This design comes from an exercise in tuning for small area on the open sky130 flow, not from production work.
RTL that was checked went through simulation tests only; none was proved equivalent to the original.
The series may have gaps, and a smaller design here may also do less where the tests do not look.
No functional check of the RTL was part of runs 4 to 7.
Power figures rest on the tool's default switching activity, not on a simulated workload.

==> flow/design.v <==
module UIController (
  input wire         Clock,
  input wire         Reset_n,
  input  wire [6:0]  REG,
  input  wire [9:0]  VALUE_D,
  output reg  [9:0]  VALUE_Q,
  input  wire        SET,
  input  wire        CLR,
  input  wire        INC,
  input  wire        DEC,
  output wire [8:0]  DISP_VMRK1,
  output wire [8:0]  DISP_VMRK2,
  output wire [8:0]  DISP_HMRK1,
  output wire [8:0]  DISP_HMRK2,
  output wire [1:0]  INPUT_SELECT,
  output wire [0:0]  ADC1_TDIV,
  output wire [1:0]  ADC1_VDIV,
  output wire [7:0]  ADC1_VSHIFT,
  output wire [13:0] ADC1_TRG_LVL,
  output wire [2:0]  ADC1_TRG_MODE,
  output wire [0:0]  ADC2_TDIV,
  output wire [1:0]  ADC2_VDIV,
  output wire [7:0]  ADC2_VSHIFT,
  output wire [13:0] ADC2_TRG_LVL,
  output wire [2:0]  ADC2_TRG_MODE,
  output wire [0:0]  DIG1_TDIV,
  output wire [7:0]  DIG1_VSHIFT,
  output wire [9:0]  DIG1_PAT,
  output wire [9:0]  DIG1_PDCC,
  output reg         DIG1_CFG,
  output wire [0:0] DIG1_TRG_LVL,
  output wire [2:0]  DIG1_TRG_MODE,
  output wire [0:0]  DIG2_TDIV,
  output wire [7:0]  DIG2_VSHIFT,
  output wire [9:0]  DIG2_PAT,
  output wire [9:0]  DIG2_PDCC,
  output reg         DIG2_CFG,
  output wire [0:0]  DIG2_TRG_LVL,
  output wire [2:0]  DIG2_TRG_MODE,
  output wire [0:0]  DIG3_TDIV,
  output wire [7:0]  DIG3_VSHIFT,
  output wire [9:0]  DIG3_PAT,
  output wire [9:0]  DIG3_PDCC,
  output reg         DIG3_CFG,
  output wire [0:0]  DIG3_TRG_LVL,
  output wire [2:0]  DIG3_TRG_MODE,
  output wire [0:0]  DIG4_TDIV,
  output wire [7:0]  DIG4_VSHIFT,
  output wire [9:0]  DIG4_PAT,
  output wire [9:0]  DIG4_PDCC,
  output reg         DIG4_CFG,
  output wire [0:0]  DIG4_TRG_LVL,
  output wire [2:0]  DIG4_TRG_MODE
);
  parameter NOREG             = 0,   
            DISP_VMRK1_REG    = 1,   
            DISP_VMRK2_REG    = 2,   
            DISP_VMRK_DIFF    = 3,   
            DISP_HMRK1_REG    = 4,   
            DISP_HMRK2_REG    = 5,   
            DISP_HMRK_DIFF    = 6,   
            INPUT_SELECT_REG  = 7,   
            ADC1_TDIV_REG     = 8,   
            ADC1_VDIV_REG     = 9,   
            ADC1_VSHIFT_REG   = 10,  
            ADC1_TRG_LVL_REG  = 11,  
            ADC1_TRG_MODE_REG = 12,  
            ADC2_TDIV_REG     = 13,  
            ADC2_VDIV_REG     = 14,  
            ADC2_VSHIFT_REG   = 15,  
            ADC2_TRG_LVL_REG  = 16,  
            ADC2_TRG_MODE_REG = 17,  
            DIG1_TDIV_REG     = 18,  
            DIG1_VSHIFT_REG   = 19,  
            DIG1_PAT_REG      = 20,  
            DIG1_PDCC_REG     = 21,  
            DIG1_TRG_LVL_REG  = 22,  
            DIG1_TRG_MODE_REG = 23,  
            DIG2_TDIV_REG     = 24,  
            DIG2_VSHIFT_REG   = 25,  
            DIG2_PAT_REG      = 26,  
            DIG2_PDCC_REG     = 27,  
            DIG2_TRG_LVL_REG  = 28,  
            DIG2_TRG_MODE_REG = 29,  
            DIG3_TDIV_REG     = 30,  
            DIG3_VSHIFT_REG   = 31,  
            DIG3_PAT_REG      = 32,  
            DIG3_PDCC_REG     = 33,  
            DIG3_TRG_LVL_REG  = 34,  
            DIG3_TRG_MODE_REG = 35,  
            DIG4_TDIV_REG     = 36,  
            DIG4_VSHIFT_REG   = 37,  
            DIG4_PAT_REG      = 38,  
            DIG4_PDCC_REG     = 39,  
            DIG4_TRG_LVL_REG  = 40,  
            DIG4_TRG_MODE_REG = 41;  
  reg INC_q, INC_d;
  reg INC_p;  
  reg DEC_q, DEC_d;
  reg DEC_p;  
  always @ ( INC, INC_q, DEC, DEC_q ) begin
    INC_p <= 1'b0;
    INC_d <= INC_q;
    if ( INC == 1'b1 )
      INC_d <= 1'b1;
    else if ( INC_q == 1'b1 ) begin
      INC_p <= 1;
      INC_d <= 1'b0;
    end
    DEC_p <= 1'b0;
    DEC_d <= DEC_q;
    if ( DEC == 1'b1 )
      DEC_d <= 1'b1;
    else if ( DEC_q == 1'b1 ) begin
      DEC_p <= 1'b1;
      DEC_d <= 1'b0;
    end
  end
  reg [8:0]  DISP_VMRK1_q, DISP_VMRK1_d;
  reg [8:0]  DISP_VMRK2_q, DISP_VMRK2_d;
  reg [8:0]  DISP_HMRK1_q, DISP_HMRK1_d;
  reg [8:0]  DISP_HMRK2_q, DISP_HMRK2_d;
  reg [1:0]  INPUT_SELECT_q, INPUT_SELECT_d;
  reg [0:0]  ADC1_TDIV_q, ADC1_TDIV_d;
  reg [1:0]  ADC1_VDIV_q, ADC1_VDIV_d;
  reg [7:0]  ADC1_VSHIFT_q, ADC1_VSHIFT_d;
  reg [9:0]  ADC1_TRG_LVL_q, ADC1_TRG_LVL_d;
  reg [2:0]  ADC1_TRG_MODE_q, ADC1_TRG_MODE_d;
  reg [0:0]  ADC2_TDIV_q, ADC2_TDIV_d;
  reg [1:0]  ADC2_VDIV_q, ADC2_VDIV_d;
  reg [7:0]  ADC2_VSHIFT_q, ADC2_VSHIFT_d;
  reg [9:0]  ADC2_TRG_LVL_q, ADC2_TRG_LVL_d;
  reg [2:0]  ADC2_TRG_MODE_q, ADC2_TRG_MODE_d;
  reg [0:0]  DIG1_TDIV_q, DIG1_TDIV_d;
  reg [7:0]  DIG1_VSHIFT_q, DIG1_VSHIFT_d;
  reg [9:0]  DIG1_PAT_q, DIG1_PAT_d;
  reg [9:0]  DIG1_PDCC_q, DIG1_PDCC_d;
  reg [0:0]  DIG1_TRG_LVL_q, DIG1_TRG_LVL_d;
  reg [2:0]  DIG1_TRG_MODE_q, DIG1_TRG_MODE_d;
  reg [0:0]  DIG2_TDIV_q, DIG2_TDIV_d;
  reg [7:0]  DIG2_VSHIFT_q, DIG2_VSHIFT_d;
  reg [9:0]  DIG2_PAT_q, DIG2_PAT_d;
  reg [9:0]  DIG2_PDCC_q, DIG2_PDCC_d;
  reg [0:0]  DIG2_TRG_LVL_q, DIG2_TRG_LVL_d;
  reg [2:0]  DIG2_TRG_MODE_q, DIG2_TRG_MODE_d;
  reg [0:0]  DIG3_TDIV_q, DIG3_TDIV_d;
  reg [7:0]  DIG3_VSHIFT_q, DIG3_VSHIFT_d;
  reg [9:0]  DIG3_PAT_q, DIG3_PAT_d;
  reg [9:0]  DIG3_PDCC_q, DIG3_PDCC_d;
  reg [0:0]  DIG3_TRG_LVL_q, DIG3_TRG_LVL_d;
  reg [2:0]  DIG3_TRG_MODE_q, DIG3_TRG_MODE_d;
  reg [0:0]  DIG4_TDIV_q, DIG4_TDIV_d;
  reg [7:0]  DIG4_VSHIFT_q, DIG4_VSHIFT_d;
  reg [9:0]  DIG4_PAT_q, DIG4_PAT_d;
  reg [9:0]  DIG4_PDCC_q, DIG4_PDCC_d;
  reg [0:0]  DIG4_TRG_LVL_q, DIG4_TRG_LVL_d;
  reg [2:0]  DIG4_TRG_MODE_q, DIG4_TRG_MODE_d;
  assign DISP_VMRK1 = DISP_VMRK1_q,
         DISP_VMRK2 = DISP_VMRK2_q,
         DISP_HMRK1 = DISP_HMRK1_q,
         DISP_HMRK2 = DISP_HMRK2_q,
         INPUT_SELECT = INPUT_SELECT_q,
         ADC1_TDIV = ADC1_TDIV_q,
         ADC1_VDIV = ADC1_VDIV_q,
         ADC1_VSHIFT = ADC1_VSHIFT_q,
         ADC1_TRG_LVL = { ADC1_TRG_LVL_q, 4'hF },
         ADC1_TRG_MODE = ADC1_TRG_MODE_q,
         ADC2_TDIV = ADC2_TDIV_q,
         ADC2_VDIV = ADC2_VDIV_q,
         ADC2_VSHIFT = ADC2_VSHIFT_q,
         ADC2_TRG_LVL = { ADC2_TRG_LVL_q, 4'hF },
         ADC2_TRG_MODE = ADC2_TRG_MODE_q,
         DIG1_TDIV = DIG1_TDIV_q,
         DIG1_VSHIFT = DIG1_VSHIFT_q,
         DIG1_PAT = DIG1_PAT_q,
         DIG1_PDCC = DIG1_PDCC_q,
         DIG1_TRG_LVL = DIG1_TRG_LVL_q,
         DIG1_TRG_MODE = DIG1_TRG_MODE_q,
         DIG2_TDIV = DIG2_TDIV_q,
         DIG2_VSHIFT = DIG2_VSHIFT_q,
         DIG2_PAT = DIG2_PAT_q,
         DIG2_PDCC = DIG2_PDCC_q,
         DIG2_TRG_LVL = DIG2_TRG_LVL_q,
         DIG2_TRG_MODE = DIG2_TRG_MODE_q,
         DIG3_TDIV = DIG3_TDIV_q,
         DIG3_VSHIFT = DIG3_VSHIFT_q,
         DIG3_PAT = DIG3_PAT_q,
         DIG3_PDCC = DIG3_PDCC_q,
         DIG3_TRG_LVL = DIG3_TRG_LVL_q,
         DIG3_TRG_MODE = DIG3_TRG_MODE_q,
         DIG4_TDIV = DIG4_TDIV_q,
         DIG4_VSHIFT = DIG4_VSHIFT_q,
         DIG4_PAT = DIG4_PAT_q,
         DIG4_PDCC = DIG4_PDCC_q,
         DIG4_TRG_LVL = DIG4_TRG_LVL_q,
         DIG4_TRG_MODE = DIG4_TRG_MODE_q;
  always @ (REG, VALUE_D, SET, CLR, INC_p, DEC_p,
            DISP_VMRK1_q, DISP_VMRK2_q, DISP_HMRK1_q, DISP_HMRK2_q,
            INPUT_SELECT_q,
            ADC1_TDIV_q, ADC1_VDIV_q, ADC1_VSHIFT_q, ADC1_TRG_LVL_q,
            ADC1_TRG_MODE_q,
            ADC2_TDIV_q, ADC2_VDIV_q, ADC2_VSHIFT_q, ADC2_TRG_LVL_q,
            ADC2_TRG_MODE_q,
            DIG1_TDIV_q, DIG1_VSHIFT_q, DIG1_PAT_q, DIG1_PDCC_q,
            DIG1_TRG_LVL_q, DIG1_TRG_MODE_q,
            DIG2_TDIV_q, DIG2_VSHIFT_q, DIG2_PAT_q, DIG2_PDCC_q,
            DIG2_TRG_LVL_q, DIG2_TRG_MODE_q,
            DIG3_TDIV_q, DIG3_VSHIFT_q, DIG3_PAT_q, DIG3_PDCC_q,
            DIG3_TRG_LVL_q, DIG3_TRG_MODE_q,
            DIG4_TDIV_q, DIG4_VSHIFT_q, DIG4_PAT_q, DIG4_PDCC_q,
            DIG4_TRG_LVL_q, DIG4_TRG_MODE_q ) begin
    VALUE_Q <= 'b0;
    DISP_VMRK1_d <= DISP_VMRK1_q;
    DISP_VMRK2_d <= DISP_VMRK2_q;
    DISP_HMRK1_d <= DISP_HMRK1_q;
    DISP_HMRK2_d <= DISP_HMRK2_q;
    INPUT_SELECT_d <= INPUT_SELECT_q;
    ADC1_TDIV_d <= ADC1_TDIV_q;
    ADC1_VDIV_d <= ADC1_VDIV_q;
    ADC1_VSHIFT_d <= ADC1_VSHIFT_q;
    ADC1_TRG_LVL_d <= ADC1_TRG_LVL_q;
    ADC1_TRG_MODE_d <= ADC1_TRG_MODE_q;
    ADC2_TDIV_d <= ADC2_TDIV_q;
    ADC2_VDIV_d <= ADC2_VDIV_q;
    ADC2_VSHIFT_d <= ADC2_VSHIFT_q;
    ADC2_TRG_LVL_d <= ADC2_TRG_LVL_q;
    ADC2_TRG_MODE_d <= ADC2_TRG_MODE_q;
    DIG1_TDIV_d <= DIG1_TDIV_q;
    DIG1_VSHIFT_d <= DIG1_VSHIFT_q;
    DIG1_PAT_d <= DIG1_PAT_q;
    DIG1_PDCC_d <= DIG1_PDCC_q;
    DIG1_TRG_LVL_d <= DIG1_TRG_LVL_q;
    DIG1_CFG <= 1'b0;
    DIG1_TRG_MODE_d <= DIG1_TRG_MODE_q;
    DIG2_TDIV_d <= DIG2_TDIV_q;
    DIG2_VSHIFT_d <= DIG2_VSHIFT_q;
    DIG2_PAT_d <= DIG2_PAT_q;
    DIG2_PDCC_d <= DIG2_PDCC_q;
    DIG2_TRG_LVL_d <= DIG2_TRG_LVL_q;
    DIG2_CFG <= 1'b0;
    DIG2_TRG_MODE_d <= DIG2_TRG_MODE_q;
    DIG3_TDIV_d <= DIG3_TDIV_q;
    DIG3_VSHIFT_d <= DIG3_VSHIFT_q;
    DIG3_PAT_d <= DIG3_PAT_q;
    DIG3_PDCC_d <= DIG3_PDCC_q;
    DIG3_TRG_LVL_d <= DIG3_TRG_LVL_q;
    DIG3_CFG <= 1'b0;
    DIG3_TRG_MODE_d <= DIG3_TRG_MODE_q;
    DIG4_TDIV_d <= DIG4_TDIV_q;
    DIG4_VSHIFT_d <= DIG4_VSHIFT_q;
    DIG4_PAT_d <= DIG4_PAT_q;
    DIG4_PDCC_d <= DIG4_PDCC_q;
    DIG4_TRG_LVL_d <= DIG4_TRG_LVL_q;
    DIG4_CFG <= 1'b0;
    DIG4_TRG_MODE_d <= DIG4_TRG_MODE_q;
    case ( REG )
      DISP_VMRK1_REG : begin
        VALUE_Q <= { 1'b0, DISP_VMRK1_q };
        if ( SET == 1'b1 )
          DISP_VMRK1_d <= VALUE_D[8:0];
        if ( CLR == 1'b1 )
          DISP_VMRK1_d <= 'b0;
        if ( INC_p == 1'b1 )
          DISP_VMRK1_d <= DISP_VMRK1_q + 1; 
        if ( DEC_p == 1'b1 )
          DISP_VMRK1_d <= DISP_VMRK1_q - 1; 
      end
      DISP_VMRK2_REG : begin
        VALUE_Q <= { 1'b0, DISP_VMRK2_q };
        if ( SET == 1'b1 )
          DISP_VMRK2_d <= VALUE_D[8:0];
        if ( CLR == 1'b1 )
          DISP_VMRK2_d <= 'b0;
        if ( INC_p == 1'b1 )
          DISP_VMRK2_d <= DISP_VMRK2_q + 1; 
        if ( DEC_p == 1'b1 )
          DISP_VMRK2_d <= DISP_VMRK2_q - 1;
      end
      DISP_VMRK_DIFF : begin
        VALUE_Q <= { 1'b0, DISP_VMRK2_q - DISP_VMRK1_q };
      end
      DISP_HMRK1_REG : begin
        VALUE_Q <= { 1'b0, DISP_HMRK1_q };
        if ( SET == 1'b1 )
          DISP_HMRK1_d <= VALUE_D[8:0];
        if ( CLR == 1'b1 )
          DISP_HMRK1_d <= 'b0;
        if ( INC_p == 1'b1 )
          DISP_HMRK1_d <= DISP_HMRK1_q + 1; 
        if ( DEC_p == 1'b1 )
          DISP_HMRK1_d <= DISP_HMRK1_q - 1;
      end
      DISP_HMRK2_REG : begin
        VALUE_Q <= { 1'b0, DISP_HMRK2_q };
        if ( SET == 1'b1 )
          DISP_HMRK2_d <= VALUE_D[8:0];
        if ( CLR == 1'b1 )
          DISP_HMRK2_d <= 'b0;
        if ( INC_p == 1'b1 )
          DISP_HMRK2_d <= DISP_HMRK2_q + 1; 
        if ( DEC_p == 1'b1 )
          DISP_HMRK2_d <= DISP_HMRK2_q - 1;
      end
      DISP_HMRK_DIFF : begin
        VALUE_Q <= { 1'b0, DISP_HMRK2_q - DISP_HMRK1_q };
      end
      INPUT_SELECT_REG : begin
        VALUE_Q <= { 8'b0, INPUT_SELECT_q };
        if ( SET == 1'b1 )
          INPUT_SELECT_d <= VALUE_D[1:0];
        if ( CLR == 1'b1 )
          INPUT_SELECT_d <= 'b0;
        if ( INC_p == 1'b1 )
          INPUT_SELECT_d <= INPUT_SELECT_q + 1; 
        if ( DEC_p == 1'b1 )
          INPUT_SELECT_d <= INPUT_SELECT_q - 1;
      end
      ADC1_TDIV_REG : begin
        VALUE_Q <= { 9'b0, ADC1_TDIV_q };
        if ( SET == 1'b1 )
          ADC1_TDIV_d <= VALUE_D[0:0];
        if ( CLR == 1'b1 )
          ADC1_TDIV_d <= 'b0;
        if ( INC_p == 1'b1 )
          ADC1_TDIV_d <= ADC1_TDIV_q + 1; 
        if ( DEC_p == 1'b1 )
          ADC1_TDIV_d <= ADC1_TDIV_q - 1;
      end
      ADC1_VDIV_REG : begin
        VALUE_Q <= { 8'b0, ADC1_VDIV_q };
        if ( SET == 1'b1 )
          ADC1_VDIV_d <= VALUE_D[1:0];
        if ( CLR == 1'b1 )
          ADC1_VDIV_d <= 'b0;
        if ( INC_p == 1'b1 )
          ADC1_VDIV_d <= ADC1_VDIV_q + 1; 
        if ( DEC_p == 1'b1 )
          ADC1_VDIV_d <= ADC1_VDIV_q - 1;
      end
      ADC1_VSHIFT_REG : begin
        VALUE_Q <= { 2'b0, ADC1_VSHIFT_q };
        if ( SET == 1'b1 )
          ADC1_VSHIFT_d <= VALUE_D[7:0];
        if ( CLR == 1'b1 )
          ADC1_VSHIFT_d <= 120;
        if ( INC_p == 1'b1 )
          ADC1_VSHIFT_d <= ADC1_VSHIFT_q + 1; 
        if ( DEC_p == 1'b1 )
          ADC1_VSHIFT_d <= ADC1_VSHIFT_q - 1;
      end
      ADC1_TRG_LVL_REG : begin
        VALUE_Q <= { ADC1_TRG_LVL_q };
        if ( SET == 1'b1 )
          ADC1_TRG_LVL_d <= VALUE_D[9:0];
        if ( CLR == 1'b1 )
          ADC1_TRG_LVL_d <= 'b0;
        if ( INC_p == 1'b1 )
          ADC1_TRG_LVL_d <= ADC1_TRG_LVL_q + 4'h3; 
        if ( DEC_p == 1'b1 )
          ADC1_TRG_LVL_d <= ADC1_TRG_LVL_q - 4'h3;
      end
      ADC1_TRG_MODE_REG : begin
        VALUE_Q <= { 7'b0, ADC1_TRG_MODE_q };
        if ( SET == 1'b1 )
          ADC1_TRG_MODE_d <= VALUE_D[2:0];
        if ( CLR == 1'b1 )
          ADC1_TRG_MODE_d <= 'b0;
        if ( INC_p == 1'b1 )
          ADC1_TRG_MODE_d <= ADC1_TRG_MODE_q + 1; 
        if ( DEC_p == 1'b1 )
          ADC1_TRG_MODE_d <= ADC1_TRG_MODE_q - 1;
      end
      ADC2_TDIV_REG : begin
        VALUE_Q <= { 9'b0, ADC2_TDIV_q };
        if ( SET == 1'b1 )
          ADC2_TDIV_d <= VALUE_D[0:0];
        if ( CLR == 1'b1 )
          ADC2_TDIV_d <= 'b0;
        if ( INC_p == 1'b1 )
          ADC2_TDIV_d <= ADC2_TDIV_q + 1; 
        if ( DEC_p == 1'b1 )
          ADC2_TDIV_d <= ADC2_TDIV_q - 1;
      end
      ADC2_VDIV_REG : begin
        VALUE_Q <= { 8'b0, ADC2_VDIV_q };
        if ( SET == 1'b1 )
          ADC2_VDIV_d <= VALUE_D[1:0];
        if ( CLR == 1'b1 )
          ADC2_VDIV_d <= 'b0;
        if ( INC_p == 1'b1 )
          ADC2_VDIV_d <= ADC2_VDIV_q + 1; 
        if ( DEC_p == 1'b1 )
          ADC2_VDIV_d <= ADC2_VDIV_q - 1;
      end
      ADC2_VSHIFT_REG : begin
        VALUE_Q <= { 2'b0, ADC2_VSHIFT_q };
        if ( SET == 1'b1 )
          ADC2_VSHIFT_d <= VALUE_D[7:0];
        if ( CLR == 1'b1 )
          ADC2_VSHIFT_d <= 120;
        if ( INC_p == 1'b1 )
          ADC2_VSHIFT_d <= ADC2_VSHIFT_q + 1; 
        if ( DEC_p == 1'b1 )
          ADC2_VSHIFT_d <= ADC2_VSHIFT_q - 1;
      end
      ADC2_TRG_LVL_REG : begin
        VALUE_Q <= { ADC2_TRG_LVL_q };
        if ( SET == 1'b1 )
          ADC2_TRG_LVL_d <= VALUE_D[9:0];
        if ( CLR == 1'b1 )
          ADC2_TRG_LVL_d <= 'b0;
        if ( INC_p == 1'b1 )
          ADC2_TRG_LVL_d <= ADC2_TRG_LVL_q + 4'h3; 
        if ( DEC_p == 1'b1 )
          ADC2_TRG_LVL_d <= ADC2_TRG_LVL_q - 4'h3;
      end
      ADC2_TRG_MODE_REG : begin
        VALUE_Q <= { 7'b0, ADC2_TRG_MODE_q };
        if ( SET == 1'b1 )
          ADC2_TRG_MODE_d <= VALUE_D[2:0];
        if ( CLR == 1'b1 )
          ADC2_TRG_MODE_d <= 'b0;
        if ( INC_p == 1'b1 )
          ADC2_TRG_MODE_d <= ADC2_TRG_MODE_q + 1; 
        if ( DEC_p == 1'b1 )
          ADC2_TRG_MODE_d <= ADC2_TRG_MODE_q - 1;
      end
      DIG1_TDIV_REG : begin
        VALUE_Q <= { 9'b0, DIG1_TDIV_q };
        if ( SET == 1'b1 )
          DIG1_TDIV_d <= VALUE_D[0:0];
        if ( CLR == 1'b1 )
          DIG1_TDIV_d <= 'b0;
        if ( INC_p == 1'b1 )
          DIG1_TDIV_d <= DIG1_TDIV_q + 1; 
        if ( DEC_p == 1'b1 )
          DIG1_TDIV_d <= DIG1_TDIV_q - 1;
      end
      DIG1_VSHIFT_REG : begin
        VALUE_Q <= { 2'b0, DIG1_VSHIFT_q };
        if ( SET == 1'b1 )
          DIG1_VSHIFT_d <= VALUE_D[7:0];
        if ( CLR == 1'b1 )
          DIG1_VSHIFT_d <= 120;
        if ( INC_p == 1'b1 )
          DIG1_VSHIFT_d <= DIG1_VSHIFT_q + 1; 
        if ( DEC_p == 1'b1 )
          DIG1_VSHIFT_d <= DIG1_VSHIFT_q - 1;
      end
      DIG1_PAT_REG : begin
        VALUE_Q <= { DIG1_PAT_q };
        if ( SET == 1'b1 ) begin
          DIG1_PAT_d <= VALUE_D[9:0];
          DIG1_CFG <= 1'b1;
        end
        if ( CLR == 1'b1 ) begin
          DIG1_PAT_d <= 'b0;
          DIG1_CFG <= 1'b1;
        end
        if ( INC_p == 1'b1 )
          DIG1_PAT_d <= DIG1_PAT_q + 1; 
        if ( DEC_p == 1'b1 )
          DIG1_PAT_d <= DIG1_PAT_q - 1;
      end
      DIG1_PDCC_REG : begin
        VALUE_Q <= { DIG1_PDCC_q };
        if ( SET == 1'b1 ) begin
          DIG1_PDCC_d <= VALUE_D[9:0];
          DIG1_CFG <= 1'b1;
        end
        if ( CLR == 1'b1 ) begin
          DIG1_PDCC_d <= 'b0;
          DIG1_CFG <= 1'b1;
        end
        if ( INC_p == 1'b1 )
          DIG1_PDCC_d <= DIG1_PDCC_q + 1; 
        if ( DEC_p == 1'b1 )
          DIG1_PDCC_d <= DIG1_PDCC_q - 1;
      end
      DIG1_TRG_LVL_REG : begin
        VALUE_Q <= { 9'b0, DIG1_TRG_LVL_q };
        if ( SET == 1'b1 )
          DIG1_TRG_LVL_d <= VALUE_D[0];
        if ( CLR == 1'b1 )
          DIG1_TRG_LVL_d <= 'b0;
        if ( INC_p == 1'b1 )
          DIG1_TRG_LVL_d <= DIG1_TRG_LVL_q + 1; 
        if ( DEC_p == 1'b1 )
          DIG1_TRG_LVL_d <= DIG1_TRG_LVL_q - 1;
      end
      DIG1_TRG_MODE_REG : begin
        VALUE_Q <= { 7'b0, DIG1_TRG_MODE_q };
        if ( SET == 1'b1 )
          DIG1_TRG_MODE_d <= VALUE_D[2:0];
        if ( CLR == 1'b1 )
          DIG1_TRG_MODE_d <= 'b0;
        if ( INC_p == 1'b1 )
          DIG1_TRG_MODE_d <= DIG1_TRG_MODE_q + 1; 
        if ( DEC_p == 1'b1 )
          DIG1_TRG_MODE_d <= DIG1_TRG_MODE_q - 1;
      end
      DIG2_TDIV_REG : begin
        VALUE_Q <= { 9'b0, DIG2_TDIV_q };
        if ( SET == 1'b1 )
          DIG2_TDIV_d <= VALUE_D[0:0];
        if ( CLR == 1'b1 )
          DIG2_TDIV_d <= 'b0;
        if ( INC_p == 1'b1 )
          DIG2_TDIV_d <= DIG2_TDIV_q + 1; 
        if ( DEC_p == 1'b1 )
          DIG2_TDIV_d <= DIG2_TDIV_q - 1;
      end
      DIG2_VSHIFT_REG : begin
        VALUE_Q <= { 2'b0, DIG2_VSHIFT_q };
        if ( SET == 1'b1 )
          DIG2_VSHIFT_d <= VALUE_D[7:0];
        if ( CLR == 1'b1 )
          DIG2_VSHIFT_d <= 120;
        if ( INC_p == 1'b1 )
          DIG2_VSHIFT_d <= DIG2_VSHIFT_q + 1; 
        if ( DEC_p == 1'b1 )
          DIG2_VSHIFT_d <= DIG2_VSHIFT_q - 1;
      end
      DIG2_PAT_REG : begin
        VALUE_Q <= { DIG2_PAT_q };
        if ( SET == 1'b1 ) begin
          DIG2_PAT_d <= VALUE_D[9:0];
          DIG2_CFG <= 1'b1;
        end
        if ( CLR == 1'b1 ) begin
          DIG2_PAT_d <= 'b0;
          DIG2_CFG <= 1'b1;
        end
        if ( INC_p == 1'b1 )
          DIG2_PAT_d <= DIG2_PAT_q + 1; 
        if ( DEC_p == 1'b1 )
          DIG2_PAT_d <= DIG2_PAT_q - 1;
      end
      DIG2_PDCC_REG : begin
        VALUE_Q <= { DIG2_PDCC_q };
        if ( SET == 1'b1 ) begin
          DIG2_PDCC_d <= VALUE_D[9:0];
          DIG2_CFG <= 1'b1;
        end
        if ( CLR == 1'b1 ) begin
          DIG2_PDCC_d <= 'b0;
          DIG2_CFG <= 1'b1;
        end
        if ( INC_p == 1'b1 )
          DIG2_PDCC_d <= DIG2_PDCC_q + 1; 
        if ( DEC_p == 1'b1 )
          DIG2_PDCC_d <= DIG2_PDCC_q - 1;
      end
      DIG2_TRG_LVL_REG : begin
        VALUE_Q <= { 9'b0, DIG2_TRG_LVL_q };
        if ( SET == 1'b1 )
          DIG2_TRG_LVL_d <= VALUE_D[0];
        if ( CLR == 1'b1 )
          DIG2_TRG_LVL_d <= 'b0;
        if ( INC_p == 1'b1 )
          DIG2_TRG_LVL_d <= DIG2_TRG_LVL_q + 1; 
        if ( DEC_p == 1'b1 )
          DIG2_TRG_LVL_d <= DIG2_TRG_LVL_q - 1;
      end
      DIG2_TRG_MODE_REG : begin
        VALUE_Q <= { 7'b0, DIG2_TRG_MODE_q };
        if ( SET == 1'b1 )
          DIG2_TRG_MODE_d <= VALUE_D[2:0];
        if ( CLR == 1'b1 )
          DIG2_TRG_MODE_d <= 'b0;
        if ( INC_p == 1'b1 )
          DIG2_TRG_MODE_d <= DIG2_TRG_MODE_q + 1; 
        if ( DEC_p == 1'b1 )
          DIG2_TRG_MODE_d <= DIG2_TRG_MODE_q - 1;
      end
      DIG3_TDIV_REG : begin
        VALUE_Q <= { 9'b0, DIG3_TDIV_q };
        if ( SET == 1'b1 )
          DIG3_TDIV_d <= VALUE_D[0:0];
        if ( CLR == 1'b1 )
          DIG3_TDIV_d <= 'b0;
        if ( INC_p == 1'b1 )
          DIG3_TDIV_d <= DIG3_TDIV_q + 1; 
        if ( DEC_p == 1'b1 )
          DIG3_TDIV_d <= DIG3_TDIV_q - 1;
      end
      DIG3_VSHIFT_REG : begin
        VALUE_Q <= { 2'b0, DIG3_VSHIFT_q };
        if ( SET == 1'b1 )
          DIG3_VSHIFT_d <= VALUE_D[7:0];
        if ( CLR == 1'b1 )
          DIG3_VSHIFT_d <= 120;
        if ( INC_p == 1'b1 )
          DIG3_VSHIFT_d <= DIG3_VSHIFT_q + 1; 
        if ( DEC_p == 1'b1 )
          DIG3_VSHIFT_d <= DIG3_VSHIFT_q - 1;
      end
      DIG3_PAT_REG : begin
        VALUE_Q <= { DIG3_PAT_q };
        if ( SET == 1'b1 ) begin
          DIG3_PAT_d <= VALUE_D[9:0];
          DIG3_CFG <= 1'b1;
        end
        if ( CLR == 1'b1 ) begin
          DIG3_PAT_d <= 'b0;
          DIG3_CFG <= 1'b1;
        end
        if ( INC_p == 1'b1 )
          DIG3_PAT_d <= DIG3_PAT_q + 1; 
        if ( DEC_p == 1'b1 )
          DIG3_PAT_d <= DIG3_PAT_q - 1;
      end
      DIG3_PDCC_REG : begin
        VALUE_Q <= { DIG3_PDCC_q };
        if ( SET == 1'b1 ) begin
          DIG3_PDCC_d <= VALUE_D[9:0];
          DIG3_CFG <= 1'b1;
        end
        if ( CLR == 1'b1 ) begin
          DIG3_PDCC_d <= 'b0;
          DIG3_CFG <= 1'b1;
        end
        if ( INC_p == 1'b1 )
          DIG3_PDCC_d <= DIG3_PDCC_q + 1; 
        if ( DEC_p == 1'b1 )
          DIG3_PDCC_d <= DIG3_PDCC_q - 1;
      end
      DIG3_TRG_LVL_REG : begin
        VALUE_Q <= { 9'b0, DIG3_TRG_LVL_q };
        if ( SET == 1'b1 )
          DIG3_TRG_LVL_d <= VALUE_D[0];
        if ( CLR == 1'b1 )
          DIG3_TRG_LVL_d <= 'b0;
        if ( INC_p == 1'b1 )
          DIG3_TRG_LVL_d <= DIG3_TRG_LVL_q + 1; 
        if ( DEC_p == 1'b1 )
          DIG3_TRG_LVL_d <= DIG3_TRG_LVL_q - 1;
      end
      DIG3_TRG_MODE_REG : begin
        VALUE_Q <= { 7'b0, DIG3_TRG_MODE_q };
        if ( SET == 1'b1 )
          DIG3_TRG_MODE_d <= VALUE_D[2:0];
        if ( CLR == 1'b1 )
          DIG3_TRG_MODE_d <= 'b0;
        if ( INC_p == 1'b1 )
          DIG3_TRG_MODE_d <= DIG3_TRG_MODE_q + 1; 
        if ( DEC_p == 1'b1 )
          DIG3_TRG_MODE_d <= DIG3_TRG_MODE_q - 1;
      end
      DIG4_TDIV_REG : begin
        VALUE_Q <= { 9'b0, DIG4_TDIV_q };
        if ( SET == 1'b1 )
          DIG4_TDIV_d <= VALUE_D[0:0];
        if ( CLR == 1'b1 )
          DIG4_TDIV_d <= 'b0;
        if ( INC_p == 1'b1 )
          DIG4_TDIV_d <= DIG4_TDIV_q + 1; 
        if ( DEC_p == 1'b1 )
          DIG4_TDIV_d <= DIG4_TDIV_q - 1;
      end
      DIG4_VSHIFT_REG : begin
        VALUE_Q <= { 2'b0, DIG4_VSHIFT_q };
        if ( SET == 1'b1 )
          DIG4_VSHIFT_d <= VALUE_D[7:0];
        if ( CLR == 1'b1 )
          DIG4_VSHIFT_d <= 120;
        if ( INC_p == 1'b1 )
          DIG4_VSHIFT_d <= DIG4_VSHIFT_q + 1; 
        if ( DEC_p == 1'b1 )
          DIG4_VSHIFT_d <= DIG4_VSHIFT_q - 1;
      end
      DIG4_PAT_REG : begin
        VALUE_Q <= { DIG4_PAT_q };
        if ( SET == 1'b1 ) begin
          DIG4_PAT_d <= VALUE_D[9:0];
          DIG4_CFG <= 1'b1;
        end
        if ( CLR == 1'b1 )begin
          DIG4_PAT_d <= 'b0;
          DIG4_CFG <= 1'b1;
        end
        if ( INC_p == 1'b1 )
          DIG4_PAT_d <= DIG4_PAT_q + 1; 
        if ( DEC_p == 1'b1 )
          DIG4_PAT_d <= DIG4_PAT_q - 1;
      end
      DIG4_PDCC_REG : begin
        VALUE_Q <= { DIG4_PDCC_q };
        if ( SET == 1'b1 ) begin
          DIG4_PDCC_d <= VALUE_D[9:0];
          DIG4_CFG <= 1'b1;
        end
        if ( CLR == 1'b1 ) begin
          DIG4_PDCC_d <= 'b0;
          DIG4_CFG <= 1'b1;
        end
        if ( INC_p == 1'b1 )
          DIG4_PDCC_d <= DIG4_PDCC_q + 1; 
        if ( DEC_p == 1'b1 )
          DIG4_PDCC_d <= DIG4_PDCC_q - 1;
      end
      DIG4_TRG_LVL_REG : begin
        VALUE_Q <= { 9'b0, DIG4_TRG_LVL_q };
        if ( SET == 1'b1 )
          DIG4_TRG_LVL_d <= VALUE_D[0];
        if ( CLR == 1'b1 )
          DIG4_TRG_LVL_d <= 'b0;
        if ( INC_p == 1'b1 )
          DIG4_TRG_LVL_d <= DIG4_TRG_LVL_q + 1; 
        if ( DEC_p == 1'b1 )
          DIG4_TRG_LVL_d <= DIG4_TRG_LVL_q - 1;
      end
      DIG4_TRG_MODE_REG : begin
        VALUE_Q <= { 7'b0, DIG4_TRG_MODE_q };
        if ( SET == 1'b1 )
          DIG4_TRG_MODE_d <= VALUE_D[2:0];
        if ( CLR == 1'b1 )
          DIG4_TRG_MODE_d <= 'b0;
        if ( INC_p == 1'b1 )
          DIG4_TRG_MODE_d <= DIG4_TRG_MODE_q + 1; 
        if ( DEC_p == 1'b1 )
          DIG4_TRG_MODE_d <= DIG4_TRG_MODE_q - 1;
      end
      default : begin
      end
    endcase
  end
  always @ (posedge Clock or negedge Reset_n) begin
    if ( Reset_n == 1'b0 ) begin
      INC_q <= 1'b0;
      DEC_q <= 1'b0;
      DISP_VMRK1_q <= 'b0;
      DISP_VMRK2_q <= 'b0;
      DISP_HMRK1_q <= 'b0;
      DISP_HMRK2_q <= 'b0;
      INPUT_SELECT_q <= 'b0;
      ADC1_TDIV_q <= 'b0;
      ADC1_VDIV_q <= 'b0;
      ADC1_VSHIFT_q <= 120;
      ADC1_TRG_LVL_q <= 'b0;
      ADC1_TRG_MODE_q <= 'b0;
      ADC2_TDIV_q <= 'b0;
      ADC2_VDIV_q <= 'b0;
      ADC2_VSHIFT_q <= 120;
      ADC2_TRG_LVL_q <= 'b0;
      ADC2_TRG_MODE_q <= 'b0;
      DIG1_TDIV_q <= 'b0;
      DIG1_VSHIFT_q <= 120;
      DIG1_PAT_q <= 'b0;
      DIG1_PDCC_q <= 'b0;
      DIG1_TRG_LVL_q <= 'b0;
      DIG1_TRG_MODE_q <= 'b0;
      DIG2_TDIV_q <= 'b0;
      DIG2_VSHIFT_q <= 120;
      DIG2_PAT_q <= 'b0;
      DIG2_PDCC_q <= 'b0;
      DIG2_TRG_LVL_q <= 'b0;
      DIG2_TRG_MODE_q <= 'b0;
      DIG3_TDIV_q <= 'b0;
      DIG3_VSHIFT_q <= 120;
      DIG3_PAT_q <= 'b0;
      DIG3_PDCC_q <= 'b0;
      DIG3_TRG_LVL_q <= 'b0;
      DIG3_TRG_MODE_q <= 'b0;
      DIG4_TDIV_q <= 'b0;
      DIG4_VSHIFT_q <= 120;
      DIG4_PAT_q <= 'b0;
      DIG4_PDCC_q <= 'b0;
      DIG4_TRG_LVL_q <= 'b0;
      DIG4_TRG_MODE_q <= 'b0;
    end
    else begin
      INC_q <= INC_d;
      DEC_q <= DEC_d;
      DISP_VMRK1_q <= DISP_VMRK1_d;
      DISP_VMRK2_q <= DISP_VMRK2_d;
      DISP_HMRK1_q <= DISP_HMRK1_d;
      DISP_HMRK2_q <= DISP_HMRK2_d;
      INPUT_SELECT_q <= INPUT_SELECT_d;
      ADC1_TDIV_q <= ADC1_TDIV_d;
      ADC1_VDIV_q <= ADC1_VDIV_d;
      ADC1_VSHIFT_q <= ADC1_VSHIFT_d;
      ADC1_TRG_LVL_q <= ADC1_TRG_LVL_d;
      ADC1_TRG_MODE_q <= ADC1_TRG_MODE_d;
      ADC2_TDIV_q <= ADC2_TDIV_d;
      ADC2_VDIV_q <= ADC2_VDIV_d;
      ADC2_VSHIFT_q <= ADC2_VSHIFT_d;
      ADC2_TRG_LVL_q <= ADC2_TRG_LVL_d;
      ADC2_TRG_MODE_q <= ADC2_TRG_MODE_d;
      DIG1_TDIV_q <= DIG1_TDIV_d;
      DIG1_VSHIFT_q <= DIG1_VSHIFT_d;
      DIG1_PAT_q <= DIG1_PAT_d;
      DIG1_PDCC_q <= DIG1_PDCC_d;
      DIG1_TRG_LVL_q <= DIG1_TRG_LVL_d;
      DIG1_TRG_MODE_q <= DIG1_TRG_MODE_d;
      DIG2_TDIV_q <= DIG2_TDIV_d;
      DIG2_VSHIFT_q <= DIG2_VSHIFT_d;
      DIG2_PAT_q <= DIG2_PAT_d;
      DIG2_PDCC_q <= DIG2_PDCC_d;
      DIG2_TRG_LVL_q <= DIG2_TRG_LVL_d;
      DIG2_TRG_MODE_q <= DIG2_TRG_MODE_d;
      DIG3_TDIV_q <= DIG3_TDIV_d;
      DIG3_VSHIFT_q <= DIG3_VSHIFT_d;
      DIG3_PAT_q <= DIG3_PAT_d;
      DIG3_PDCC_q <= DIG3_PDCC_d;
      DIG3_TRG_LVL_q <= DIG3_TRG_LVL_d;
      DIG3_TRG_MODE_q <= DIG3_TRG_MODE_d;
      DIG4_TDIV_q <= DIG4_TDIV_d;
      DIG4_VSHIFT_q <= DIG4_VSHIFT_d;
      DIG4_PAT_q <= DIG4_PAT_d;
      DIG4_PDCC_q <= DIG4_PDCC_d;
      DIG4_TRG_LVL_q <= DIG4_TRG_LVL_d;
      DIG4_TRG_MODE_q <= DIG4_TRG_MODE_d;
    end
  end
endmodule
==> flow/run.sh <==
#!/bin/bash
# synth_recipe.tcl (not shown) runs the flow's synth.tcl, then flattens the netlist and writes it again
# the make line also repeats each setting of config.mk as NAME=value (left out here)
make -C /OpenROAD-flow-scripts/flow DESIGN_CONFIG=/design/flow/config.mk WORK_HOME=/design/flow/orfs CLKGATE_MAP_FILE= SYNTH_SCRIPT=/design/flow/synth_recipe.tcl finish
==> flow/config.mk <==
export PLATFORM = sky130hd
export DESIGN_NAME = UIController
export DESIGN_NICKNAME = UIController
export VERILOG_FILES = /design/flow/design.v
export SDC_FILE = /design/flow/constraint.sdc
export NUM_CORES = 4
export LEC_CHECK = 0
export CAP_MARGIN = 20
export CORE_MARGIN = 2
export CORE_UTILIZATION = 40
export PLACE_DENSITY = 0.6
export SLEW_MARGIN = 20
==> flow/constraint.sdc <==
create_clock -name core_clock -period 10.0 [get_ports {Clock}]
set_input_delay 2.0000 -clock core_clock [delete_from_list [all_inputs] [get_ports {Clock}]]
set_output_delay 2.0000 -clock core_clock [all_outputs]
set_load 0.01 [all_outputs]
==> run_1/route_heat.png <==
Drawn at 1.5 px/um. 22 x 22 tiles, from dark purple (low) to yellow (high), scaled to the fullest tile. Values are wire area over tile area, all layers added.
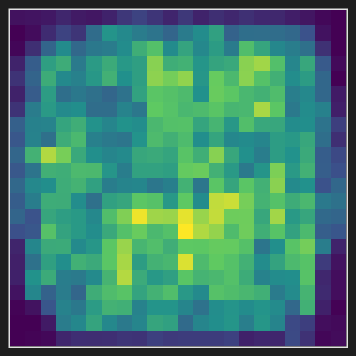
- mean over tiles: 0.32
- emptiest ninth of the die: top left
- densest ninth of the die: middle
- fullest tile: 0.68

==> run_1/util_map.png <==
Drawn at 1.5 px/um. 22 x 22 tiles, from dark purple (low) to yellow (high), 0 to 100% covered.
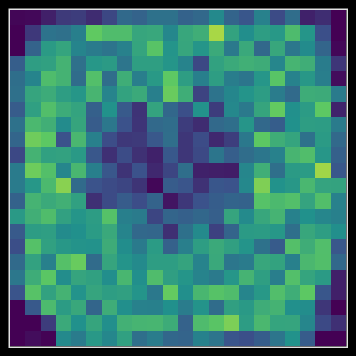
- fullest tile: 87%
- tiles over 75% full: 2.5%
- emptiest ninth of the die: middle
final core utilization: 48.4%
Core Box Area: 0.0478 mm2
Initial Utilization: 40.6%

==> qor.yml, run 1 <==
global_route:
  grt_usage_pct: 36.8
  busiest_layer: "met2"
  use_met2_pct: 54.6
  antenna_found_initial: 3
  grt_pass1_vias: 20200
layout:
  multiInputGateArea_mm2: 0.0126
  final_cells: 3322
  drive_gt1_share_pct: 6.40
  multi_input_area_share_pct: 54.6
  design.seq.count: 220
  design_area_mm2: 0.0232
  buffers: 288
  nNonClkInverters: 104
  area_delta_synth_final_pct: 19.3
place:
  pre_cts_ws_ps: 2370
  post_dp_cell_area_mm2: 0.0221
synth:
  synthCells: 2597
  ys_top_cells_by_count: "243 x o21ai_0, 227 x nand2_1, 222 x a21oi_1"
  synth_ff_type: "dfrtp_1"
  ys_ff_latch: 220
  synth_edf_count: 0
  ys_seq_area_share_pct: 28.5
sta:
  fin_ws_ps: 2150
  fmax_mhz: 127
  setup_viol: 0
  finalSetupTns_ps: 0
  whs_ps: 562
  relSlewSlack_pct: 17.9
  skew_ps: 13.3
  period_needed_ps: 7850
  maxSlewViolCount: 0
power:
  power_uw: 3850
  leakagePower_uw: 0.00904
  ir_drop_mv: 0.110
  p_per_area_mw_per_mm2: 166
worst_setup_path:
  cp_max_fo: 25
  cp_top_family: "buffers and inverters"
  slowest_delay_ps: 1030
  worstSetupStartpoint: "REG[2]"
  worstSetupEndpoint: "VALUE_Q[0]"
  r2r_end: "DIG1_PDCC_q[7]$_DFFE_PN0P_"
  arrival_ps: 5850
  crit_path_frequent_cell: "a2111oi_0"
  worstPathCellList: "buf_2 > buf_4 > nor4bb_4 > a22oi_1 > a2111oi_0 > a2111oi_0 > nand3_1 > clkdlybuf4s50_1"
  cp.depth: 8
detailed_routing:
  viasPerCell: 6.77
  via_count: 22500
  postRouteAntennaNets: 0
  drc: 0
  drt_iter0_markers: 2889
  dr.pass1.iters: 9
clock_tree:
  cts_root_buffer: "clkbuf_16"
  postCtsSetupBuffers: 0
  clkSlewWorstSetupHoldPaths_ps: 60
die:
  ios: 263
  num_tap_cells: 615
  die_h_um: 224
min_path:
  min_to: "DIG3_TRG_MODE_q[1]$_DFFE_PN0P_"
status:
  status: "no timing/DRC/antenna violations"
==> run_1/layers.png <==
Drawn at 2 px/um.
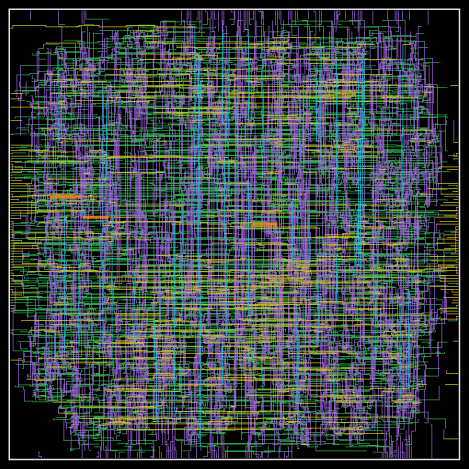
- purple: M2 (wire length 40.6 mm)
- cyan: M4 (wire length 4040 um)
- yellow: M3 (wire length 10200 um)
- orange: M5 (wire length 35.9 um)
- green: M1 (wire length 40.5 mm)
WL final: 95400 um
drt wl/cell: 28.7 um

==> run 1: layout by cell type (no fill, tap or decap), drive strengths merged, types with 68 or more instances in the layout <==
master and n:
o21ai 246, nand3 117, clkdlybuf4s50 249, a31oi 77, nand2 227, inv 103, dfrtp 196, ha 68
a21oi 222, nor2 206, nor3 102
==> run 1: worst register-to-register path: cells and delay by family, from the launching register on <==
family | cells | cell delay (ps)
AOI/OAI and AO/OA | 1 | 200
buffers and inverters | 1 | 660
DFF | 1 | 400
and+or+nand+nor | 5 | 2070
==> run 1: flip-flops by register name (all words and copies together) (netlist names), 8 cells and up <==
| signal | flops |
|---|---|
| ADC2_VSHIFT_q | 8 |
| DIG1_VSHIFT_q | 8 |
| DIG2_PAT_q | 10 |
| ADC1_VSHIFT_q | 8 |
| DIG1_PDCC_q | 10 |
| ADC1_TRG_LVL_q | 10 |
| DIG2_PDCC_q | 10 |
| DISP_HMRK2_q | 9 |
| DIG3_VSHIFT_q | 8 |
| DISP_HMRK1_q | 9 |
| DISP_VMRK1_q | 9 |
| DIG4_PDCC_q | 10 |
| DIG4_PAT_q | 10 |
| DIG3_PAT_q | 10 |
| ADC2_TRG_LVL_q | 10 |
| DIG3_PDCC_q | 10 |
| DIG1_PAT_q | 10 |
| DIG4_VSHIFT_q | 8 |
| DIG2_VSHIFT_q | 8 |
| DISP_VMRK2_q | 9 |
==> run 1: layer usage <==
| metal | routed length, um | part of all wire [%] |
|---|---|---|
| met1 | 40500 | 42 |
| met2 | 40600 | 43 |
| met3 | 10200 | 11 |
| met4 | 4040 | 4.2 |
| met5 | 35 | 0.037 |
==> run 1: report_power, final <==
| part | total, uW | switching, uW | internal [uW] |
|---|---|---|---|
| logic | 1280 | 696 | 585 |
| clock network | 1110 | 454 | 657 |
| registers | 1460 | 430 | 1030 |
| total | 3850 | 1580 | 2270 |
==> run 1: logic make-up (layout without fill, tap and decap cells) <==
group	count (synthesis)	in the layout	share of synthesized area, %
adders and majority gates	70	70	4.59
buffers and inverters	348	447	7.17
other	1	12	0.0193
DFF	220	220	28.5
muxes	26	26	1.44
AOI/OAI and AO/OA	938	938	31.2
xor gates and xnor gates	115	115	5.19
and+or+nand+nor	879	879	21.9
==> run_1/congestion_map.png <==
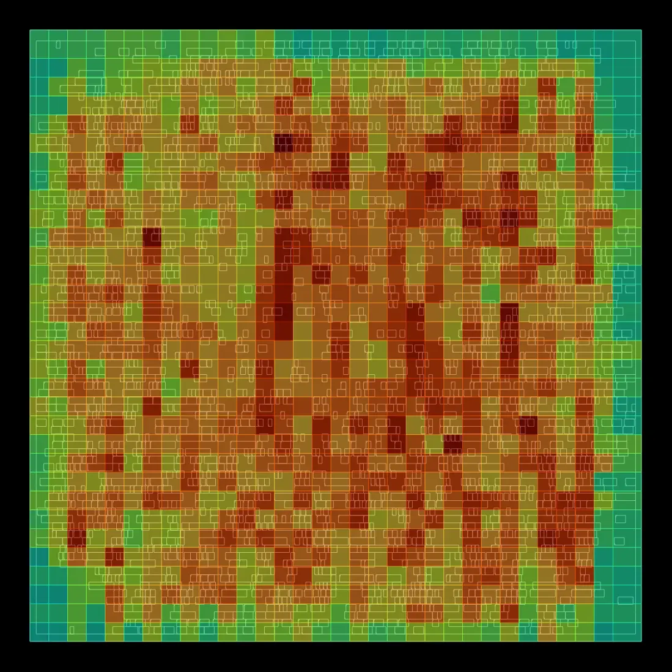

==> run 2: a larger rewrite; changed files in full <==
removed: flow/run.sh
==> flow/design.v <==
module UIController (
  input wire         Clock,
  input wire         Reset_n,
  input  wire [6:0]  REG,
  input  wire [9:0]  VALUE_D,
  output reg  [9:0]  VALUE_Q,
  input  wire        SET,
  input  wire        CLR,
  input  wire        INC,
  input  wire        DEC,
  output wire [8:0]  DISP_VMRK1,
  output wire [8:0]  DISP_VMRK2,
  output wire [8:0]  DISP_HMRK1,
  output wire [8:0]  DISP_HMRK2,
  output wire [1:0]  INPUT_SELECT,
  output wire [0:0]  ADC1_TDIV,
  output wire [1:0]  ADC1_VDIV,
  output wire [7:0]  ADC1_VSHIFT,
  output wire [13:0] ADC1_TRG_LVL,
  output wire [2:0]  ADC1_TRG_MODE,
  output wire [0:0]  ADC2_TDIV,
  output wire [1:0]  ADC2_VDIV,
  output wire [7:0]  ADC2_VSHIFT,
  output wire [13:0] ADC2_TRG_LVL,
  output wire [2:0]  ADC2_TRG_MODE,
  output wire [0:0]  DIG1_TDIV,
  output wire [7:0]  DIG1_VSHIFT,
  output wire [9:0]  DIG1_PAT,
  output wire [9:0]  DIG1_PDCC,
  output reg         DIG1_CFG,
  output wire [0:0]  DIG1_TRG_LVL,
  output wire [2:0]  DIG1_TRG_MODE,
  output wire [0:0]  DIG2_TDIV,
  output wire [7:0]  DIG2_VSHIFT,
  output wire [9:0]  DIG2_PAT,
  output wire [9:0]  DIG2_PDCC,
  output reg         DIG2_CFG,
  output wire [0:0]  DIG2_TRG_LVL,
  output wire [2:0]  DIG2_TRG_MODE,
  output wire [0:0]  DIG3_TDIV,
  output wire [7:0]  DIG3_VSHIFT,
  output wire [9:0]  DIG3_PAT,
  output wire [9:0]  DIG3_PDCC,
  output reg         DIG3_CFG,
  output wire [0:0]  DIG3_TRG_LVL,
  output wire [2:0]  DIG3_TRG_MODE,
  output wire [0:0]  DIG4_TDIV,
  output wire [7:0]  DIG4_VSHIFT,
  output wire [9:0]  DIG4_PAT,
  output wire [9:0]  DIG4_PDCC,
  output reg         DIG4_CFG,
  output wire [0:0]  DIG4_TRG_LVL,
  output wire [2:0]  DIG4_TRG_MODE
);
  reg INC_q, DEC_q;
  wire INC_p = INC_q & ~INC;
  wire DEC_p = DEC_q & ~DEC;
  wire step  = INC_p | DEC_p;
  reg [8:0] DISP_VMRK1_q;
  reg [8:0] DISP_VMRK2_q;
  reg [8:0] DISP_HMRK1_q;
  reg [8:0] DISP_HMRK2_q;
  reg [1:0] INPUT_SELECT_q;
  reg [0:0] ADC1_TDIV_q;
  reg [1:0] ADC1_VDIV_q;
  reg [7:0] ADC1_VSHIFT_q;
  reg [9:0] ADC1_TRG_LVL_q;
  reg [2:0] ADC1_TRG_MODE_q;
  reg [0:0] ADC2_TDIV_q;
  reg [1:0] ADC2_VDIV_q;
  reg [7:0] ADC2_VSHIFT_q;
  reg [9:0] ADC2_TRG_LVL_q;
  reg [2:0] ADC2_TRG_MODE_q;
  reg [0:0] DIG1_TDIV_q;
  reg [7:0] DIG1_VSHIFT_q;
  reg [9:0] DIG1_PAT_q;
  reg [9:0] DIG1_PDCC_q;
  reg [0:0] DIG1_TRG_LVL_q;
  reg [2:0] DIG1_TRG_MODE_q;
  reg [0:0] DIG2_TDIV_q;
  reg [7:0] DIG2_VSHIFT_q;
  reg [9:0] DIG2_PAT_q;
  reg [9:0] DIG2_PDCC_q;
  reg [0:0] DIG2_TRG_LVL_q;
  reg [2:0] DIG2_TRG_MODE_q;
  reg [0:0] DIG3_TDIV_q;
  reg [7:0] DIG3_VSHIFT_q;
  reg [9:0] DIG3_PAT_q;
  reg [9:0] DIG3_PDCC_q;
  reg [0:0] DIG3_TRG_LVL_q;
  reg [2:0] DIG3_TRG_MODE_q;
  reg [0:0] DIG4_TDIV_q;
  reg [7:0] DIG4_VSHIFT_q;
  reg [9:0] DIG4_PAT_q;
  reg [9:0] DIG4_PDCC_q;
  reg [0:0] DIG4_TRG_LVL_q;
  reg [2:0] DIG4_TRG_MODE_q;
  assign DISP_VMRK1 = DISP_VMRK1_q;
  assign DISP_VMRK2 = DISP_VMRK2_q;
  assign DISP_HMRK1 = DISP_HMRK1_q;
  assign DISP_HMRK2 = DISP_HMRK2_q;
  assign INPUT_SELECT = INPUT_SELECT_q;
  assign ADC1_TDIV = ADC1_TDIV_q;
  assign ADC1_VDIV = ADC1_VDIV_q;
  assign ADC1_VSHIFT = ADC1_VSHIFT_q;
  assign ADC1_TRG_LVL = { ADC1_TRG_LVL_q, 4'hF };
  assign ADC1_TRG_MODE = ADC1_TRG_MODE_q;
  assign ADC2_TDIV = ADC2_TDIV_q;
  assign ADC2_VDIV = ADC2_VDIV_q;
  assign ADC2_VSHIFT = ADC2_VSHIFT_q;
  assign ADC2_TRG_LVL = { ADC2_TRG_LVL_q, 4'hF };
  assign ADC2_TRG_MODE = ADC2_TRG_MODE_q;
  assign DIG1_TDIV = DIG1_TDIV_q;
  assign DIG1_VSHIFT = DIG1_VSHIFT_q;
  assign DIG1_PAT = DIG1_PAT_q;
  assign DIG1_PDCC = DIG1_PDCC_q;
  assign DIG1_TRG_LVL = DIG1_TRG_LVL_q;
  assign DIG1_TRG_MODE = DIG1_TRG_MODE_q;
  assign DIG2_TDIV = DIG2_TDIV_q;
  assign DIG2_VSHIFT = DIG2_VSHIFT_q;
  assign DIG2_PAT = DIG2_PAT_q;
  assign DIG2_PDCC = DIG2_PDCC_q;
  assign DIG2_TRG_LVL = DIG2_TRG_LVL_q;
  assign DIG2_TRG_MODE = DIG2_TRG_MODE_q;
  assign DIG3_TDIV = DIG3_TDIV_q;
  assign DIG3_VSHIFT = DIG3_VSHIFT_q;
  assign DIG3_PAT = DIG3_PAT_q;
  assign DIG3_PDCC = DIG3_PDCC_q;
  assign DIG3_TRG_LVL = DIG3_TRG_LVL_q;
  assign DIG3_TRG_MODE = DIG3_TRG_MODE_q;
  assign DIG4_TDIV = DIG4_TDIV_q;
  assign DIG4_VSHIFT = DIG4_VSHIFT_q;
  assign DIG4_PAT = DIG4_PAT_q;
  assign DIG4_PDCC = DIG4_PDCC_q;
  assign DIG4_TRG_LVL = DIG4_TRG_LVL_q;
  assign DIG4_TRG_MODE = DIG4_TRG_MODE_q;
  reg [9:0] rd;
  reg       is_diff, lvl;
  reg [8:0] sub;
  always @(*) begin
    rd = 10'd0;
    is_diff = 1'b0;
    lvl = 1'b0;
    sub = 9'd0;
    case (REG)
      7'd1: rd = DISP_VMRK1_q;
      7'd2: rd = DISP_VMRK2_q;
      7'd4: rd = DISP_HMRK1_q;
      7'd5: rd = DISP_HMRK2_q;
      7'd7: rd = INPUT_SELECT_q;
      7'd8: rd = ADC1_TDIV_q;
      7'd9: rd = ADC1_VDIV_q;
      7'd10: rd = ADC1_VSHIFT_q;
      7'd11: begin rd = ADC1_TRG_LVL_q; lvl = 1'b1; end
      7'd12: rd = ADC1_TRG_MODE_q;
      7'd13: rd = ADC2_TDIV_q;
      7'd14: rd = ADC2_VDIV_q;
      7'd15: rd = ADC2_VSHIFT_q;
      7'd16: begin rd = ADC2_TRG_LVL_q; lvl = 1'b1; end
      7'd17: rd = ADC2_TRG_MODE_q;
      7'd18: rd = DIG1_TDIV_q;
      7'd19: rd = DIG1_VSHIFT_q;
      7'd20: rd = DIG1_PAT_q;
      7'd21: rd = DIG1_PDCC_q;
      7'd22: rd = DIG1_TRG_LVL_q;
      7'd23: rd = DIG1_TRG_MODE_q;
      7'd24: rd = DIG2_TDIV_q;
      7'd25: rd = DIG2_VSHIFT_q;
      7'd26: rd = DIG2_PAT_q;
      7'd27: rd = DIG2_PDCC_q;
      7'd28: rd = DIG2_TRG_LVL_q;
      7'd29: rd = DIG2_TRG_MODE_q;
      7'd30: rd = DIG3_TDIV_q;
      7'd31: rd = DIG3_VSHIFT_q;
      7'd32: rd = DIG3_PAT_q;
      7'd33: rd = DIG3_PDCC_q;
      7'd34: rd = DIG3_TRG_LVL_q;
      7'd35: rd = DIG3_TRG_MODE_q;
      7'd36: rd = DIG4_TDIV_q;
      7'd37: rd = DIG4_VSHIFT_q;
      7'd38: rd = DIG4_PAT_q;
      7'd39: rd = DIG4_PDCC_q;
      7'd40: rd = DIG4_TRG_LVL_q;
      7'd41: rd = DIG4_TRG_MODE_q;
      7'd3: begin rd = DISP_VMRK2_q; sub = DISP_VMRK1_q; is_diff = 1'b1; end
      7'd6: begin rd = DISP_HMRK2_q; sub = DISP_HMRK1_q; is_diff = 1'b1; end
      default: ;
    endcase
  end
  wire [9:0] kk  = is_diff ? {1'b1, ~sub} : (DEC_p ? ~{8'd0, lvl, 1'b1} : {8'd0, lvl, 1'b1});
  wire [9:0] sum = rd + kk + {9'd0, is_diff | DEC_p};
  always @(*) begin
    VALUE_Q = rd;
    if (is_diff) VALUE_Q[8:0] = sum[8:0];
  end
  wire [9:0] wd0 = step ? sum : (CLR ? 10'd0   : VALUE_D);
  wire [9:0] wd1 = step ? sum : (CLR ? 10'd120 : VALUE_D);
  wire       wr  = SET | CLR | step;
  always @(*) begin
    DIG1_CFG = (SET | CLR) & ((REG == 7'd20) | (REG == 7'd21));
    DIG2_CFG = (SET | CLR) & ((REG == 7'd26) | (REG == 7'd27));
    DIG3_CFG = (SET | CLR) & ((REG == 7'd32) | (REG == 7'd33));
    DIG4_CFG = (SET | CLR) & ((REG == 7'd38) | (REG == 7'd39));
  end
  always @(posedge Clock or negedge Reset_n) begin
    if (Reset_n == 1'b0) begin
      INC_q <= 1'b0;
      DEC_q <= 1'b0;
      DISP_VMRK1_q <= 9'd0;
      DISP_VMRK2_q <= 9'd0;
      DISP_HMRK1_q <= 9'd0;
      DISP_HMRK2_q <= 9'd0;
      INPUT_SELECT_q <= 2'd0;
      ADC1_TDIV_q <= 1'd0;
      ADC1_VDIV_q <= 2'd0;
      ADC1_VSHIFT_q <= 8'd120;
      ADC1_TRG_LVL_q <= 10'd0;
      ADC1_TRG_MODE_q <= 3'd0;
      ADC2_TDIV_q <= 1'd0;
      ADC2_VDIV_q <= 2'd0;
      ADC2_VSHIFT_q <= 8'd120;
      ADC2_TRG_LVL_q <= 10'd0;
      ADC2_TRG_MODE_q <= 3'd0;
      DIG1_TDIV_q <= 1'd0;
      DIG1_VSHIFT_q <= 8'd120;
      DIG1_PAT_q <= 10'd0;
      DIG1_PDCC_q <= 10'd0;
      DIG1_TRG_LVL_q <= 1'd0;
      DIG1_TRG_MODE_q <= 3'd0;
      DIG2_TDIV_q <= 1'd0;
      DIG2_VSHIFT_q <= 8'd120;
      DIG2_PAT_q <= 10'd0;
      DIG2_PDCC_q <= 10'd0;
      DIG2_TRG_LVL_q <= 1'd0;
      DIG2_TRG_MODE_q <= 3'd0;
      DIG3_TDIV_q <= 1'd0;
      DIG3_VSHIFT_q <= 8'd120;
      DIG3_PAT_q <= 10'd0;
      DIG3_PDCC_q <= 10'd0;
      DIG3_TRG_LVL_q <= 1'd0;
      DIG3_TRG_MODE_q <= 3'd0;
      DIG4_TDIV_q <= 1'd0;
      DIG4_VSHIFT_q <= 8'd120;
      DIG4_PAT_q <= 10'd0;
      DIG4_PDCC_q <= 10'd0;
      DIG4_TRG_LVL_q <= 1'd0;
      DIG4_TRG_MODE_q <= 3'd0;
    end else begin
      INC_q <= INC;
      DEC_q <= DEC;
      if (wr && REG == 7'd1) DISP_VMRK1_q <= wd0[8:0];
      if (wr && REG == 7'd2) DISP_VMRK2_q <= wd0[8:0];
      if (wr && REG == 7'd4) DISP_HMRK1_q <= wd0[8:0];
      if (wr && REG == 7'd5) DISP_HMRK2_q <= wd0[8:0];
      if (wr && REG == 7'd7) INPUT_SELECT_q <= wd0[1:0];
      if (wr && REG == 7'd8) ADC1_TDIV_q <= wd0[0:0];
      if (wr && REG == 7'd9) ADC1_VDIV_q <= wd0[1:0];
      if (wr && REG == 7'd10) ADC1_VSHIFT_q <= wd1[7:0];
      if (wr && REG == 7'd11) ADC1_TRG_LVL_q <= wd0[9:0];
      if (wr && REG == 7'd12) ADC1_TRG_MODE_q <= wd0[2:0];
      if (wr && REG == 7'd13) ADC2_TDIV_q <= wd0[0:0];
      if (wr && REG == 7'd14) ADC2_VDIV_q <= wd0[1:0];
      if (wr && REG == 7'd15) ADC2_VSHIFT_q <= wd1[7:0];
      if (wr && REG == 7'd16) ADC2_TRG_LVL_q <= wd0[9:0];
      if (wr && REG == 7'd17) ADC2_TRG_MODE_q <= wd0[2:0];
      if (wr && REG == 7'd18) DIG1_TDIV_q <= wd0[0:0];
      if (wr && REG == 7'd19) DIG1_VSHIFT_q <= wd1[7:0];
      if (wr && REG == 7'd20) DIG1_PAT_q <= wd0[9:0];
      if (wr && REG == 7'd21) DIG1_PDCC_q <= wd0[9:0];
      if (wr && REG == 7'd22) DIG1_TRG_LVL_q <= wd0[0:0];
      if (wr && REG == 7'd23) DIG1_TRG_MODE_q <= wd0[2:0];
      if (wr && REG == 7'd24) DIG2_TDIV_q <= wd0[0:0];
      if (wr && REG == 7'd25) DIG2_VSHIFT_q <= wd1[7:0];
      if (wr && REG == 7'd26) DIG2_PAT_q <= wd0[9:0];
      if (wr && REG == 7'd27) DIG2_PDCC_q <= wd0[9:0];
      if (wr && REG == 7'd28) DIG2_TRG_LVL_q <= wd0[0:0];
      if (wr && REG == 7'd29) DIG2_TRG_MODE_q <= wd0[2:0];
      if (wr && REG == 7'd30) DIG3_TDIV_q <= wd0[0:0];
      if (wr && REG == 7'd31) DIG3_VSHIFT_q <= wd1[7:0];
      if (wr && REG == 7'd32) DIG3_PAT_q <= wd0[9:0];
      if (wr && REG == 7'd33) DIG3_PDCC_q <= wd0[9:0];
      if (wr && REG == 7'd34) DIG3_TRG_LVL_q <= wd0[0:0];
      if (wr && REG == 7'd35) DIG3_TRG_MODE_q <= wd0[2:0];
      if (wr && REG == 7'd36) DIG4_TDIV_q <= wd0[0:0];
      if (wr && REG == 7'd37) DIG4_VSHIFT_q <= wd1[7:0];
      if (wr && REG == 7'd38) DIG4_PAT_q <= wd0[9:0];
      if (wr && REG == 7'd39) DIG4_PDCC_q <= wd0[9:0];
      if (wr && REG == 7'd40) DIG4_TRG_LVL_q <= wd0[0:0];
      if (wr && REG == 7'd41) DIG4_TRG_MODE_q <= wd0[2:0];
    end
  end
endmodule
==> flow/flow/run.sh <==
#!/bin/bash
# Standard layout, with the port buffers made from the smallest buffer.
set -euo pipefail
export BUFFER_PORTS_ARGS="-buffer_cell sky130_fd_sc_hd__buf_1"
bash standard.sh finish > standard.log 2>&1
==> flow/standard.sh <==
#!/bin/bash
# synth_recipe.tcl (not shown) runs the flow's synth.tcl, then flattens the netlist and writes it again
# the make line also repeats each setting of config.mk as NAME=value (left out here)
make -C /OpenROAD-flow-scripts/flow DESIGN_CONFIG=/design/flow/config.mk WORK_HOME=/design/flow/orfs CLKGATE_MAP_FILE= SYNTH_SCRIPT=/design/flow/synth_recipe.tcl "${@:-finish}"
==> flow/config.mk <==
export PLATFORM = sky130hd
export DESIGN_NAME = UIController
export DESIGN_NICKNAME = UIController
export VERILOG_FILES = /design/flow/design.v
export SDC_FILE = /design/flow/constraint.sdc
export NUM_CORES = 4
export LEC_CHECK = 0
export CAP_MARGIN = 20
export CORE_MARGIN = 2
export CORE_UTILIZATION = 60
export CTS_BUF_LIST = sky130_fd_sc_hd__clkbuf_4
export PLACE_DENSITY = 0.7
export SLEW_MARGIN = 20
==> run_2/congestion_map.png <==
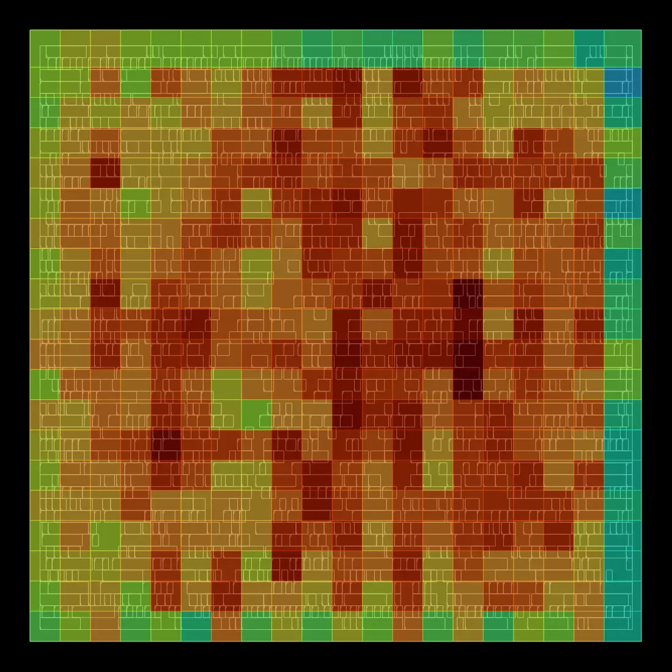
M2 GR Usage: 66.1%
GR met1 Demand/Resource: 60.0%
final core utilization: 71.7%
M3 GR Usage: 12.4%

==> qor.yml, run 2 <==
die:
  die_h_um: 140
  die_x_um: 140
  fp.dieArea_mm2: 0.0195
  core_mm2: 0.0180
  ios: 263
  start_util_pct: 61.2
power:
  leakagePower_uw: 0.00541
  ir_drop_mv: 0.178
synth:
  synth_edf_count: 0
  ys_top_cells_by_count: "196 x dfrtp_1, 178 x nand2_1, 144 x o21ai_0"
  synth_ff_type: "dfrtp_1"
  synthCells: 1203
  ys_ff_latch: 220
  synth_cell_types: 77
  ys_seq_area_share_pct: 50.2
  synth_most_common_cell: "dfrtp_1"
  yosys_warnings: 1
min_path:
  min_path_type: "flip-flop to flip-flop"
layout:
  fill_cells: 1449
  final_cells: 1734
  finalNetCount: 1488
  final_common_cell: "buf_1"
  design_area_mm2: 0.0129
  drive_gt1_share_pct: 13.1
  area_delta_synth_final_pct: 17.1
  layout_common_cells: "251 x buf_1, 196 x dfrtp_1, 178 x nand2_1"
global_route:
  grt_pass1_wl_um: 64800
  grt_pass1_vias: 10600
  grt_overflow: 0
  grt_usage_pct: 44.4
  antenna_found_initial: 2
  grt_max_degree: 164
sta:
  worst_slew_pin_slew_ps: 1120
  finalSetupTns_ps: 0
  whs_ps: 482
  maxSlewViolCount: 0
  period_needed_ps: 8790
  rsz0062_at_grt: "false"
  relSlewSlack_pct: 24.7
  skew_ps: 52.2
  setup_viol: 0
  final-hold-violation-count: 0
  fmax_mhz: 114
  fin_crit_sh_pct: 87.9
worst_setup_path:
  critPathLaunchType: "primary input"
  cp_max_fo: 18
  critPathRequiredTime_ps: 8000
  arrival_ps: 6790
  r2r_setup_slack_ps: 4880
detailed_routing:
  dr.pass1.iters: 8
  wl_per_cell_um: 25.6
  drc: 0
  finalWirelength_um: 44300
  viasPerCell: 6.54
  via_count: 11300
  drt_iter0_markers: 1474
  postRouteAntennaNets: 0
place:
  post_dp_cell_area_mm2: 0.0122
  placed_cells: 1627
  dpl.hpwl_um: 31400
clock_tree:
  cts_sinks: 220
  ctsResizeCount: 0
  cts_root_buffer: "clkbuf_4"
  postCtsSetupBuffers: 0
  cts_tree: "built"
  cts_buffers: 55
  clkSlewWorstSetupHoldPaths_ps: 60
run:
  drv_cap: 0
status:
  status: "no timing/DRC/antenna violations"
==> run_2/ir_map.png <==
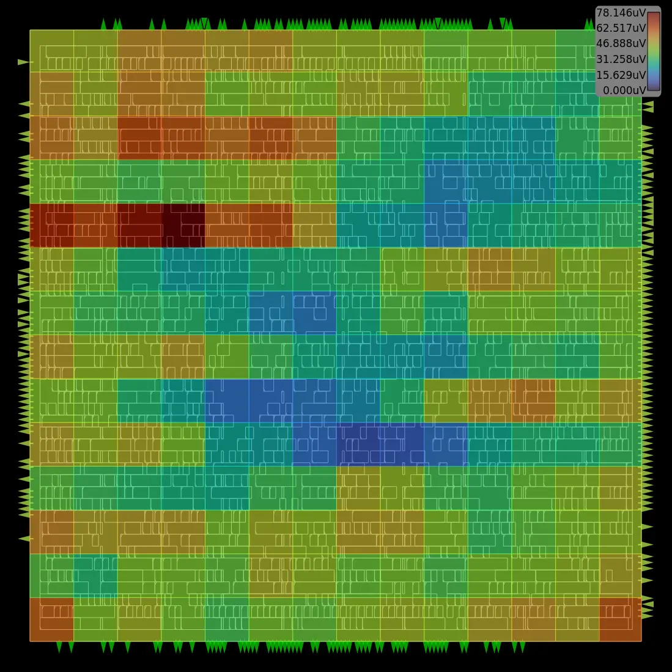
total power: 2490 uW
Internal Power: 1600 uW
power density over cell area: 193 mW/mm2
Switch Pwr: 888 uW

run 2: per-layer routing:
metal | GRT usage, % | vias up | wire length [um]
met3 | 12.4 | 170 | 5890
met1 | 60.0 | 5382 | 16500
met4 | 23.1 | 0 | 2560
met5 | 0 | - | 0
li1 | - | 4877 | -
met2 | 66.1 | 913 | 19400
run 2: cell families (layout without fill, tap and decap cells):
kind of cell	Yosys count	in the layout	share of synthesized area (%)
and+or+nand+nor	436	436	18.4
AOI/OAI and AO/OA	389	389	22.0
DFF	220	220	50.2
buffers and inverters	110	401	4.68
muxes	31	31	2.98
adders and majority gates	10	10	1.27
xor gates and xnor gates	6	6	0.476
other	1	12	0.0340
run 2: path summary, 6_finish.rpt:
path,start,end,depth (start not counted)
worst min register to register,DIG1_VSHIFT_q[6]$_DFFE_PN1P_,DIG1_VSHIFT_q[6]$_DFFE_PN1P_,2
worst min-delay path,DIG1_VSHIFT_q[6]$_DFFE_PN1P_,DIG1_VSHIFT_q[6]$_DFFE_PN1P_,2
worst max-delay path,REG[4],VALUE_Q[8],17
max in group asynchronous,Reset_n,DIG2_TRG_MODE_q[1]$_DFFE_PN0P_,2
worst max register to register,DIG4_PAT_q[0]$_DFFE_PN0P_,DISP_HMRK1_q[6]$_DFFE_PN0P_,16
min in group asynchronous,Reset_n,ADC1_VSHIFT_q[1]$_DFFE_PN0P_,1
run 2: stage by stage:
step	utilization [%]	worst slack, ps
6_report	71.7	1210
5_1_grt	71.6	921
4_1_cts	71.6	1380
3_5_place_dp	67.5	1400
3_3_place_gp	67.4	1470
2_1_floorplan	-	2470
run 2: area by class of cell:
cell class,count,area [um2],share of cell area (%)
clock inverters,20,113,0.872
clock buffers,83,623,4.82
flip-flops and latches,220,5540,42.8
diodes,4,10.0,0.0775
well taps,229,287,2.22
inverters,13,48.8,0.378
multi-input cells,880,5100,39.5
repair buffers,285,1200,9.33
run 2: worst max-delay path: stages:
cell and delay [ps]:
buf_1 300, or3_1 710, nor2_2 790, nand3_1 150, a32o_1 290, and3_1 190, nor3b_1 180, fa_1 430
fa_1 490, nor2b_1 130, o21a_1 160, o21ai_0 90, a211oi_1 270, o21ai_0 140, and3_1 180, a21o_1 150
buf_1 130
run 2: where the power goes:
group / internal (uW) / switching [uW]
logic: 161 / 336
clock network: 409 / 390
registers: 1030 / 163
==> run_2/util_map.png <==
Drawn at 3 px/um. 14 x 14 tiles, from dark purple (low) to yellow (high), 0 to 100% covered.
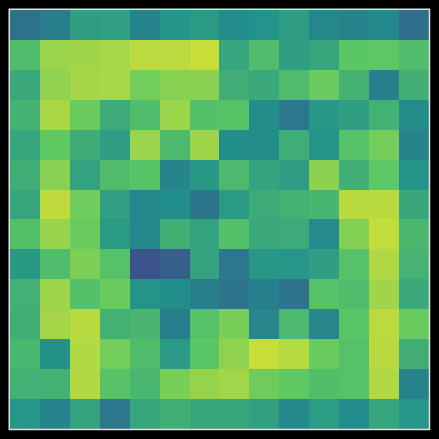

==> inputs of run 3 (changes only) <==
==> flow/run.sh (new file) <==
#!/bin/bash
# synth_recipe.tcl (not shown) runs the flow's synth.tcl, then flattens the netlist and writes it again
# the make line also repeats each setting of config.mk as NAME=value (left out here)
make -C /OpenROAD-flow-scripts/flow DESIGN_CONFIG=/design/flow/config.mk WORK_HOME=/design/flow/orfs CLKGATE_MAP_FILE= SYNTH_SCRIPT=/design/flow/synth_recipe.tcl finish
--- a/flow/config.mk
+++ b/flow/config.mk
@@ -9,5 +9,4 @@
 export CORE_MARGIN = 2
-export CORE_UTILIZATION = 60
-export CTS_BUF_LIST = sky130_fd_sc_hd__clkbuf_4
-export PLACE_DENSITY = 0.7
+export CORE_UTILIZATION = 40
+export PLACE_DENSITY = 0.6
 export SLEW_MARGIN = 20
removed: flow/flow/run.sh
removed: flow/standard.sh
==> run_3/util_map.png <==
Drawn at 2 px/um. 17 x 17 tiles, from dark purple (low) to yellow (high), 0 to 100% covered.
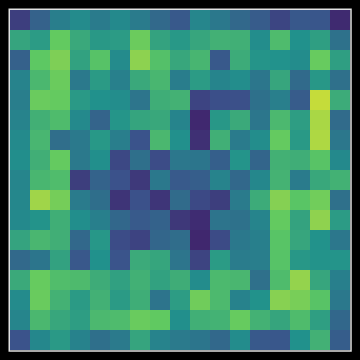
Core Box Area: 0.0270 mm2
final core utilization: 55.0%
Initial Utilization: 40.8%

==> run_3/pinout.png <==
Drawn at 2 px/um. Pins as bars across the die edge, other pins in grey.
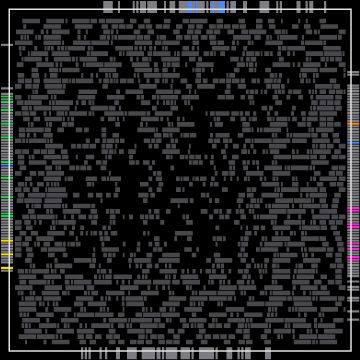
- green: `DIG4_PAT` (pins 10; direction output; edge left)
- blue: `DISP_VMRK1` (pins 9; direction output; edge 7 top, 1 left, 1 right)
- magenta: `DIG3_VSHIFT` (pins 8; direction output; edge right)
- yellow: `DIG4_TRG_MODE` (pins 3; direction output; edge left)
- orange: `SET` (pins 1; direction input; edge right)
- all pins by edge: 80 right, 67 left, 62 top, 54 bottom

==> qor.yml, run 3 <==
die:
  die_x_um: 170
  die_h_um: 170
  ios: 263
detailed_routing:
  viasPerCell: 6.07
  drt_iter0_markers: 1082
  dr.pass1.iters: 9
  drc: 0
  via_count: 10900
  finalWirelength_um: 51000
  wl_per_cell_um: 28.4
power:
  p_per_area_mw_per_mm2: 193
  leakagePower_uw: 0.00607
  ir_drop_mv: 0.154
sta:
  setup_viol: 0
  period_needed_ps: 9440
  finalSetupTns_ps: 0
  worst_slew_pin_slew_ps: 1150
  rsz0062_at_grt: "false"
  relSlewSlack_pct: 23.5
  maxSlewViolCount: 0
  skew_ps: 13.3
  final-hold-violation-count: 0
worst_setup_path:
  critPathRequiredTime_ps: 8000
  r2r_start: "ADC2_TRG_MODE_q[0]$_DFFE_PN0P_"
  arrival_ps: 7440
  r2r_end: "DIG3_VSHIFT_q[6]$_DFFE_PN1P_"
  ff2ff_path_depth: 15
  critPathLaunchType: "primary input"
  r2r_setup_slack_ps: 5270
clock_tree:
  ctsResizeCount: 0
  clkSlewWorstSetupHoldPaths_ps: 60
  postCtsSetupBuffers: 0
  cts_max_path_buffers: 3
  cts_root_buffer: "clkbuf_16"
  cts_buffers: 25
  cts_sinks: 220
  cts_tree: "built"
layout:
  finalNetCount: 1469
  final_cells: 1795
  drive_gt1_share_pct: 11.1
  fill_cells: 2441
  diodes: 0
  final_common_cell: "clkdlybuf4s50_1"
  area_delta_synth_final_pct: 34.8
  layout_common_cells: "251 x clkdlybuf4s50_1, 196 x dfrtp_1, 178 x nand2_1"
synth:
  synth_top_family_by_area: "compound AO/OA/AOI/OAI gates"
  ys_top_cells_by_count: "196 x dfrtp_1, 178 x nand2_1, 144 x o21ai_0"
  synth_cell_types: 77
  synthMuxAreaShare_pct: 2.98
  yosys.area_share.simple_pct: 18.4
  synth_compound_area_share_pct: 22.0
  yosys_warnings: 1
  synth_ff_type: "dfrtp_1"
  synthCells: 1203
  synth_xor_area_share_pct: 0.476
  synth_most_common_cell: "dfrtp_1"
  ys_seq_area_share_pct: 50.2
  ys_ff_latch: 220
min_path:
  min_to: "DIG3_VSHIFT_q[6]$_DFFE_PN1P_"
  holdPathStages: 2
  worstHoldStart: "DIG3_VSHIFT_q[6]$_DFFE_PN1P_"
place:
  placed_cells: 1750
  gp_congestion: 0.992
run:
  drv_cap: 0
global_route:
  grt_max_degree: 97
  grt_overflow: 0
  antenna_found_initial: 1
  grt_usage_pct: 35.2
  grt_pass1_vias: 10600
status:
  status: "no timing/DRC/antenna violations"
-- run 3: cell types whose count changed in the layout (fill, tap and decap cells not counted), sizes merged --
cell | before | now
clkdlybuf4s50 | 0 | 251
buf | 282 | 45
clkbuf | 86 | 33
clkinv | 17 | 6
diode | 4 | 0
bufinv | 1 | 4
clkinvlp | 0 | 2
inv | 15 | 13
-- run 3: critical path, cell delays in order --
cell	delay, ps
clkdlybuf4s50_1	940
or3b_1	550
buf_4	230
nor2_1	670
nor2_1	140
xnor2_1	160
a222oi_1	450
inv_1	130
fa_1	460
nor2b_1	130
o21a_1	160
o21ai_0	100
a211oi_1	320
o21ai_0	170
and3_1	190
a21o_1	150
clkdlybuf4s50_1	470
-- run 3: final cells by class --
cell class	count	area [um2]	share of cell area [%]
flip-flops and latches	220	5540	37.2
multi-input cells	880	5120	34.4
repair buffers	296	2850	19.2
clock buffers	33	726	4.88
well taps	341	427	2.87
clock inverters	12	169	1.14
inverters	13	48.8	0.328
-- run 3: stage by stage --
stage          area [um2]  setup slack (ps)  hold WS, ps  utilization, %  power, uW
2_1_floorplan       11100              2470          486               -       1410
3_3_place_gp        14000               739          486            51.6       1880
3_5_place_dp        14000               699          486            51.7       1890
4_1_cts             14900               681          494            55.0       2880
5_1_grt             14900               292          508            55.0       2980
6_report            14900               559          500            55.0       2880
-- run 3: how the worst max path moves through the flow --
stage	start	end	slack [ps]
3_3_place_gp	REG[4]	VALUE_Q[8]	740
3_5_place_dp	REG[4]	VALUE_Q[8]	700
2_1_floorplan	REG[6]	VALUE_Q[8]	2470
4_1_cts	REG[4]	VALUE_Q[8]	680
6_report	REG[4]	VALUE_Q[8]	560
5_1_grt	REG[4]	VALUE_Q[8]	290
-- run 3: power breakdown --
group / total, uW / internal (uW) / switching, uW
Combinational: 674 / 328 / 346
Clock: 994 / 611 / 383
Sequential: 1210 / 1030 / 179
Total: 2880 / 1970 / 908
-- run 3: routing by layer --
metal / up-vias / global-route usage (%) / share of wire, %
met5: - / 0 / 0
met3: 89 / 5.79 / 8.4
met4: 0 / 10.3 / 2.8
li1: 4810 / - / -
met1: 5353 / 50.2 / 43
met2: 638 / 55.4 / 46
==> run_3/congestion_map.png <==
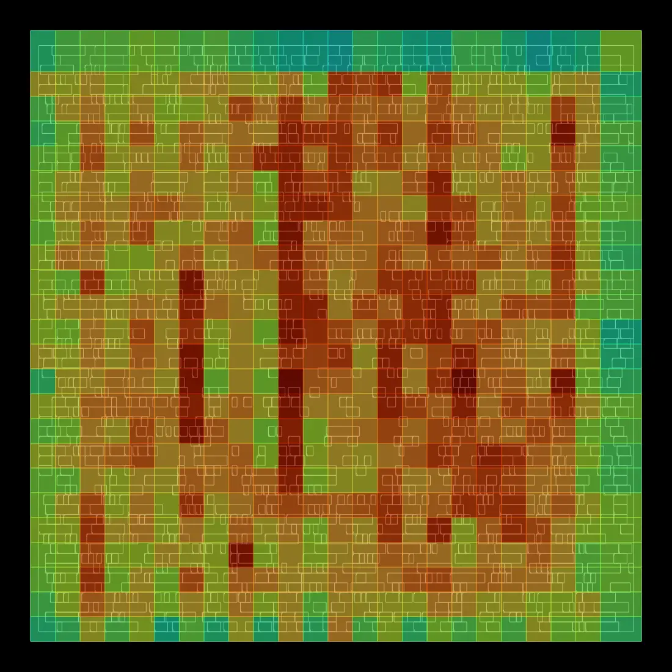

==> run 4: a larger rewrite; changed files in full <==
removed: flow/run.sh
==> flow/design.v <==
module UIController (
  input wire         Clock,
  input wire         Reset_n,
  input  wire [6:0]  REG,
  input  wire [9:0]  VALUE_D,
  output reg  [9:0]  VALUE_Q,
  input  wire        SET,
  input  wire        CLR,
  input  wire        INC,
  input  wire        DEC,
  output wire [8:0]  DISP_VMRK1,
  output wire [8:0]  DISP_VMRK2,
  output wire [8:0]  DISP_HMRK1,
  output wire [8:0]  DISP_HMRK2,
  output wire [1:0]  INPUT_SELECT,
  output wire [0:0]  ADC1_TDIV,
  output wire [1:0]  ADC1_VDIV,
  output wire [7:0]  ADC1_VSHIFT,
  output wire [13:0] ADC1_TRG_LVL,
  output wire [2:0]  ADC1_TRG_MODE,
  output wire [0:0]  ADC2_TDIV,
  output wire [1:0]  ADC2_VDIV,
  output wire [7:0]  ADC2_VSHIFT,
  output wire [13:0] ADC2_TRG_LVL,
  output wire [2:0]  ADC2_TRG_MODE,
  output wire [0:0]  DIG1_TDIV,
  output wire [7:0]  DIG1_VSHIFT,
  output wire [9:0]  DIG1_PAT,
  output wire [9:0]  DIG1_PDCC,
  output reg         DIG1_CFG,
  output wire [0:0]  DIG1_TRG_LVL,
  output wire [2:0]  DIG1_TRG_MODE,
  output wire [0:0]  DIG2_TDIV,
  output wire [7:0]  DIG2_VSHIFT,
  output wire [9:0]  DIG2_PAT,
  output wire [9:0]  DIG2_PDCC,
  output reg         DIG2_CFG,
  output wire [0:0]  DIG2_TRG_LVL,
  output wire [2:0]  DIG2_TRG_MODE,
  output wire [0:0]  DIG3_TDIV,
  output wire [7:0]  DIG3_VSHIFT,
  output wire [9:0]  DIG3_PAT,
  output wire [9:0]  DIG3_PDCC,
  output reg         DIG3_CFG,
  output wire [0:0]  DIG3_TRG_LVL,
  output wire [2:0]  DIG3_TRG_MODE,
  output wire [0:0]  DIG4_TDIV,
  output wire [7:0]  DIG4_VSHIFT,
  output wire [9:0]  DIG4_PAT,
  output wire [9:0]  DIG4_PDCC,
  output reg         DIG4_CFG,
  output wire [0:0]  DIG4_TRG_LVL,
  output wire [2:0]  DIG4_TRG_MODE
);
  reg INC_q, DEC_q;
  wire INC_p = INC_q & ~INC;
  wire DEC_p = DEC_q & ~DEC;
  wire step  = INC_p | DEC_p;
  wire wr    = SET | CLR | step;
  reg [8:0] DISP_VMRK1_q;
  reg [8:0] DISP_VMRK2_q;
  reg [8:0] DISP_HMRK1_q;
  reg [8:0] DISP_HMRK2_q;
  reg [1:0] INPUT_SELECT_q;
  reg [0:0] ADC1_TDIV_q;
  reg [1:0] ADC1_VDIV_q;
  reg [7:0] ADC1_VSHIFT_q;
  reg [9:0] ADC1_TRG_LVL_q;
  reg [2:0] ADC1_TRG_MODE_q;
  reg [0:0] ADC2_TDIV_q;
  reg [1:0] ADC2_VDIV_q;
  reg [7:0] ADC2_VSHIFT_q;
  reg [9:0] ADC2_TRG_LVL_q;
  reg [2:0] ADC2_TRG_MODE_q;
  reg [0:0] DIG1_TDIV_q;
  reg [7:0] DIG1_VSHIFT_q;
  reg [9:0] DIG1_PAT_q;
  reg [9:0] DIG1_PDCC_q;
  reg [0:0] DIG1_TRG_LVL_q;
  reg [2:0] DIG1_TRG_MODE_q;
  reg [0:0] DIG2_TDIV_q;
  reg [7:0] DIG2_VSHIFT_q;
  reg [9:0] DIG2_PAT_q;
  reg [9:0] DIG2_PDCC_q;
  reg [0:0] DIG2_TRG_LVL_q;
  reg [2:0] DIG2_TRG_MODE_q;
  reg [0:0] DIG3_TDIV_q;
  reg [7:0] DIG3_VSHIFT_q;
  reg [9:0] DIG3_PAT_q;
  reg [9:0] DIG3_PDCC_q;
  reg [0:0] DIG3_TRG_LVL_q;
  reg [2:0] DIG3_TRG_MODE_q;
  reg [0:0] DIG4_TDIV_q;
  reg [7:0] DIG4_VSHIFT_q;
  reg [9:0] DIG4_PAT_q;
  reg [9:0] DIG4_PDCC_q;
  reg [0:0] DIG4_TRG_LVL_q;
  reg [2:0] DIG4_TRG_MODE_q;
  assign DISP_VMRK1 = DISP_VMRK1_q;
  assign DISP_VMRK2 = DISP_VMRK2_q;
  assign DISP_HMRK1 = DISP_HMRK1_q;
  assign DISP_HMRK2 = DISP_HMRK2_q;
  assign INPUT_SELECT = INPUT_SELECT_q;
  assign ADC1_TDIV = ADC1_TDIV_q;
  assign ADC1_VDIV = ADC1_VDIV_q;
  assign ADC1_VSHIFT = ADC1_VSHIFT_q;
  assign ADC1_TRG_LVL = { ADC1_TRG_LVL_q, 4'hF };
  assign ADC1_TRG_MODE = ADC1_TRG_MODE_q;
  assign ADC2_TDIV = ADC2_TDIV_q;
  assign ADC2_VDIV = ADC2_VDIV_q;
  assign ADC2_VSHIFT = ADC2_VSHIFT_q;
  assign ADC2_TRG_LVL = { ADC2_TRG_LVL_q, 4'hF };
  assign ADC2_TRG_MODE = ADC2_TRG_MODE_q;
  assign DIG1_TDIV = DIG1_TDIV_q;
  assign DIG1_VSHIFT = DIG1_VSHIFT_q;
  assign DIG1_PAT = DIG1_PAT_q;
  assign DIG1_PDCC = DIG1_PDCC_q;
  assign DIG1_TRG_LVL = DIG1_TRG_LVL_q;
  assign DIG1_TRG_MODE = DIG1_TRG_MODE_q;
  assign DIG2_TDIV = DIG2_TDIV_q;
  assign DIG2_VSHIFT = DIG2_VSHIFT_q;
  assign DIG2_PAT = DIG2_PAT_q;
  assign DIG2_PDCC = DIG2_PDCC_q;
  assign DIG2_TRG_LVL = DIG2_TRG_LVL_q;
  assign DIG2_TRG_MODE = DIG2_TRG_MODE_q;
  assign DIG3_TDIV = DIG3_TDIV_q;
  assign DIG3_VSHIFT = DIG3_VSHIFT_q;
  assign DIG3_PAT = DIG3_PAT_q;
  assign DIG3_PDCC = DIG3_PDCC_q;
  assign DIG3_TRG_LVL = DIG3_TRG_LVL_q;
  assign DIG3_TRG_MODE = DIG3_TRG_MODE_q;
  assign DIG4_TDIV = DIG4_TDIV_q;
  assign DIG4_VSHIFT = DIG4_VSHIFT_q;
  assign DIG4_PAT = DIG4_PAT_q;
  assign DIG4_PDCC = DIG4_PDCC_q;
  assign DIG4_TRG_LVL = DIG4_TRG_LVL_q;
  assign DIG4_TRG_MODE = DIG4_TRG_MODE_q;
  wire [6:0] rn;
  UIC_inv g1 (REG[0], rn[0]);
  UIC_inv g2 (REG[1], rn[1]);
  UIC_inv g3 (REG[2], rn[2]);
  UIC_inv g4 (REG[3], rn[3]);
  UIC_inv g5 (REG[4], rn[4]);
  UIC_inv g6 (REG[5], rn[5]);
  UIC_inv g7 (REG[6], rn[6]);
  wire [7:0] an;   
  UIC_nand3 g8 (rn[0], rn[1], rn[2], an[0]);
  UIC_nand3 g9 (REG[0], rn[1], rn[2], an[1]);
  UIC_nand3 g10 (rn[0], REG[1], rn[2], an[2]);
  UIC_nand3 g11 (REG[0], REG[1], rn[2], an[3]);
  UIC_nand3 g12 (rn[0], rn[1], REG[2], an[4]);
  UIC_nand3 g13 (REG[0], rn[1], REG[2], an[5]);
  UIC_nand3 g14 (rn[0], REG[1], REG[2], an[6]);
  UIC_nand3 g15 (REG[0], REG[1], REG[2], an[7]);
  wire [5:0] bn;   
  UIC_nand4 g16 (rn[3], rn[4], rn[5], rn[6], bn[0]);
  UIC_nand4 g17 (REG[3], rn[4], rn[5], rn[6], bn[1]);
  UIC_nand4 g18 (rn[3], REG[4], rn[5], rn[6], bn[2]);
  UIC_nand4 g19 (REG[3], REG[4], rn[5], rn[6], bn[3]);
  UIC_nand4 g20 (rn[3], rn[4], REG[5], rn[6], bn[4]);
  UIC_nand4 g21 (REG[3], rn[4], REG[5], rn[6], bn[5]);
  wire [41:1] s;
  UIC_nor2 g22 (an[1], bn[0], s[1]);
  UIC_nor2 g23 (an[2], bn[0], s[2]);
  UIC_nor2 g24 (an[3], bn[0], s[3]);
  UIC_nor2 g25 (an[4], bn[0], s[4]);
  UIC_nor2 g26 (an[5], bn[0], s[5]);
  UIC_nor2 g27 (an[6], bn[0], s[6]);
  UIC_nor2 g28 (an[7], bn[0], s[7]);
  UIC_nor2 g29 (an[0], bn[1], s[8]);
  UIC_nor2 g30 (an[1], bn[1], s[9]);
  UIC_nor2 g31 (an[2], bn[1], s[10]);
  UIC_nor2 g32 (an[3], bn[1], s[11]);
  UIC_nor2 g33 (an[4], bn[1], s[12]);
  UIC_nor2 g34 (an[5], bn[1], s[13]);
  UIC_nor2 g35 (an[6], bn[1], s[14]);
  UIC_nor2 g36 (an[7], bn[1], s[15]);
  UIC_nor2 g37 (an[0], bn[2], s[16]);
  UIC_nor2 g38 (an[1], bn[2], s[17]);
  UIC_nor2 g39 (an[2], bn[2], s[18]);
  UIC_nor2 g40 (an[3], bn[2], s[19]);
  UIC_nor2 g41 (an[4], bn[2], s[20]);
  UIC_nor2 g42 (an[5], bn[2], s[21]);
  UIC_nor2 g43 (an[6], bn[2], s[22]);
  UIC_nor2 g44 (an[7], bn[2], s[23]);
  UIC_nor2 g45 (an[0], bn[3], s[24]);
  UIC_nor2 g46 (an[1], bn[3], s[25]);
  UIC_nor2 g47 (an[2], bn[3], s[26]);
  UIC_nor2 g48 (an[3], bn[3], s[27]);
  UIC_nor2 g49 (an[4], bn[3], s[28]);
  UIC_nor2 g50 (an[5], bn[3], s[29]);
  UIC_nor2 g51 (an[6], bn[3], s[30]);
  UIC_nor2 g52 (an[7], bn[3], s[31]);
  UIC_nor2 g53 (an[0], bn[4], s[32]);
  UIC_nor2 g54 (an[1], bn[4], s[33]);
  UIC_nor2 g55 (an[2], bn[4], s[34]);
  UIC_nor2 g56 (an[3], bn[4], s[35]);
  UIC_nor2 g57 (an[4], bn[4], s[36]);
  UIC_nor2 g58 (an[5], bn[4], s[37]);
  UIC_nor2 g59 (an[6], bn[4], s[38]);
  UIC_nor2 g60 (an[7], bn[4], s[39]);
  UIC_nor2 g61 (an[0], bn[5], s[40]);
  UIC_nor2 g62 (an[1], bn[5], s[41]);
  wire [41:1] sh;
  UIC_nor2 g63 (an[1], bn[0], sh[1]);
  UIC_nor2 g64 (an[2], bn[0], sh[2]);
  assign sh[3] = s[3];
  UIC_nor2 g65 (an[4], bn[0], sh[4]);
  UIC_nor2 g66 (an[5], bn[0], sh[5]);
  assign sh[6] = s[6];
  assign sh[7] = s[7];
  assign sh[8] = s[8];
  assign sh[9] = s[9];
  UIC_nor2 g67 (an[2], bn[1], sh[10]);
  UIC_nor2 g68 (an[3], bn[1], sh[11]);
  assign sh[12] = s[12];
  assign sh[13] = s[13];
  assign sh[14] = s[14];
  UIC_nor2 g69 (an[7], bn[1], sh[15]);
  UIC_nor2 g70 (an[0], bn[2], sh[16]);
  assign sh[17] = s[17];
  assign sh[18] = s[18];
  UIC_nor2 g71 (an[3], bn[2], sh[19]);
  UIC_nor2 g72 (an[4], bn[2], sh[20]);
  UIC_nor2 g73 (an[5], bn[2], sh[21]);
  assign sh[22] = s[22];
  assign sh[23] = s[23];
  assign sh[24] = s[24];
  UIC_nor2 g74 (an[1], bn[3], sh[25]);
  UIC_nor2 g75 (an[2], bn[3], sh[26]);
  UIC_nor2 g76 (an[3], bn[3], sh[27]);
  assign sh[28] = s[28];
  assign sh[29] = s[29];
  assign sh[30] = s[30];
  UIC_nor2 g77 (an[7], bn[3], sh[31]);
  UIC_nor2 g78 (an[0], bn[4], sh[32]);
  UIC_nor2 g79 (an[1], bn[4], sh[33]);
  assign sh[34] = s[34];
  assign sh[35] = s[35];
  assign sh[36] = s[36];
  UIC_nor2 g80 (an[5], bn[4], sh[37]);
  UIC_nor2 g81 (an[6], bn[4], sh[38]);
  UIC_nor2 g82 (an[7], bn[4], sh[39]);
  assign sh[40] = s[40];
  assign sh[41] = s[41];
  wire an23, s23, s56, is_diff, nodiff;
  UIC_nand2 g83 (rn[2], REG[1], an23);
  UIC_nor2 g84 (an23, bn[0], s23);
  UIC_or2 g85 (s[5], s[6], s56);
  UIC_or2 g86 (s[3], s[6], is_diff);
  UIC_inv g87 (is_diff, nodiff);
  wire [9:0] rd;
  wire rt0_0;
  UIC_aoi222 g88 (s[1], DISP_VMRK1_q[0], s23, DISP_VMRK2_q[0], s[4], DISP_HMRK1_q[0], rt0_0);
  wire rt0_1;
  UIC_aoi222 g89 (s56, DISP_HMRK2_q[0], s[7], INPUT_SELECT_q[0], s[8], ADC1_TDIV_q[0], rt0_1);
  wire rt0_2;
  UIC_aoi222 g90 (s[9], ADC1_VDIV_q[0], s[10], ADC1_VSHIFT_q[0], s[11], ADC1_TRG_LVL_q[0], rt0_2);
  wire rt0_3;
  UIC_aoi222 g91 (s[12], ADC1_TRG_MODE_q[0], s[13], ADC2_TDIV_q[0], s[14], ADC2_VDIV_q[0], rt0_3);
  wire rt0_4;
  UIC_aoi222 g92 (s[15], ADC2_VSHIFT_q[0], s[16], ADC2_TRG_LVL_q[0], s[17], ADC2_TRG_MODE_q[0], rt0_4);
  wire rt0_5;
  UIC_aoi222 g93 (s[18], DIG1_TDIV_q[0], s[19], DIG1_VSHIFT_q[0], s[20], DIG1_PAT_q[0], rt0_5);
  wire rt0_6;
  UIC_aoi222 g94 (s[21], DIG1_PDCC_q[0], s[22], DIG1_TRG_LVL_q[0], s[23], DIG1_TRG_MODE_q[0], rt0_6);
  wire rt0_7;
  UIC_aoi222 g95 (s[24], DIG2_TDIV_q[0], s[25], DIG2_VSHIFT_q[0], s[26], DIG2_PAT_q[0], rt0_7);
  wire rt0_8;
  UIC_aoi222 g96 (s[27], DIG2_PDCC_q[0], s[28], DIG2_TRG_LVL_q[0], s[29], DIG2_TRG_MODE_q[0], rt0_8);
  wire rt0_9;
  UIC_aoi222 g97 (s[30], DIG3_TDIV_q[0], s[31], DIG3_VSHIFT_q[0], s[32], DIG3_PAT_q[0], rt0_9);
  wire rt0_10;
  UIC_aoi222 g98 (s[33], DIG3_PDCC_q[0], s[34], DIG3_TRG_LVL_q[0], s[35], DIG3_TRG_MODE_q[0], rt0_10);
  wire rt0_11;
  UIC_aoi222 g99 (s[36], DIG4_TDIV_q[0], s[37], DIG4_VSHIFT_q[0], s[38], DIG4_PAT_q[0], rt0_11);
  wire rt0_12;
  UIC_aoi222 g100 (s[39], DIG4_PDCC_q[0], s[40], DIG4_TRG_LVL_q[0], s[41], DIG4_TRG_MODE_q[0], rt0_12);
  wire rp0_0;
  UIC_nand4 g101 (rt0_0, rt0_1, rt0_2, rt0_3, rp0_0);
  wire rp0_1;
  UIC_nand3 g102 (rt0_4, rt0_5, rt0_6, rp0_1);
  wire rp0_2;
  UIC_nand3 g103 (rt0_7, rt0_8, rt0_9, rp0_2);
  wire rp0_3;
  UIC_nand3 g104 (rt0_10, rt0_11, rt0_12, rp0_3);
  UIC_or4 g105 (rp0_0, rp0_1, rp0_2, rp0_3, rd[0]);
  wire rt1_0;
  UIC_aoi222 g106 (s[1], DISP_VMRK1_q[1], s23, DISP_VMRK2_q[1], s[4], DISP_HMRK1_q[1], rt1_0);
  wire rt1_1;
  UIC_aoi222 g107 (s56, DISP_HMRK2_q[1], s[7], INPUT_SELECT_q[1], s[9], ADC1_VDIV_q[1], rt1_1);
  wire rt1_2;
  UIC_aoi222 g108 (s[10], ADC1_VSHIFT_q[1], s[11], ADC1_TRG_LVL_q[1], s[12], ADC1_TRG_MODE_q[1], rt1_2);
  wire rt1_3;
  UIC_aoi222 g109 (s[14], ADC2_VDIV_q[1], s[15], ADC2_VSHIFT_q[1], s[16], ADC2_TRG_LVL_q[1], rt1_3);
  wire rt1_4;
  UIC_aoi222 g110 (s[17], ADC2_TRG_MODE_q[1], s[19], DIG1_VSHIFT_q[1], s[20], DIG1_PAT_q[1], rt1_4);
  wire rt1_5;
  UIC_aoi222 g111 (s[21], DIG1_PDCC_q[1], s[23], DIG1_TRG_MODE_q[1], s[25], DIG2_VSHIFT_q[1], rt1_5);
  wire rt1_6;
  UIC_aoi222 g112 (s[26], DIG2_PAT_q[1], s[27], DIG2_PDCC_q[1], s[29], DIG2_TRG_MODE_q[1], rt1_6);
  wire rt1_7;
  UIC_aoi222 g113 (s[31], DIG3_VSHIFT_q[1], s[32], DIG3_PAT_q[1], s[33], DIG3_PDCC_q[1], rt1_7);
  wire rt1_8;
  UIC_aoi222 g114 (s[35], DIG3_TRG_MODE_q[1], s[37], DIG4_VSHIFT_q[1], s[38], DIG4_PAT_q[1], rt1_8);
  wire rt1_9;
  UIC_nand2 g115 (s[39], DIG4_PDCC_q[1], rt1_9);
  wire rt1_10;
  UIC_nand2 g116 (s[41], DIG4_TRG_MODE_q[1], rt1_10);
  wire rp1_0;
  UIC_nand4 g117 (rt1_0, rt1_1, rt1_2, rt1_3, rp1_0);
  wire rp1_1;
  UIC_nand4 g118 (rt1_4, rt1_5, rt1_6, rt1_7, rp1_1);
  wire rp1_2;
  UIC_nand3 g119 (rt1_8, rt1_9, rt1_10, rp1_2);
  UIC_or3 g120 (rp1_0, rp1_1, rp1_2, rd[1]);
  wire rt2_0;
  UIC_aoi222 g121 (s[1], DISP_VMRK1_q[2], s23, DISP_VMRK2_q[2], s[4], DISP_HMRK1_q[2], rt2_0);
  wire rt2_1;
  UIC_aoi222 g122 (s56, DISP_HMRK2_q[2], s[10], ADC1_VSHIFT_q[2], s[11], ADC1_TRG_LVL_q[2], rt2_1);
  wire rt2_2;
  UIC_aoi222 g123 (s[12], ADC1_TRG_MODE_q[2], s[15], ADC2_VSHIFT_q[2], s[16], ADC2_TRG_LVL_q[2], rt2_2);
  wire rt2_3;
  UIC_aoi222 g124 (s[17], ADC2_TRG_MODE_q[2], s[19], DIG1_VSHIFT_q[2], s[20], DIG1_PAT_q[2], rt2_3);
  wire rt2_4;
  UIC_aoi222 g125 (s[21], DIG1_PDCC_q[2], s[23], DIG1_TRG_MODE_q[2], s[25], DIG2_VSHIFT_q[2], rt2_4);
  wire rt2_5;
  UIC_aoi222 g126 (s[26], DIG2_PAT_q[2], s[27], DIG2_PDCC_q[2], s[29], DIG2_TRG_MODE_q[2], rt2_5);
  wire rt2_6;
  UIC_aoi222 g127 (s[31], DIG3_VSHIFT_q[2], s[32], DIG3_PAT_q[2], s[33], DIG3_PDCC_q[2], rt2_6);
  wire rt2_7;
  UIC_aoi222 g128 (s[35], DIG3_TRG_MODE_q[2], s[37], DIG4_VSHIFT_q[2], s[38], DIG4_PAT_q[2], rt2_7);
  wire rt2_8;
  UIC_nand2 g129 (s[39], DIG4_PDCC_q[2], rt2_8);
  wire rt2_9;
  UIC_nand2 g130 (s[41], DIG4_TRG_MODE_q[2], rt2_9);
  wire rp2_0;
  UIC_nand4 g131 (rt2_0, rt2_1, rt2_2, rt2_3, rp2_0);
  wire rp2_1;
  UIC_nand3 g132 (rt2_4, rt2_5, rt2_6, rp2_1);
  wire rp2_2;
  UIC_nand3 g133 (rt2_7, rt2_8, rt2_9, rp2_2);
  UIC_or3 g134 (rp2_0, rp2_1, rp2_2, rd[2]);
  wire rt3_0;
  UIC_aoi222 g135 (s[1], DISP_VMRK1_q[3], s23, DISP_VMRK2_q[3], s[4], DISP_HMRK1_q[3], rt3_0);
  wire rt3_1;
  UIC_aoi222 g136 (s56, DISP_HMRK2_q[3], s[10], ADC1_VSHIFT_q[3], s[11], ADC1_TRG_LVL_q[3], rt3_1);
  wire rt3_2;
  UIC_aoi222 g137 (s[15], ADC2_VSHIFT_q[3], s[16], ADC2_TRG_LVL_q[3], s[19], DIG1_VSHIFT_q[3], rt3_2);
  wire rt3_3;
  UIC_aoi222 g138 (s[20], DIG1_PAT_q[3], s[21], DIG1_PDCC_q[3], s[25], DIG2_VSHIFT_q[3], rt3_3);
  wire rt3_4;
  UIC_aoi222 g139 (s[26], DIG2_PAT_q[3], s[27], DIG2_PDCC_q[3], s[31], DIG3_VSHIFT_q[3], rt3_4);
  wire rt3_5;
  UIC_aoi222 g140 (s[32], DIG3_PAT_q[3], s[33], DIG3_PDCC_q[3], s[37], DIG4_VSHIFT_q[3], rt3_5);
  wire rt3_6;
  UIC_nand2 g141 (s[38], DIG4_PAT_q[3], rt3_6);
  wire rt3_7;
  UIC_nand2 g142 (s[39], DIG4_PDCC_q[3], rt3_7);
  wire rp3_0;
  UIC_nand4 g143 (rt3_0, rt3_1, rt3_2, rt3_3, rp3_0);
  wire rp3_1;
  UIC_nand4 g144 (rt3_4, rt3_5, rt3_6, rt3_7, rp3_1);
  UIC_or2 g145 (rp3_0, rp3_1, rd[3]);
  wire rt4_0;
  UIC_aoi222 g146 (s[1], DISP_VMRK1_q[4], s23, DISP_VMRK2_q[4], s[4], DISP_HMRK1_q[4], rt4_0);
  wire rt4_1;
  UIC_aoi222 g147 (s56, DISP_HMRK2_q[4], s[10], ADC1_VSHIFT_q[4], s[11], ADC1_TRG_LVL_q[4], rt4_1);
  wire rt4_2;
  UIC_aoi222 g148 (s[15], ADC2_VSHIFT_q[4], s[16], ADC2_TRG_LVL_q[4], s[19], DIG1_VSHIFT_q[4], rt4_2);
  wire rt4_3;
  UIC_aoi222 g149 (s[20], DIG1_PAT_q[4], s[21], DIG1_PDCC_q[4], s[25], DIG2_VSHIFT_q[4], rt4_3);
  wire rt4_4;
  UIC_aoi222 g150 (s[26], DIG2_PAT_q[4], s[27], DIG2_PDCC_q[4], s[31], DIG3_VSHIFT_q[4], rt4_4);
  wire rt4_5;
  UIC_aoi222 g151 (s[32], DIG3_PAT_q[4], s[33], DIG3_PDCC_q[4], s[37], DIG4_VSHIFT_q[4], rt4_5);
  wire rt4_6;
  UIC_nand2 g152 (s[38], DIG4_PAT_q[4], rt4_6);
  wire rt4_7;
  UIC_nand2 g153 (s[39], DIG4_PDCC_q[4], rt4_7);
  wire rp4_0;
  UIC_nand4 g154 (rt4_0, rt4_1, rt4_2, rt4_3, rp4_0);
  wire rp4_1;
  UIC_nand4 g155 (rt4_4, rt4_5, rt4_6, rt4_7, rp4_1);
  UIC_or2 g156 (rp4_0, rp4_1, rd[4]);
  wire rt5_0;
  UIC_aoi222 g157 (sh[1], DISP_VMRK1_q[5], s23, DISP_VMRK2_q[5], sh[4], DISP_HMRK1_q[5], rt5_0);
  wire rt5_1;
  UIC_aoi222 g158 (s56, DISP_HMRK2_q[5], sh[10], ADC1_VSHIFT_q[5], sh[11], ADC1_TRG_LVL_q[5], rt5_1);
  wire rt5_2;
  UIC_aoi222 g159 (sh[15], ADC2_VSHIFT_q[5], sh[16], ADC2_TRG_LVL_q[5], sh[19], DIG1_VSHIFT_q[5], rt5_2);
  wire rt5_3;
  UIC_aoi222 g160 (sh[20], DIG1_PAT_q[5], sh[21], DIG1_PDCC_q[5], sh[25], DIG2_VSHIFT_q[5], rt5_3);
  wire rt5_4;
  UIC_aoi222 g161 (sh[26], DIG2_PAT_q[5], sh[27], DIG2_PDCC_q[5], sh[31], DIG3_VSHIFT_q[5], rt5_4);
  wire rt5_5;
  UIC_aoi222 g162 (sh[32], DIG3_PAT_q[5], sh[33], DIG3_PDCC_q[5], sh[37], DIG4_VSHIFT_q[5], rt5_5);
  wire rt5_6;
  UIC_nand2 g163 (sh[38], DIG4_PAT_q[5], rt5_6);
  wire rt5_7;
  UIC_nand2 g164 (sh[39], DIG4_PDCC_q[5], rt5_7);
  wire rp5_0;
  UIC_nand4 g165 (rt5_0, rt5_1, rt5_2, rt5_3, rp5_0);
  wire rp5_1;
  UIC_nand4 g166 (rt5_4, rt5_5, rt5_6, rt5_7, rp5_1);
  UIC_or2 g167 (rp5_0, rp5_1, rd[5]);
  wire rt6_0;
  UIC_aoi222 g168 (sh[1], DISP_VMRK1_q[6], s23, DISP_VMRK2_q[6], sh[4], DISP_HMRK1_q[6], rt6_0);
  wire rt6_1;
  UIC_aoi222 g169 (s56, DISP_HMRK2_q[6], sh[10], ADC1_VSHIFT_q[6], sh[11], ADC1_TRG_LVL_q[6], rt6_1);
  wire rt6_2;
  UIC_aoi222 g170 (sh[15], ADC2_VSHIFT_q[6], sh[16], ADC2_TRG_LVL_q[6], sh[19], DIG1_VSHIFT_q[6], rt6_2);
  wire rt6_3;
  UIC_aoi222 g171 (sh[20], DIG1_PAT_q[6], sh[21], DIG1_PDCC_q[6], sh[25], DIG2_VSHIFT_q[6], rt6_3);
  wire rt6_4;
  UIC_aoi222 g172 (sh[26], DIG2_PAT_q[6], sh[27], DIG2_PDCC_q[6], sh[31], DIG3_VSHIFT_q[6], rt6_4);
  wire rt6_5;
  UIC_aoi222 g173 (sh[32], DIG3_PAT_q[6], sh[33], DIG3_PDCC_q[6], sh[37], DIG4_VSHIFT_q[6], rt6_5);
  wire rt6_6;
  UIC_nand2 g174 (sh[38], DIG4_PAT_q[6], rt6_6);
  wire rt6_7;
  UIC_nand2 g175 (sh[39], DIG4_PDCC_q[6], rt6_7);
  wire rp6_0;
  UIC_nand4 g176 (rt6_0, rt6_1, rt6_2, rt6_3, rp6_0);
  wire rp6_1;
  UIC_nand4 g177 (rt6_4, rt6_5, rt6_6, rt6_7, rp6_1);
  UIC_or2 g178 (rp6_0, rp6_1, rd[6]);
  wire rt7_0;
  UIC_aoi222 g179 (sh[1], DISP_VMRK1_q[7], s23, DISP_VMRK2_q[7], sh[4], DISP_HMRK1_q[7], rt7_0);
  wire rt7_1;
  UIC_aoi222 g180 (s56, DISP_HMRK2_q[7], sh[10], ADC1_VSHIFT_q[7], sh[11], ADC1_TRG_LVL_q[7], rt7_1);
  wire rt7_2;
  UIC_aoi222 g181 (sh[15], ADC2_VSHIFT_q[7], sh[16], ADC2_TRG_LVL_q[7], sh[19], DIG1_VSHIFT_q[7], rt7_2);
  wire rt7_3;
  UIC_aoi222 g182 (sh[20], DIG1_PAT_q[7], sh[21], DIG1_PDCC_q[7], sh[25], DIG2_VSHIFT_q[7], rt7_3);
  wire rt7_4;
  UIC_aoi222 g183 (sh[26], DIG2_PAT_q[7], sh[27], DIG2_PDCC_q[7], sh[31], DIG3_VSHIFT_q[7], rt7_4);
  wire rt7_5;
  UIC_aoi222 g184 (sh[32], DIG3_PAT_q[7], sh[33], DIG3_PDCC_q[7], sh[37], DIG4_VSHIFT_q[7], rt7_5);
  wire rt7_6;
  UIC_nand2 g185 (sh[38], DIG4_PAT_q[7], rt7_6);
  wire rt7_7;
  UIC_nand2 g186 (sh[39], DIG4_PDCC_q[7], rt7_7);
  wire rp7_0;
  UIC_nand4 g187 (rt7_0, rt7_1, rt7_2, rt7_3, rp7_0);
  wire rp7_1;
  UIC_nand4 g188 (rt7_4, rt7_5, rt7_6, rt7_7, rp7_1);
  UIC_or2 g189 (rp7_0, rp7_1, rd[7]);
  wire rt8_0;
  UIC_aoi222 g190 (sh[1], DISP_VMRK1_q[8], s23, DISP_VMRK2_q[8], sh[4], DISP_HMRK1_q[8], rt8_0);
  wire rt8_1;
  UIC_aoi222 g191 (s56, DISP_HMRK2_q[8], sh[11], ADC1_TRG_LVL_q[8], sh[16], ADC2_TRG_LVL_q[8], rt8_1);
  wire rt8_2;
  UIC_aoi222 g192 (sh[20], DIG1_PAT_q[8], sh[21], DIG1_PDCC_q[8], sh[26], DIG2_PAT_q[8], rt8_2);
  wire rt8_3;
  UIC_aoi222 g193 (sh[27], DIG2_PDCC_q[8], sh[32], DIG3_PAT_q[8], sh[33], DIG3_PDCC_q[8], rt8_3);
  wire rt8_4;
  UIC_nand2 g194 (sh[38], DIG4_PAT_q[8], rt8_4);
  wire rt8_5;
  UIC_nand2 g195 (sh[39], DIG4_PDCC_q[8], rt8_5);
  wire rp8_0;
  UIC_nand3 g196 (rt8_0, rt8_1, rt8_2, rp8_0);
  wire rp8_1;
  UIC_nand3 g197 (rt8_3, rt8_4, rt8_5, rp8_1);
  UIC_or2 g198 (rp8_0, rp8_1, rd[8]);
  wire rt9_0;
  UIC_aoi222 g199 (sh[11], ADC1_TRG_LVL_q[9], sh[16], ADC2_TRG_LVL_q[9], sh[20], DIG1_PAT_q[9], rt9_0);
  wire rt9_1;
  UIC_aoi222 g200 (sh[21], DIG1_PDCC_q[9], sh[26], DIG2_PAT_q[9], sh[27], DIG2_PDCC_q[9], rt9_1);
  wire rt9_2;
  UIC_aoi222 g201 (sh[32], DIG3_PAT_q[9], sh[33], DIG3_PDCC_q[9], sh[38], DIG4_PAT_q[9], rt9_2);
  wire rt9_3;
  UIC_nand2 g202 (sh[39], DIG4_PDCC_q[9], rt9_3);
  UIC_nand4 g203 (rt9_0, rt9_1, rt9_2, rt9_3, rd[9]);
  wire lvl = s[11] | s[16];
  wire cin = is_diff | DEC_p;
  wire ncin;
  UIC_inv g204 (cin, ncin);
  wire [9:0] kk;
  wire [9:0] sum;
  assign kk[0] = is_diff ? ~((s[3] & DISP_VMRK1_q[0]) | (s[6] & DISP_HMRK1_q[0])) : ~DEC_p;
  assign kk[1] = is_diff ? ~((s[3] & DISP_VMRK1_q[1]) | (s[6] & DISP_HMRK1_q[1])) : (lvl ^ DEC_p);
  wire sub2;
  UIC_ao22 g205 (s[3], DISP_VMRK1_q[2], s[6], DISP_HMRK1_q[2], sub2);
  UIC_nor2 g206 (sub2, ncin, kk[2]);
  wire sub3;
  UIC_ao22 g207 (s[3], DISP_VMRK1_q[3], s[6], DISP_HMRK1_q[3], sub3);
  UIC_nor2 g208 (sub3, ncin, kk[3]);
  wire sub4;
  UIC_ao22 g209 (s[3], DISP_VMRK1_q[4], s[6], DISP_HMRK1_q[4], sub4);
  UIC_nor2 g210 (sub4, ncin, kk[4]);
  wire sub5;
  UIC_ao22 g211 (s[3], DISP_VMRK1_q[5], s[6], DISP_HMRK1_q[5], sub5);
  UIC_nor2 g212 (sub5, ncin, kk[5]);
  wire sub6;
  UIC_ao22 g213 (s[3], DISP_VMRK1_q[6], s[6], DISP_HMRK1_q[6], sub6);
  UIC_nor2 g214 (sub6, ncin, kk[6]);
  wire sub7;
  UIC_ao22 g215 (s[3], DISP_VMRK1_q[7], s[6], DISP_HMRK1_q[7], sub7);
  UIC_nor2 g216 (sub7, ncin, kk[7]);
  wire sub8;
  UIC_ao22 g217 (s[3], DISP_VMRK1_q[8], s[6], DISP_HMRK1_q[8], sub8);
  UIC_nor2 g218 (sub8, ncin, kk[8]);
  assign kk[9] = DEC_p;
  wire [5:0] cy;
  assign cy[0] = cin;
  UIC_fa a0 (.a(rd[0]), .b(kk[0]), .c(cy[0]), .s(sum[0]), .co(cy[1]));
  UIC_fa a1 (.a(rd[1]), .b(kk[1]), .c(cy[1]), .s(sum[1]), .co(cy[2]));
  UIC_fa a2 (.a(rd[2]), .b(kk[2]), .c(cy[2]), .s(sum[2]), .co(cy[3]));
  UIC_fa a3 (.a(rd[3]), .b(kk[3]), .c(cy[3]), .s(sum[3]), .co(cy[4]));
  UIC_fa a4 (.a(rd[4]), .b(kk[4]), .c(cy[4]), .s(sum[4]), .co(cy[5]));
  assign sum[9:5] = rd[9:5] + kk[9:5] + {4'd0, cy[5]};
  always @(*) begin
    VALUE_Q[9] = rd[9];
  end
  wire vq0;
  UIC_ao22 g219 (is_diff, sum[0], nodiff, rd[0], vq0);
  wire vq1;
  UIC_ao22 g220 (is_diff, sum[1], nodiff, rd[1], vq1);
  wire vq2;
  UIC_ao22 g221 (is_diff, sum[2], nodiff, rd[2], vq2);
  wire vq3;
  UIC_ao22 g222 (is_diff, sum[3], nodiff, rd[3], vq3);
  wire vq4;
  UIC_ao22 g223 (is_diff, sum[4], nodiff, rd[4], vq4);
  wire vq5;
  UIC_ao22 g224 (is_diff, sum[5], nodiff, rd[5], vq5);
  wire vq6;
  UIC_ao22 g225 (is_diff, sum[6], nodiff, rd[6], vq6);
  wire vq7;
  UIC_ao22 g226 (is_diff, sum[7], nodiff, rd[7], vq7);
  wire vq8;
  UIC_ao22 g227 (is_diff, sum[8], nodiff, rd[8], vq8);
  always @(*) begin
    VALUE_Q[8:0] = {vq8, vq7, vq6, vq5, vq4, vq3, vq2, vq1, vq0};
  end
  wire nsc = ~(step | CLR);
  wire [9:0] wd0;
  UIC_ao22 g228 (step, sum[0], nsc, VALUE_D[0], wd0[0]);
  UIC_ao22 g229 (step, sum[1], nsc, VALUE_D[1], wd0[1]);
  UIC_ao22 g230 (step, sum[2], nsc, VALUE_D[2], wd0[2]);
  UIC_ao22 g231 (step, sum[3], nsc, VALUE_D[3], wd0[3]);
  UIC_ao22 g232 (step, sum[4], nsc, VALUE_D[4], wd0[4]);
  UIC_ao22 g233 (step, sum[5], nsc, VALUE_D[5], wd0[5]);
  UIC_ao22 g234 (step, sum[6], nsc, VALUE_D[6], wd0[6]);
  UIC_ao22 g235 (step, sum[7], nsc, VALUE_D[7], wd0[7]);
  UIC_ao22 g236 (step, sum[8], nsc, VALUE_D[8], wd0[8]);
  UIC_ao22 g237 (step, sum[9], nsc, VALUE_D[9], wd0[9]);
  wire clr1 = CLR & ~step;
  wire [9:0] wd1;
  assign wd1[0] = wd0[0];
  assign wd1[1] = wd0[1];
  assign wd1[2] = wd0[2];
  UIC_or2 g238 (wd0[3], clr1, wd1[3]);
  UIC_or2 g239 (wd0[4], clr1, wd1[4]);
  UIC_or2 g240 (wd0[5], clr1, wd1[5]);
  UIC_or2 g241 (wd0[6], clr1, wd1[6]);
  assign wd1[7] = wd0[7];
  assign wd1[8] = wd0[8];
  assign wd1[9] = wd0[9];
  always @(*) begin
    DIG1_CFG = (SET | CLR) & (s[20] | s[21]);
    DIG2_CFG = (SET | CLR) & (s[26] | s[27]);
    DIG3_CFG = (SET | CLR) & (s[32] | s[33]);
    DIG4_CFG = (SET | CLR) & (s[38] | s[39]);
  end
  wire DISP_VMRK1_wen, DISP_VMRK1_we;
  wire [8:0] DISP_VMRK1_d;
  UIC_nand2 g242 (s[1], wr, DISP_VMRK1_wen);
  UIC_inv g243 (DISP_VMRK1_wen, DISP_VMRK1_we);
  UIC_ao22 g244 (DISP_VMRK1_we, wd0[0], DISP_VMRK1_wen, DISP_VMRK1_q[0], DISP_VMRK1_d[0]);
  UIC_ao22 g245 (DISP_VMRK1_we, wd0[1], DISP_VMRK1_wen, DISP_VMRK1_q[1], DISP_VMRK1_d[1]);
  UIC_ao22 g246 (DISP_VMRK1_we, wd0[2], DISP_VMRK1_wen, DISP_VMRK1_q[2], DISP_VMRK1_d[2]);
  UIC_ao22 g247 (DISP_VMRK1_we, wd0[3], DISP_VMRK1_wen, DISP_VMRK1_q[3], DISP_VMRK1_d[3]);
  UIC_ao22 g248 (DISP_VMRK1_we, wd0[4], DISP_VMRK1_wen, DISP_VMRK1_q[4], DISP_VMRK1_d[4]);
  UIC_ao22 g249 (DISP_VMRK1_we, wd0[5], DISP_VMRK1_wen, DISP_VMRK1_q[5], DISP_VMRK1_d[5]);
  UIC_ao22 g250 (DISP_VMRK1_we, wd0[6], DISP_VMRK1_wen, DISP_VMRK1_q[6], DISP_VMRK1_d[6]);
  UIC_ao22 g251 (DISP_VMRK1_we, wd0[7], DISP_VMRK1_wen, DISP_VMRK1_q[7], DISP_VMRK1_d[7]);
  UIC_ao22 g252 (DISP_VMRK1_we, wd0[8], DISP_VMRK1_wen, DISP_VMRK1_q[8], DISP_VMRK1_d[8]);
  wire DISP_VMRK2_wen, DISP_VMRK2_we;
  wire [8:0] DISP_VMRK2_d;
  UIC_nand2 g253 (s[2], wr, DISP_VMRK2_wen);
  UIC_inv g254 (DISP_VMRK2_wen, DISP_VMRK2_we);
  UIC_ao22 g255 (DISP_VMRK2_we, wd0[0], DISP_VMRK2_wen, DISP_VMRK2_q[0], DISP_VMRK2_d[0]);
  UIC_ao22 g256 (DISP_VMRK2_we, wd0[1], DISP_VMRK2_wen, DISP_VMRK2_q[1], DISP_VMRK2_d[1]);
  UIC_ao22 g257 (DISP_VMRK2_we, wd0[2], DISP_VMRK2_wen, DISP_VMRK2_q[2], DISP_VMRK2_d[2]);
  UIC_ao22 g258 (DISP_VMRK2_we, wd0[3], DISP_VMRK2_wen, DISP_VMRK2_q[3], DISP_VMRK2_d[3]);
  UIC_ao22 g259 (DISP_VMRK2_we, wd0[4], DISP_VMRK2_wen, DISP_VMRK2_q[4], DISP_VMRK2_d[4]);
  UIC_ao22 g260 (DISP_VMRK2_we, wd0[5], DISP_VMRK2_wen, DISP_VMRK2_q[5], DISP_VMRK2_d[5]);
  UIC_ao22 g261 (DISP_VMRK2_we, wd0[6], DISP_VMRK2_wen, DISP_VMRK2_q[6], DISP_VMRK2_d[6]);
  UIC_ao22 g262 (DISP_VMRK2_we, wd0[7], DISP_VMRK2_wen, DISP_VMRK2_q[7], DISP_VMRK2_d[7]);
  UIC_ao22 g263 (DISP_VMRK2_we, wd0[8], DISP_VMRK2_wen, DISP_VMRK2_q[8], DISP_VMRK2_d[8]);
  wire DISP_HMRK1_wen, DISP_HMRK1_we;
  wire [8:0] DISP_HMRK1_d;
  UIC_nand2 g264 (s[4], wr, DISP_HMRK1_wen);
  UIC_inv g265 (DISP_HMRK1_wen, DISP_HMRK1_we);
  UIC_ao22 g266 (DISP_HMRK1_we, wd0[0], DISP_HMRK1_wen, DISP_HMRK1_q[0], DISP_HMRK1_d[0]);
  UIC_ao22 g267 (DISP_HMRK1_we, wd0[1], DISP_HMRK1_wen, DISP_HMRK1_q[1], DISP_HMRK1_d[1]);
  UIC_ao22 g268 (DISP_HMRK1_we, wd0[2], DISP_HMRK1_wen, DISP_HMRK1_q[2], DISP_HMRK1_d[2]);
  UIC_ao22 g269 (DISP_HMRK1_we, wd0[3], DISP_HMRK1_wen, DISP_HMRK1_q[3], DISP_HMRK1_d[3]);
  UIC_ao22 g270 (DISP_HMRK1_we, wd0[4], DISP_HMRK1_wen, DISP_HMRK1_q[4], DISP_HMRK1_d[4]);
  UIC_ao22 g271 (DISP_HMRK1_we, wd0[5], DISP_HMRK1_wen, DISP_HMRK1_q[5], DISP_HMRK1_d[5]);
  UIC_ao22 g272 (DISP_HMRK1_we, wd0[6], DISP_HMRK1_wen, DISP_HMRK1_q[6], DISP_HMRK1_d[6]);
  UIC_ao22 g273 (DISP_HMRK1_we, wd0[7], DISP_HMRK1_wen, DISP_HMRK1_q[7], DISP_HMRK1_d[7]);
  UIC_ao22 g274 (DISP_HMRK1_we, wd0[8], DISP_HMRK1_wen, DISP_HMRK1_q[8], DISP_HMRK1_d[8]);
  wire DISP_HMRK2_wen, DISP_HMRK2_we;
  wire [8:0] DISP_HMRK2_d;
  UIC_nand2 g275 (s[5], wr, DISP_HMRK2_wen);
  UIC_inv g276 (DISP_HMRK2_wen, DISP_HMRK2_we);
  UIC_ao22 g277 (DISP_HMRK2_we, wd0[0], DISP_HMRK2_wen, DISP_HMRK2_q[0], DISP_HMRK2_d[0]);
  UIC_ao22 g278 (DISP_HMRK2_we, wd0[1], DISP_HMRK2_wen, DISP_HMRK2_q[1], DISP_HMRK2_d[1]);
  UIC_ao22 g279 (DISP_HMRK2_we, wd0[2], DISP_HMRK2_wen, DISP_HMRK2_q[2], DISP_HMRK2_d[2]);
  UIC_ao22 g280 (DISP_HMRK2_we, wd0[3], DISP_HMRK2_wen, DISP_HMRK2_q[3], DISP_HMRK2_d[3]);
  UIC_ao22 g281 (DISP_HMRK2_we, wd0[4], DISP_HMRK2_wen, DISP_HMRK2_q[4], DISP_HMRK2_d[4]);
  UIC_ao22 g282 (DISP_HMRK2_we, wd0[5], DISP_HMRK2_wen, DISP_HMRK2_q[5], DISP_HMRK2_d[5]);
  UIC_ao22 g283 (DISP_HMRK2_we, wd0[6], DISP_HMRK2_wen, DISP_HMRK2_q[6], DISP_HMRK2_d[6]);
  UIC_ao22 g284 (DISP_HMRK2_we, wd0[7], DISP_HMRK2_wen, DISP_HMRK2_q[7], DISP_HMRK2_d[7]);
  UIC_ao22 g285 (DISP_HMRK2_we, wd0[8], DISP_HMRK2_wen, DISP_HMRK2_q[8], DISP_HMRK2_d[8]);
  wire INPUT_SELECT_wen, INPUT_SELECT_we;
  wire [1:0] INPUT_SELECT_d;
  UIC_nand2 g286 (s[7], wr, INPUT_SELECT_wen);
  UIC_inv g287 (INPUT_SELECT_wen, INPUT_SELECT_we);
  UIC_ao22 g288 (INPUT_SELECT_we, wd0[0], INPUT_SELECT_wen, INPUT_SELECT_q[0], INPUT_SELECT_d[0]);
  UIC_ao22 g289 (INPUT_SELECT_we, wd0[1], INPUT_SELECT_wen, INPUT_SELECT_q[1], INPUT_SELECT_d[1]);
  wire ADC1_TDIV_wen, ADC1_TDIV_we;
  wire [0:0] ADC1_TDIV_d;
  UIC_nand2 g290 (s[8], wr, ADC1_TDIV_wen);
  UIC_inv g291 (ADC1_TDIV_wen, ADC1_TDIV_we);
  UIC_ao22 g292 (ADC1_TDIV_we, wd0[0], ADC1_TDIV_wen, ADC1_TDIV_q[0], ADC1_TDIV_d[0]);
  wire ADC1_VDIV_wen, ADC1_VDIV_we;
  wire [1:0] ADC1_VDIV_d;
  UIC_nand2 g293 (s[9], wr, ADC1_VDIV_wen);
  UIC_inv g294 (ADC1_VDIV_wen, ADC1_VDIV_we);
  UIC_ao22 g295 (ADC1_VDIV_we, wd0[0], ADC1_VDIV_wen, ADC1_VDIV_q[0], ADC1_VDIV_d[0]);
  UIC_ao22 g296 (ADC1_VDIV_we, wd0[1], ADC1_VDIV_wen, ADC1_VDIV_q[1], ADC1_VDIV_d[1]);
  wire ADC1_VSHIFT_wen, ADC1_VSHIFT_we;
  wire [7:0] ADC1_VSHIFT_d;
  UIC_nand2 g297 (s[10], wr, ADC1_VSHIFT_wen);
  UIC_inv g298 (ADC1_VSHIFT_wen, ADC1_VSHIFT_we);
  UIC_ao22 g299 (ADC1_VSHIFT_we, wd1[0], ADC1_VSHIFT_wen, ADC1_VSHIFT_q[0], ADC1_VSHIFT_d[0]);
  UIC_ao22 g300 (ADC1_VSHIFT_we, wd1[1], ADC1_VSHIFT_wen, ADC1_VSHIFT_q[1], ADC1_VSHIFT_d[1]);
  UIC_ao22 g301 (ADC1_VSHIFT_we, wd1[2], ADC1_VSHIFT_wen, ADC1_VSHIFT_q[2], ADC1_VSHIFT_d[2]);
  UIC_ao22 g302 (ADC1_VSHIFT_we, wd1[3], ADC1_VSHIFT_wen, ADC1_VSHIFT_q[3], ADC1_VSHIFT_d[3]);
  UIC_ao22 g303 (ADC1_VSHIFT_we, wd1[4], ADC1_VSHIFT_wen, ADC1_VSHIFT_q[4], ADC1_VSHIFT_d[4]);
  UIC_ao22 g304 (ADC1_VSHIFT_we, wd1[5], ADC1_VSHIFT_wen, ADC1_VSHIFT_q[5], ADC1_VSHIFT_d[5]);
  UIC_ao22 g305 (ADC1_VSHIFT_we, wd1[6], ADC1_VSHIFT_wen, ADC1_VSHIFT_q[6], ADC1_VSHIFT_d[6]);
  UIC_ao22 g306 (ADC1_VSHIFT_we, wd1[7], ADC1_VSHIFT_wen, ADC1_VSHIFT_q[7], ADC1_VSHIFT_d[7]);
  wire ADC1_TRG_LVL_wen, ADC1_TRG_LVL_we;
  wire [9:0] ADC1_TRG_LVL_d;
  UIC_nand2 g307 (s[11], wr, ADC1_TRG_LVL_wen);
  UIC_inv g308 (ADC1_TRG_LVL_wen, ADC1_TRG_LVL_we);
  UIC_ao22 g309 (ADC1_TRG_LVL_we, wd0[0], ADC1_TRG_LVL_wen, ADC1_TRG_LVL_q[0], ADC1_TRG_LVL_d[0]);
  UIC_ao22 g310 (ADC1_TRG_LVL_we, wd0[1], ADC1_TRG_LVL_wen, ADC1_TRG_LVL_q[1], ADC1_TRG_LVL_d[1]);
  UIC_ao22 g311 (ADC1_TRG_LVL_we, wd0[2], ADC1_TRG_LVL_wen, ADC1_TRG_LVL_q[2], ADC1_TRG_LVL_d[2]);
  UIC_ao22 g312 (ADC1_TRG_LVL_we, wd0[3], ADC1_TRG_LVL_wen, ADC1_TRG_LVL_q[3], ADC1_TRG_LVL_d[3]);
  UIC_ao22 g313 (ADC1_TRG_LVL_we, wd0[4], ADC1_TRG_LVL_wen, ADC1_TRG_LVL_q[4], ADC1_TRG_LVL_d[4]);
  UIC_ao22 g314 (ADC1_TRG_LVL_we, wd0[5], ADC1_TRG_LVL_wen, ADC1_TRG_LVL_q[5], ADC1_TRG_LVL_d[5]);
  UIC_ao22 g315 (ADC1_TRG_LVL_we, wd0[6], ADC1_TRG_LVL_wen, ADC1_TRG_LVL_q[6], ADC1_TRG_LVL_d[6]);
  UIC_ao22 g316 (ADC1_TRG_LVL_we, wd0[7], ADC1_TRG_LVL_wen, ADC1_TRG_LVL_q[7], ADC1_TRG_LVL_d[7]);
  UIC_ao22 g317 (ADC1_TRG_LVL_we, wd0[8], ADC1_TRG_LVL_wen, ADC1_TRG_LVL_q[8], ADC1_TRG_LVL_d[8]);
  UIC_ao22 g318 (ADC1_TRG_LVL_we, wd0[9], ADC1_TRG_LVL_wen, ADC1_TRG_LVL_q[9], ADC1_TRG_LVL_d[9]);
  wire ADC1_TRG_MODE_wen, ADC1_TRG_MODE_we;
  wire [2:0] ADC1_TRG_MODE_d;
  UIC_nand2 g319 (s[12], wr, ADC1_TRG_MODE_wen);
  UIC_inv g320 (ADC1_TRG_MODE_wen, ADC1_TRG_MODE_we);
  UIC_ao22 g321 (ADC1_TRG_MODE_we, wd0[0], ADC1_TRG_MODE_wen, ADC1_TRG_MODE_q[0], ADC1_TRG_MODE_d[0]);
  UIC_ao22 g322 (ADC1_TRG_MODE_we, wd0[1], ADC1_TRG_MODE_wen, ADC1_TRG_MODE_q[1], ADC1_TRG_MODE_d[1]);
  UIC_ao22 g323 (ADC1_TRG_MODE_we, wd0[2], ADC1_TRG_MODE_wen, ADC1_TRG_MODE_q[2], ADC1_TRG_MODE_d[2]);
  wire ADC2_TDIV_wen, ADC2_TDIV_we;
  wire [0:0] ADC2_TDIV_d;
  UIC_nand2 g324 (s[13], wr, ADC2_TDIV_wen);
  UIC_inv g325 (ADC2_TDIV_wen, ADC2_TDIV_we);
  UIC_ao22 g326 (ADC2_TDIV_we, wd0[0], ADC2_TDIV_wen, ADC2_TDIV_q[0], ADC2_TDIV_d[0]);
  wire ADC2_VDIV_wen, ADC2_VDIV_we;
  wire [1:0] ADC2_VDIV_d;
  UIC_nand2 g327 (s[14], wr, ADC2_VDIV_wen);
  UIC_inv g328 (ADC2_VDIV_wen, ADC2_VDIV_we);
  UIC_ao22 g329 (ADC2_VDIV_we, wd0[0], ADC2_VDIV_wen, ADC2_VDIV_q[0], ADC2_VDIV_d[0]);
  UIC_ao22 g330 (ADC2_VDIV_we, wd0[1], ADC2_VDIV_wen, ADC2_VDIV_q[1], ADC2_VDIV_d[1]);
  wire ADC2_VSHIFT_wen, ADC2_VSHIFT_we;
  wire [7:0] ADC2_VSHIFT_d;
  UIC_nand2 g331 (s[15], wr, ADC2_VSHIFT_wen);
  UIC_inv g332 (ADC2_VSHIFT_wen, ADC2_VSHIFT_we);
  UIC_ao22 g333 (ADC2_VSHIFT_we, wd1[0], ADC2_VSHIFT_wen, ADC2_VSHIFT_q[0], ADC2_VSHIFT_d[0]);
  UIC_ao22 g334 (ADC2_VSHIFT_we, wd1[1], ADC2_VSHIFT_wen, ADC2_VSHIFT_q[1], ADC2_VSHIFT_d[1]);
  UIC_ao22 g335 (ADC2_VSHIFT_we, wd1[2], ADC2_VSHIFT_wen, ADC2_VSHIFT_q[2], ADC2_VSHIFT_d[2]);
  UIC_ao22 g336 (ADC2_VSHIFT_we, wd1[3], ADC2_VSHIFT_wen, ADC2_VSHIFT_q[3], ADC2_VSHIFT_d[3]);
  UIC_ao22 g337 (ADC2_VSHIFT_we, wd1[4], ADC2_VSHIFT_wen, ADC2_VSHIFT_q[4], ADC2_VSHIFT_d[4]);
  UIC_ao22 g338 (ADC2_VSHIFT_we, wd1[5], ADC2_VSHIFT_wen, ADC2_VSHIFT_q[5], ADC2_VSHIFT_d[5]);
  UIC_ao22 g339 (ADC2_VSHIFT_we, wd1[6], ADC2_VSHIFT_wen, ADC2_VSHIFT_q[6], ADC2_VSHIFT_d[6]);
  UIC_ao22 g340 (ADC2_VSHIFT_we, wd1[7], ADC2_VSHIFT_wen, ADC2_VSHIFT_q[7], ADC2_VSHIFT_d[7]);
  wire ADC2_TRG_LVL_wen, ADC2_TRG_LVL_we;
  wire [9:0] ADC2_TRG_LVL_d;
  UIC_nand2 g341 (s[16], wr, ADC2_TRG_LVL_wen);
  UIC_inv g342 (ADC2_TRG_LVL_wen, ADC2_TRG_LVL_we);
  UIC_ao22 g343 (ADC2_TRG_LVL_we, wd0[0], ADC2_TRG_LVL_wen, ADC2_TRG_LVL_q[0], ADC2_TRG_LVL_d[0]);
  UIC_ao22 g344 (ADC2_TRG_LVL_we, wd0[1], ADC2_TRG_LVL_wen, ADC2_TRG_LVL_q[1], ADC2_TRG_LVL_d[1]);
  UIC_ao22 g345 (ADC2_TRG_LVL_we, wd0[2], ADC2_TRG_LVL_wen, ADC2_TRG_LVL_q[2], ADC2_TRG_LVL_d[2]);
  UIC_ao22 g346 (ADC2_TRG_LVL_we, wd0[3], ADC2_TRG_LVL_wen, ADC2_TRG_LVL_q[3], ADC2_TRG_LVL_d[3]);
  UIC_ao22 g347 (ADC2_TRG_LVL_we, wd0[4], ADC2_TRG_LVL_wen, ADC2_TRG_LVL_q[4], ADC2_TRG_LVL_d[4]);
  UIC_ao22 g348 (ADC2_TRG_LVL_we, wd0[5], ADC2_TRG_LVL_wen, ADC2_TRG_LVL_q[5], ADC2_TRG_LVL_d[5]);
  UIC_ao22 g349 (ADC2_TRG_LVL_we, wd0[6], ADC2_TRG_LVL_wen, ADC2_TRG_LVL_q[6], ADC2_TRG_LVL_d[6]);
  UIC_ao22 g350 (ADC2_TRG_LVL_we, wd0[7], ADC2_TRG_LVL_wen, ADC2_TRG_LVL_q[7], ADC2_TRG_LVL_d[7]);
  UIC_ao22 g351 (ADC2_TRG_LVL_we, wd0[8], ADC2_TRG_LVL_wen, ADC2_TRG_LVL_q[8], ADC2_TRG_LVL_d[8]);
  UIC_ao22 g352 (ADC2_TRG_LVL_we, wd0[9], ADC2_TRG_LVL_wen, ADC2_TRG_LVL_q[9], ADC2_TRG_LVL_d[9]);
  wire ADC2_TRG_MODE_wen, ADC2_TRG_MODE_we;
  wire [2:0] ADC2_TRG_MODE_d;
  UIC_nand2 g353 (s[17], wr, ADC2_TRG_MODE_wen);
  UIC_inv g354 (ADC2_TRG_MODE_wen, ADC2_TRG_MODE_we);
  UIC_ao22 g355 (ADC2_TRG_MODE_we, wd0[0], ADC2_TRG_MODE_wen, ADC2_TRG_MODE_q[0], ADC2_TRG_MODE_d[0]);
  UIC_ao22 g356 (ADC2_TRG_MODE_we, wd0[1], ADC2_TRG_MODE_wen, ADC2_TRG_MODE_q[1], ADC2_TRG_MODE_d[1]);
  UIC_ao22 g357 (ADC2_TRG_MODE_we, wd0[2], ADC2_TRG_MODE_wen, ADC2_TRG_MODE_q[2], ADC2_TRG_MODE_d[2]);
  wire DIG1_TDIV_wen, DIG1_TDIV_we;
  wire [0:0] DIG1_TDIV_d;
  UIC_nand2 g358 (s[18], wr, DIG1_TDIV_wen);
  UIC_inv g359 (DIG1_TDIV_wen, DIG1_TDIV_we);
  UIC_ao22 g360 (DIG1_TDIV_we, wd0[0], DIG1_TDIV_wen, DIG1_TDIV_q[0], DIG1_TDIV_d[0]);
  wire DIG1_VSHIFT_wen, DIG1_VSHIFT_we;
  wire [7:0] DIG1_VSHIFT_d;
  UIC_nand2 g361 (s[19], wr, DIG1_VSHIFT_wen);
  UIC_inv g362 (DIG1_VSHIFT_wen, DIG1_VSHIFT_we);
  UIC_ao22 g363 (DIG1_VSHIFT_we, wd1[0], DIG1_VSHIFT_wen, DIG1_VSHIFT_q[0], DIG1_VSHIFT_d[0]);
  UIC_ao22 g364 (DIG1_VSHIFT_we, wd1[1], DIG1_VSHIFT_wen, DIG1_VSHIFT_q[1], DIG1_VSHIFT_d[1]);
  UIC_ao22 g365 (DIG1_VSHIFT_we, wd1[2], DIG1_VSHIFT_wen, DIG1_VSHIFT_q[2], DIG1_VSHIFT_d[2]);
  UIC_ao22 g366 (DIG1_VSHIFT_we, wd1[3], DIG1_VSHIFT_wen, DIG1_VSHIFT_q[3], DIG1_VSHIFT_d[3]);
  UIC_ao22 g367 (DIG1_VSHIFT_we, wd1[4], DIG1_VSHIFT_wen, DIG1_VSHIFT_q[4], DIG1_VSHIFT_d[4]);
  UIC_ao22 g368 (DIG1_VSHIFT_we, wd1[5], DIG1_VSHIFT_wen, DIG1_VSHIFT_q[5], DIG1_VSHIFT_d[5]);
  UIC_ao22 g369 (DIG1_VSHIFT_we, wd1[6], DIG1_VSHIFT_wen, DIG1_VSHIFT_q[6], DIG1_VSHIFT_d[6]);
  UIC_ao22 g370 (DIG1_VSHIFT_we, wd1[7], DIG1_VSHIFT_wen, DIG1_VSHIFT_q[7], DIG1_VSHIFT_d[7]);
  wire DIG1_PAT_wen, DIG1_PAT_we;
  wire [9:0] DIG1_PAT_d;
  UIC_nand2 g371 (s[20], wr, DIG1_PAT_wen);
  UIC_inv g372 (DIG1_PAT_wen, DIG1_PAT_we);
  UIC_ao22 g373 (DIG1_PAT_we, wd0[0], DIG1_PAT_wen, DIG1_PAT_q[0], DIG1_PAT_d[0]);
  UIC_ao22 g374 (DIG1_PAT_we, wd0[1], DIG1_PAT_wen, DIG1_PAT_q[1], DIG1_PAT_d[1]);
  UIC_ao22 g375 (DIG1_PAT_we, wd0[2], DIG1_PAT_wen, DIG1_PAT_q[2], DIG1_PAT_d[2]);
  UIC_ao22 g376 (DIG1_PAT_we, wd0[3], DIG1_PAT_wen, DIG1_PAT_q[3], DIG1_PAT_d[3]);
  UIC_ao22 g377 (DIG1_PAT_we, wd0[4], DIG1_PAT_wen, DIG1_PAT_q[4], DIG1_PAT_d[4]);
  UIC_ao22 g378 (DIG1_PAT_we, wd0[5], DIG1_PAT_wen, DIG1_PAT_q[5], DIG1_PAT_d[5]);
  UIC_ao22 g379 (DIG1_PAT_we, wd0[6], DIG1_PAT_wen, DIG1_PAT_q[6], DIG1_PAT_d[6]);
  UIC_ao22 g380 (DIG1_PAT_we, wd0[7], DIG1_PAT_wen, DIG1_PAT_q[7], DIG1_PAT_d[7]);
  UIC_ao22 g381 (DIG1_PAT_we, wd0[8], DIG1_PAT_wen, DIG1_PAT_q[8], DIG1_PAT_d[8]);
  UIC_ao22 g382 (DIG1_PAT_we, wd0[9], DIG1_PAT_wen, DIG1_PAT_q[9], DIG1_PAT_d[9]);
  wire DIG1_PDCC_wen, DIG1_PDCC_we;
  wire [9:0] DIG1_PDCC_d;
  UIC_nand2 g383 (s[21], wr, DIG1_PDCC_wen);
  UIC_inv g384 (DIG1_PDCC_wen, DIG1_PDCC_we);
  UIC_ao22 g385 (DIG1_PDCC_we, wd0[0], DIG1_PDCC_wen, DIG1_PDCC_q[0], DIG1_PDCC_d[0]);
  UIC_ao22 g386 (DIG1_PDCC_we, wd0[1], DIG1_PDCC_wen, DIG1_PDCC_q[1], DIG1_PDCC_d[1]);
  UIC_ao22 g387 (DIG1_PDCC_we, wd0[2], DIG1_PDCC_wen, DIG1_PDCC_q[2], DIG1_PDCC_d[2]);
  UIC_ao22 g388 (DIG1_PDCC_we, wd0[3], DIG1_PDCC_wen, DIG1_PDCC_q[3], DIG1_PDCC_d[3]);
  UIC_ao22 g389 (DIG1_PDCC_we, wd0[4], DIG1_PDCC_wen, DIG1_PDCC_q[4], DIG1_PDCC_d[4]);
  UIC_ao22 g390 (DIG1_PDCC_we, wd0[5], DIG1_PDCC_wen, DIG1_PDCC_q[5], DIG1_PDCC_d[5]);
  UIC_ao22 g391 (DIG1_PDCC_we, wd0[6], DIG1_PDCC_wen, DIG1_PDCC_q[6], DIG1_PDCC_d[6]);
  UIC_ao22 g392 (DIG1_PDCC_we, wd0[7], DIG1_PDCC_wen, DIG1_PDCC_q[7], DIG1_PDCC_d[7]);
  UIC_ao22 g393 (DIG1_PDCC_we, wd0[8], DIG1_PDCC_wen, DIG1_PDCC_q[8], DIG1_PDCC_d[8]);
  UIC_ao22 g394 (DIG1_PDCC_we, wd0[9], DIG1_PDCC_wen, DIG1_PDCC_q[9], DIG1_PDCC_d[9]);
  wire DIG1_TRG_LVL_wen, DIG1_TRG_LVL_we;
  wire [0:0] DIG1_TRG_LVL_d;
  UIC_nand2 g395 (s[22], wr, DIG1_TRG_LVL_wen);
  UIC_inv g396 (DIG1_TRG_LVL_wen, DIG1_TRG_LVL_we);
  UIC_ao22 g397 (DIG1_TRG_LVL_we, wd0[0], DIG1_TRG_LVL_wen, DIG1_TRG_LVL_q[0], DIG1_TRG_LVL_d[0]);
  wire DIG1_TRG_MODE_wen, DIG1_TRG_MODE_we;
  wire [2:0] DIG1_TRG_MODE_d;
  UIC_nand2 g398 (s[23], wr, DIG1_TRG_MODE_wen);
  UIC_inv g399 (DIG1_TRG_MODE_wen, DIG1_TRG_MODE_we);
  UIC_ao22 g400 (DIG1_TRG_MODE_we, wd0[0], DIG1_TRG_MODE_wen, DIG1_TRG_MODE_q[0], DIG1_TRG_MODE_d[0]);
  UIC_ao22 g401 (DIG1_TRG_MODE_we, wd0[1], DIG1_TRG_MODE_wen, DIG1_TRG_MODE_q[1], DIG1_TRG_MODE_d[1]);
  UIC_ao22 g402 (DIG1_TRG_MODE_we, wd0[2], DIG1_TRG_MODE_wen, DIG1_TRG_MODE_q[2], DIG1_TRG_MODE_d[2]);
  wire DIG2_TDIV_wen, DIG2_TDIV_we;
  wire [0:0] DIG2_TDIV_d;
  UIC_nand2 g403 (s[24], wr, DIG2_TDIV_wen);
  UIC_inv g404 (DIG2_TDIV_wen, DIG2_TDIV_we);
  UIC_ao22 g405 (DIG2_TDIV_we, wd0[0], DIG2_TDIV_wen, DIG2_TDIV_q[0], DIG2_TDIV_d[0]);
  wire DIG2_VSHIFT_wen, DIG2_VSHIFT_we;
  wire [7:0] DIG2_VSHIFT_d;
  UIC_nand2 g406 (s[25], wr, DIG2_VSHIFT_wen);
  UIC_inv g407 (DIG2_VSHIFT_wen, DIG2_VSHIFT_we);
  UIC_ao22 g408 (DIG2_VSHIFT_we, wd1[0], DIG2_VSHIFT_wen, DIG2_VSHIFT_q[0], DIG2_VSHIFT_d[0]);
  UIC_ao22 g409 (DIG2_VSHIFT_we, wd1[1], DIG2_VSHIFT_wen, DIG2_VSHIFT_q[1], DIG2_VSHIFT_d[1]);
  UIC_ao22 g410 (DIG2_VSHIFT_we, wd1[2], DIG2_VSHIFT_wen, DIG2_VSHIFT_q[2], DIG2_VSHIFT_d[2]);
  UIC_ao22 g411 (DIG2_VSHIFT_we, wd1[3], DIG2_VSHIFT_wen, DIG2_VSHIFT_q[3], DIG2_VSHIFT_d[3]);
  UIC_ao22 g412 (DIG2_VSHIFT_we, wd1[4], DIG2_VSHIFT_wen, DIG2_VSHIFT_q[4], DIG2_VSHIFT_d[4]);
  UIC_ao22 g413 (DIG2_VSHIFT_we, wd1[5], DIG2_VSHIFT_wen, DIG2_VSHIFT_q[5], DIG2_VSHIFT_d[5]);
  UIC_ao22 g414 (DIG2_VSHIFT_we, wd1[6], DIG2_VSHIFT_wen, DIG2_VSHIFT_q[6], DIG2_VSHIFT_d[6]);
  UIC_ao22 g415 (DIG2_VSHIFT_we, wd1[7], DIG2_VSHIFT_wen, DIG2_VSHIFT_q[7], DIG2_VSHIFT_d[7]);
  wire DIG2_PAT_wen, DIG2_PAT_we;
  wire [9:0] DIG2_PAT_d;
  UIC_nand2 g416 (s[26], wr, DIG2_PAT_wen);
  UIC_inv g417 (DIG2_PAT_wen, DIG2_PAT_we);
  UIC_ao22 g418 (DIG2_PAT_we, wd0[0], DIG2_PAT_wen, DIG2_PAT_q[0], DIG2_PAT_d[0]);
  UIC_ao22 g419 (DIG2_PAT_we, wd0[1], DIG2_PAT_wen, DIG2_PAT_q[1], DIG2_PAT_d[1]);
  UIC_ao22 g420 (DIG2_PAT_we, wd0[2], DIG2_PAT_wen, DIG2_PAT_q[2], DIG2_PAT_d[2]);
  UIC_ao22 g421 (DIG2_PAT_we, wd0[3], DIG2_PAT_wen, DIG2_PAT_q[3], DIG2_PAT_d[3]);
  UIC_ao22 g422 (DIG2_PAT_we, wd0[4], DIG2_PAT_wen, DIG2_PAT_q[4], DIG2_PAT_d[4]);
  UIC_ao22 g423 (DIG2_PAT_we, wd0[5], DIG2_PAT_wen, DIG2_PAT_q[5], DIG2_PAT_d[5]);
  UIC_ao22 g424 (DIG2_PAT_we, wd0[6], DIG2_PAT_wen, DIG2_PAT_q[6], DIG2_PAT_d[6]);
  UIC_ao22 g425 (DIG2_PAT_we, wd0[7], DIG2_PAT_wen, DIG2_PAT_q[7], DIG2_PAT_d[7]);
  UIC_ao22 g426 (DIG2_PAT_we, wd0[8], DIG2_PAT_wen, DIG2_PAT_q[8], DIG2_PAT_d[8]);
  UIC_ao22 g427 (DIG2_PAT_we, wd0[9], DIG2_PAT_wen, DIG2_PAT_q[9], DIG2_PAT_d[9]);
  wire DIG2_PDCC_wen, DIG2_PDCC_we;
  wire [9:0] DIG2_PDCC_d;
  UIC_nand2 g428 (s[27], wr, DIG2_PDCC_wen);
  UIC_inv g429 (DIG2_PDCC_wen, DIG2_PDCC_we);
  UIC_ao22 g430 (DIG2_PDCC_we, wd0[0], DIG2_PDCC_wen, DIG2_PDCC_q[0], DIG2_PDCC_d[0]);
  UIC_ao22 g431 (DIG2_PDCC_we, wd0[1], DIG2_PDCC_wen, DIG2_PDCC_q[1], DIG2_PDCC_d[1]);
  UIC_ao22 g432 (DIG2_PDCC_we, wd0[2], DIG2_PDCC_wen, DIG2_PDCC_q[2], DIG2_PDCC_d[2]);
  UIC_ao22 g433 (DIG2_PDCC_we, wd0[3], DIG2_PDCC_wen, DIG2_PDCC_q[3], DIG2_PDCC_d[3]);
  UIC_ao22 g434 (DIG2_PDCC_we, wd0[4], DIG2_PDCC_wen, DIG2_PDCC_q[4], DIG2_PDCC_d[4]);
  UIC_ao22 g435 (DIG2_PDCC_we, wd0[5], DIG2_PDCC_wen, DIG2_PDCC_q[5], DIG2_PDCC_d[5]);
  UIC_ao22 g436 (DIG2_PDCC_we, wd0[6], DIG2_PDCC_wen, DIG2_PDCC_q[6], DIG2_PDCC_d[6]);
  UIC_ao22 g437 (DIG2_PDCC_we, wd0[7], DIG2_PDCC_wen, DIG2_PDCC_q[7], DIG2_PDCC_d[7]);
  UIC_ao22 g438 (DIG2_PDCC_we, wd0[8], DIG2_PDCC_wen, DIG2_PDCC_q[8], DIG2_PDCC_d[8]);
  UIC_ao22 g439 (DIG2_PDCC_we, wd0[9], DIG2_PDCC_wen, DIG2_PDCC_q[9], DIG2_PDCC_d[9]);
  wire DIG2_TRG_LVL_wen, DIG2_TRG_LVL_we;
  wire [0:0] DIG2_TRG_LVL_d;
  UIC_nand2 g440 (s[28], wr, DIG2_TRG_LVL_wen);
  UIC_inv g441 (DIG2_TRG_LVL_wen, DIG2_TRG_LVL_we);
  UIC_ao22 g442 (DIG2_TRG_LVL_we, wd0[0], DIG2_TRG_LVL_wen, DIG2_TRG_LVL_q[0], DIG2_TRG_LVL_d[0]);
  wire DIG2_TRG_MODE_wen, DIG2_TRG_MODE_we;
  wire [2:0] DIG2_TRG_MODE_d;
  UIC_nand2 g443 (s[29], wr, DIG2_TRG_MODE_wen);
  UIC_inv g444 (DIG2_TRG_MODE_wen, DIG2_TRG_MODE_we);
  UIC_ao22 g445 (DIG2_TRG_MODE_we, wd0[0], DIG2_TRG_MODE_wen, DIG2_TRG_MODE_q[0], DIG2_TRG_MODE_d[0]);
  UIC_ao22 g446 (DIG2_TRG_MODE_we, wd0[1], DIG2_TRG_MODE_wen, DIG2_TRG_MODE_q[1], DIG2_TRG_MODE_d[1]);
  UIC_ao22 g447 (DIG2_TRG_MODE_we, wd0[2], DIG2_TRG_MODE_wen, DIG2_TRG_MODE_q[2], DIG2_TRG_MODE_d[2]);
  wire DIG3_TDIV_wen, DIG3_TDIV_we;
  wire [0:0] DIG3_TDIV_d;
  UIC_nand2 g448 (s[30], wr, DIG3_TDIV_wen);
  UIC_inv g449 (DIG3_TDIV_wen, DIG3_TDIV_we);
  UIC_ao22 g450 (DIG3_TDIV_we, wd0[0], DIG3_TDIV_wen, DIG3_TDIV_q[0], DIG3_TDIV_d[0]);
  wire DIG3_VSHIFT_wen, DIG3_VSHIFT_we;
  wire [7:0] DIG3_VSHIFT_d;
  UIC_nand2 g451 (s[31], wr, DIG3_VSHIFT_wen);
  UIC_inv g452 (DIG3_VSHIFT_wen, DIG3_VSHIFT_we);
  UIC_ao22 g453 (DIG3_VSHIFT_we, wd1[0], DIG3_VSHIFT_wen, DIG3_VSHIFT_q[0], DIG3_VSHIFT_d[0]);
  UIC_ao22 g454 (DIG3_VSHIFT_we, wd1[1], DIG3_VSHIFT_wen, DIG3_VSHIFT_q[1], DIG3_VSHIFT_d[1]);
  UIC_ao22 g455 (DIG3_VSHIFT_we, wd1[2], DIG3_VSHIFT_wen, DIG3_VSHIFT_q[2], DIG3_VSHIFT_d[2]);
  UIC_ao22 g456 (DIG3_VSHIFT_we, wd1[3], DIG3_VSHIFT_wen, DIG3_VSHIFT_q[3], DIG3_VSHIFT_d[3]);
  UIC_ao22 g457 (DIG3_VSHIFT_we, wd1[4], DIG3_VSHIFT_wen, DIG3_VSHIFT_q[4], DIG3_VSHIFT_d[4]);
  UIC_ao22 g458 (DIG3_VSHIFT_we, wd1[5], DIG3_VSHIFT_wen, DIG3_VSHIFT_q[5], DIG3_VSHIFT_d[5]);
  UIC_ao22 g459 (DIG3_VSHIFT_we, wd1[6], DIG3_VSHIFT_wen, DIG3_VSHIFT_q[6], DIG3_VSHIFT_d[6]);
  UIC_ao22 g460 (DIG3_VSHIFT_we, wd1[7], DIG3_VSHIFT_wen, DIG3_VSHIFT_q[7], DIG3_VSHIFT_d[7]);
  wire DIG3_PAT_wen, DIG3_PAT_we;
  wire [9:0] DIG3_PAT_d;
  UIC_nand2 g461 (s[32], wr, DIG3_PAT_wen);
  UIC_inv g462 (DIG3_PAT_wen, DIG3_PAT_we);
  UIC_ao22 g463 (DIG3_PAT_we, wd0[0], DIG3_PAT_wen, DIG3_PAT_q[0], DIG3_PAT_d[0]);
  UIC_ao22 g464 (DIG3_PAT_we, wd0[1], DIG3_PAT_wen, DIG3_PAT_q[1], DIG3_PAT_d[1]);
  UIC_ao22 g465 (DIG3_PAT_we, wd0[2], DIG3_PAT_wen, DIG3_PAT_q[2], DIG3_PAT_d[2]);
  UIC_ao22 g466 (DIG3_PAT_we, wd0[3], DIG3_PAT_wen, DIG3_PAT_q[3], DIG3_PAT_d[3]);
  UIC_ao22 g467 (DIG3_PAT_we, wd0[4], DIG3_PAT_wen, DIG3_PAT_q[4], DIG3_PAT_d[4]);
  UIC_ao22 g468 (DIG3_PAT_we, wd0[5], DIG3_PAT_wen, DIG3_PAT_q[5], DIG3_PAT_d[5]);
  UIC_ao22 g469 (DIG3_PAT_we, wd0[6], DIG3_PAT_wen, DIG3_PAT_q[6], DIG3_PAT_d[6]);
  UIC_ao22 g470 (DIG3_PAT_we, wd0[7], DIG3_PAT_wen, DIG3_PAT_q[7], DIG3_PAT_d[7]);
  UIC_ao22 g471 (DIG3_PAT_we, wd0[8], DIG3_PAT_wen, DIG3_PAT_q[8], DIG3_PAT_d[8]);
  UIC_ao22 g472 (DIG3_PAT_we, wd0[9], DIG3_PAT_wen, DIG3_PAT_q[9], DIG3_PAT_d[9]);
  wire DIG3_PDCC_wen, DIG3_PDCC_we;
  wire [9:0] DIG3_PDCC_d;
  UIC_nand2 g473 (s[33], wr, DIG3_PDCC_wen);
  UIC_inv g474 (DIG3_PDCC_wen, DIG3_PDCC_we);
  UIC_ao22 g475 (DIG3_PDCC_we, wd0[0], DIG3_PDCC_wen, DIG3_PDCC_q[0], DIG3_PDCC_d[0]);
  UIC_ao22 g476 (DIG3_PDCC_we, wd0[1], DIG3_PDCC_wen, DIG3_PDCC_q[1], DIG3_PDCC_d[1]);
  UIC_ao22 g477 (DIG3_PDCC_we, wd0[2], DIG3_PDCC_wen, DIG3_PDCC_q[2], DIG3_PDCC_d[2]);
  UIC_ao22 g478 (DIG3_PDCC_we, wd0[3], DIG3_PDCC_wen, DIG3_PDCC_q[3], DIG3_PDCC_d[3]);
  UIC_ao22 g479 (DIG3_PDCC_we, wd0[4], DIG3_PDCC_wen, DIG3_PDCC_q[4], DIG3_PDCC_d[4]);
  UIC_ao22 g480 (DIG3_PDCC_we, wd0[5], DIG3_PDCC_wen, DIG3_PDCC_q[5], DIG3_PDCC_d[5]);
  UIC_ao22 g481 (DIG3_PDCC_we, wd0[6], DIG3_PDCC_wen, DIG3_PDCC_q[6], DIG3_PDCC_d[6]);
  UIC_ao22 g482 (DIG3_PDCC_we, wd0[7], DIG3_PDCC_wen, DIG3_PDCC_q[7], DIG3_PDCC_d[7]);
  UIC_ao22 g483 (DIG3_PDCC_we, wd0[8], DIG3_PDCC_wen, DIG3_PDCC_q[8], DIG3_PDCC_d[8]);
  UIC_ao22 g484 (DIG3_PDCC_we, wd0[9], DIG3_PDCC_wen, DIG3_PDCC_q[9], DIG3_PDCC_d[9]);
  wire DIG3_TRG_LVL_wen, DIG3_TRG_LVL_we;
  wire [0:0] DIG3_TRG_LVL_d;
  UIC_nand2 g485 (s[34], wr, DIG3_TRG_LVL_wen);
  UIC_inv g486 (DIG3_TRG_LVL_wen, DIG3_TRG_LVL_we);
  UIC_ao22 g487 (DIG3_TRG_LVL_we, wd0[0], DIG3_TRG_LVL_wen, DIG3_TRG_LVL_q[0], DIG3_TRG_LVL_d[0]);
  wire DIG3_TRG_MODE_wen, DIG3_TRG_MODE_we;
  wire [2:0] DIG3_TRG_MODE_d;
  UIC_nand2 g488 (s[35], wr, DIG3_TRG_MODE_wen);
  UIC_inv g489 (DIG3_TRG_MODE_wen, DIG3_TRG_MODE_we);
  UIC_ao22 g490 (DIG3_TRG_MODE_we, wd0[0], DIG3_TRG_MODE_wen, DIG3_TRG_MODE_q[0], DIG3_TRG_MODE_d[0]);
  UIC_ao22 g491 (DIG3_TRG_MODE_we, wd0[1], DIG3_TRG_MODE_wen, DIG3_TRG_MODE_q[1], DIG3_TRG_MODE_d[1]);
  UIC_ao22 g492 (DIG3_TRG_MODE_we, wd0[2], DIG3_TRG_MODE_wen, DIG3_TRG_MODE_q[2], DIG3_TRG_MODE_d[2]);
  wire DIG4_TDIV_wen, DIG4_TDIV_we;
  wire [0:0] DIG4_TDIV_d;
  UIC_nand2 g493 (s[36], wr, DIG4_TDIV_wen);
  UIC_inv g494 (DIG4_TDIV_wen, DIG4_TDIV_we);
  UIC_ao22 g495 (DIG4_TDIV_we, wd0[0], DIG4_TDIV_wen, DIG4_TDIV_q[0], DIG4_TDIV_d[0]);
  wire DIG4_VSHIFT_wen, DIG4_VSHIFT_we;
  wire [7:0] DIG4_VSHIFT_d;
  UIC_nand2 g496 (s[37], wr, DIG4_VSHIFT_wen);
  UIC_inv g497 (DIG4_VSHIFT_wen, DIG4_VSHIFT_we);
  UIC_ao22 g498 (DIG4_VSHIFT_we, wd1[0], DIG4_VSHIFT_wen, DIG4_VSHIFT_q[0], DIG4_VSHIFT_d[0]);
  UIC_ao22 g499 (DIG4_VSHIFT_we, wd1[1], DIG4_VSHIFT_wen, DIG4_VSHIFT_q[1], DIG4_VSHIFT_d[1]);
  UIC_ao22 g500 (DIG4_VSHIFT_we, wd1[2], DIG4_VSHIFT_wen, DIG4_VSHIFT_q[2], DIG4_VSHIFT_d[2]);
  UIC_ao22 g501 (DIG4_VSHIFT_we, wd1[3], DIG4_VSHIFT_wen, DIG4_VSHIFT_q[3], DIG4_VSHIFT_d[3]);
  UIC_ao22 g502 (DIG4_VSHIFT_we, wd1[4], DIG4_VSHIFT_wen, DIG4_VSHIFT_q[4], DIG4_VSHIFT_d[4]);
  UIC_ao22 g503 (DIG4_VSHIFT_we, wd1[5], DIG4_VSHIFT_wen, DIG4_VSHIFT_q[5], DIG4_VSHIFT_d[5]);
  UIC_ao22 g504 (DIG4_VSHIFT_we, wd1[6], DIG4_VSHIFT_wen, DIG4_VSHIFT_q[6], DIG4_VSHIFT_d[6]);
  UIC_ao22 g505 (DIG4_VSHIFT_we, wd1[7], DIG4_VSHIFT_wen, DIG4_VSHIFT_q[7], DIG4_VSHIFT_d[7]);
  wire DIG4_PAT_wen, DIG4_PAT_we;
  wire [9:0] DIG4_PAT_d;
  UIC_nand2 g506 (s[38], wr, DIG4_PAT_wen);
  UIC_inv g507 (DIG4_PAT_wen, DIG4_PAT_we);
  UIC_ao22 g508 (DIG4_PAT_we, wd0[0], DIG4_PAT_wen, DIG4_PAT_q[0], DIG4_PAT_d[0]);
  UIC_ao22 g509 (DIG4_PAT_we, wd0[1], DIG4_PAT_wen, DIG4_PAT_q[1], DIG4_PAT_d[1]);
  UIC_ao22 g510 (DIG4_PAT_we, wd0[2], DIG4_PAT_wen, DIG4_PAT_q[2], DIG4_PAT_d[2]);
  UIC_ao22 g511 (DIG4_PAT_we, wd0[3], DIG4_PAT_wen, DIG4_PAT_q[3], DIG4_PAT_d[3]);
  UIC_ao22 g512 (DIG4_PAT_we, wd0[4], DIG4_PAT_wen, DIG4_PAT_q[4], DIG4_PAT_d[4]);
  UIC_ao22 g513 (DIG4_PAT_we, wd0[5], DIG4_PAT_wen, DIG4_PAT_q[5], DIG4_PAT_d[5]);
  UIC_ao22 g514 (DIG4_PAT_we, wd0[6], DIG4_PAT_wen, DIG4_PAT_q[6], DIG4_PAT_d[6]);
  UIC_ao22 g515 (DIG4_PAT_we, wd0[7], DIG4_PAT_wen, DIG4_PAT_q[7], DIG4_PAT_d[7]);
  UIC_ao22 g516 (DIG4_PAT_we, wd0[8], DIG4_PAT_wen, DIG4_PAT_q[8], DIG4_PAT_d[8]);
  UIC_ao22 g517 (DIG4_PAT_we, wd0[9], DIG4_PAT_wen, DIG4_PAT_q[9], DIG4_PAT_d[9]);
  wire DIG4_PDCC_wen, DIG4_PDCC_we;
  wire [9:0] DIG4_PDCC_d;
  UIC_nand2 g518 (s[39], wr, DIG4_PDCC_wen);
  UIC_inv g519 (DIG4_PDCC_wen, DIG4_PDCC_we);
  UIC_ao22 g520 (DIG4_PDCC_we, wd0[0], DIG4_PDCC_wen, DIG4_PDCC_q[0], DIG4_PDCC_d[0]);
  UIC_ao22 g521 (DIG4_PDCC_we, wd0[1], DIG4_PDCC_wen, DIG4_PDCC_q[1], DIG4_PDCC_d[1]);
  UIC_ao22 g522 (DIG4_PDCC_we, wd0[2], DIG4_PDCC_wen, DIG4_PDCC_q[2], DIG4_PDCC_d[2]);
  UIC_ao22 g523 (DIG4_PDCC_we, wd0[3], DIG4_PDCC_wen, DIG4_PDCC_q[3], DIG4_PDCC_d[3]);
  UIC_ao22 g524 (DIG4_PDCC_we, wd0[4], DIG4_PDCC_wen, DIG4_PDCC_q[4], DIG4_PDCC_d[4]);
  UIC_ao22 g525 (DIG4_PDCC_we, wd0[5], DIG4_PDCC_wen, DIG4_PDCC_q[5], DIG4_PDCC_d[5]);
  UIC_ao22 g526 (DIG4_PDCC_we, wd0[6], DIG4_PDCC_wen, DIG4_PDCC_q[6], DIG4_PDCC_d[6]);
  UIC_ao22 g527 (DIG4_PDCC_we, wd0[7], DIG4_PDCC_wen, DIG4_PDCC_q[7], DIG4_PDCC_d[7]);
  UIC_ao22 g528 (DIG4_PDCC_we, wd0[8], DIG4_PDCC_wen, DIG4_PDCC_q[8], DIG4_PDCC_d[8]);
  UIC_ao22 g529 (DIG4_PDCC_we, wd0[9], DIG4_PDCC_wen, DIG4_PDCC_q[9], DIG4_PDCC_d[9]);
  wire DIG4_TRG_LVL_wen, DIG4_TRG_LVL_we;
  wire [0:0] DIG4_TRG_LVL_d;
  UIC_nand2 g530 (s[40], wr, DIG4_TRG_LVL_wen);
  UIC_inv g531 (DIG4_TRG_LVL_wen, DIG4_TRG_LVL_we);
  UIC_ao22 g532 (DIG4_TRG_LVL_we, wd0[0], DIG4_TRG_LVL_wen, DIG4_TRG_LVL_q[0], DIG4_TRG_LVL_d[0]);
  wire DIG4_TRG_MODE_wen, DIG4_TRG_MODE_we;
  wire [2:0] DIG4_TRG_MODE_d;
  UIC_nand2 g533 (s[41], wr, DIG4_TRG_MODE_wen);
  UIC_inv g534 (DIG4_TRG_MODE_wen, DIG4_TRG_MODE_we);
  UIC_ao22 g535 (DIG4_TRG_MODE_we, wd0[0], DIG4_TRG_MODE_wen, DIG4_TRG_MODE_q[0], DIG4_TRG_MODE_d[0]);
  UIC_ao22 g536 (DIG4_TRG_MODE_we, wd0[1], DIG4_TRG_MODE_wen, DIG4_TRG_MODE_q[1], DIG4_TRG_MODE_d[1]);
  UIC_ao22 g537 (DIG4_TRG_MODE_we, wd0[2], DIG4_TRG_MODE_wen, DIG4_TRG_MODE_q[2], DIG4_TRG_MODE_d[2]);
  always @(posedge Clock or negedge Reset_n) begin
    if (Reset_n == 1'b0) begin
      INC_q <= 1'b0;
      DEC_q <= 1'b0;
      DISP_VMRK1_q <= 9'd0;
      DISP_VMRK2_q <= 9'd0;
      DISP_HMRK1_q <= 9'd0;
      DISP_HMRK2_q <= 9'd0;
      INPUT_SELECT_q <= 2'd0;
      ADC1_TDIV_q <= 1'd0;
      ADC1_VDIV_q <= 2'd0;
      ADC1_VSHIFT_q <= 8'd120;
      ADC1_TRG_LVL_q <= 10'd0;
      ADC1_TRG_MODE_q <= 3'd0;
      ADC2_TDIV_q <= 1'd0;
      ADC2_VDIV_q <= 2'd0;
      ADC2_VSHIFT_q <= 8'd120;
      ADC2_TRG_LVL_q <= 10'd0;
      ADC2_TRG_MODE_q <= 3'd0;
      DIG1_TDIV_q <= 1'd0;
      DIG1_VSHIFT_q <= 8'd120;
      DIG1_PAT_q <= 10'd0;
      DIG1_PDCC_q <= 10'd0;
      DIG1_TRG_LVL_q <= 1'd0;
      DIG1_TRG_MODE_q <= 3'd0;
      DIG2_TDIV_q <= 1'd0;
      DIG2_VSHIFT_q <= 8'd120;
      DIG2_PAT_q <= 10'd0;
      DIG2_PDCC_q <= 10'd0;
      DIG2_TRG_LVL_q <= 1'd0;
      DIG2_TRG_MODE_q <= 3'd0;
      DIG3_TDIV_q <= 1'd0;
      DIG3_VSHIFT_q <= 8'd120;
      DIG3_PAT_q <= 10'd0;
      DIG3_PDCC_q <= 10'd0;
      DIG3_TRG_LVL_q <= 1'd0;
      DIG3_TRG_MODE_q <= 3'd0;
      DIG4_TDIV_q <= 1'd0;
      DIG4_VSHIFT_q <= 8'd120;
      DIG4_PAT_q <= 10'd0;
      DIG4_PDCC_q <= 10'd0;
      DIG4_TRG_LVL_q <= 1'd0;
      DIG4_TRG_MODE_q <= 3'd0;
    end else begin
      INC_q <= INC;
      DEC_q <= DEC;
      DISP_VMRK1_q <= DISP_VMRK1_d;
      DISP_VMRK2_q <= DISP_VMRK2_d;
      DISP_HMRK1_q <= DISP_HMRK1_d;
      DISP_HMRK2_q <= DISP_HMRK2_d;
      INPUT_SELECT_q <= INPUT_SELECT_d;
      ADC1_TDIV_q <= ADC1_TDIV_d;
      ADC1_VDIV_q <= ADC1_VDIV_d;
      ADC1_VSHIFT_q <= ADC1_VSHIFT_d;
      ADC1_TRG_LVL_q <= ADC1_TRG_LVL_d;
      ADC1_TRG_MODE_q <= ADC1_TRG_MODE_d;
      ADC2_TDIV_q <= ADC2_TDIV_d;
      ADC2_VDIV_q <= ADC2_VDIV_d;
      ADC2_VSHIFT_q <= ADC2_VSHIFT_d;
      ADC2_TRG_LVL_q <= ADC2_TRG_LVL_d;
      ADC2_TRG_MODE_q <= ADC2_TRG_MODE_d;
      DIG1_TDIV_q <= DIG1_TDIV_d;
      DIG1_VSHIFT_q <= DIG1_VSHIFT_d;
      DIG1_PAT_q <= DIG1_PAT_d;
      DIG1_PDCC_q <= DIG1_PDCC_d;
      DIG1_TRG_LVL_q <= DIG1_TRG_LVL_d;
      DIG1_TRG_MODE_q <= DIG1_TRG_MODE_d;
      DIG2_TDIV_q <= DIG2_TDIV_d;
      DIG2_VSHIFT_q <= DIG2_VSHIFT_d;
      DIG2_PAT_q <= DIG2_PAT_d;
      DIG2_PDCC_q <= DIG2_PDCC_d;
      DIG2_TRG_LVL_q <= DIG2_TRG_LVL_d;
      DIG2_TRG_MODE_q <= DIG2_TRG_MODE_d;
      DIG3_TDIV_q <= DIG3_TDIV_d;
      DIG3_VSHIFT_q <= DIG3_VSHIFT_d;
      DIG3_PAT_q <= DIG3_PAT_d;
      DIG3_PDCC_q <= DIG3_PDCC_d;
      DIG3_TRG_LVL_q <= DIG3_TRG_LVL_d;
      DIG3_TRG_MODE_q <= DIG3_TRG_MODE_d;
      DIG4_TDIV_q <= DIG4_TDIV_d;
      DIG4_VSHIFT_q <= DIG4_VSHIFT_d;
      DIG4_PAT_q <= DIG4_PAT_d;
      DIG4_PDCC_q <= DIG4_PDCC_d;
      DIG4_TRG_LVL_q <= DIG4_TRG_LVL_d;
      DIG4_TRG_MODE_q <= DIG4_TRG_MODE_d;
    end
  end
endmodule
module UIC_fa (input wire a, input wire b, input wire c, output wire s, output wire co);
  assign {co, s} = a + b + c;
endmodule
module UIC_inv (input wire a, output wire y);
  assign y = ~a;
endmodule
module UIC_nand2 (input wire a, input wire b, output wire y);
  assign y = ~(a & b);
endmodule
module UIC_nand3 (input wire a, input wire b, input wire c, output wire y);
  assign y = ~(a & b & c);
endmodule
module UIC_nand4 (input wire a, input wire b, input wire c, input wire d, output wire y);
  assign y = ~(a & b & c & d);
endmodule
module UIC_nor2 (input wire a, input wire b, output wire y);
  assign y = ~(a | b);
endmodule
module UIC_or2 (input wire a, input wire b, output wire y);
  assign y = a | b;
endmodule
module UIC_or3 (input wire a, input wire b, input wire c, output wire y);
  assign y = a | b | c;
endmodule
module UIC_or4 (input wire a, input wire b, input wire c, input wire d, output wire y);
  assign y = a | b | c | d;
endmodule
module UIC_aoi222 (input wire a1, input wire a2, input wire b1, input wire b2, input wire c1, input wire c2, output wire y);
  assign y = ~((a1 & a2) | (b1 & b2) | (c1 & c2));
endmodule
module UIC_ao22 (input wire a1, input wire a2, input wire b1, input wire b2, output wire y);
  assign y = (a1 & a2) | (b1 & b2);
endmodule
==> flow/flow/run.sh <==
#!/bin/bash
# Standard layout, with the port buffers made from the smallest buffer,
# a clock tree of larger clusters without dummy loads, and one tie cell
# for the constant outputs.
set -euo pipefail
export BUFFER_PORTS_ARGS="-buffer_cell sky130_fd_sc_hd__buf_1"
export CTS_ARGS="-sink_clustering_enable -sink_clustering_size 9 -sink_clustering_max_diameter 45 -buf_list sky130_fd_sc_hd__clkbuf_4 -dont_use_dummy_load -repair_clock_nets"
export SKIP_REPAIR_TIE_FANOUT=1
bash standard.sh finish > standard.log 2>&1
==> flow/standard.sh <==
#!/bin/bash
# synth_recipe.tcl (not shown) runs the flow's synth.tcl, then flattens the netlist and writes it again
# the make line also repeats each setting of config.mk as NAME=value (left out here)
make -C /OpenROAD-flow-scripts/flow DESIGN_CONFIG=/design/flow/config.mk WORK_HOME=/design/flow/orfs CLKGATE_MAP_FILE= SYNTH_SCRIPT=/design/flow/synth_recipe.tcl "${@:-finish}"
==> flow/config.mk <==
export PLATFORM = sky130hd
export DESIGN_NAME = UIController
export DESIGN_NICKNAME = UIController
export VERILOG_FILES = /design/flow/design.v
export SDC_FILE = /design/flow/constraint.sdc
export NUM_CORES = 4
export LEC_CHECK = 0
export CAP_MARGIN = 5
export CORE_MARGIN = 2
export CORE_UTILIZATION = 72
export PLACE_DENSITY = 0.8
export SLEW_MARGIN = 5
export SYNTH_HIERARCHICAL = 1
export SYNTH_MINIMUM_KEEP_SIZE = 0
==> run_4/congestion_map.png <==
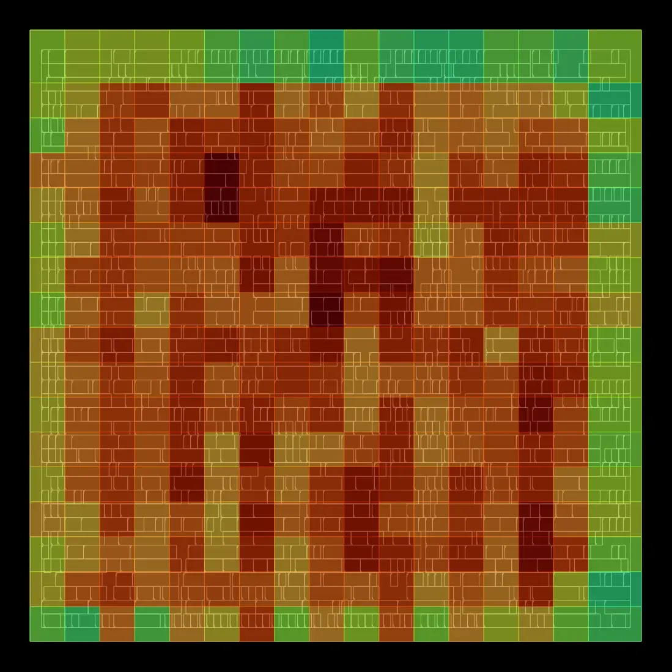
GR met1 Demand/Resource: 67.1%
gr usage total: 48.4%
M2 GR Usage: 70.5%
M3 GR Usage: 15.6%

==> run_4/pinout.png <==
Drawn at 3 px/um. Pins as bars across the die edge, other pins in grey.
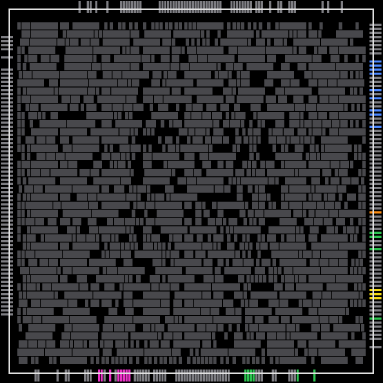
- yellow: `DIG4_TRG_MODE` (pins 3; direction output; edge right)
- blue: `DISP_VMRK1` (pins 9; direction output; edge right)
- green: `DIG4_PAT` (pins 10; direction output; edge 6 bottom, 4 right)
- magenta: `DIG3_VSHIFT` (pins 8; direction output; edge bottom)
- orange: `SET` (pins 1; direction input; edge right)
Horiz. Die Dim: 121 um
IO Port Bufs: 254

==> qor.yml, run 4 <==
clock_tree:
  clk_latency_ps: 700
  cts_tree: "built"
  postCtsSetupBuffers: 0
  cts_max_path_buffers: 3
  clkSlewWorstSetupHoldPaths_ps: 90
  cts_buffers: 30
  cts_root_buffer: "clkbuf_4"
  cts_sinks: 220
detailed_routing:
  drc: 0
  postRouteAntennaNets: 0
  dr.pass1.iters: 10
  drt_iter0_markers: 2057
  wl_met1_um: 11700
  finalWirelength_um: 35600
  wl_met3_um: 6420
  wl_per_cell_um: 27.8
  wl_met2_um: 15200
  viasPerCell: 7.70
  via_count: 9853
synth:
  synthMuxAreaShare_pct: 0
  synth_xor_area_share_pct: 0.522
  ys_ff_latch: 220
  synth_compound_area_share_pct: 29.1
  yosys_warnings: 7
  ys_seq_area_share_pct: 56.3
  synthAdderAreaFrac_pct: 1.81
  synthCells: 823
  synth_edf_count: 0
  synth_cell_types: 27
  synth_most_common_cell: "a22o_1"
  yosys.area_share.simple_pct: 8.83
  synth_top_family_by_area: "compound AO/OA/AOI/OAI gates"
  synth_ff_type: "dfrtp_1"
layout:
  area_delta_synth_final_pct: 14.0
  diodes: 1
  design_area_mm2: 0.0112
  n_clock_buffer: 30
  final_common_cell: "buf_1"
  clkCellAreaFrac_pct: 2.01
  design.seq.count: 220
  multi_input_area_share_pct: 35.3
  seq_share_pct: 49.4
  register_area_mm2: 0.00554
  buf_share_pct: 9.52
  nMultiInputCombCells: 531
  multiInputGateArea_mm2: 0.00396
  nNonClkInverters: 54
  drive_gt1_share_pct: 6.53
  dominant-cell-class: "sequential cells"
  fill_cells: 779
  finalNetCount: 1137
global_route:
  grt_overflow: 0
  grt_pass1_vias: 8937
  grt_max_degree: 173
  antenna_found_initial: 1
  busiest_layer: "met2"
  grt_pass1_wl_um: 53000
worst_setup_path:
  crit_path_frequent_cell: "fa_1"
  critPathLaunchType: "primary input"
  worstSetupStartpoint: "REG[0]"
  r2r_setup_slack_ps: 3880
  r2r_end: "DISP_HMRK2_q[7]$_DFF_PN0_"
  worstPathCellList: "buf_1 > inv_1 > nand3_1 > nor2_1 > or2_1 > a222oi_1 > nand4_1 > or4_1 > fa_1 > fa_1 > fa_1 > fa_1 > fa_1 > fa_1 > inv_1 > fa_1 > inv_1 > a22o_1 > buf_1"
  r2r_start: "ADC1_TRG_MODE_q[0]$_DFF_PN0_"
  worstSetupEndpoint: "VALUE_Q[6]"
  cp_top_family: "adder cells"
  cp_max_fo: 9
  critPathBufInv: 5
  ff2ff_path_depth: 14
  slowest_delay_ps: 620
  cp.depth: 19
sta:
  fin_crit_sh_pct: 95.2
  maxSlewViolCount: 0
  final-hold-violation-count: 0
  rsz0062_at_grt: "false"
  setup_viol: 0
  skew_ps: 96.1
  period_needed_ps: 9520
  relSlewSlack_pct: 11.7
  worst_slew_pin_slew_ps: 1320
power:
  ir_drop_mv: 0.119
  p_per_area_mw_per_mm2: 161
  leakagePower_uw: 0.00533
place:
  post_dp_cell_area_mm2: 0.0110
  dpl.hpwl_um: 25100
run:
  drv_cap: 0
min_path:
  worstHoldStart: "DIG1_PDCC_q[6]$_DFF_PN0_"
  min_path_type: "flip-flop to flip-flop"
die:
  start_util_pct: 74.0
  num_tap_cells: 176
status:
  status: "no timing/DRC/antenna violations"
run 4: changes by cell type in the layout (fill, tap and decap cells not counted), sizes merged, moves of 26 or more:
cell,delta
inv,+41
nand2,-117
clkdlybuf4s50,-251
nor2,-35
nor3,-28
o21ai,-150
buf,+221
a22o,+239
a21oi,-92
a22oi,-26
a222oi,+61
run 4: cell families (layout without fill, tap and decap cells):
| group | after synthesis | in the layout |
|---|---|---|
| XOR/XNOR | 5 | 5 |
| AO/OA/AOI/OAI | 318 | 318 |
| other | 1 | 2 |
| buffers and inverters | 72 | 351 |
| flip-flops | 220 | 220 |
| adder cells (fa/ha/maj) | 10 | 10 |
| AND/OR/NAND/NOR | 197 | 197 |
run 4: per-stage QoR:
| step | hold WS (ps) | util, % | setup WS (ps) | cells | total power (uW) |
|---|---|---|---|---|---|
| after global routing | 553 | 84.3 | 228 | 1279 | 1860 |
| final | 541 | 84.3 | 482 | 1279 | 1810 |
| after detailed placement | 515 | 82.6 | 552 | 1248 | 1390 |
| after CTS | 539 | 84.3 | 557 | 1278 | 1790 |
| after floorplan | 549 | - | 1050 | 823 | 1220 |
| after global placement | 506 | 82.6 | 686 | 1248 | 1380 |
run 4: Yosys stat by module, one instance, submodules excluded:
module | flops+latches | cells | cell area, um2
UIC_fa | 0 | 1 | 20.0
UIC_nand2 | 0 | 1 | 3.75
UIC_aoi222 | 0 | 1 | 10.0
UIC_nand4 | 0 | 1 | 6.26
UIC_or2 | 0 | 1 | 6.26
UIC_or4 | 0 | 1 | 7.51
UIC_inv | 0 | 1 | 3.75
UIC_nand3 | 0 | 1 | 5.00
UIC_nor2 | 0 | 1 | 3.75
UIC_ao22 | 0 | 1 | 8.76
UIC_or3 | 0 | 1 | 6.26
UIController | 220 | 283 | 5970
run 4: worst min-delay path by stage:
stage | to | cells past startpoint
after floorplan | ADC1_VSHIFT_q[3]$_DFF_PN1_ | 1
after global placement | DIG1_PDCC_q[7]$_DFF_PN0_ | 1
after detailed placement | DIG1_PDCC_q[6]$_DFF_PN0_ | 1
after CTS | DIG2_PDCC_q[7]$_DFF_PN0_ | 1
after global routing | DIG1_PDCC_q[6]$_DFF_PN0_ | 1
final | DIG1_PDCC_q[6]$_DFF_PN0_ | 1
run 4: power breakdown:
group          switching (uW)  internal, uW  total [uW]
sequential                105           982        1090
clock                     283           137         420
combinational             193           108         302
total                     582          1230        1810
==> run_4/layers.png <==
Drawn at 4 px/um.
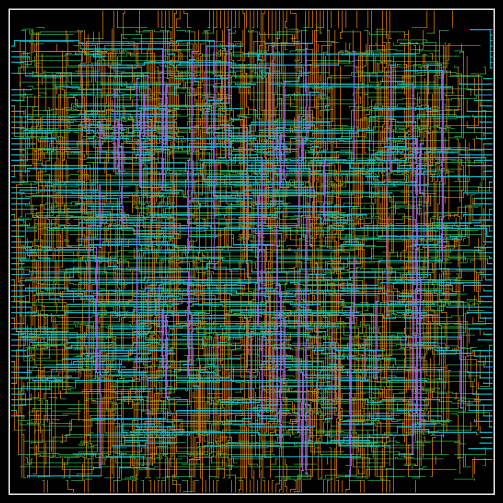

## Run 5: large edit since run 4, in outline
flow/design.v: 1061 -> 1012 lines; modules unchanged: 11
  UIController: edited, 1028 -> 979 lines
==> flow/flow/run.sh (replaced) <==
#!/bin/bash
# Standard layout, with the port buffers made from the smallest buffer and
# a clock tree of fewer, larger clusters without dummy loads.
set -euo pipefail
export BUFFER_PORTS_ARGS="-buffer_cell sky130_fd_sc_hd__buf_1"
export CTS_ARGS="-sink_clustering_enable -sink_clustering_size 14 -sink_clustering_max_diameter 60 -buf_list sky130_fd_sc_hd__clkbuf_8 -dont_use_dummy_load -repair_clock_nets"
bash standard.sh finish > standard.log 2>&1
--- a/flow/config.mk
+++ b/flow/config.mk
@@ -6,9 +6,9 @@
 export NUM_CORES = 4
 export LEC_CHECK = 0
-export CAP_MARGIN = 5
+export CAP_MARGIN = 20
 export CORE_MARGIN = 2
-export CORE_UTILIZATION = 72
-export PLACE_DENSITY = 0.8
-export SLEW_MARGIN = 5
+export CORE_UTILIZATION = 60
+export PLACE_DENSITY = 0.7
+export SLEW_MARGIN = 20
 export SYNTH_HIERARCHICAL = 1
 export SYNTH_MINIMUM_KEEP_SIZE = 0
==> run_5/layers.png <==
Drawn at 4 px/um.
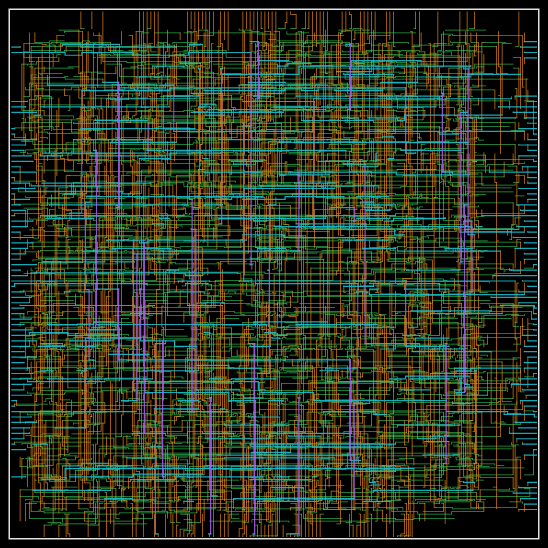
- green: M1 (wire length 14100 um)
- purple: M4 (wire length 1340 um)
- orange: M2 (wire length 15300 um)
- cyan: M3 (wire length 4770 um)

==> run_5/ir_map.png <==
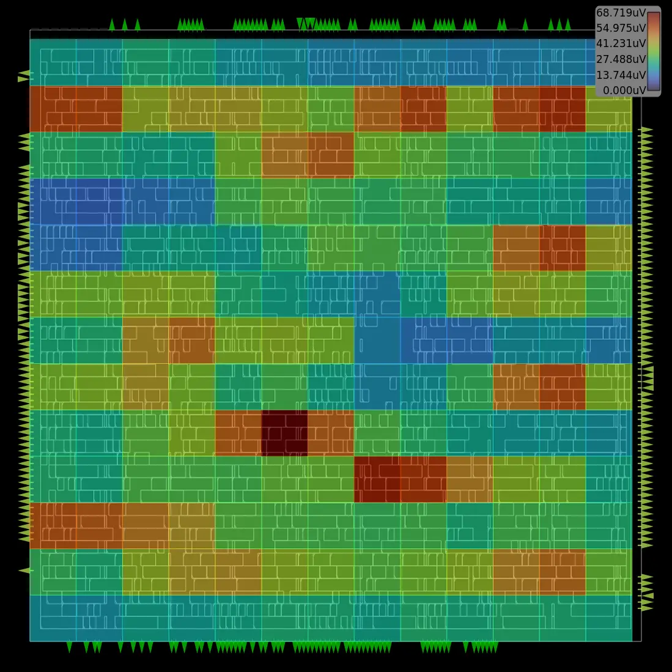
Switch Pwr: 575 uW
total power: 1850 uW
Internal Power: 1270 uW
power density over cell area: 160 mW/mm2

==> qor.yml, run 5 <==
status:
  status: "no timing/DRC/antenna violations"
synth:
  yosys.area_share.simple_pct: 8.11
  synth_edf_count: 0
  synthCells: 809
  synth_most_common_cell: "a22o_1"
  synth_ff_type: "dfrtp_1"
  synth_cell_types: 27
  synthAdderAreaFrac_pct: 1.83
  ys_ff_latch: 220
  ys_seq_area_share_pct: 56.3
  synth_compound_area_share_pct: 28.8
  synthMuxAreaShare_pct: 1.02
  synth_xor_area_share_pct: 0.267
layout:
  layout_common_cells: "246 x buf_1, 244 x a22o_1, 196 x dfrtp_1"
  final_cells: 1323
  diodes: 0
  area_delta_synth_final_pct: 17.2
  final_common_cell: "buf_1"
  drive_gt1_share_pct: 9.12
  postLayoutCoreUtil_pct: 72.3
  finalNetCount: 1141
detailed_routing:
  drt_iter0_markers: 1592
  finalWirelength_um: 35500
  via_count: 9427
  drc: 0
  dr.pass1.iters: 7
clock_tree:
  cts_tree: "built"
  cts_max_path_buffers: 3
  clk_latency_ps: 530
  clkSlewWorstSetupHoldPaths_ps: 80
  cts_sinks: 220
global_route:
  grt_max_degree: 86
  grt_overflow: 0
  grt_usage_pct: 39.8
  grt_pass1_wl_um: 52700
sta:
  fin_crit_sh_pct: 97.9
  finalSetupTns_ps: 0
  final-hold-violation-count: 0
  fmax_mhz: 102
  worst_slew_pin_slew_ps: 1240
  whs_ps: 532
  fin_ws_ps: 215
  relSlewSlack_pct: 17.1
  setup_viol: 0
  skew_ps: 31.2
die:
  ios: 263
  die_h_um: 132
  core_mm2: 0.0159
  die_x_um: 132
  start_util_pct: 61.7
worst_setup_path:
  slowest_delay_ps: 470
  critPathBufInv: 4
  arrival_ps: 7790
  critPathLaunchType: "primary input"
  cp_top_family: "adder cells"
  crit_slowest_cell: "or4_4"
  crit_path_frequent_cell: "fa_1"
  r2r_setup_slack_ps: 3510
  worstPathCellList: "clkbuf_2 > inv_1 > nand4_1 > buf_4 > nor2_1 > a222oi_1 > nand4_1 > or4_4 > fa_1 > fa_1 > fa_1 > fa_1 > fa_1 > fa_1 > fa_1 > fa_1 > fa_1 > a22o_1 > clkbuf_2"
  cp_max_fo: 5
power:
  leakagePower_uw: 0.00552
place:
  placed_cells: 1304
  port_buffers: 254
  dpl.hpwl_um: 25400
run:
  drv_cap: 0
run 5: stage by stage:
stage | cell area, um2 | power [uW]
after floorplan | 9860 | 1230
after global placement | 11200 | 1400
after detailed placement | 11200 | 1400
after CTS | 11500 | 1840
after global routing | 11500 | 1910
final | 11500 | 1850
run 5: path summary, 6_finish.rpt:
kind                                                start                      endpoint  cells past startpoint
worst max-delay path                               REG[4]                    VALUE_Q[8]                     19
worst min-delay path            DISP_VMRK2_q[7]$_DFF_PN0_     DISP_VMRK2_q[7]$_DFF_PN0_                      1
worst max register to register   DIG1_PDCC_q[0]$_DFF_PN0_   ADC2_TRG_LVL_q[9]$_DFF_PN0_                     16
worst min register to register  DISP_VMRK2_q[7]$_DFF_PN0_     DISP_VMRK2_q[7]$_DFF_PN0_                      1
max in group asynchronous                         Reset_n     DISP_HMRK1_q[8]$_DFF_PN0_                      2
min in group asynchronous                         Reset_n  DIG1_TRG_MODE_q[1]$_DFF_PN0_                      1
run 5: cell families after synthesis:
logic type,Yosys count
adder cells (fa/ha/maj),9
AND/OR/NAND/NOR,179
multiplexers,8
AO/OA/AOI/OAI,315
XOR/XNOR,3
other,1
buffers and inverters,74
flip-flops,220
run 5: report_power, final:
group | internal, uW | switching (uW)
Clock | 171 | 278
Sequential | 984 | 94.0
Combinational | 115 | 203
run 5: per-layer routing:
layer	GRT usage, %	share of wire (%)
met4	15.2	3.8
met3	7.50	13
met2	56.7	43
met1	61.0	40
met5	0	0
run 5: per-module statistics from Yosys, one instance, submodules excluded, a selection:
module	copies in the design	cells	flops+latches	cell area, um2
UIC_ao22	244	1	0	8.76
UIC_nand4	21	1	0	6.26
UIC_or4	1	1	0	7.51
UIController	1	287	220	5980
UIC_nand2	57	1	0	3.75
UIC_fa	9	1	0	20.0
UIC_nand3	16	1	0	5.00
UIC_or3	2	1	0	6.26
UIC_nor2	49	1	0	3.75
UIC_inv	48	1	0	3.75
run 5: layout make-up:
cell class                 count  area, um2
timing repair buffer         292       1250
sequential                   220       5540
inverter                      54        203
clock buffer                  19        262
fill                        1216       4420
tap                          216        270
multi-input combinational    522       4000
run 5: what timing repair did:
item	CTS	global route
resized for setup	0	12
setup buffers	0	0
endpoints found under the setup margin	0	1
endpoints found under the hold margin	0	0
==> run_5/util_map.png <==
Drawn at 3 px/um. 13 x 13 tiles, from dark purple (low) to yellow (high), 0 to 100% covered.
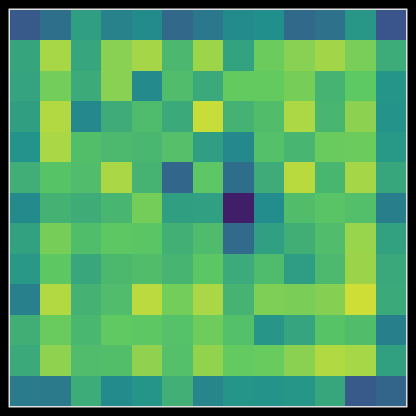

==> inputs of run 6 (changes only) <==
==> flow/flow/run.sh (replaced) <==
#!/bin/bash
# Standard layout, with the port buffers made from the smallest buffer and
# a clock tree of fewer, larger clusters without dummy loads.
set -euo pipefail
export BUFFER_PORTS_ARGS="-buffer_cell sky130_fd_sc_hd__buf_1"
export CTS_ARGS="-sink_clustering_enable -sink_clustering_size 28 -sink_clustering_max_diameter 80 -buf_list sky130_fd_sc_hd__clkbuf_16 -dont_use_dummy_load -repair_clock_nets"
bash standard.sh finish > standard.log 2>&1
==> run_6/util_map.png <==
Drawn at 3 px/um. 13 x 13 tiles, from dark purple (low) to yellow (high), 0 to 100% covered.
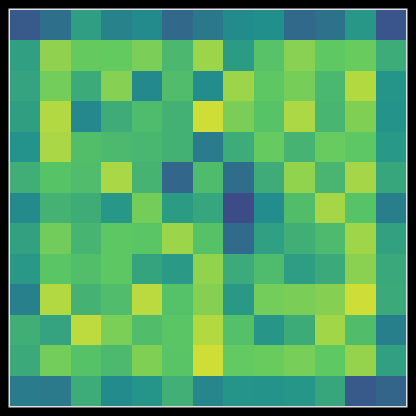
final core utilization: 72.4%
Core Box Area: 0.0159 mm2
Initial Utilization: 61.7%

==> qor.yml, run 6 <==
status:
  status: "no timing/DRC/antenna violations"
clock_tree:
  cts-htree-levels: 1
  cts_max_path_buffers: 3
  clkSlewWorstSetupHoldPaths_ps: 90
  clk_latency_ps: 480
  cts_sinks: 220
  cts_tree: "built"
  cts_root_buffer: "clkbuf_16"
  cts_buffers: 11
  cts.hold.buffers_added: 0
synth:
  synth_top_area_cell: "dfrtp_1"
  synth_ff_type: "dfrtp_1"
  yosys_warnings: 7
  syn_area_per_cell_um2: 12.2
  synth.area.top_cells: "dfrtp_1 50%, a22o_1 22%, a222oi_1 6.8%, dfstp_2 6.4%, nor2_1 2.4%"
  synthCells: 809
  synth_top_area_share_pct: 49.9
  ys_ff_latch: 220
  ys_async_sr_fraction_pct: 100
  synth_most_common_cell: "a22o_1"
  syn_area_mm2: 0.00983
  synth_cell_types: 27
  ys_top_cells_by_count: "244 x a22o_1, 196 x dfrtp_1, 67 x a222oi_1"
  synth_edf_count: 0
  ys_seq_area_share_pct: 56.3
worst_setup_path:
  crit_path_frequent_cell: "fa_1"
  endpoint_kind: "output port"
  arrival_ps: 7760
  worstPathCellList: "buf_1 > inv_1 > nand4_1 > nor2_1 > a222oi_1 > nand3_1 > or4_4 > fa_1 > fa_1 > fa_1 > fa_1 > fa_1 > fa_1 > fa_1 > fa_1 > fa_1 > a22o_1 > clkbuf_2"
  critPathLaunchType: "primary input"
  cp_max_fo: 8
  crit_slowest_cell: "or4_4"
  path_class: "primary input to output port"
  critPathBufInv: 3
  cp_top_family: "adder cells"
  critPathRequiredTime_ps: 8000
  slowest_delay_ps: 540
place:
  gp_congestion: 0.987
  dpl.hpwl_um: 25400
  port_buffers: 254
  post_dp_cell_area_mm2: 0.0112
layout:
  area_delta_synth_final_pct: 17.3
  layout_common_cells: "247 x buf_1, 244 x a22o_1, 196 x dfrtp_1"
  design_area_mm2: 0.0115
  final_common_cell: "buf_1"
  drive_gt1_share_pct: 8.37
  finalNetCount: 1133
  diodes: 0
sta:
  rsz0062_at_grt: "false"
  fin_crit_sh_pct: 97.6
  period_needed_ps: 9760
  finalSetupTns_ps: 0
  relSlewSlack_pct: 18.7
  maxSlewViolCount: 0
  whs_ps: 534
  skew_ps: 28.2
  final-hold-violation-count: 0
  worst_slew_pin_slew_ps: 1220
  setup_viol: 0
  fmax_mhz: 102
run:
  drv_cap: 0
power:
  seq_power_uw: 1080
  p_sw_uw: 567
  p_seq_share_pct: 57.8
  power_frac_comb_pct: 17.0
  intPower_uw: 1300
  pg_comb_uw: 318
  pg_clk_uw: 471
  maxPowerGroup: "registers"
  ir_drop_mv: 0.104
  clkPwrFrac_pct: 25.2
  swShare_pct: 30.4
  p_per_area_mw_per_mm2: 162
  leakagePower_uw: 0.00552
global_route:
  grt_pass1_vias: 8459
  antenna_found_initial: 1
  grt_overflow: 0
  grt_max_degree: 86
  grt_pass1_wl_um: 52400
detailed_routing:
  via_count: 9294
  finalWirelength_um: 35300
  postRouteAntennaNets: 0
  drc: 0
  viasPerCell: 7.07
  dr.pass1.iters: 9
  drt_iter0_markers: 1410
  wl_per_cell_um: 26.9
die:
  ios: 263
  die_x_um: 132
  num_rows: 46
  fp.dieArea_mm2: 0.0174
  die_h_um: 132
min_path:
  min_path_type: "flip-flop to flip-flop"
==> run_6/congestion_map.png <==
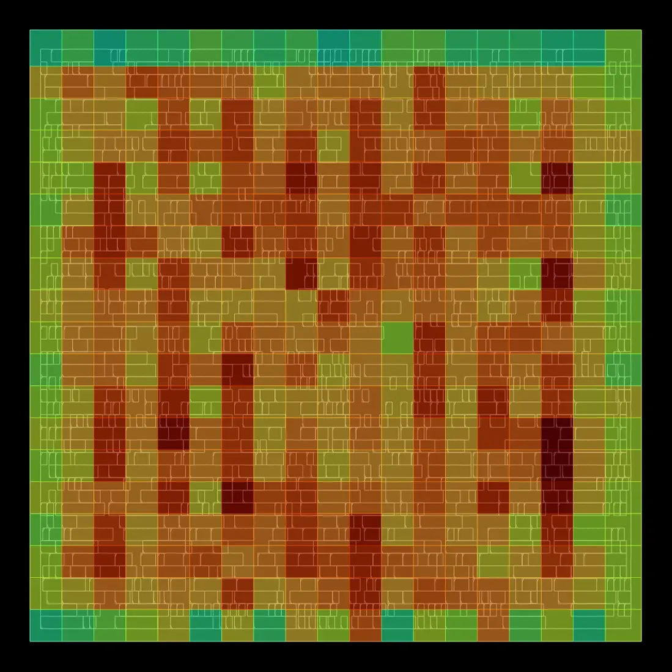
gr usage total: 39.7%
M2 GR Usage: 56.6%
M3 GR Usage: 8.57%

run 6: cell counts after synthesis:
Identical to the previous run, type by type.
run 6: kinds of logic (layout without fill, tap and decap cells):
| group | Yosys count | count (layout) | share of synthesized area (%) |
|---|---|---|---|
| buffers and inverters | 74 | 357 | 3.60 |
| DFF | 220 | 220 | 56.3 |
| xor gates and xnor gates | 3 | 3 | 0.267 |
| muxes | 8 | 8 | 1.02 |
| AOI/OAI and AO/OA | 315 | 315 | 28.8 |
| adders and majority gates | 9 | 9 | 1.83 |
| and+or+nand+nor | 179 | 179 | 8.11 |
| other | 1 | 8 | 0.0381 |
run 6: final cells by class:
type / instances / area (um2)
Sequential cell: 220 / 5540
Fill cell: 1215 / 4410
Multi-Input combinational cell: 522 / 4000
Timing Repair Buffer: 292 / 1250
Clock buffer: 11 / 275
Tap cell: 216 / 270
Inverter: 54 / 203
run 6: stage by stage:
step                      utilization [%]  power, uW  instances  setup WS (ps)
after floorplan                         -       1230        816            316
after global placement               70.4       1400       1304            204
after detailed placement             70.4       1400       1304           60.7
after CTS                            72.1       1850       1315           24.5
after global routing                 72.4       1930       1315           16.6
final                                72.4       1870       1315            239
run 6: what timing repair did:
action,in CTS,in global routing
endpoints found under the setup margin,0,1
setup buffers,0,0
gates resized for setup,0,11
run 6: worst paths after layout:
check                           depth (start not counted)                            to  slack (ps)                      from
max in group asynchronous                               2     DISP_HMRK1_q[6]$_DFF_PN0_        6950                   Reset_n
worst min-delay path                                    1       DIG3_PAT_q[4]$_DFF_PN0_         530   DIG3_PAT_q[4]$_DFF_PN0_
worst max register to register                         16      DIG3_PDCC_q[9]$_DFF_PN0_        3570  DIG1_PDCC_q[0]$_DFF_PN0_
min in group asynchronous                               1  DIG1_TRG_MODE_q[1]$_DFF_PN0_        1660                   Reset_n
worst min register to register                          1       DIG3_PAT_q[4]$_DFF_PN0_         530   DIG3_PAT_q[4]$_DFF_PN0_
worst max-delay path                                   18                    VALUE_Q[8]         240                    REG[6]
run 6: per-layer routing:
layer | up-vias | GRT usage (%) | wire, um
li1 | 3813 | - | -
met1 | 4607 | 60.0 | 13800
met2 | 784 | 56.6 | 15400
met3 | 90 | 8.57 | 4800
met4 | 0 | 15.0 | 1360
met5 | - | 0 | 0
==> run_6/route_heat.png <==
Drawn at 3 px/um. 26 x 26 tiles, from dark purple (low) to yellow (high), scaled to the fullest tile. Values are wire area over tile area, all layers added.
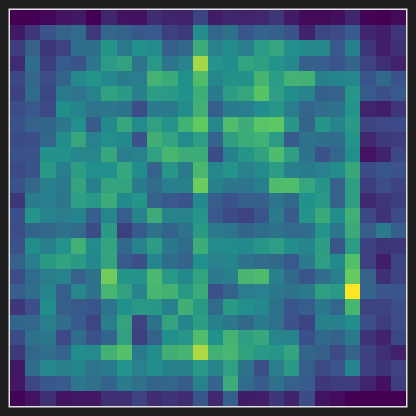

==> inputs of run 7 (changes only) <==
==> flow/flow/run.sh (replaced) <==
#!/bin/bash
# Standard layout, with the port buffers made from the smallest buffer and
# a clock tree of fewer, larger clusters without dummy loads.
set -euo pipefail
export BUFFER_PORTS_ARGS="-buffer_cell sky130_fd_sc_hd__buf_1"
export CTS_ARGS="-sink_clustering_enable -sink_clustering_size 10 -sink_clustering_max_diameter 50 -buf_list sky130_fd_sc_hd__clkbuf_4 -dont_use_dummy_load -repair_clock_nets"
bash standard.sh finish > standard.log 2>&1
--- a/flow/config.mk
+++ b/flow/config.mk
@@ -10,2 +10,3 @@
 export CORE_UTILIZATION = 60
+export GPL_TIMING_DRIVEN = 0
 export PLACE_DENSITY = 0.7
==> run_7/route_heat.png <==
Drawn at 3 px/um. 26 x 26 tiles, from dark purple (low) to yellow (high), scaled to the fullest tile. Values are wire area over tile area, all layers added.
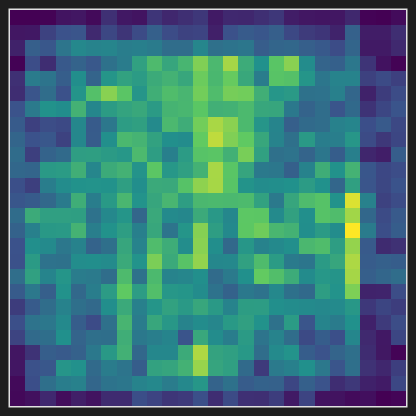
- mean over tiles: 0.36
- densest ninth of the die: middle
- fullest tile: 0.87
- nearly empty tiles: 1.5%
- tiles over half the peak: 36%
total number of vias: 9337
gr usage total: 39.6%
drt wl/cell: 26.7 um
WL final: 35500 um

==> qor.yml, run 7 <==
synth:
  synth_ff_type: "dfrtp_1"
  syn_area_mm2: 0.00983
  yosys_warnings: 7
  synthCells: 809
  syn_area_per_cell_um2: 12.2
  synth_cell_types: 27
  synth_top_area_share_pct: 49.9
  ys_async_sr_fraction_pct: 100
global_route:
  grt_pass1_wl_um: 52600
  grt_pass1_vias: 8652
  grt_max_degree: 38
status:
  checkFailReasons: "negative setup slack"
  status: "failed layout checks"
worst_setup_path:
  arrival_ps: 8030
  endpoint_kind: "output port"
  r2r_setup_slack_ps: 3450
  critPathRequiredTime_ps: 8000
  path_class: "primary input to output port"
  r2r_end: "DIG2_PDCC_q[8]$_DFF_PN0_"
sta:
  period_needed_ps: 10030
  setup_viol: 1
  fmax_mhz: 99.7
  fin_crit_sh_pct: 100
  worst_slew_pin_slew_ps: 1190
  fin_ws_ps: -28.2
  skew_ps: 64.7
  finalSetupTns_ps: -28.2
place:
  placed_cells: 1296
  pre_cts_ws_ps: -731
  port_buffers: 253
die:
  core_mm2: 0.0159
  die_x_um: 132
  num_rows: 46
  start_util_pct: 61.7
layout:
  final_common_cell: "buf_1"
  finalNetCount: 1147
  fill_cells: 1246
  final_cells: 1331
  layout_common_cells: "245 x buf_1, 242 x a22o_1, 196 x dfrtp_1"
  multiInputGateArea_mm2: 0.00408
power:
  leakagePower_uw: 0.00554
  power_uw: 1820
  p_per_area_mw_per_mm2: 155
min_path:
  worstHoldStart: "ADC2_TRG_LVL_q[1]$_DFF_PN0_"
  holdPathStages: 1
  min_to: "ADC2_TRG_LVL_q[1]$_DFF_PN0_"
detailed_routing:
  postRouteAntennaNets: 0
clock_tree:
  clkSlewWorstSetupHoldPaths_ps: 90
  cts_max_path_buffers: 3
  cts_sinks: 220
  clk_latency_ps: 680
  cts_root_buffer: "clkbuf_4"
  cts_tree: "built"
==> run_7/layers.png <==
Drawn at 4 px/um.
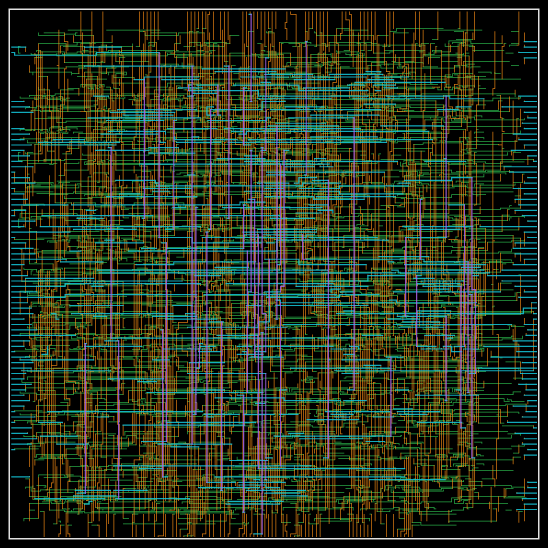

[run 7: cell counts after synthesis]
Identical to the previous run, type by type.
[run 7: stage by stage]
stage	util, %	cell area, um2
after floorplan	-	9860
after global placement	69.5	11100
after detailed placement	71.1	11300
after CTS	73.0	11600
after global routing	73.5	11700
final	73.5	11700
[run 7: layer usage]
layer  part of all wire [%]  up-vias  wire length [um]  GRT usage [%]
met5                      0        -                 0              0
met4                    4.8        0              1710           16.2
met3                     13      119              4780           9.30
met2                     43      769             15400           58.0
met1                     38     4590             13600           57.5
li1                       -     3859                 -              -
[run 7: repair_timing]
item	in CTS	in global routing
resized for setup	22	19
setup endpoints to repair	2	1
buffers inserted	3	3
pin swaps	5	9
hold buffers	0	0
[run 7: kinds of logic after synthesis]
| family | count (synthesis) | synth area share [%] |
|---|---|---|
| flip-flops | 220 | 56.3 |
| buffers and inverters | 74 | 3.60 |
| AND/OR/NAND/NOR | 179 | 8.11 |
| AO/OA/AOI/OAI | 315 | 28.8 |
| adder cells (fa/ha/maj) | 9 | 1.83 |
| XOR/XNOR | 3 | 0.267 |
| other | 1 | 0.0381 |
| multiplexers | 8 | 1.02 |
[run 7: how the worst max path moves through the flow]
stage | depth (start not counted) | startpoint | end | slack (ps)
6_report | 19 | REG[1] | VALUE_Q[8] | -30
3_5_place_dp | 20 | REG[0] | VALUE_Q[8] | -730
5_1_grt | 20 | REG[1] | VALUE_Q[8] | -70
2_1_floorplan | 18 | REG[6] | VALUE_Q[8] | 320
3_3_place_gp | 1 | Reset_n | DISP_VMRK2_q[8]$_DFF_PN0_ | -3400
4_1_cts | 21 | REG[6] | VALUE_Q[8] | 20
[run 7: final cells by class]
cell class	count	area share, %
Buffer	20	1.29
Tap cell	216	2.31
Sequential cell	220	47.2
Clock buffer	27	1.73
Antenna cell	2	0.0427
Inverter	54	1.73
Timing Repair Buffer	270	10.8
Multi-Input combinational cell	522	34.9
[run 7: worst max-delay path: stages]
cell and delay (ps):
buf_2 180, inv_1 160, nand3_2 220, nor2_2 150, a222oi_1 570, nand4_1 280
or4_4 620, fa_2 380, fa_2 360, fa_2 350, fa_2 350, fa_2 340
fa_2 350, fa_2 360, fa_2 350, fa_1 510, a22o_1 240, buf_4 130
buf_1 110
[run 7: report_power, final]
group | switching (uW) | internal (uW)
combinational | 207 | 130
clock | 285 | 124
sequential | 91.2 | 985
total | 583 | 1240
==> run_7/util_map.png <==
Drawn at 3 px/um. 13 x 13 tiles, from dark purple (low) to yellow (high), 0 to 100% covered.
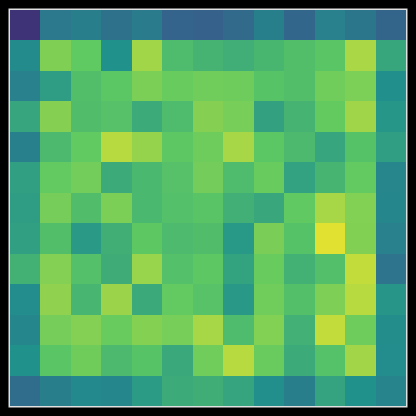

## Run 8: large edit since run 7, in outline
flow/design.v: 1012 -> 1012 lines; modules unchanged: 11
  UIController: edited, 979 -> 979 lines
==> flow/flow/run.sh (replaced) <==
#!/bin/bash
# Standard layout, with the port buffers made from the smallest buffer and
# a clock tree of fewer, larger clusters without dummy loads.
set -euo pipefail
export BUFFER_PORTS_ARGS="-buffer_cell sky130_fd_sc_hd__buf_1"
export CTS_ARGS="-sink_clustering_enable -sink_clustering_size 14 -sink_clustering_max_diameter 60 -buf_list sky130_fd_sc_hd__clkbuf_8 -dont_use_dummy_load -repair_clock_nets"
bash standard.sh finish > standard.log 2>&1
--- a/flow/config.mk
+++ b/flow/config.mk
@@ -9,5 +9,4 @@
 export CORE_MARGIN = 2
 export CORE_UTILIZATION = 60
-export GPL_TIMING_DRIVEN = 0
 export PLACE_DENSITY = 0.7
 export SLEW_MARGIN = 20
==> run_8/util_map.png <==
Drawn at 3 px/um. 13 x 13 tiles, from dark purple (low) to yellow (high), 0 to 100% covered.
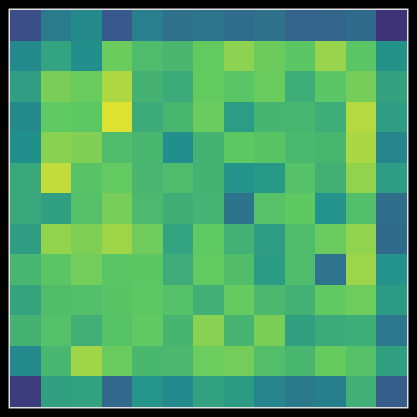
- mean over tiles: 63%
- tiles over 75% full: 26%
- fullest tile: 95%
Core Box Area: 0.0160 mm2
final core utilization: 71.1%
Initial Utilization: 61.7%

==> run_8/ir_map.png <==
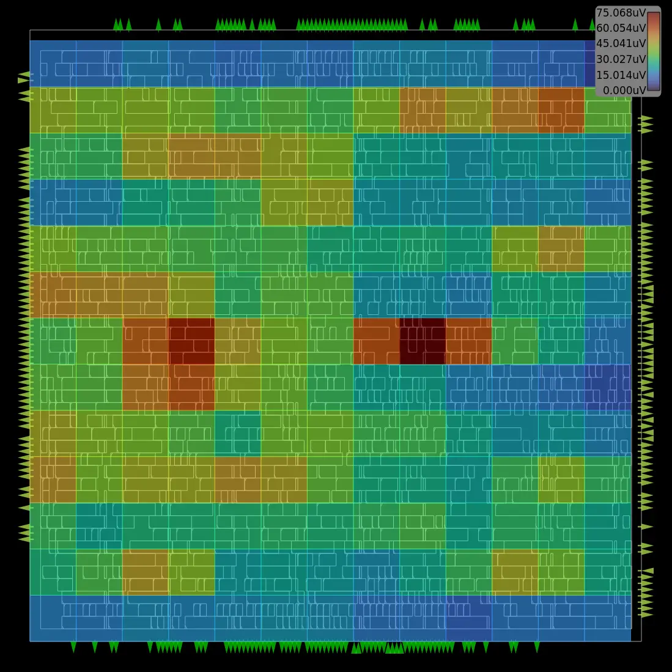
Switch Pwr: 557 uW
total power: 1830 uW
power density over cell area: 160 mW/mm2

==> qor.yml, run 8 <==
status:
  status: "no timing/DRC/antenna violations"
sta:
  fin_crit_sh_pct: 80.8
  fmax_mhz: 124
  whs_ps: 534
  rsz0062_at_grt: "false"
  period_needed_ps: 8080
  maxSlewViolCount: 0
  final-hold-violation-count: 0
detailed_routing:
  drc: 0
  dr.pass1.iters: 10
  postRouteAntennaNets: 0
  viasPerCell: 7.04
  via_count: 9339
synth:
  ys_ff_latch: 220
  syn_area_mm2: 0.00988
  synth_most_common_cell: "a22o_1"
  synth_edf_count: 0
  yosys_warnings: 7
  ys_seq_area_share_pct: 56.0
  synth_top_area_cell: "dfrtp_1"
place:
  post_dp_cell_area_mm2: 0.0111
  gp_congestion: 0.950
  pre_cts_ws_ps: 2000
  port_buffers: 254
worst_setup_path:
  slowest_delay_ps: 590
  critPathBufInv: 4
  cp_max_fo: 11
  path_class: "primary input to output port"
  endpoint_kind: "output port"
  cp_top_family: "simple AND/OR/NAND/NOR gates"
die:
  num_rows: 46
  die_h_um: 132
  die_x_um: 132
  fp.dieArea_mm2: 0.0175
layout:
  design_area_mm2: 0.0114
  finalNetCount: 1144
  layout_common_cells: "253 x buf_1, 244 x a22o_1, 196 x dfrtp_1"
clock_tree:
  ctsResizeCount: 0
  cts_max_path_buffers: 3
  cts_root_buffer: "clkbuf_8"
  cts_buffers: 20
global_route:
  grt_max_degree: 81
  busiest_layer: "met1"
power:
  power_frac_comb_pct: 16.2
  leakagePower_uw: 0.00539
  p_seq_share_pct: 58.8
==> run 8: worst paths after layout <==
path                                               from  slack [ps]                           end
min in group asynchronous                       Reset_n        1670     DISP_HMRK2_q[4]$_DFF_PN0_
max in group asynchronous                       Reset_n        6760  DIG2_TRG_MODE_q[1]$_DFF_PN0_
min                            DIG4_PDCC_q[1]$_DFF_PN0_         530      DIG4_PDCC_q[1]$_DFF_PN0_
max                                              REG[3]        1920                    VALUE_Q[8]
min reg2reg                    DIG4_PDCC_q[1]$_DFF_PN0_         530      DIG4_PDCC_q[1]$_DFF_PN0_
max reg2reg                ADC1_TRG_MODE_q[0]$_DFF_PN0_        5520    DIG4_VSHIFT_q[5]$_DFF_PN1_
==> run 8: final cells by class <==
class	instances	area [um2]	area share (%)
Timing Repair Buffer	268	1060	9.33
Inverter	56	210	1.85
Clock buffer	20	275	2.42
Tap cell	216	270	2.37
Multi-Input combinational cell	545	4020	35.4
Antenna cell	1	2.50	0.0220
Sequential cell	220	5540	48.6
==> run 8: cells by family after synthesis <==
group	synth area share, %
other	0.0380
AND/OR/NAND/NOR	8.50
AO/OA/AOI/OAI	29.6
XOR/XNOR	0.887
adder cells (fa/ha/maj)	1.42
flip-flops	56.0
buffers and inverters	3.50
==> run 8: layer usage <==
| layer | up-vias | part of all wire [%] |
|---|---|---|
| met5 | - | 0 |
| met4 | 0 | 3.8 |
| met3 | 101 | 14 |
| met2 | 791 | 44 |
| met1 | 4576 | 38 |
| li1 | 3871 | - |
==> run 8: power by group through the flow <==
stage / clock network [uW] / registers, uW / logic, uW
after floorplan: 0 / 1100 / 124
after global routing: 498 / 1080 / 318
after global placement: 0 / 1090 / 287
after detailed placement: 0 / 1090 / 293
after CTS: 461 / 1070 / 294
final: 458 / 1070 / 295
==> run 8: worst register-to-register path, stage by stage, from the launching register on <==
cell,delay (ps)
dfrtp_1,440
a222oi_1,450
nand4_1,180
or4_1,590
fa_1,460
a21oi_1,240
o211ai_1,180
nor2_1,140
xnor2_1,150
a22o_1,880
or2_1,470
a22o_1,220
==> run_8/congestion_map.png <==
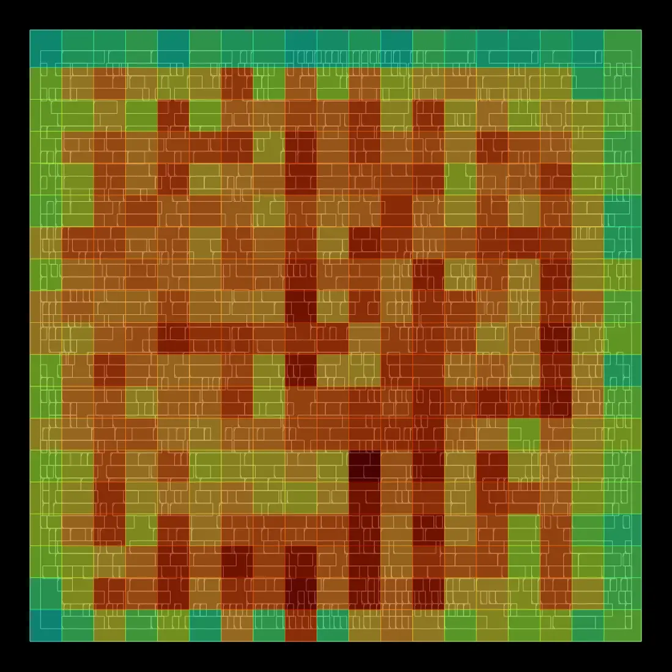

==> inputs of run 9 (changes only) <==
--- a/flow/config.mk
+++ b/flow/config.mk
@@ -10,2 +10,3 @@
 export CORE_UTILIZATION = 60
+export GPL_TIMING_DRIVEN = 0
 export PLACE_DENSITY = 0.7
==> run_9/congestion_map.png <==
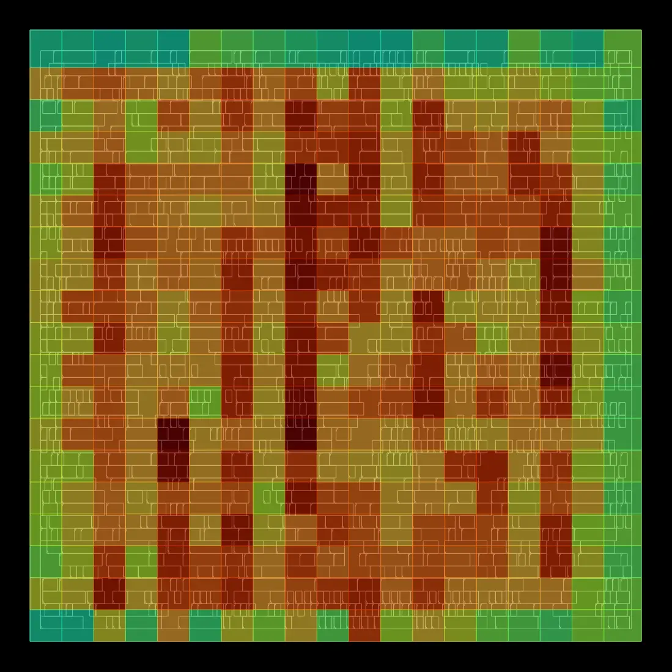
GRT busiest layer: met1
gr usage total: 38.6%
M2 GR Usage: 56.1%

==> qor.yml, run 9 <==
synth:
  syn_area_mm2: 0.00988
  synth_top_area_share_pct: 49.7
  synth_cell_types: 29
  ys_ff_latch: 220
  synth_ff_type: "dfrtp_1"
  ys_seq_area_share_pct: 56.0
  synthAdderAreaFrac_pct: 1.42
  synthMuxAreaShare_pct: 0
  synth_xor_area_share_pct: 0.887
  synth_edf_count: 0
  ys_top_cells_by_count: "244 x a22o_1, 196 x dfrtp_1, 67 x a222oi_1"
  synthCells: 832
  yosys_warnings: 7
  synth.area.top_cells: "dfrtp_1 50%, a22o_1 22%, a222oi_1 6.8%, dfstp_2 6.4%, nor2_1 2.4%"
clock_tree:
  cts_tree: "built"
  clkSlewWorstSetupHoldPaths_ps: 60
  clk_latency_ps: 530
  postCtsSetupBuffers: 0
  ctsResizeCount: 0
  cts.hold.buffers_added: 0
  cts_buffers: 20
  cts_sinks: 220
  cts_root_buffer: "clkbuf_8"
  cts-htree-levels: 1
layout:
  design_area_mm2: 0.0116
  diodes: 0
  final_cells: 1338
  final_common_cell: "buf_1"
  drive_gt1_share_pct: 6.95
  finalNetCount: 1157
worst_setup_path:
  crit_slowest_cell: "or4_1"
  ff2ff_path_depth: 13
  critPathRequiredTime_ps: 8000
  arrival_ps: 6510
  critPathBufInv: 5
power:
  p_per_area_mw_per_mm2: 158
  power_uw: 1840
  ir_drop_mv: 0.117
global_route:
  grt_pass1_wl_um: 51800
  antenna_found_initial: 0
  grt_pass1_vias: 8576
  grt_overflow: 0
  grt_util_met3_pct: 7.11
  grt_max_degree: 35
sta:
  skew_ps: 31.3
  setup_viol: 0
  fmax_mhz: 118
  final-hold-violation-count: 0
  maxSlewViolCount: 0
min_path:
  min_path_type: "flip-flop to flip-flop"
  holdPathStages: 1
detailed_routing:
  drc: 0
  postRouteAntennaNets: 0
  wl_met1_um: 13800
  wl_met3_um: 4120
  via_count: 9280
  dr.pass1.iters: 10
  finalWirelength_um: 34500
  drt_iter0_markers: 1356
place:
  post_dp_cell_area_mm2: 0.0113
  pre_cts_ws_ps: 1650
  gp_congestion: 0.900
  placed_cells: 1318
  dpl.hpwl_um: 24400
die:
  start_util_pct: 61.7
  fp.dieArea_mm2: 0.0175
  die_h_um: 132
  ios: 263
status:
  status: "no timing/DRC/antenna violations"
==> run_9/util_map.png <==
Drawn at 3 px/um. 13 x 13 tiles, from dark purple (low) to yellow (high), 0 to 100% covered.
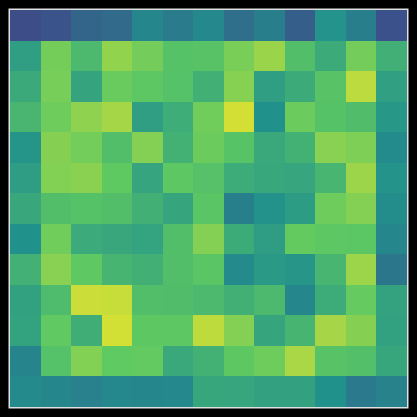
- tiles over 75% full: 28%
- fullest tile: 94%
- mean over tiles: 65%
final core utilization: 72.5%

[run 9: cell counts after synthesis]
Identical to the previous run, type by type.
[run 9: final timing paths]
path	endpoint	slack, ps	startpoint
setup reg to reg	ADC1_VSHIFT_q[6]$_DFF_PN1_	5370	ADC2_VSHIFT_q[0]$_DFF_PN0_
hold reg to reg	DIG2_PAT_q[7]$_DFF_PN0_	520	DIG2_PAT_q[7]$_DFF_PN0_
setup / recovery	VALUE_Q[8]	1490	REG[0]
hold / removal	DIG2_PAT_q[7]$_DFF_PN0_	520	DIG2_PAT_q[7]$_DFF_PN0_
max in group asynchronous	ADC2_VSHIFT_q[3]$_DFF_PN1_	7590	Reset_n
min in group asynchronous	DIG4_PDCC_q[8]$_DFF_PN0_	1360	Reset_n
[run 9: final cells by class]
cell class                 count  area (um2)  area share [%]
clock buffer                  20         275            2.37
sequential                   220        5540            47.7
buffer                        18         135            1.16
multi-input combinational    545        4030            34.7
tap                          216         270            2.33
timing repair buffer         263        1150            9.91
inverter                      56         210            1.81
[run 9: power by group]
part	internal (uW)	switching, uW
logic	118	193
clock network	180	283
registers	982	84.2
total	1280	560
[run 9: cell families (layout without fill, tap and decap cells)]
| kind of cell | after synthesis | count (layout) |
|---|---|---|
| adder cells (fa/ha/maj) | 10 | 10 |
| other | 1 | 8 |
| AO/OA/AOI/OAI | 328 | 328 |
| flip-flops | 220 | 220 |
| AND/OR/NAND/NOR | 189 | 189 |
| buffers and inverters | 74 | 357 |
| XOR/XNOR | 10 | 10 |
[run 9: modules after synthesis (local to each module, per instance)]
| module | times used | area, um2 | cells |
|---|---|---|---|
| UIC_ao22 | 244 | 8.76 | 1 |
| UIC_aoi222 | 67 | 10.0 | 1 |
| UIC_inv | 48 | 3.75 | 1 |
| UIC_nand2 | 57 | 3.75 | 1 |
| UIC_nand3 | 16 | 5.00 | 1 |
| UIC_nand4 | 21 | 6.26 | 1 |
| UIC_nor2 | 49 | 3.75 | 1 |
| UIC_or2 | 12 | 6.26 | 1 |
| UIC_or3 | 2 | 6.26 | 1 |
| UIC_or4 | 1 | 7.51 | 1 |
| UIController | 1 | 6190 | 315 |
[run 9: worst reg2reg max path: cells and delay by family, from the launching register on]
kind / cells / cell delay (ps)
xor+xnor: 1 / 210
simple gates: 5 / 1630
compound gates: 4 / 1570
fa+ha+maj: 2 / 700
flops: 1 / 400
buf+inv: 1 / 90
==> run_9/layers.png <==
Drawn at 4 px/um.
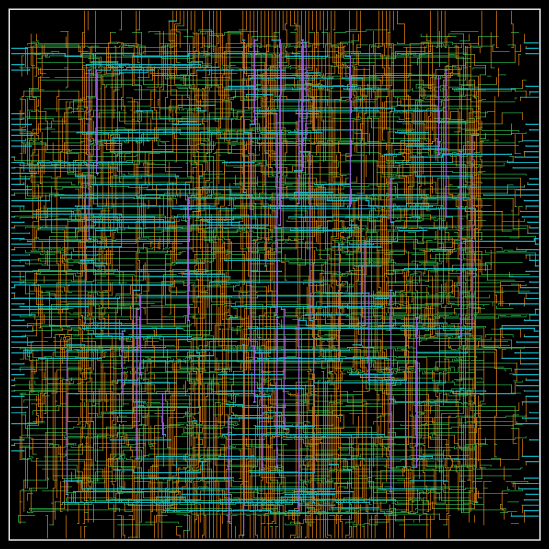

==> inputs of run 10 (changes only) <==
--- a/flow/design.v
+++ b/flow/design.v
@@ -437,2 +437,3 @@
   wire [9:0] kk;
+  wire [9:0] cy;
   wire [9:0] sum;
@@ -462,3 +463,13 @@
   assign kk[9] = DEC_p;
-  assign sum = rd + kk + {9'd0, cin};
+  assign cy[0] = cin;
+  UIC_fa a0 (.a(rd[0]), .b(kk[0]), .c(cy[0]), .s(sum[0]), .co(cy[1]));
+  UIC_fa a1 (.a(rd[1]), .b(kk[1]), .c(cy[1]), .s(sum[1]), .co(cy[2]));
+  UIC_fa a2 (.a(rd[2]), .b(kk[2]), .c(cy[2]), .s(sum[2]), .co(cy[3]));
+  UIC_fa a3 (.a(rd[3]), .b(kk[3]), .c(cy[3]), .s(sum[3]), .co(cy[4]));
+  UIC_fa a4 (.a(rd[4]), .b(kk[4]), .c(cy[4]), .s(sum[4]), .co(cy[5]));
+  UIC_fa a5 (.a(rd[5]), .b(kk[5]), .c(cy[5]), .s(sum[5]), .co(cy[6]));
+  UIC_fa a6 (.a(rd[6]), .b(kk[6]), .c(cy[6]), .s(sum[6]), .co(cy[7]));
+  UIC_fa a7 (.a(rd[7]), .b(kk[7]), .c(cy[7]), .s(sum[7]), .co(cy[8]));
+  UIC_fa a8 (.a(rd[8]), .b(kk[8]), .c(cy[8]), .s(sum[8]), .co(cy[9]));
+  assign sum[9] = rd[9] ^ kk[9] ^ cy[9];
   always @(*) begin
--- a/flow/config.mk
+++ b/flow/config.mk
@@ -10,3 +10,2 @@
 export CORE_UTILIZATION = 60
-export GPL_TIMING_DRIVEN = 0
 export PLACE_DENSITY = 0.7
==> run_10/layers.png <==
Drawn at 4 px/um.
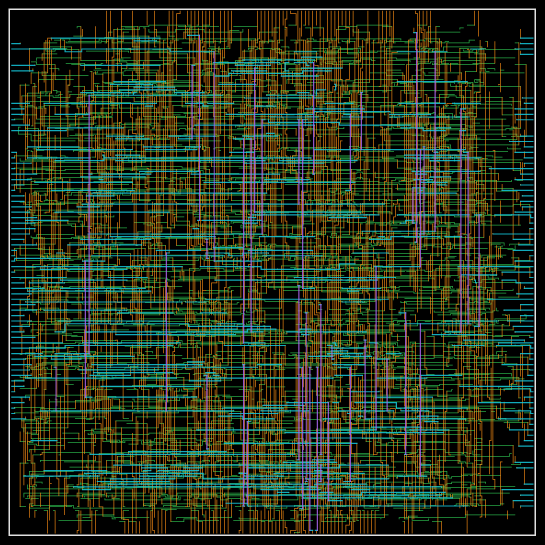
drt wl/cell: 26.7 um
total number of vias: 9123
gr usage total: 39.6%
WL final: 34800 um

==> run_10/route_heat.png <==
Drawn at 3 px/um. 26 x 26 tiles, from dark purple (low) to yellow (high), scaled to the fullest tile. Values are wire area over tile area, all layers added.
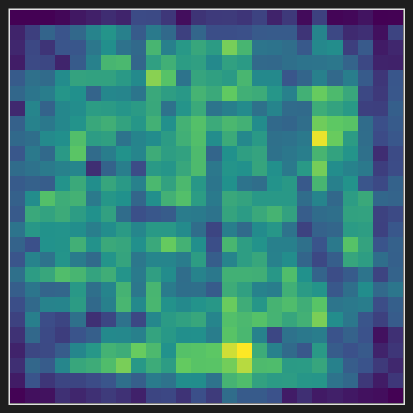
- tiles over half the peak: 37%
- mean over tiles: 0.36
- nearly empty tiles: 1.3%
- fullest tile: 0.85

==> qor.yml, run 10 <==
sta:
  fin_crit_sh_pct: 98.2
  relSlewSlack_pct: 19.8
  final-hold-violation-count: 0
  whs_ps: 531
  worst_slew_pin_slew_ps: 1200
  maxSlewViolCount: 0
  finalSetupTns_ps: 0
clock_tree:
  cts.hold.buffers_added: 0
  clk_latency_ps: 530
  cts_max_path_buffers: 3
  cts_sinks: 220
  cts_root_buffer: "clkbuf_8"
  clkSlewWorstSetupHoldPaths_ps: 90
  cts_buffers: 19
synth:
  synth_xor_area_share_pct: 0.271
  synth.area.top_cells: "dfrtp_1 51%, a22o_1 22%, a222oi_1 6.9%, dfstp_2 6.5%, nand2_1 2.4%"
  ys_seq_area_share_pct: 57.1
  synth_compound_area_share_pct: 29.3
  ys_top_cells_by_count: "244 x a22o_1, 196 x dfrtp_1, 67 x a222oi_1"
  synth_most_common_cell: "a22o_1"
  syn_area_mm2: 0.00970
  synth_cell_types: 24
  synthAdderAreaFrac_pct: 1.86
  synth_edf_count: 0
  ys_async_sr_fraction_pct: 100
  ys_ff_latch: 220
  synth_ff_type: "dfrtp_1"
  syn_area_per_cell_um2: 12.2
  synth_top_family_by_area: "compound AO/OA/AOI/OAI gates"
detailed_routing:
  drc: 0
  drt_iter0_markers: 1514
  dr.pass1.iters: 8
  viasPerCell: 6.98
min_path:
  min_path_type: "flip-flop to flip-flop"
  min_to: "DIG1_TRG_MODE_q[2]$_DFF_PN0_"
  holdPathStages: 1
power:
  power_frac_comb_pct: 16.3
  leakagePower_uw: 0.00544
  power_uw: 1820
  intPower_uw: 1260
  p_per_area_mw_per_mm2: 160
  ir_drop_mv: 0.127
  swShare_pct: 30.8
  p_seq_share_pct: 59.2
  p_sw_uw: 562
global_route:
  grt_use_met1_pct: 59.9
  busiest_layer: "met1"
  grt_overflow: 0
  grt_pass1_vias: 8423
  grt_util_met3_pct: 10.6
  grt_pass1_wl_um: 52100
  grt_max_degree: 170
worst_setup_path:
  cp_max_fo: 6
  critPathBufInv: 3
  r2r_setup_slack_ps: 3540
  path_class: "primary input to output port"
  critPathLaunchType: "primary input"
  critPathRequiredTime_ps: 8000
  ff2ff_path_depth: 14
  arrival_ps: 7820
  r2r_end: "DISP_VMRK1_q[8]$_DFF_PN0_"
  worstPathCellList: "buf_1 > inv_1 > nand3_2 > nor2_1 > a222oi_1 > nand3_1 > or4_4 > fa_1 > fa_1 > fa_1 > fa_1 > fa_1 > fa_1 > fa_1 > fa_1 > fa_1 > a22o_1 > clkbuf_2"
  endpoint_kind: "output port"
  r2r_start: "DIG1_PDCC_q[0]$_DFF_PN0_"
die:
  core_mm2: 0.0158
  fp.dieArea_mm2: 0.0172
  ios: 263
  num_rows: 46
  die_h_um: 131
status:
  status: "no timing/DRC/antenna violations"
layout:
  finalNetCount: 1125
  final_common_cell: "buf_1"
  area_delta_synth_final_pct: 17.6
  drive_gt1_share_pct: 8.80
place:
  placed_cells: 1287
  pre_cts_ws_ps: 167
  dpl.hpwl_um: 24400
  post_dp_cell_area_mm2: 0.0111
run:
  drv_cap: 0
[run 10: changes by cell type in the layout (fill, tap and decap cells not counted), sizes merged, moves of 5 or more]
cell and change:
nand3 -5, fa +7, xnor2 -7, inv -6, ha -8, buf +5
[run 10: routing by layer]
layer | share of wire, % | up-vias | routed length (um)
met5 | 0 | - | 0
met4 | 3.9 | 0 | 1360
met3 | 14 | 93 | 4780
met2 | 43 | 778 | 15000
met1 | 39 | 4479 | 13700
li1 | - | 3773 | -
[run 10: logic make-up (layout without fill, tap and decap cells)]
family | Yosys count | in the layout
fa+ha+maj | 9 | 9
buf+inv | 68 | 360
flops | 220 | 220
compound gates | 315 | 315
xor+xnor | 3 | 3
simple gates | 176 | 176
other cells | 1 | 8
[run 10: worst max path at each step]
stage	from	end	slack, ps	depth (start not counted)
5_1_grt	REG[2]	VALUE_Q[8]	-3	18
2_1_floorplan	REG[6]	VALUE_Q[8]	320	18
4_1_cts	REG[3]	VALUE_Q[8]	140	18
3_5_place_dp	REG[6]	VALUE_Q[8]	170	18
6_report	REG[2]	VALUE_Q[8]	180	18
3_3_place_gp	REG[6]	VALUE_Q[8]	260	19
[run 10: layout make-up]
class                           count  area, um2
Fill cell                        1225       4420
Timing Repair Buffer              291       1250
Sequential cell                   220       5540
Clock buffer                       19        262
Inverter                           50        188
Tap cell                          216        270
Multi-Input combinational cell    511       3900
[run 10: what timing repair did]
item                                    4_1_cts  5_1_grt
endpoints found under the setup margin        0        1
buffers inserted                              0        1
resized for setup                             0       11
[run 10: per-module statistics from Yosys, one instance, submodules excluded]
| module | times used | cells inside |
|---|---|---|
| UIController | 1 | 266 |
| UIC_fa | 9 | 1 |
| UIC_aoi222 | 67 | 1 |
| UIC_ao22 | 244 | 1 |
| UIC_or4 | 1 | 1 |
| UIC_nand4 | 21 | 1 |
| UIC_or2 | 12 | 1 |
| UIC_or3 | 2 | 1 |
| UIC_nand3 | 16 | 1 |
| UIC_inv | 48 | 1 |
| UIC_nand2 | 57 | 1 |
| UIC_nor2 | 49 | 1 |
[run 10: power by group through the flow]
stage / logic, uW / clock network [uW] / registers [uW]
floorplan: 120 / 0 / 1100
global placement: 288 / 0 / 1090
detailed placement: 293 / 0 / 1090
CTS: 294 / 448 / 1070
global route: 318 / 484 / 1090
finish: 296 / 448 / 1080
==> run_10/pinout.png <==
Drawn at 3 px/um. Pins as bars across the die edge, other pins in grey.
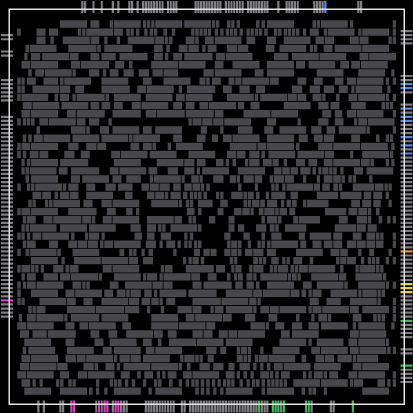

==> inputs of run 11 (changes only) <==
--- a/flow/design.v
+++ b/flow/design.v
@@ -437,3 +437,2 @@
   wire [9:0] kk;
-  wire [9:0] cy;
   wire [9:0] sum;
@@ -463,13 +462,3 @@
   assign kk[9] = DEC_p;
-  assign cy[0] = cin;
-  UIC_fa a0 (.a(rd[0]), .b(kk[0]), .c(cy[0]), .s(sum[0]), .co(cy[1]));
-  UIC_fa a1 (.a(rd[1]), .b(kk[1]), .c(cy[1]), .s(sum[1]), .co(cy[2]));
-  UIC_fa a2 (.a(rd[2]), .b(kk[2]), .c(cy[2]), .s(sum[2]), .co(cy[3]));
-  UIC_fa a3 (.a(rd[3]), .b(kk[3]), .c(cy[3]), .s(sum[3]), .co(cy[4]));
-  UIC_fa a4 (.a(rd[4]), .b(kk[4]), .c(cy[4]), .s(sum[4]), .co(cy[5]));
-  UIC_fa a5 (.a(rd[5]), .b(kk[5]), .c(cy[5]), .s(sum[5]), .co(cy[6]));
-  UIC_fa a6 (.a(rd[6]), .b(kk[6]), .c(cy[6]), .s(sum[6]), .co(cy[7]));
-  UIC_fa a7 (.a(rd[7]), .b(kk[7]), .c(cy[7]), .s(sum[7]), .co(cy[8]));
-  UIC_fa a8 (.a(rd[8]), .b(kk[8]), .c(cy[8]), .s(sum[8]), .co(cy[9]));
-  assign sum[9] = rd[9] ^ kk[9] ^ cy[9];
+  assign sum = rd + kk + {9'd0, cin};
   always @(*) begin
==> flow/flow/run.sh (replaced) <==
#!/bin/bash
# Standard layout, with the port buffers made from the smallest buffer,
# a clock tree of larger clusters without dummy loads, and one tie cell
# for the constant outputs.
set -euo pipefail
export BUFFER_PORTS_ARGS="-buffer_cell sky130_fd_sc_hd__buf_1"
export CTS_ARGS="-sink_clustering_enable -sink_clustering_size 9 -sink_clustering_max_diameter 45 -buf_list sky130_fd_sc_hd__clkbuf_4 -dont_use_dummy_load -repair_clock_nets"
export SKIP_REPAIR_TIE_FANOUT=1
bash standard.sh finish > standard.log 2>&1
--- a/flow/config.mk
+++ b/flow/config.mk
@@ -9,4 +9,5 @@
 export CORE_MARGIN = 2
-export CORE_UTILIZATION = 60
-export PLACE_DENSITY = 0.7
+export CORE_UTILIZATION = 65
+export GPL_TIMING_DRIVEN = 0
+export PLACE_DENSITY = 0.75
 export SLEW_MARGIN = 20
==> run_11/pinout.png <==
Drawn at 3 px/um. Pins as bars across the die edge, other pins in grey.
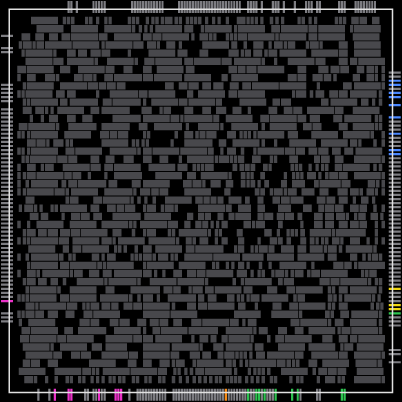
- yellow: `DIG4_TRG_MODE` (pins 3; direction output; edge right)
- green: `DIG4_PAT` (pins 10; direction output; edge 9 bottom, 1 right)
- magenta: `DIG3_VSHIFT` (pins 8; direction output; edge 7 bottom, 1 left)
- blue: `DISP_VMRK1` (pins 9; direction output; edge right)
- orange: `SET` (pins 1; direction input; edge bottom)
- all pins by edge: 72 bottom, 69 top, 63 right, 59 left
Die Y: 127 um
Horiz. Die Dim: 127 um

==> qor.yml, run 11 <==
detailed_routing:
  via_count: 9483
  dr.pass1.iters: 9
  finalWirelength_um: 34500
  postRouteAntennaNets: 0
  wl_per_cell_um: 26.3
  viasPerCell: 7.22
  drc: 0
  drt_iter0_markers: 1376
synth:
  synth_ff_type: "dfrtp_1"
  synthMuxAreaShare_pct: 0
  yosys.area_share.simple_pct: 8.50
  synthCells: 832
  synth_compound_area_share_pct: 29.6
  synthAdderAreaFrac_pct: 1.42
  synth.area.top_cells: "dfrtp_1 50%, a22o_1 22%, a222oi_1 6.8%, dfstp_2 6.4%, nor2_1 2.4%"
  synth_cell_types: 29
  synth_top_area_share_pct: 49.7
  syn_area_per_cell_um2: 11.9
  synth_top_area_cell: "dfrtp_1"
  ys_ff_latch: 220
  ys_seq_area_share_pct: 56.0
  synth_xor_area_share_pct: 0.887
  synth_most_common_cell: "a22o_1"
  synth_top_family_by_area: "compound AO/OA/AOI/OAI gates"
  ys_async_sr_fraction_pct: 100
  ys_top_cells_by_count: "244 x a22o_1, 196 x dfrtp_1, 67 x a222oi_1"
worst_setup_path:
  worstPathCellList: "buf_1 > inv_1 > nand4_1 > nor2_1 > or2_1 > a222oi_1 > nand4_1 > or4_1 > fa_1 > inv_1 > fa_1 > nand2b_1 > a21oi_1 > a221oi_2 > xnor2_1 > a22o_1 > buf_4 > buf_1"
  slowest_delay_ps: 640
  critPathLaunchType: "primary input"
  critPathBufInv: 5
  crit_slowest_cell: "or4_1"
  ff2ff_path_depth: 13
  cp.depth: 18
  cp_max_fo: 11
  critPathRequiredTime_ps: 8000
  endpoint_kind: "output port"
  arrival_ps: 6520
  path_class: "primary input to output port"
layout:
  area_delta_synth_final_pct: 16.5
  postLayoutCoreUtil_pct: 76.5
  drive_gt1_share_pct: 7.73
  layout_common_cells: "253 x buf_1, 241 x a22o_1, 196 x dfrtp_1"
  finalNetCount: 1160
  design_area_mm2: 0.0115
  final_common_cell: "buf_1"
  final_cells: 1314
sta:
  relSlewSlack_pct: 19.1
  fin_ws_ps: 1480
  skew_ps: 93.0
  whs_ps: 532
  rsz0062_at_grt: "false"
  fmax_mhz: 117
  maxSlewViolCount: 0
  fin_crit_sh_pct: 85.2
  period_needed_ps: 8520
  worst_slew_pin_slew_ps: 1210
  setup_viol: 0
clock_tree:
  clk_latency_ps: 710
  cts.hold.buffers_added: 0
  cts_buffers: 30
  cts_root_buffer: "clkbuf_4"
  cts_max_path_buffers: 3
  cts_tree: "built"
  clkSlewWorstSetupHoldPaths_ps: 70
  postCtsSetupBuffers: 0
  ctsResizeCount: 0
  cts-htree-levels: 1
  cts_sinks: 220
place:
  port_buffers: 254
  placed_cells: 1283
  dpl.hpwl_um: 24400
  gp_congestion: 0.937
  post_dp_cell_area_mm2: 0.0113
  pre_cts_ws_ps: 1610
min_path:
  holdPathStages: 1
  min_path_type: "flip-flop to flip-flop"
power:
  leakagePower_uw: 0.00547
  ir_drop_mv: 0.106
die:
  fp.dieArea_mm2: 0.0162
  start_util_pct: 65.7
  num_rows: 45
  core_mm2: 0.0150
global_route:
  grt_max_degree: 34
  grt_pass1_wl_um: 51200
  antenna_found_initial: 1
  grt_pass1_vias: 8626
  grt_overflow: 0
run:
  drv_cap: 0
status:
  status: "no timing/DRC/antenna violations"
==> run_11/ir_map.png <==
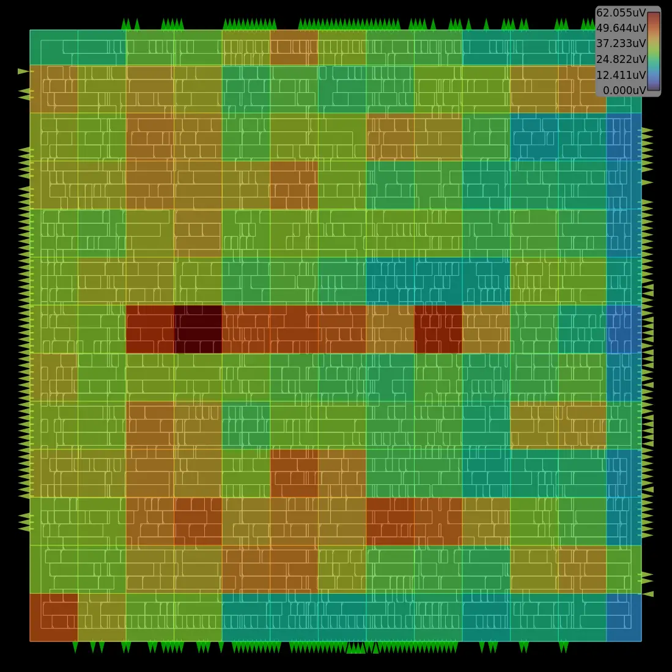
Switch Pwr: 561 uW
power density over cell area: 156 mW/mm2
Internal Power: 1240 uW
total power: 1800 uW

run 11: cell count changes after synthesis, sizes merged, moves of 4 or more:
cell,delta
a21oi,+4
fa,-7
ha,+8
inv,+6
nand3,+5
nor2,+4
xnor2,+7
run 11: worst paths after layout:
path	slack, ps	startpoint	end
min in group asynchronous	1380	Reset_n	DIG4_VSHIFT_q[1]$_DFF_PN0_
max	1480	REG[6]	VALUE_Q[8]
min reg2reg	530	DIG1_PDCC_q[1]$_DFF_PN0_	DIG1_PDCC_q[1]$_DFF_PN0_
max in group asynchronous	7370	Reset_n	DIG2_VSHIFT_q[3]$_DFF_PN1_
min	530	DIG1_PDCC_q[1]$_DFF_PN0_	DIG1_PDCC_q[1]$_DFF_PN0_
max reg2reg	5300	ADC2_VSHIFT_q[0]$_DFF_PN0_	ADC1_VSHIFT_q[6]$_DFF_PN1_
run 11: cells by family (layout without fill, tap and decap cells):
| group | count (synthesis) | after routing |
|---|---|---|
| xor+xnor | 10 | 10 |
| buf+inv | 74 | 367 |
| other cells | 1 | 2 |
| fa+ha+maj | 10 | 10 |
| compound gates | 328 | 328 |
| flops | 220 | 220 |
| simple gates | 189 | 189 |
run 11: area by class of cell:
cell class / count / area, um2
clock buffers: 30 / 225
fillers: 1092 / 3530
inverters: 56 / 210
multi-input cells: 538 / 4000
repair buffers: 263 / 1160
diodes: 1 / 2.50
plain buffers: 18 / 135
well taps: 188 / 235
flip-flops and latches: 220 / 5540
run 11: Yosys stat by module, one instance, submodules excluded:
module / area [um2] / cells / flip-flops and latches
UIC_ao22: 8.76 / 1 / 0
UIC_nand2: 3.75 / 1 / 0
UIC_nand4: 6.26 / 1 / 0
UIC_nand3: 5.00 / 1 / 0
UIC_aoi222: 10.0 / 1 / 0
UIC_nor2: 3.75 / 1 / 0
UIC_inv: 3.75 / 1 / 0
UIC_or4: 7.51 / 1 / 0
UIController: 6190 / 315 / 220
UIC_or2: 6.26 / 1 / 0
UIC_or3: 6.26 / 1 / 0
run 11: metal layers:
layer	global-route usage, %	vias to the layer above	routed length, um
li1	-	3919	-
met1	60.9	4645	13200
met2	58.7	794	15000
met3	11.1	125	4510
met4	18.9	0	1730
met5	0	-	0
run 11: report_power, final:
part / switching (uW) / internal [uW] / total [uW] / leakage, uW
combinational: 192 / 118 / 310 / 0.00241
sequential: 86.3 / 982 / 1070 / 0.00292
clock: 283 / 137 / 420 / 0.000138
==> run_11/util_map.png <==
Drawn at 3 px/um. 13 x 13 tiles, from dark purple (low) to yellow (high), 0 to 100% covered.
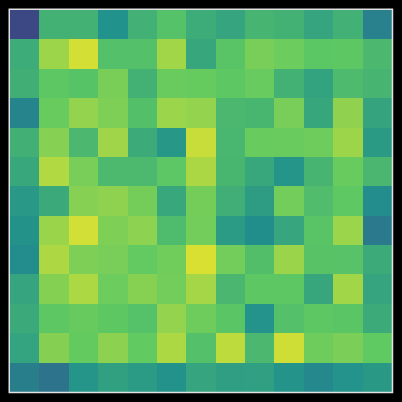

==> inputs of run 12 (changes only) <==
--- a/flow/config.mk
+++ b/flow/config.mk
@@ -10,3 +10,2 @@
 export CORE_UTILIZATION = 65
-export GPL_TIMING_DRIVEN = 0
 export PLACE_DENSITY = 0.75
==> run_12/util_map.png <==
Drawn at 3 px/um. 13 x 13 tiles, from dark purple (low) to yellow (high), 0 to 100% covered.
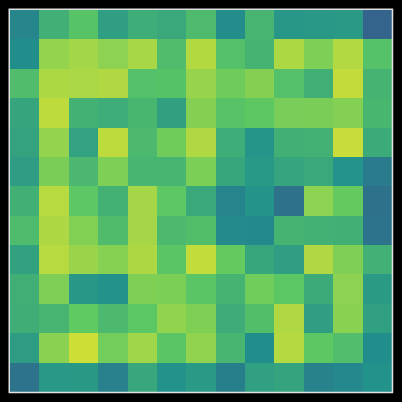
final core utilization: 75.0%
Core Box Area: 0.0150 mm2
Initial Utilization: 65.7%

==> qor.yml, run 12 <==
clock_tree:
  cts_sinks: 220
  ctsResizeCount: 0
  cts_tree: "built"
  cts-htree-levels: 1
  clk_latency_ps: 680
  cts_buffers: 30
  cts_root_buffer: "clkbuf_4"
  postCtsSetupBuffers: 0
  cts.hold.buffers_added: 0
detailed_routing:
  drt_iter0_markers: 1754
  viasPerCell: 7.26
  postRouteAntennaNets: 0
  wl_met3_um: 5030
  drc: 0
  via_count: 9450
  wl_met2_um: 15100
sta:
  fin_crit_sh_pct: 82.3
  relSlewSlack_pct: 34.4
  period_needed_ps: 8230
  maxSlewViolCount: 0
  fmax_mhz: 122
  skew_ps: 46.7
  setup_viol: 0
  final-hold-violation-count: 0
  finalSetupTns_ps: 0
global_route:
  grt_pass1_vias: 8370
die:
  ios: 263
  die_h_um: 127
worst_setup_path:
  critPathLaunchType: "primary input"
  arrival_ps: 6230
  path_class: "primary input to output port"
  worstSetupEndpoint: "VALUE_Q[8]"
  r2r_end: "ADC1_VSHIFT_q[4]$_DFF_PN1_"
min_path:
  holdPathStages: 1
  min_path_type: "flip-flop to flip-flop"
synth:
  synth_top_area_share_pct: 49.7
  synth_edf_count: 0
  ys_ff_latch: 220
  synth_top_area_cell: "dfrtp_1"
  yosys_warnings: 7
power:
  p_seq_share_pct: 59.9
  leakagePower_uw: 0.00536
  clkPwrFrac_pct: 23.6
  ir_drop_mv: 0.119
run:
  drv_cap: 0
layout:
  fill_cells: 1121
  area_delta_synth_final_pct: 14.1
  final_common_cell: "buf_1"
place:
  dpl.hpwl_um: 24000
status:
  status: "no timing/DRC/antenna violations"
==> run_12/congestion_map.png <==
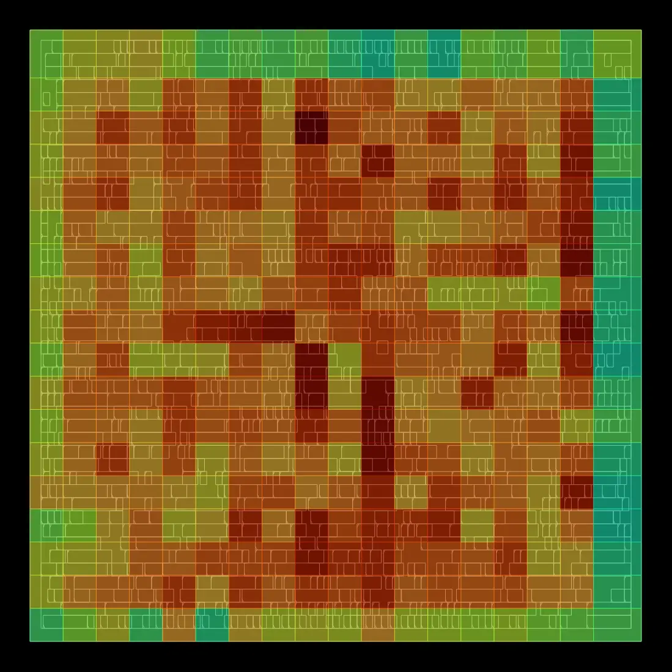
drt wl/cell: 26.5 um
M2 GR Usage: 59.6%
gr usage total: 41.6%

[run 12: cell count changes in the layout (fill, tap and decap cells not counted), moves of 2 or more]
cell | previous run | this run
buf_12 | 6 | 0
a22o_1 | 241 | 243
a22o_2 | 3 | 1
buf_4 | 18 | 14
buf_16 | 3 | 0
[run 12: per-layer routing]
| layer | up-vias | global-route usage [%] |
|---|---|---|
| li1 | 3893 | - |
| met1 | 4587 | 62.7 |
| met2 | 847 | 59.6 |
| met3 | 121 | 10.0 |
| met4 | 2 | 14.7 |
| met5 | - | 0 |
[run 12: kinds of logic after synthesis]
| kind of cell | after synthesis | synth area share, % |
|---|---|---|
| fa+ha+maj | 10 | 1.42 |
| simple gates | 189 | 8.50 |
| buf+inv | 74 | 3.50 |
| flops | 220 | 56.0 |
| compound gates | 328 | 29.6 |
| xor+xnor | 10 | 0.887 |
| other cells | 1 | 0.0380 |
[run 12: power by group through the flow]
stage	Sequential, uW	Combinational, uW	Clock, uW
after floorplan	1100	124	0
after global placement	1080	286	0
after detailed placement	1080	292	0
after CTS	1070	292	418
after global routing	1080	319	457
final	1070	296	422
[run 12: cell type report]
| class | instances | area, um2 | share of cell area (%) |
|---|---|---|---|
| repair buffers | 268 | 1060 | 9.43 |
| inverters | 56 | 210 | 1.87 |
| well taps | 188 | 235 | 2.09 |
| clock buffers | 30 | 225 | 2.00 |
| flip-flops and latches | 220 | 5540 | 49.1 |
| multi-input cells | 538 | 4000 | 35.5 |
| diodes | 1 | 2.50 | 0.0222 |
[run 12: critical path, cell delays in order]
cell and delay (ps):
buf_1 160, inv_1 100, nand4_1 320, nor2_1 280
or2_1 410, a222oi_1 400, nand4_1 190, or4_1 610
fa_1 460, inv_1 80, fa_1 200, nand2b_1 130
a21oi_1 100, a221oi_2 270, xnor2_1 180, a22o_1 180
buf_1 150
[run 12: modules after synthesis (local to each module, per instance), excerpt]
module	cell area (um2)	cells
UIController	6190	315
UIC_ao22	8.76	1
UIC_aoi222	10.0	1
UIC_inv	3.75	1
UIC_nand2	3.75	1
UIC_or4	7.51	1
UIC_or3	6.26	1
UIC_nand3	5.00	1
[run 12: metrics by stage]
step	setup slack [ps]	power [uW]	instance area [um2]	hold slack, ps
floorplan	2650	1220	9880	549
detailed placement	1900	1380	11000	504
global placement	2030	1370	11000	505
CTS	1890	1780	11300	526
finish	1770	1790	11300	525
global route	1560	1860	11300	547
==> run_12/ir_map.png <==
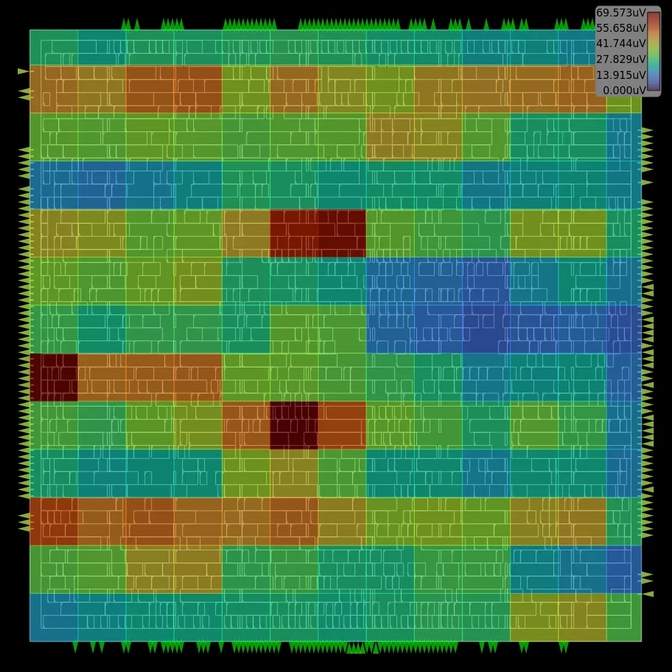

==> inputs of run 13 (changes only) <==
--- a/flow/config.mk
+++ b/flow/config.mk
@@ -9,4 +9,4 @@
 export CORE_MARGIN = 2
-export CORE_UTILIZATION = 65
-export PLACE_DENSITY = 0.75
+export CORE_UTILIZATION = 72
+export PLACE_DENSITY = 0.8
 export SLEW_MARGIN = 20
==> run_13/ir_map.png <==
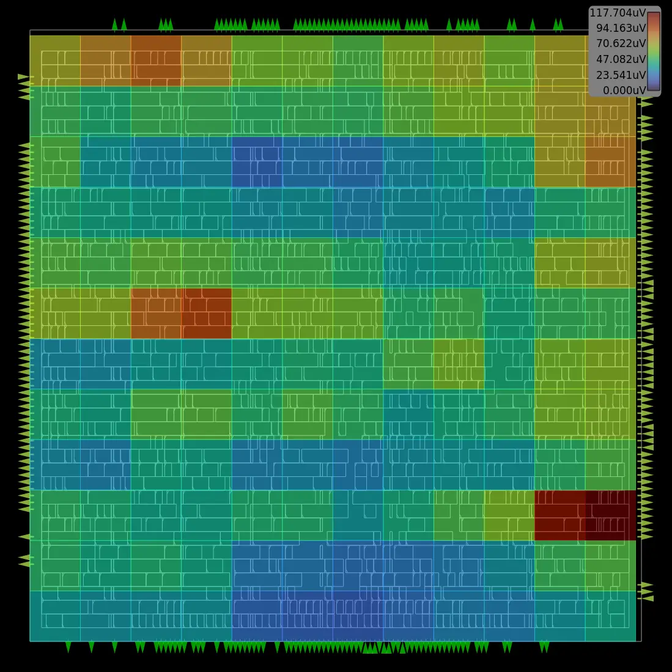
Switch Pwr: 587 uW
total power: 1810 uW
Internal Power: 1220 uW
power density over cell area: 161 mW/mm2

==> run_13/pinout.png <==
Drawn at 3 px/um. Pins as bars across the die edge, other pins in grey.
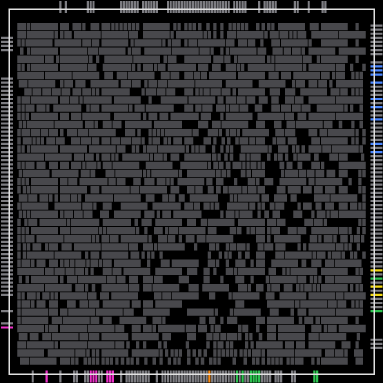
Die Y: 121 um
Horiz. Die Dim: 121 um

==> qor.yml, run 13 <==
status:
  status: "no timing/DRC/antenna violations"
min_path:
  min_to: "DIG2_VSHIFT_q[2]$_DFF_PN0_"
  min_path_type: "flip-flop to flip-flop"
  holdPathStages: 1
  worstHoldStart: "DIG2_VSHIFT_q[2]$_DFF_PN0_"
synth:
  ys_top_cells_by_count: "244 x a22o_1, 196 x dfrtp_1, 67 x a222oi_1"
  synth_edf_count: 0
  synthCells: 832
  ys_ff_latch: 220
  syn_area_mm2: 0.00988
  ys_async_sr_fraction_pct: 100
  synth_top_area_share_pct: 49.7
  yosys_warnings: 7
  synth_cell_types: 29
  syn_area_per_cell_um2: 11.9
  synth_most_common_cell: "a22o_1"
  synth_top_area_cell: "dfrtp_1"
  ys_seq_area_share_pct: 56.0
  synth_ff_type: "dfrtp_1"
  synth.area.top_cells: "dfrtp_1 50%, a22o_1 22%, a222oi_1 6.8%, dfstp_2 6.4%, nor2_1 2.4%"
power:
  pg_comb_uw: 306
  maxPowerGroup: "registers"
  leakagePower_uw: 0.00533
  p_seq_share_pct: 59.9
  pg_clk_uw: 418
  power_frac_comb_pct: 17.0
  seq_power_uw: 1080
  ir_drop_mv: 0.150
  swShare_pct: 32.5
  clkPwrFrac_pct: 23.1
global_route:
  grt_pass1_vias: 9534
  grt_use_met1_pct: 67.8
  use_met2_pct: 74.4
  grt_util_met3_pct: 16.8
  grt_overflow: 0
  grt_max_degree: 159
  grt_pass1_wl_um: 56000
  antenna_found_initial: 2
  busiest_layer: "met2"
  grt_usage_pct: 50.5
die:
  ios: 263
  fp.dieArea_mm2: 0.0147
  num_rows: 42
  start_util_pct: 74.3
  core_mm2: 0.0133
layout:
  design_area_mm2: 0.0112
  layout_common_cells: "253 x buf_1, 243 x a22o_1, 196 x dfrtp_1"
  drive_gt1_share_pct: 5.79
  final_common_cell: "buf_1"
  finalNetCount: 1140
  area_delta_synth_final_pct: 13.5
worst_setup_path:
  critPathLaunchType: "primary input"
  arrival_ps: 6210
  cp_max_fo: 11
  critPathRequiredTime_ps: 8000
  r2r_end: "DIG4_VSHIFT_q[4]$_DFF_PN1_"
  endpoint_kind: "output port"
  path_class: "primary input to output port"
  ff2ff_path_depth: 13
  r2r_start: "ADC1_TRG_MODE_q[0]$_DFF_PN0_"
  r2r_setup_slack_ps: 5420
clock_tree:
  cts-htree-levels: 1
  cts_max_path_buffers: 3
  ctsResizeCount: 0
  cts_tree: "built"
  clkSlewWorstSetupHoldPaths_ps: 100
  cts_buffers: 28
  cts_root_buffer: "clkbuf_4"
  clk_latency_ps: 710
  postCtsSetupBuffers: 0
  cts_sinks: 220
  cts.hold.buffers_added: 0
sta:
  fin_crit_sh_pct: 82.1
  fmax_mhz: 122
  relSlewSlack_pct: 29.5
  period_needed_ps: 8210
  final-hold-violation-count: 0
  skew_ps: 118
  maxSlewViolCount: 0
  setup_viol: 0
  rsz0062_at_grt: "false"
  worst_slew_pin_slew_ps: 1050
  finalSetupTns_ps: 0
detailed_routing:
  drc: 0
  postRouteAntennaNets: 0
  viasPerCell: 7.83
  drt_iter0_markers: 2089
  routed.top_layer: "met4"
  wl_met1_um: 12200
  wl_met2_um: 16100
  finalWirelength_um: 37100
  via_count: 10000
  wl_met3_um: 6210
  wl_per_cell_um: 28.9
run:
  drv_cap: 0
place:
  gp_congestion: 1.01
  post_dp_cell_area_mm2: 0.0110
  port_buffers: 254
  dpl.hpwl_um: 26000
-- run 13: worst max-delay path, cell delays in order --
cell and delay [ps]:
buf_1 160, inv_1 100, nand4_1 340, nor2_1 260, or2_1 410, a222oi_1 360
nand4_1 180, or4_1 620, fa_1 470, inv_1 80, fa_1 200, nand2b_1 130
a21oi_1 110, a221oi_2 250, xnor2_1 180, a22o_1 190, buf_1 150
-- run 13: modules after synthesis, one instance, submodules excluded --
module	cells inside	times used	flip-flops and latches	area (um2)
UIC_or2	1	12	0	6.26
UIC_or4	1	1	0	7.51
UIController	315	1	220	6190
UIC_inv	1	48	0	3.75
UIC_nor2	1	49	0	3.75
UIC_nand4	1	21	0	6.26
UIC_or3	1	2	0	6.26
UIC_nand3	1	16	0	5.00
UIC_aoi222	1	67	0	10.0
UIC_ao22	1	244	0	8.76
UIC_nand2	1	57	0	3.75
-- run 13: worst max-delay path by stage --
stage | cells past startpoint | start | to | slack (ps)
after floorplan | 16 | REG[6] | VALUE_Q[8] | 2650
after global routing | 17 | REG[3] | VALUE_Q[8] | 1600
after detailed placement | 17 | REG[3] | VALUE_Q[8] | 1940
after CTS | 17 | REG[3] | VALUE_Q[8] | 1940
final | 17 | REG[3] | VALUE_Q[8] | 1790
after global placement | 17 | REG[3] | VALUE_Q[8] | 2080
-- run 13: logic make-up (layout without fill, tap and decap cells) --
| logic type | count (synthesis) | count (layout) | synth area share [%] |
|---|---|---|---|
| buffers and inverters | 74 | 347 | 3.50 |
| adders and majority gates | 10 | 10 | 1.42 |
| DFF | 220 | 220 | 56.0 |
| and+or+nand+nor | 189 | 189 | 8.50 |
| other | 1 | 2 | 0.0380 |
| AOI/OAI and AO/OA | 328 | 328 | 29.6 |
| xor gates and xnor gates | 10 | 10 | 0.887 |
-- run 13: area by class of cell --
type                    count  area [um2]
repair buffers            263        1040
fillers                   752        2080
flip-flops and latches    220        5540
inverters                  56         210
diodes                      1        2.50
clock buffers              28         210
multi-input cells         538        4000
well taps                 176         220
-- run 13: stage by stage --
stage / setup WS (ps) / hold slack [ps] / instances / power [uW] / util (%)
after global routing: 1600 / 555 / 1282 / 1860 / 84.3
after detailed placement: 1940 / 512 / 1253 / 1390 / 82.7
final: 1790 / 538 / 1282 / 1810 / 84.3
after global placement: 2080 / 506 / 1253 / 1370 / 82.7
after floorplan: 2650 / 549 / 832 / 1220 / -
after CTS: 1940 / 534 / 1281 / 1780 / 84.3
==> run_13/util_map.png <==
Drawn at 3 px/um. 12 x 12 tiles, from dark purple (low) to yellow (high), 0 to 100% covered.
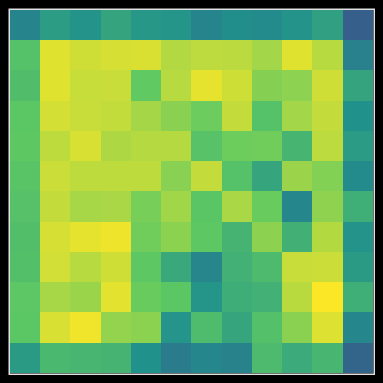

==> inputs of run 14 (changes only) <==
--- a/flow/config.mk
+++ b/flow/config.mk
@@ -7,3 +7,3 @@
 export LEC_CHECK = 0
-export CAP_MARGIN = 20
+export CAP_MARGIN = 5
 export CORE_MARGIN = 2
@@ -11,3 +11,3 @@
 export PLACE_DENSITY = 0.8
-export SLEW_MARGIN = 20
+export SLEW_MARGIN = 5
 export SYNTH_HIERARCHICAL = 1
==> run_14/util_map.png <==
Drawn at 3 px/um. 12 x 12 tiles, from dark purple (low) to yellow (high), 0 to 100% covered.
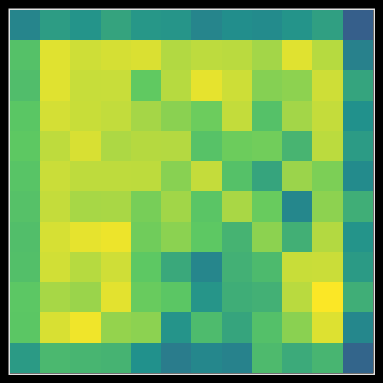
- fullest tile: 100%
- emptiest ninth of the die: bottom middle
- mean over tiles: 75%
- tiles over 75% full: 54%

==> qor.yml, run 14 <==
run:
  drv_cap: 0
synth:
  synth_edf_count: 0
  ys_top_cells_by_count: "244 x a22o_1, 196 x dfrtp_1, 67 x a222oi_1"
  syn_area_per_cell_um2: 11.9
  syn_area_mm2: 0.00988
  synth_ff_type: "dfrtp_1"
  ys_seq_area_share_pct: 56.0
  yosys_warnings: 7
  synth_cell_types: 29
  synth.area.top_cells: "dfrtp_1 50%, a22o_1 22%, a222oi_1 6.8%, dfstp_2 6.4%, nor2_1 2.4%"
  synth_top_area_share_pct: 49.7
  synth_most_common_cell: "a22o_1"
sta:
  period_needed_ps: 8210
  rsz0062_at_grt: "false"
  fmax_mhz: 122
  fin_ws_ps: 1790
  skew_ps: 116
  worst_slew_pin_slew_ps: 1350
  relSlewSlack_pct: 10.1
  finalSetupTns_ps: 0
worst_setup_path:
  ff2ff_path_depth: 13
  slowest_delay_ps: 610
  cp_max_fo: 11
  cp_top_family: "simple AND/OR/NAND/NOR gates"
  critPathLaunchType: "primary input"
  critPathRequiredTime_ps: 8000
  worstPathCellList: "buf_1 > inv_1 > nand4_1 > nor2_1 > or2_1 > a222oi_1 > nand4_1 > or4_1 > fa_1 > inv_1 > fa_1 > nand2b_1 > a21oi_1 > a221oi_2 > xnor2_1 > a22o_1 > buf_1"
clock_tree:
  cts_sinks: 220
  cts_max_path_buffers: 3
  postCtsSetupBuffers: 0
  clk_latency_ps: 710
  cts-htree-levels: 1
  clkSlewWorstSetupHoldPaths_ps: 100
global_route:
  grt_overflow: 0
detailed_routing:
  via_count: 10000
  drc: 0
  dr.pass1.iters: 10
  drt_iter0_markers: 2096
  postRouteAntennaNets: 0
  finalWirelength_um: 37000
die:
  core_mm2: 0.0133
  num_rows: 42
place:
  pre_cts_ws_ps: 1940
  dpl.hpwl_um: 26000
  port_buffers: 254
  post_dp_cell_area_mm2: 0.0110
layout:
  layout_common_cells: "253 x buf_1, 244 x a22o_1, 196 x dfrtp_1"
min_path:
  min_path_type: "flip-flop to flip-flop"
status:
  status: "no timing/DRC/antenna violations"
==> run_14/congestion_map.png <==
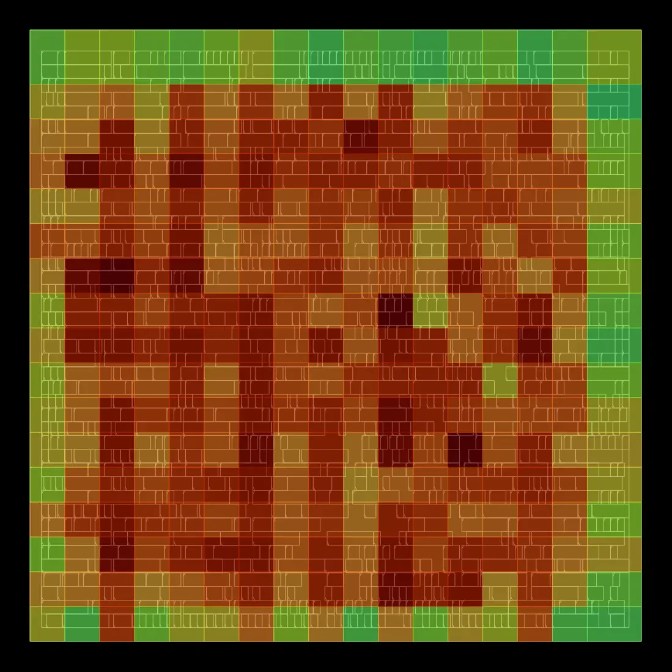
drt wl/cell: 28.8 um
M2 GR Usage: 74.4%

## run 14: final cells by class
cell class,instances,area [um2]
repair buffers,263,1040
clock buffers,28,210
inverters,56,210
diodes,1,2.50
flip-flops and latches,220,5540
well taps,176,220
multi-input cells,538,4000
fillers,753,2080
## run 14: kinds of logic (layout without fill, tap and decap cells)
kind of cell               Yosys count  after routing  synth area share (%)
AOI/OAI and AO/OA                  328            328                  29.6
adders and majority gates           10             10                  1.42
other                                1              2                0.0380
and+or+nand+nor                    189            189                  8.50
DFF                                220            220                  56.0
xor gates and xnor gates            10             10                 0.887
buffers and inverters               74            347                  3.50
## run 14: report_power, final
part / internal, uW / switching [uW] / total (uW)
combinational: 109 / 197 / 306
sequential: 982 / 100 / 1080
clock: 128 / 291 / 419
total: 1220 / 588 / 1810
## run 14: modules after synthesis (local to each module, per instance), excerpt
module,cells inside,flops+latches,area (um2)
UIController,315,220,6190
UIC_or3,1,0,6.26
UIC_ao22,1,0,8.76
UIC_or4,1,0,7.51
UIC_nand2,1,0,3.75
UIC_aoi222,1,0,10.0
UIC_or2,1,0,6.26
UIC_nand3,1,0,5.00
## run 14: path summary, 6_finish.rpt
check / startpoint / end / slack [ps]
max in group asynchronous: Reset_n / ADC2_TRG_LVL_q[0]$_DFF_PN0_ / 7250
min in group asynchronous: Reset_n / ADC1_TRG_LVL_q[1]$_DFF_PN0_ / 1470
setup reg to reg: ADC2_VSHIFT_q[0]$_DFF_PN0_ / DIG4_VSHIFT_q[4]$_DFF_PN1_ / 5410
hold / removal: DIG4_TRG_MODE_q[2]$_DFF_PN0_ / DIG4_TRG_MODE_q[2]$_DFF_PN0_ / 540
hold reg to reg: DIG4_TRG_MODE_q[2]$_DFF_PN0_ / DIG4_TRG_MODE_q[2]$_DFF_PN0_ / 540
setup / recovery: REG[3] / VALUE_Q[8] / 1790
## run 14: layer usage
layer	GRT usage, %	up-vias	wire (um)
li1	-	3872	-
met1	67.8	4739	12100
met2	74.4	1171	16000
met3	16.8	248	6220
met4	25.4	0	2590
met5	0	-	0
## run 14: stage by stage
stage	total power (uW)	hold WS, ps
2_1_floorplan	1220	549
3_3_place_gp	1370	506
3_5_place_dp	1390	512
4_1_cts	1780	534
5_1_grt	1860	555
6_report	1810	535
==> run_14/route_heat.png <==
Drawn at 3 px/um. 24 x 24 tiles, from dark purple (low) to yellow (high), scaled to the fullest tile. Values are wire area over tile area, all layers added.
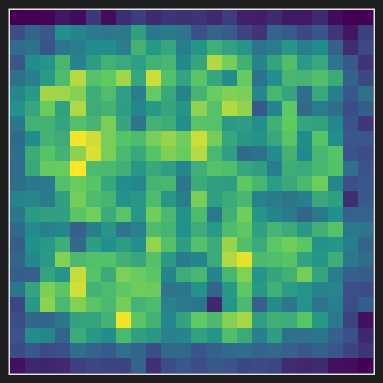

==> inputs of run 15 (changes only) <==
--- a/flow/design.v
+++ b/flow/design.v
@@ -462,3 +462,10 @@
   assign kk[9] = DEC_p;
-  assign sum = rd + kk + {9'd0, cin};
+  wire [5:0] cy;
+  assign cy[0] = cin;
+  UIC_fa a0 (.a(rd[0]), .b(kk[0]), .c(cy[0]), .s(sum[0]), .co(cy[1]));
+  UIC_fa a1 (.a(rd[1]), .b(kk[1]), .c(cy[1]), .s(sum[1]), .co(cy[2]));
+  UIC_fa a2 (.a(rd[2]), .b(kk[2]), .c(cy[2]), .s(sum[2]), .co(cy[3]));
+  UIC_fa a3 (.a(rd[3]), .b(kk[3]), .c(cy[3]), .s(sum[3]), .co(cy[4]));
+  UIC_fa a4 (.a(rd[4]), .b(kk[4]), .c(cy[4]), .s(sum[4]), .co(cy[5]));
+  assign sum[9:5] = rd[9:5] + kk[9:5] + {4'd0, cy[5]};
   always @(*) begin
==> run_15/route_heat.png <==
Drawn at 3 px/um. 24 x 24 tiles, from dark purple (low) to yellow (high), scaled to the fullest tile. Values are wire area over tile area, all layers added.
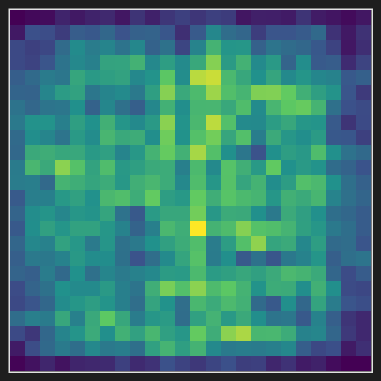
- tiles over half the peak: 43%
- mean over tiles: 0.43
- densest ninth of the die: middle

==> qor.yml, run 15 <==
status:
  status: "no timing/DRC/antenna violations"
sta:
  worst_slew_pin_slew_ps: 1080
  period_needed_ps: 9720
  fmax_mhz: 103
  maxSlewViolCount: 0
  final-hold-violation-count: 0
  finalSetupTns_ps: 0
  rsz0062_at_grt: "false"
  relSlewSlack_pct: 27.8
synth:
  synthAdderAreaFrac_pct: 1.82
  synth_most_common_cell: "a22o_1"
  ys_ff_latch: 220
  synth_cell_types: 27
  yosys.area_share.simple_pct: 8.20
  synthMuxAreaShare_pct: 0
  ys_async_sr_fraction_pct: 100
  synth_top_family_by_area: "compound AO/OA/AOI/OAI gates"
  synth_compound_area_share_pct: 29.3
  ys_seq_area_share_pct: 56.7
  ys_top_cells_by_count: "244 x a22o_1, 196 x dfrtp_1, 67 x a222oi_1"
  synthCells: 805
  synth.area.top_cells: "dfrtp_1 50%, a22o_1 22%, a222oi_1 6.9%, dfstp_2 6.5%, nor2_1 2.4%"
  synth_top_area_share_pct: 50.2
  synth_ff_type: "dfrtp_1"
worst_setup_path:
  cp_max_fo: 11
  ff2ff_path_depth: 16
  path_class: "primary input to output port"
  arrival_ps: 7720
  endpoint_kind: "output port"
detailed_routing:
  finalWirelength_um: 34300
  postRouteAntennaNets: 0
  via_count: 9587
  drc: 0
layout:
  seq_share_pct: 49.4
  nMultiInputCombCells: 513
  n_clock_buffer: 28
  multi_input_area_share_pct: 34.8
  nNonClkInverters: 54
  dominant-cell-class: "sequential cells"
  register_area_mm2: 0.00554
  finalNetCount: 1126
  design.seq.count: 220
  fill_cells: 773
  buffers: 276
  final_common_cell: "buf_1"
  layout_common_cells: "253 x buf_1, 244 x a22o_1, 196 x dfrtp_1"
  clkCellAreaFrac_pct: 1.88
power:
  seq_power_uw: 1080
  clkPwrFrac_pct: 22.9
  p_seq_share_pct: 60.4
  power_frac_comb_pct: 16.7
  power_uw: 1790
  swShare_pct: 31.8
  maxPowerGroup: "registers"
  p_per_area_mw_per_mm2: 159
  pg_clk_uw: 410
clock_tree:
  ctsResizeCount: 0
  cts_sinks: 220
  cts_tree: "built"
  cts_root_buffer: "clkbuf_4"
  cts_max_path_buffers: 3
  cts-htree-levels: 1
  clk_latency_ps: 680
  cts_buffers: 28
die:
  die_x_um: 120
  num_rows: 42
  fp.dieArea_mm2: 0.0145
  die_h_um: 120
place:
  gp_congestion: 0.995
  dpl.hpwl_um: 24000
  post_dp_cell_area_mm2: 0.0110
  port_buffers: 254
  pre_cts_ws_ps: 427
min_path:
  min_path_type: "flip-flop to flip-flop"
  holdPathStages: 1
global_route:
  grt_overflow: 0
  antenna_found_initial: 1
  grt_pass1_wl_um: 51300
==> run_15/congestion_map.png <==
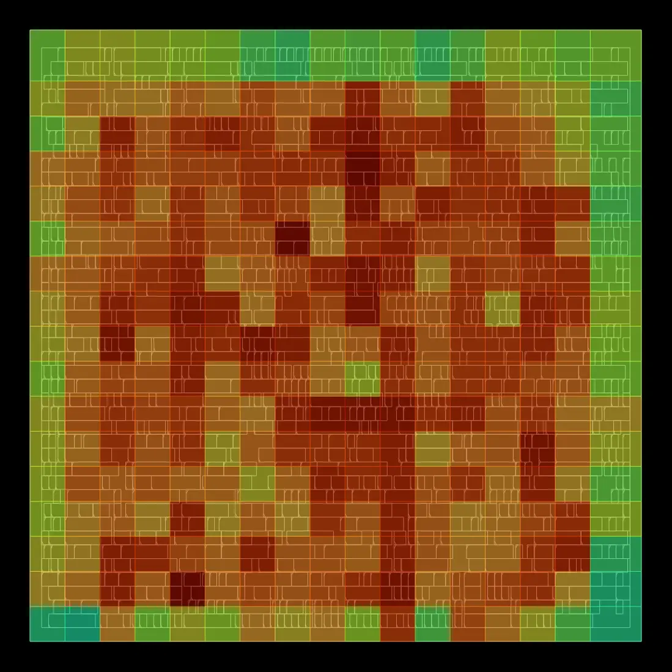
drt wl/cell: 27.1 um
GRT busiest layer: met2
M2 GR Usage: 68.8%
M3 GR Usage: 13.8%
gr usage total: 46.9%

-- run 15: changes by cell type in the layout (fill, tap and decap cells not counted), moves of 4 or more --
| cell | before | now |
|---|---|---|
| nand3_1 | 21 | 16 |
| xnor2_1 | 9 | 3 |
| a21oi_1 | 4 | 0 |
| buf_4 | 8 | 21 |
| ha_1 | 8 | 3 |
| fa_1 | 2 | 7 |
-- run 15: path summary, 6_finish.rpt --
kind                                              end                         start  slack, ps
setup / recovery                           VALUE_Q[6]                        REG[6]        280
hold / removal             DIG1_VSHIFT_q[1]$_DFF_PN0_    DIG1_VSHIFT_q[1]$_DFF_PN0_        530
setup reg to reg           DIG4_VSHIFT_q[6]$_DFF_PN1_  ADC1_TRG_MODE_q[0]$_DFF_PN0_       4120
hold reg to reg            DIG1_VSHIFT_q[1]$_DFF_PN0_    DIG1_VSHIFT_q[1]$_DFF_PN0_        530
max in group asynchronous    DIG1_PDCC_q[3]$_DFF_PN0_                       Reset_n       7270
min in group asynchronous     DIG4_PAT_q[2]$_DFF_PN0_                       Reset_n       1460
-- run 15: layer usage --
metal | wire length [um] | global-route usage (%) | up-vias
li1 | - | - | 3799
met1 | 11600 | 66.8 | 4587
met2 | 15100 | 68.8 | 1041
met3 | 5940 | 13.8 | 160
met4 | 1660 | 18.9 | 0
met5 | 0 | 0 | -
-- run 15: worst max-delay path, stage by stage --
cell and delay [ps]:
buf_1 140, inv_1 130, nand4_1 310, nor2_1 240, or2_1 410, a222oi_1 370
nand4_1 150, or4_1 610, fa_1 480, fa_1 410, fa_1 400, fa_1 400
fa_1 420, fa_1 410, inv_1 80, fa_1 400, inv_1 80, a22o_1 130
buf_1 150
-- run 15: per-module statistics from Yosys (local to each module, per instance) --
module,cells,times used,flops+latches,area (um2)
UIC_or2,1,12,0,6.26
UIC_or4,1,1,0,7.51
UIC_or3,1,2,0,6.26
UIC_aoi222,1,67,0,10.0
UIC_nand3,1,16,0,5.00
UIC_inv,1,48,0,3.75
UIC_ao22,1,244,0,8.76
UIC_nand4,1,21,0,6.26
UIController,283,1,220,5970
UIC_nor2,1,49,0,3.75
UIC_fa,1,5,0,20.0
UIC_nand2,1,57,0,3.75
-- run 15: per-stage QoR --
stage	utilization, %	hold slack (ps)	instances
CTS	84.6	529	1267
floorplan	-	549	805
global route	84.6	552	1268
finish	84.6	533	1268
detailed placement	83.0	507	1239
global placement	83.0	503	1239

[separate check: timing with driven ports]
The results above use ideal ports. As a check the final layouts listed here were re-extracted and re-timed, cells and wires unchanged. Step 1 sets driving cells, clkbuf_16 on the clock port and buf_2 on the other inputs (assumed; they add their load-dependent delay and slew). Step 2 also shifts input and output timing later by t, the mid clock arrival at the registers, as if the neighbouring blocks saw the same clock. a / b / c = no drivers / after step 1 / after step 2; a / b = the first two.
run | t (ns) | setup slack, ns
run 1 | 0.651 | 2.152 / 2.088 / 2.088
run 2 | 0.742 | 1.208 / 1.187 / 1.187
run 3 | 0.583 | 0.559 / 0.520 / 0.520
run 4 | 0.697 | 0.482 / 0.431 / 0.431
run 5 | 0.554 | 0.215 / 0.188 / 0.188
run 6 | 0.511 | 0.239 / 0.184 / 0.184
run 7 | 0.686 | -0.028 / -0.079 / -0.079
run 8 | 0.552 | 1.919 / 1.897 / 1.897
run 9 | 0.556 | 1.494 / 1.425 / 1.425
run 10 | 0.546 | 0.180 / 0.123 / 0.123
run 11 | 0.701 | 1.483 / 1.435 / 1.435
run 12 | 0.699 | 1.772 / 1.717 / 1.717
run 13 | 0.695 | 1.794 / 1.761 / 1.761
run 14 | 0.695 | 1.789 / 1.756 / 1.756
run 15 | 0.706 | 0.282 / 0.242 / 0.242
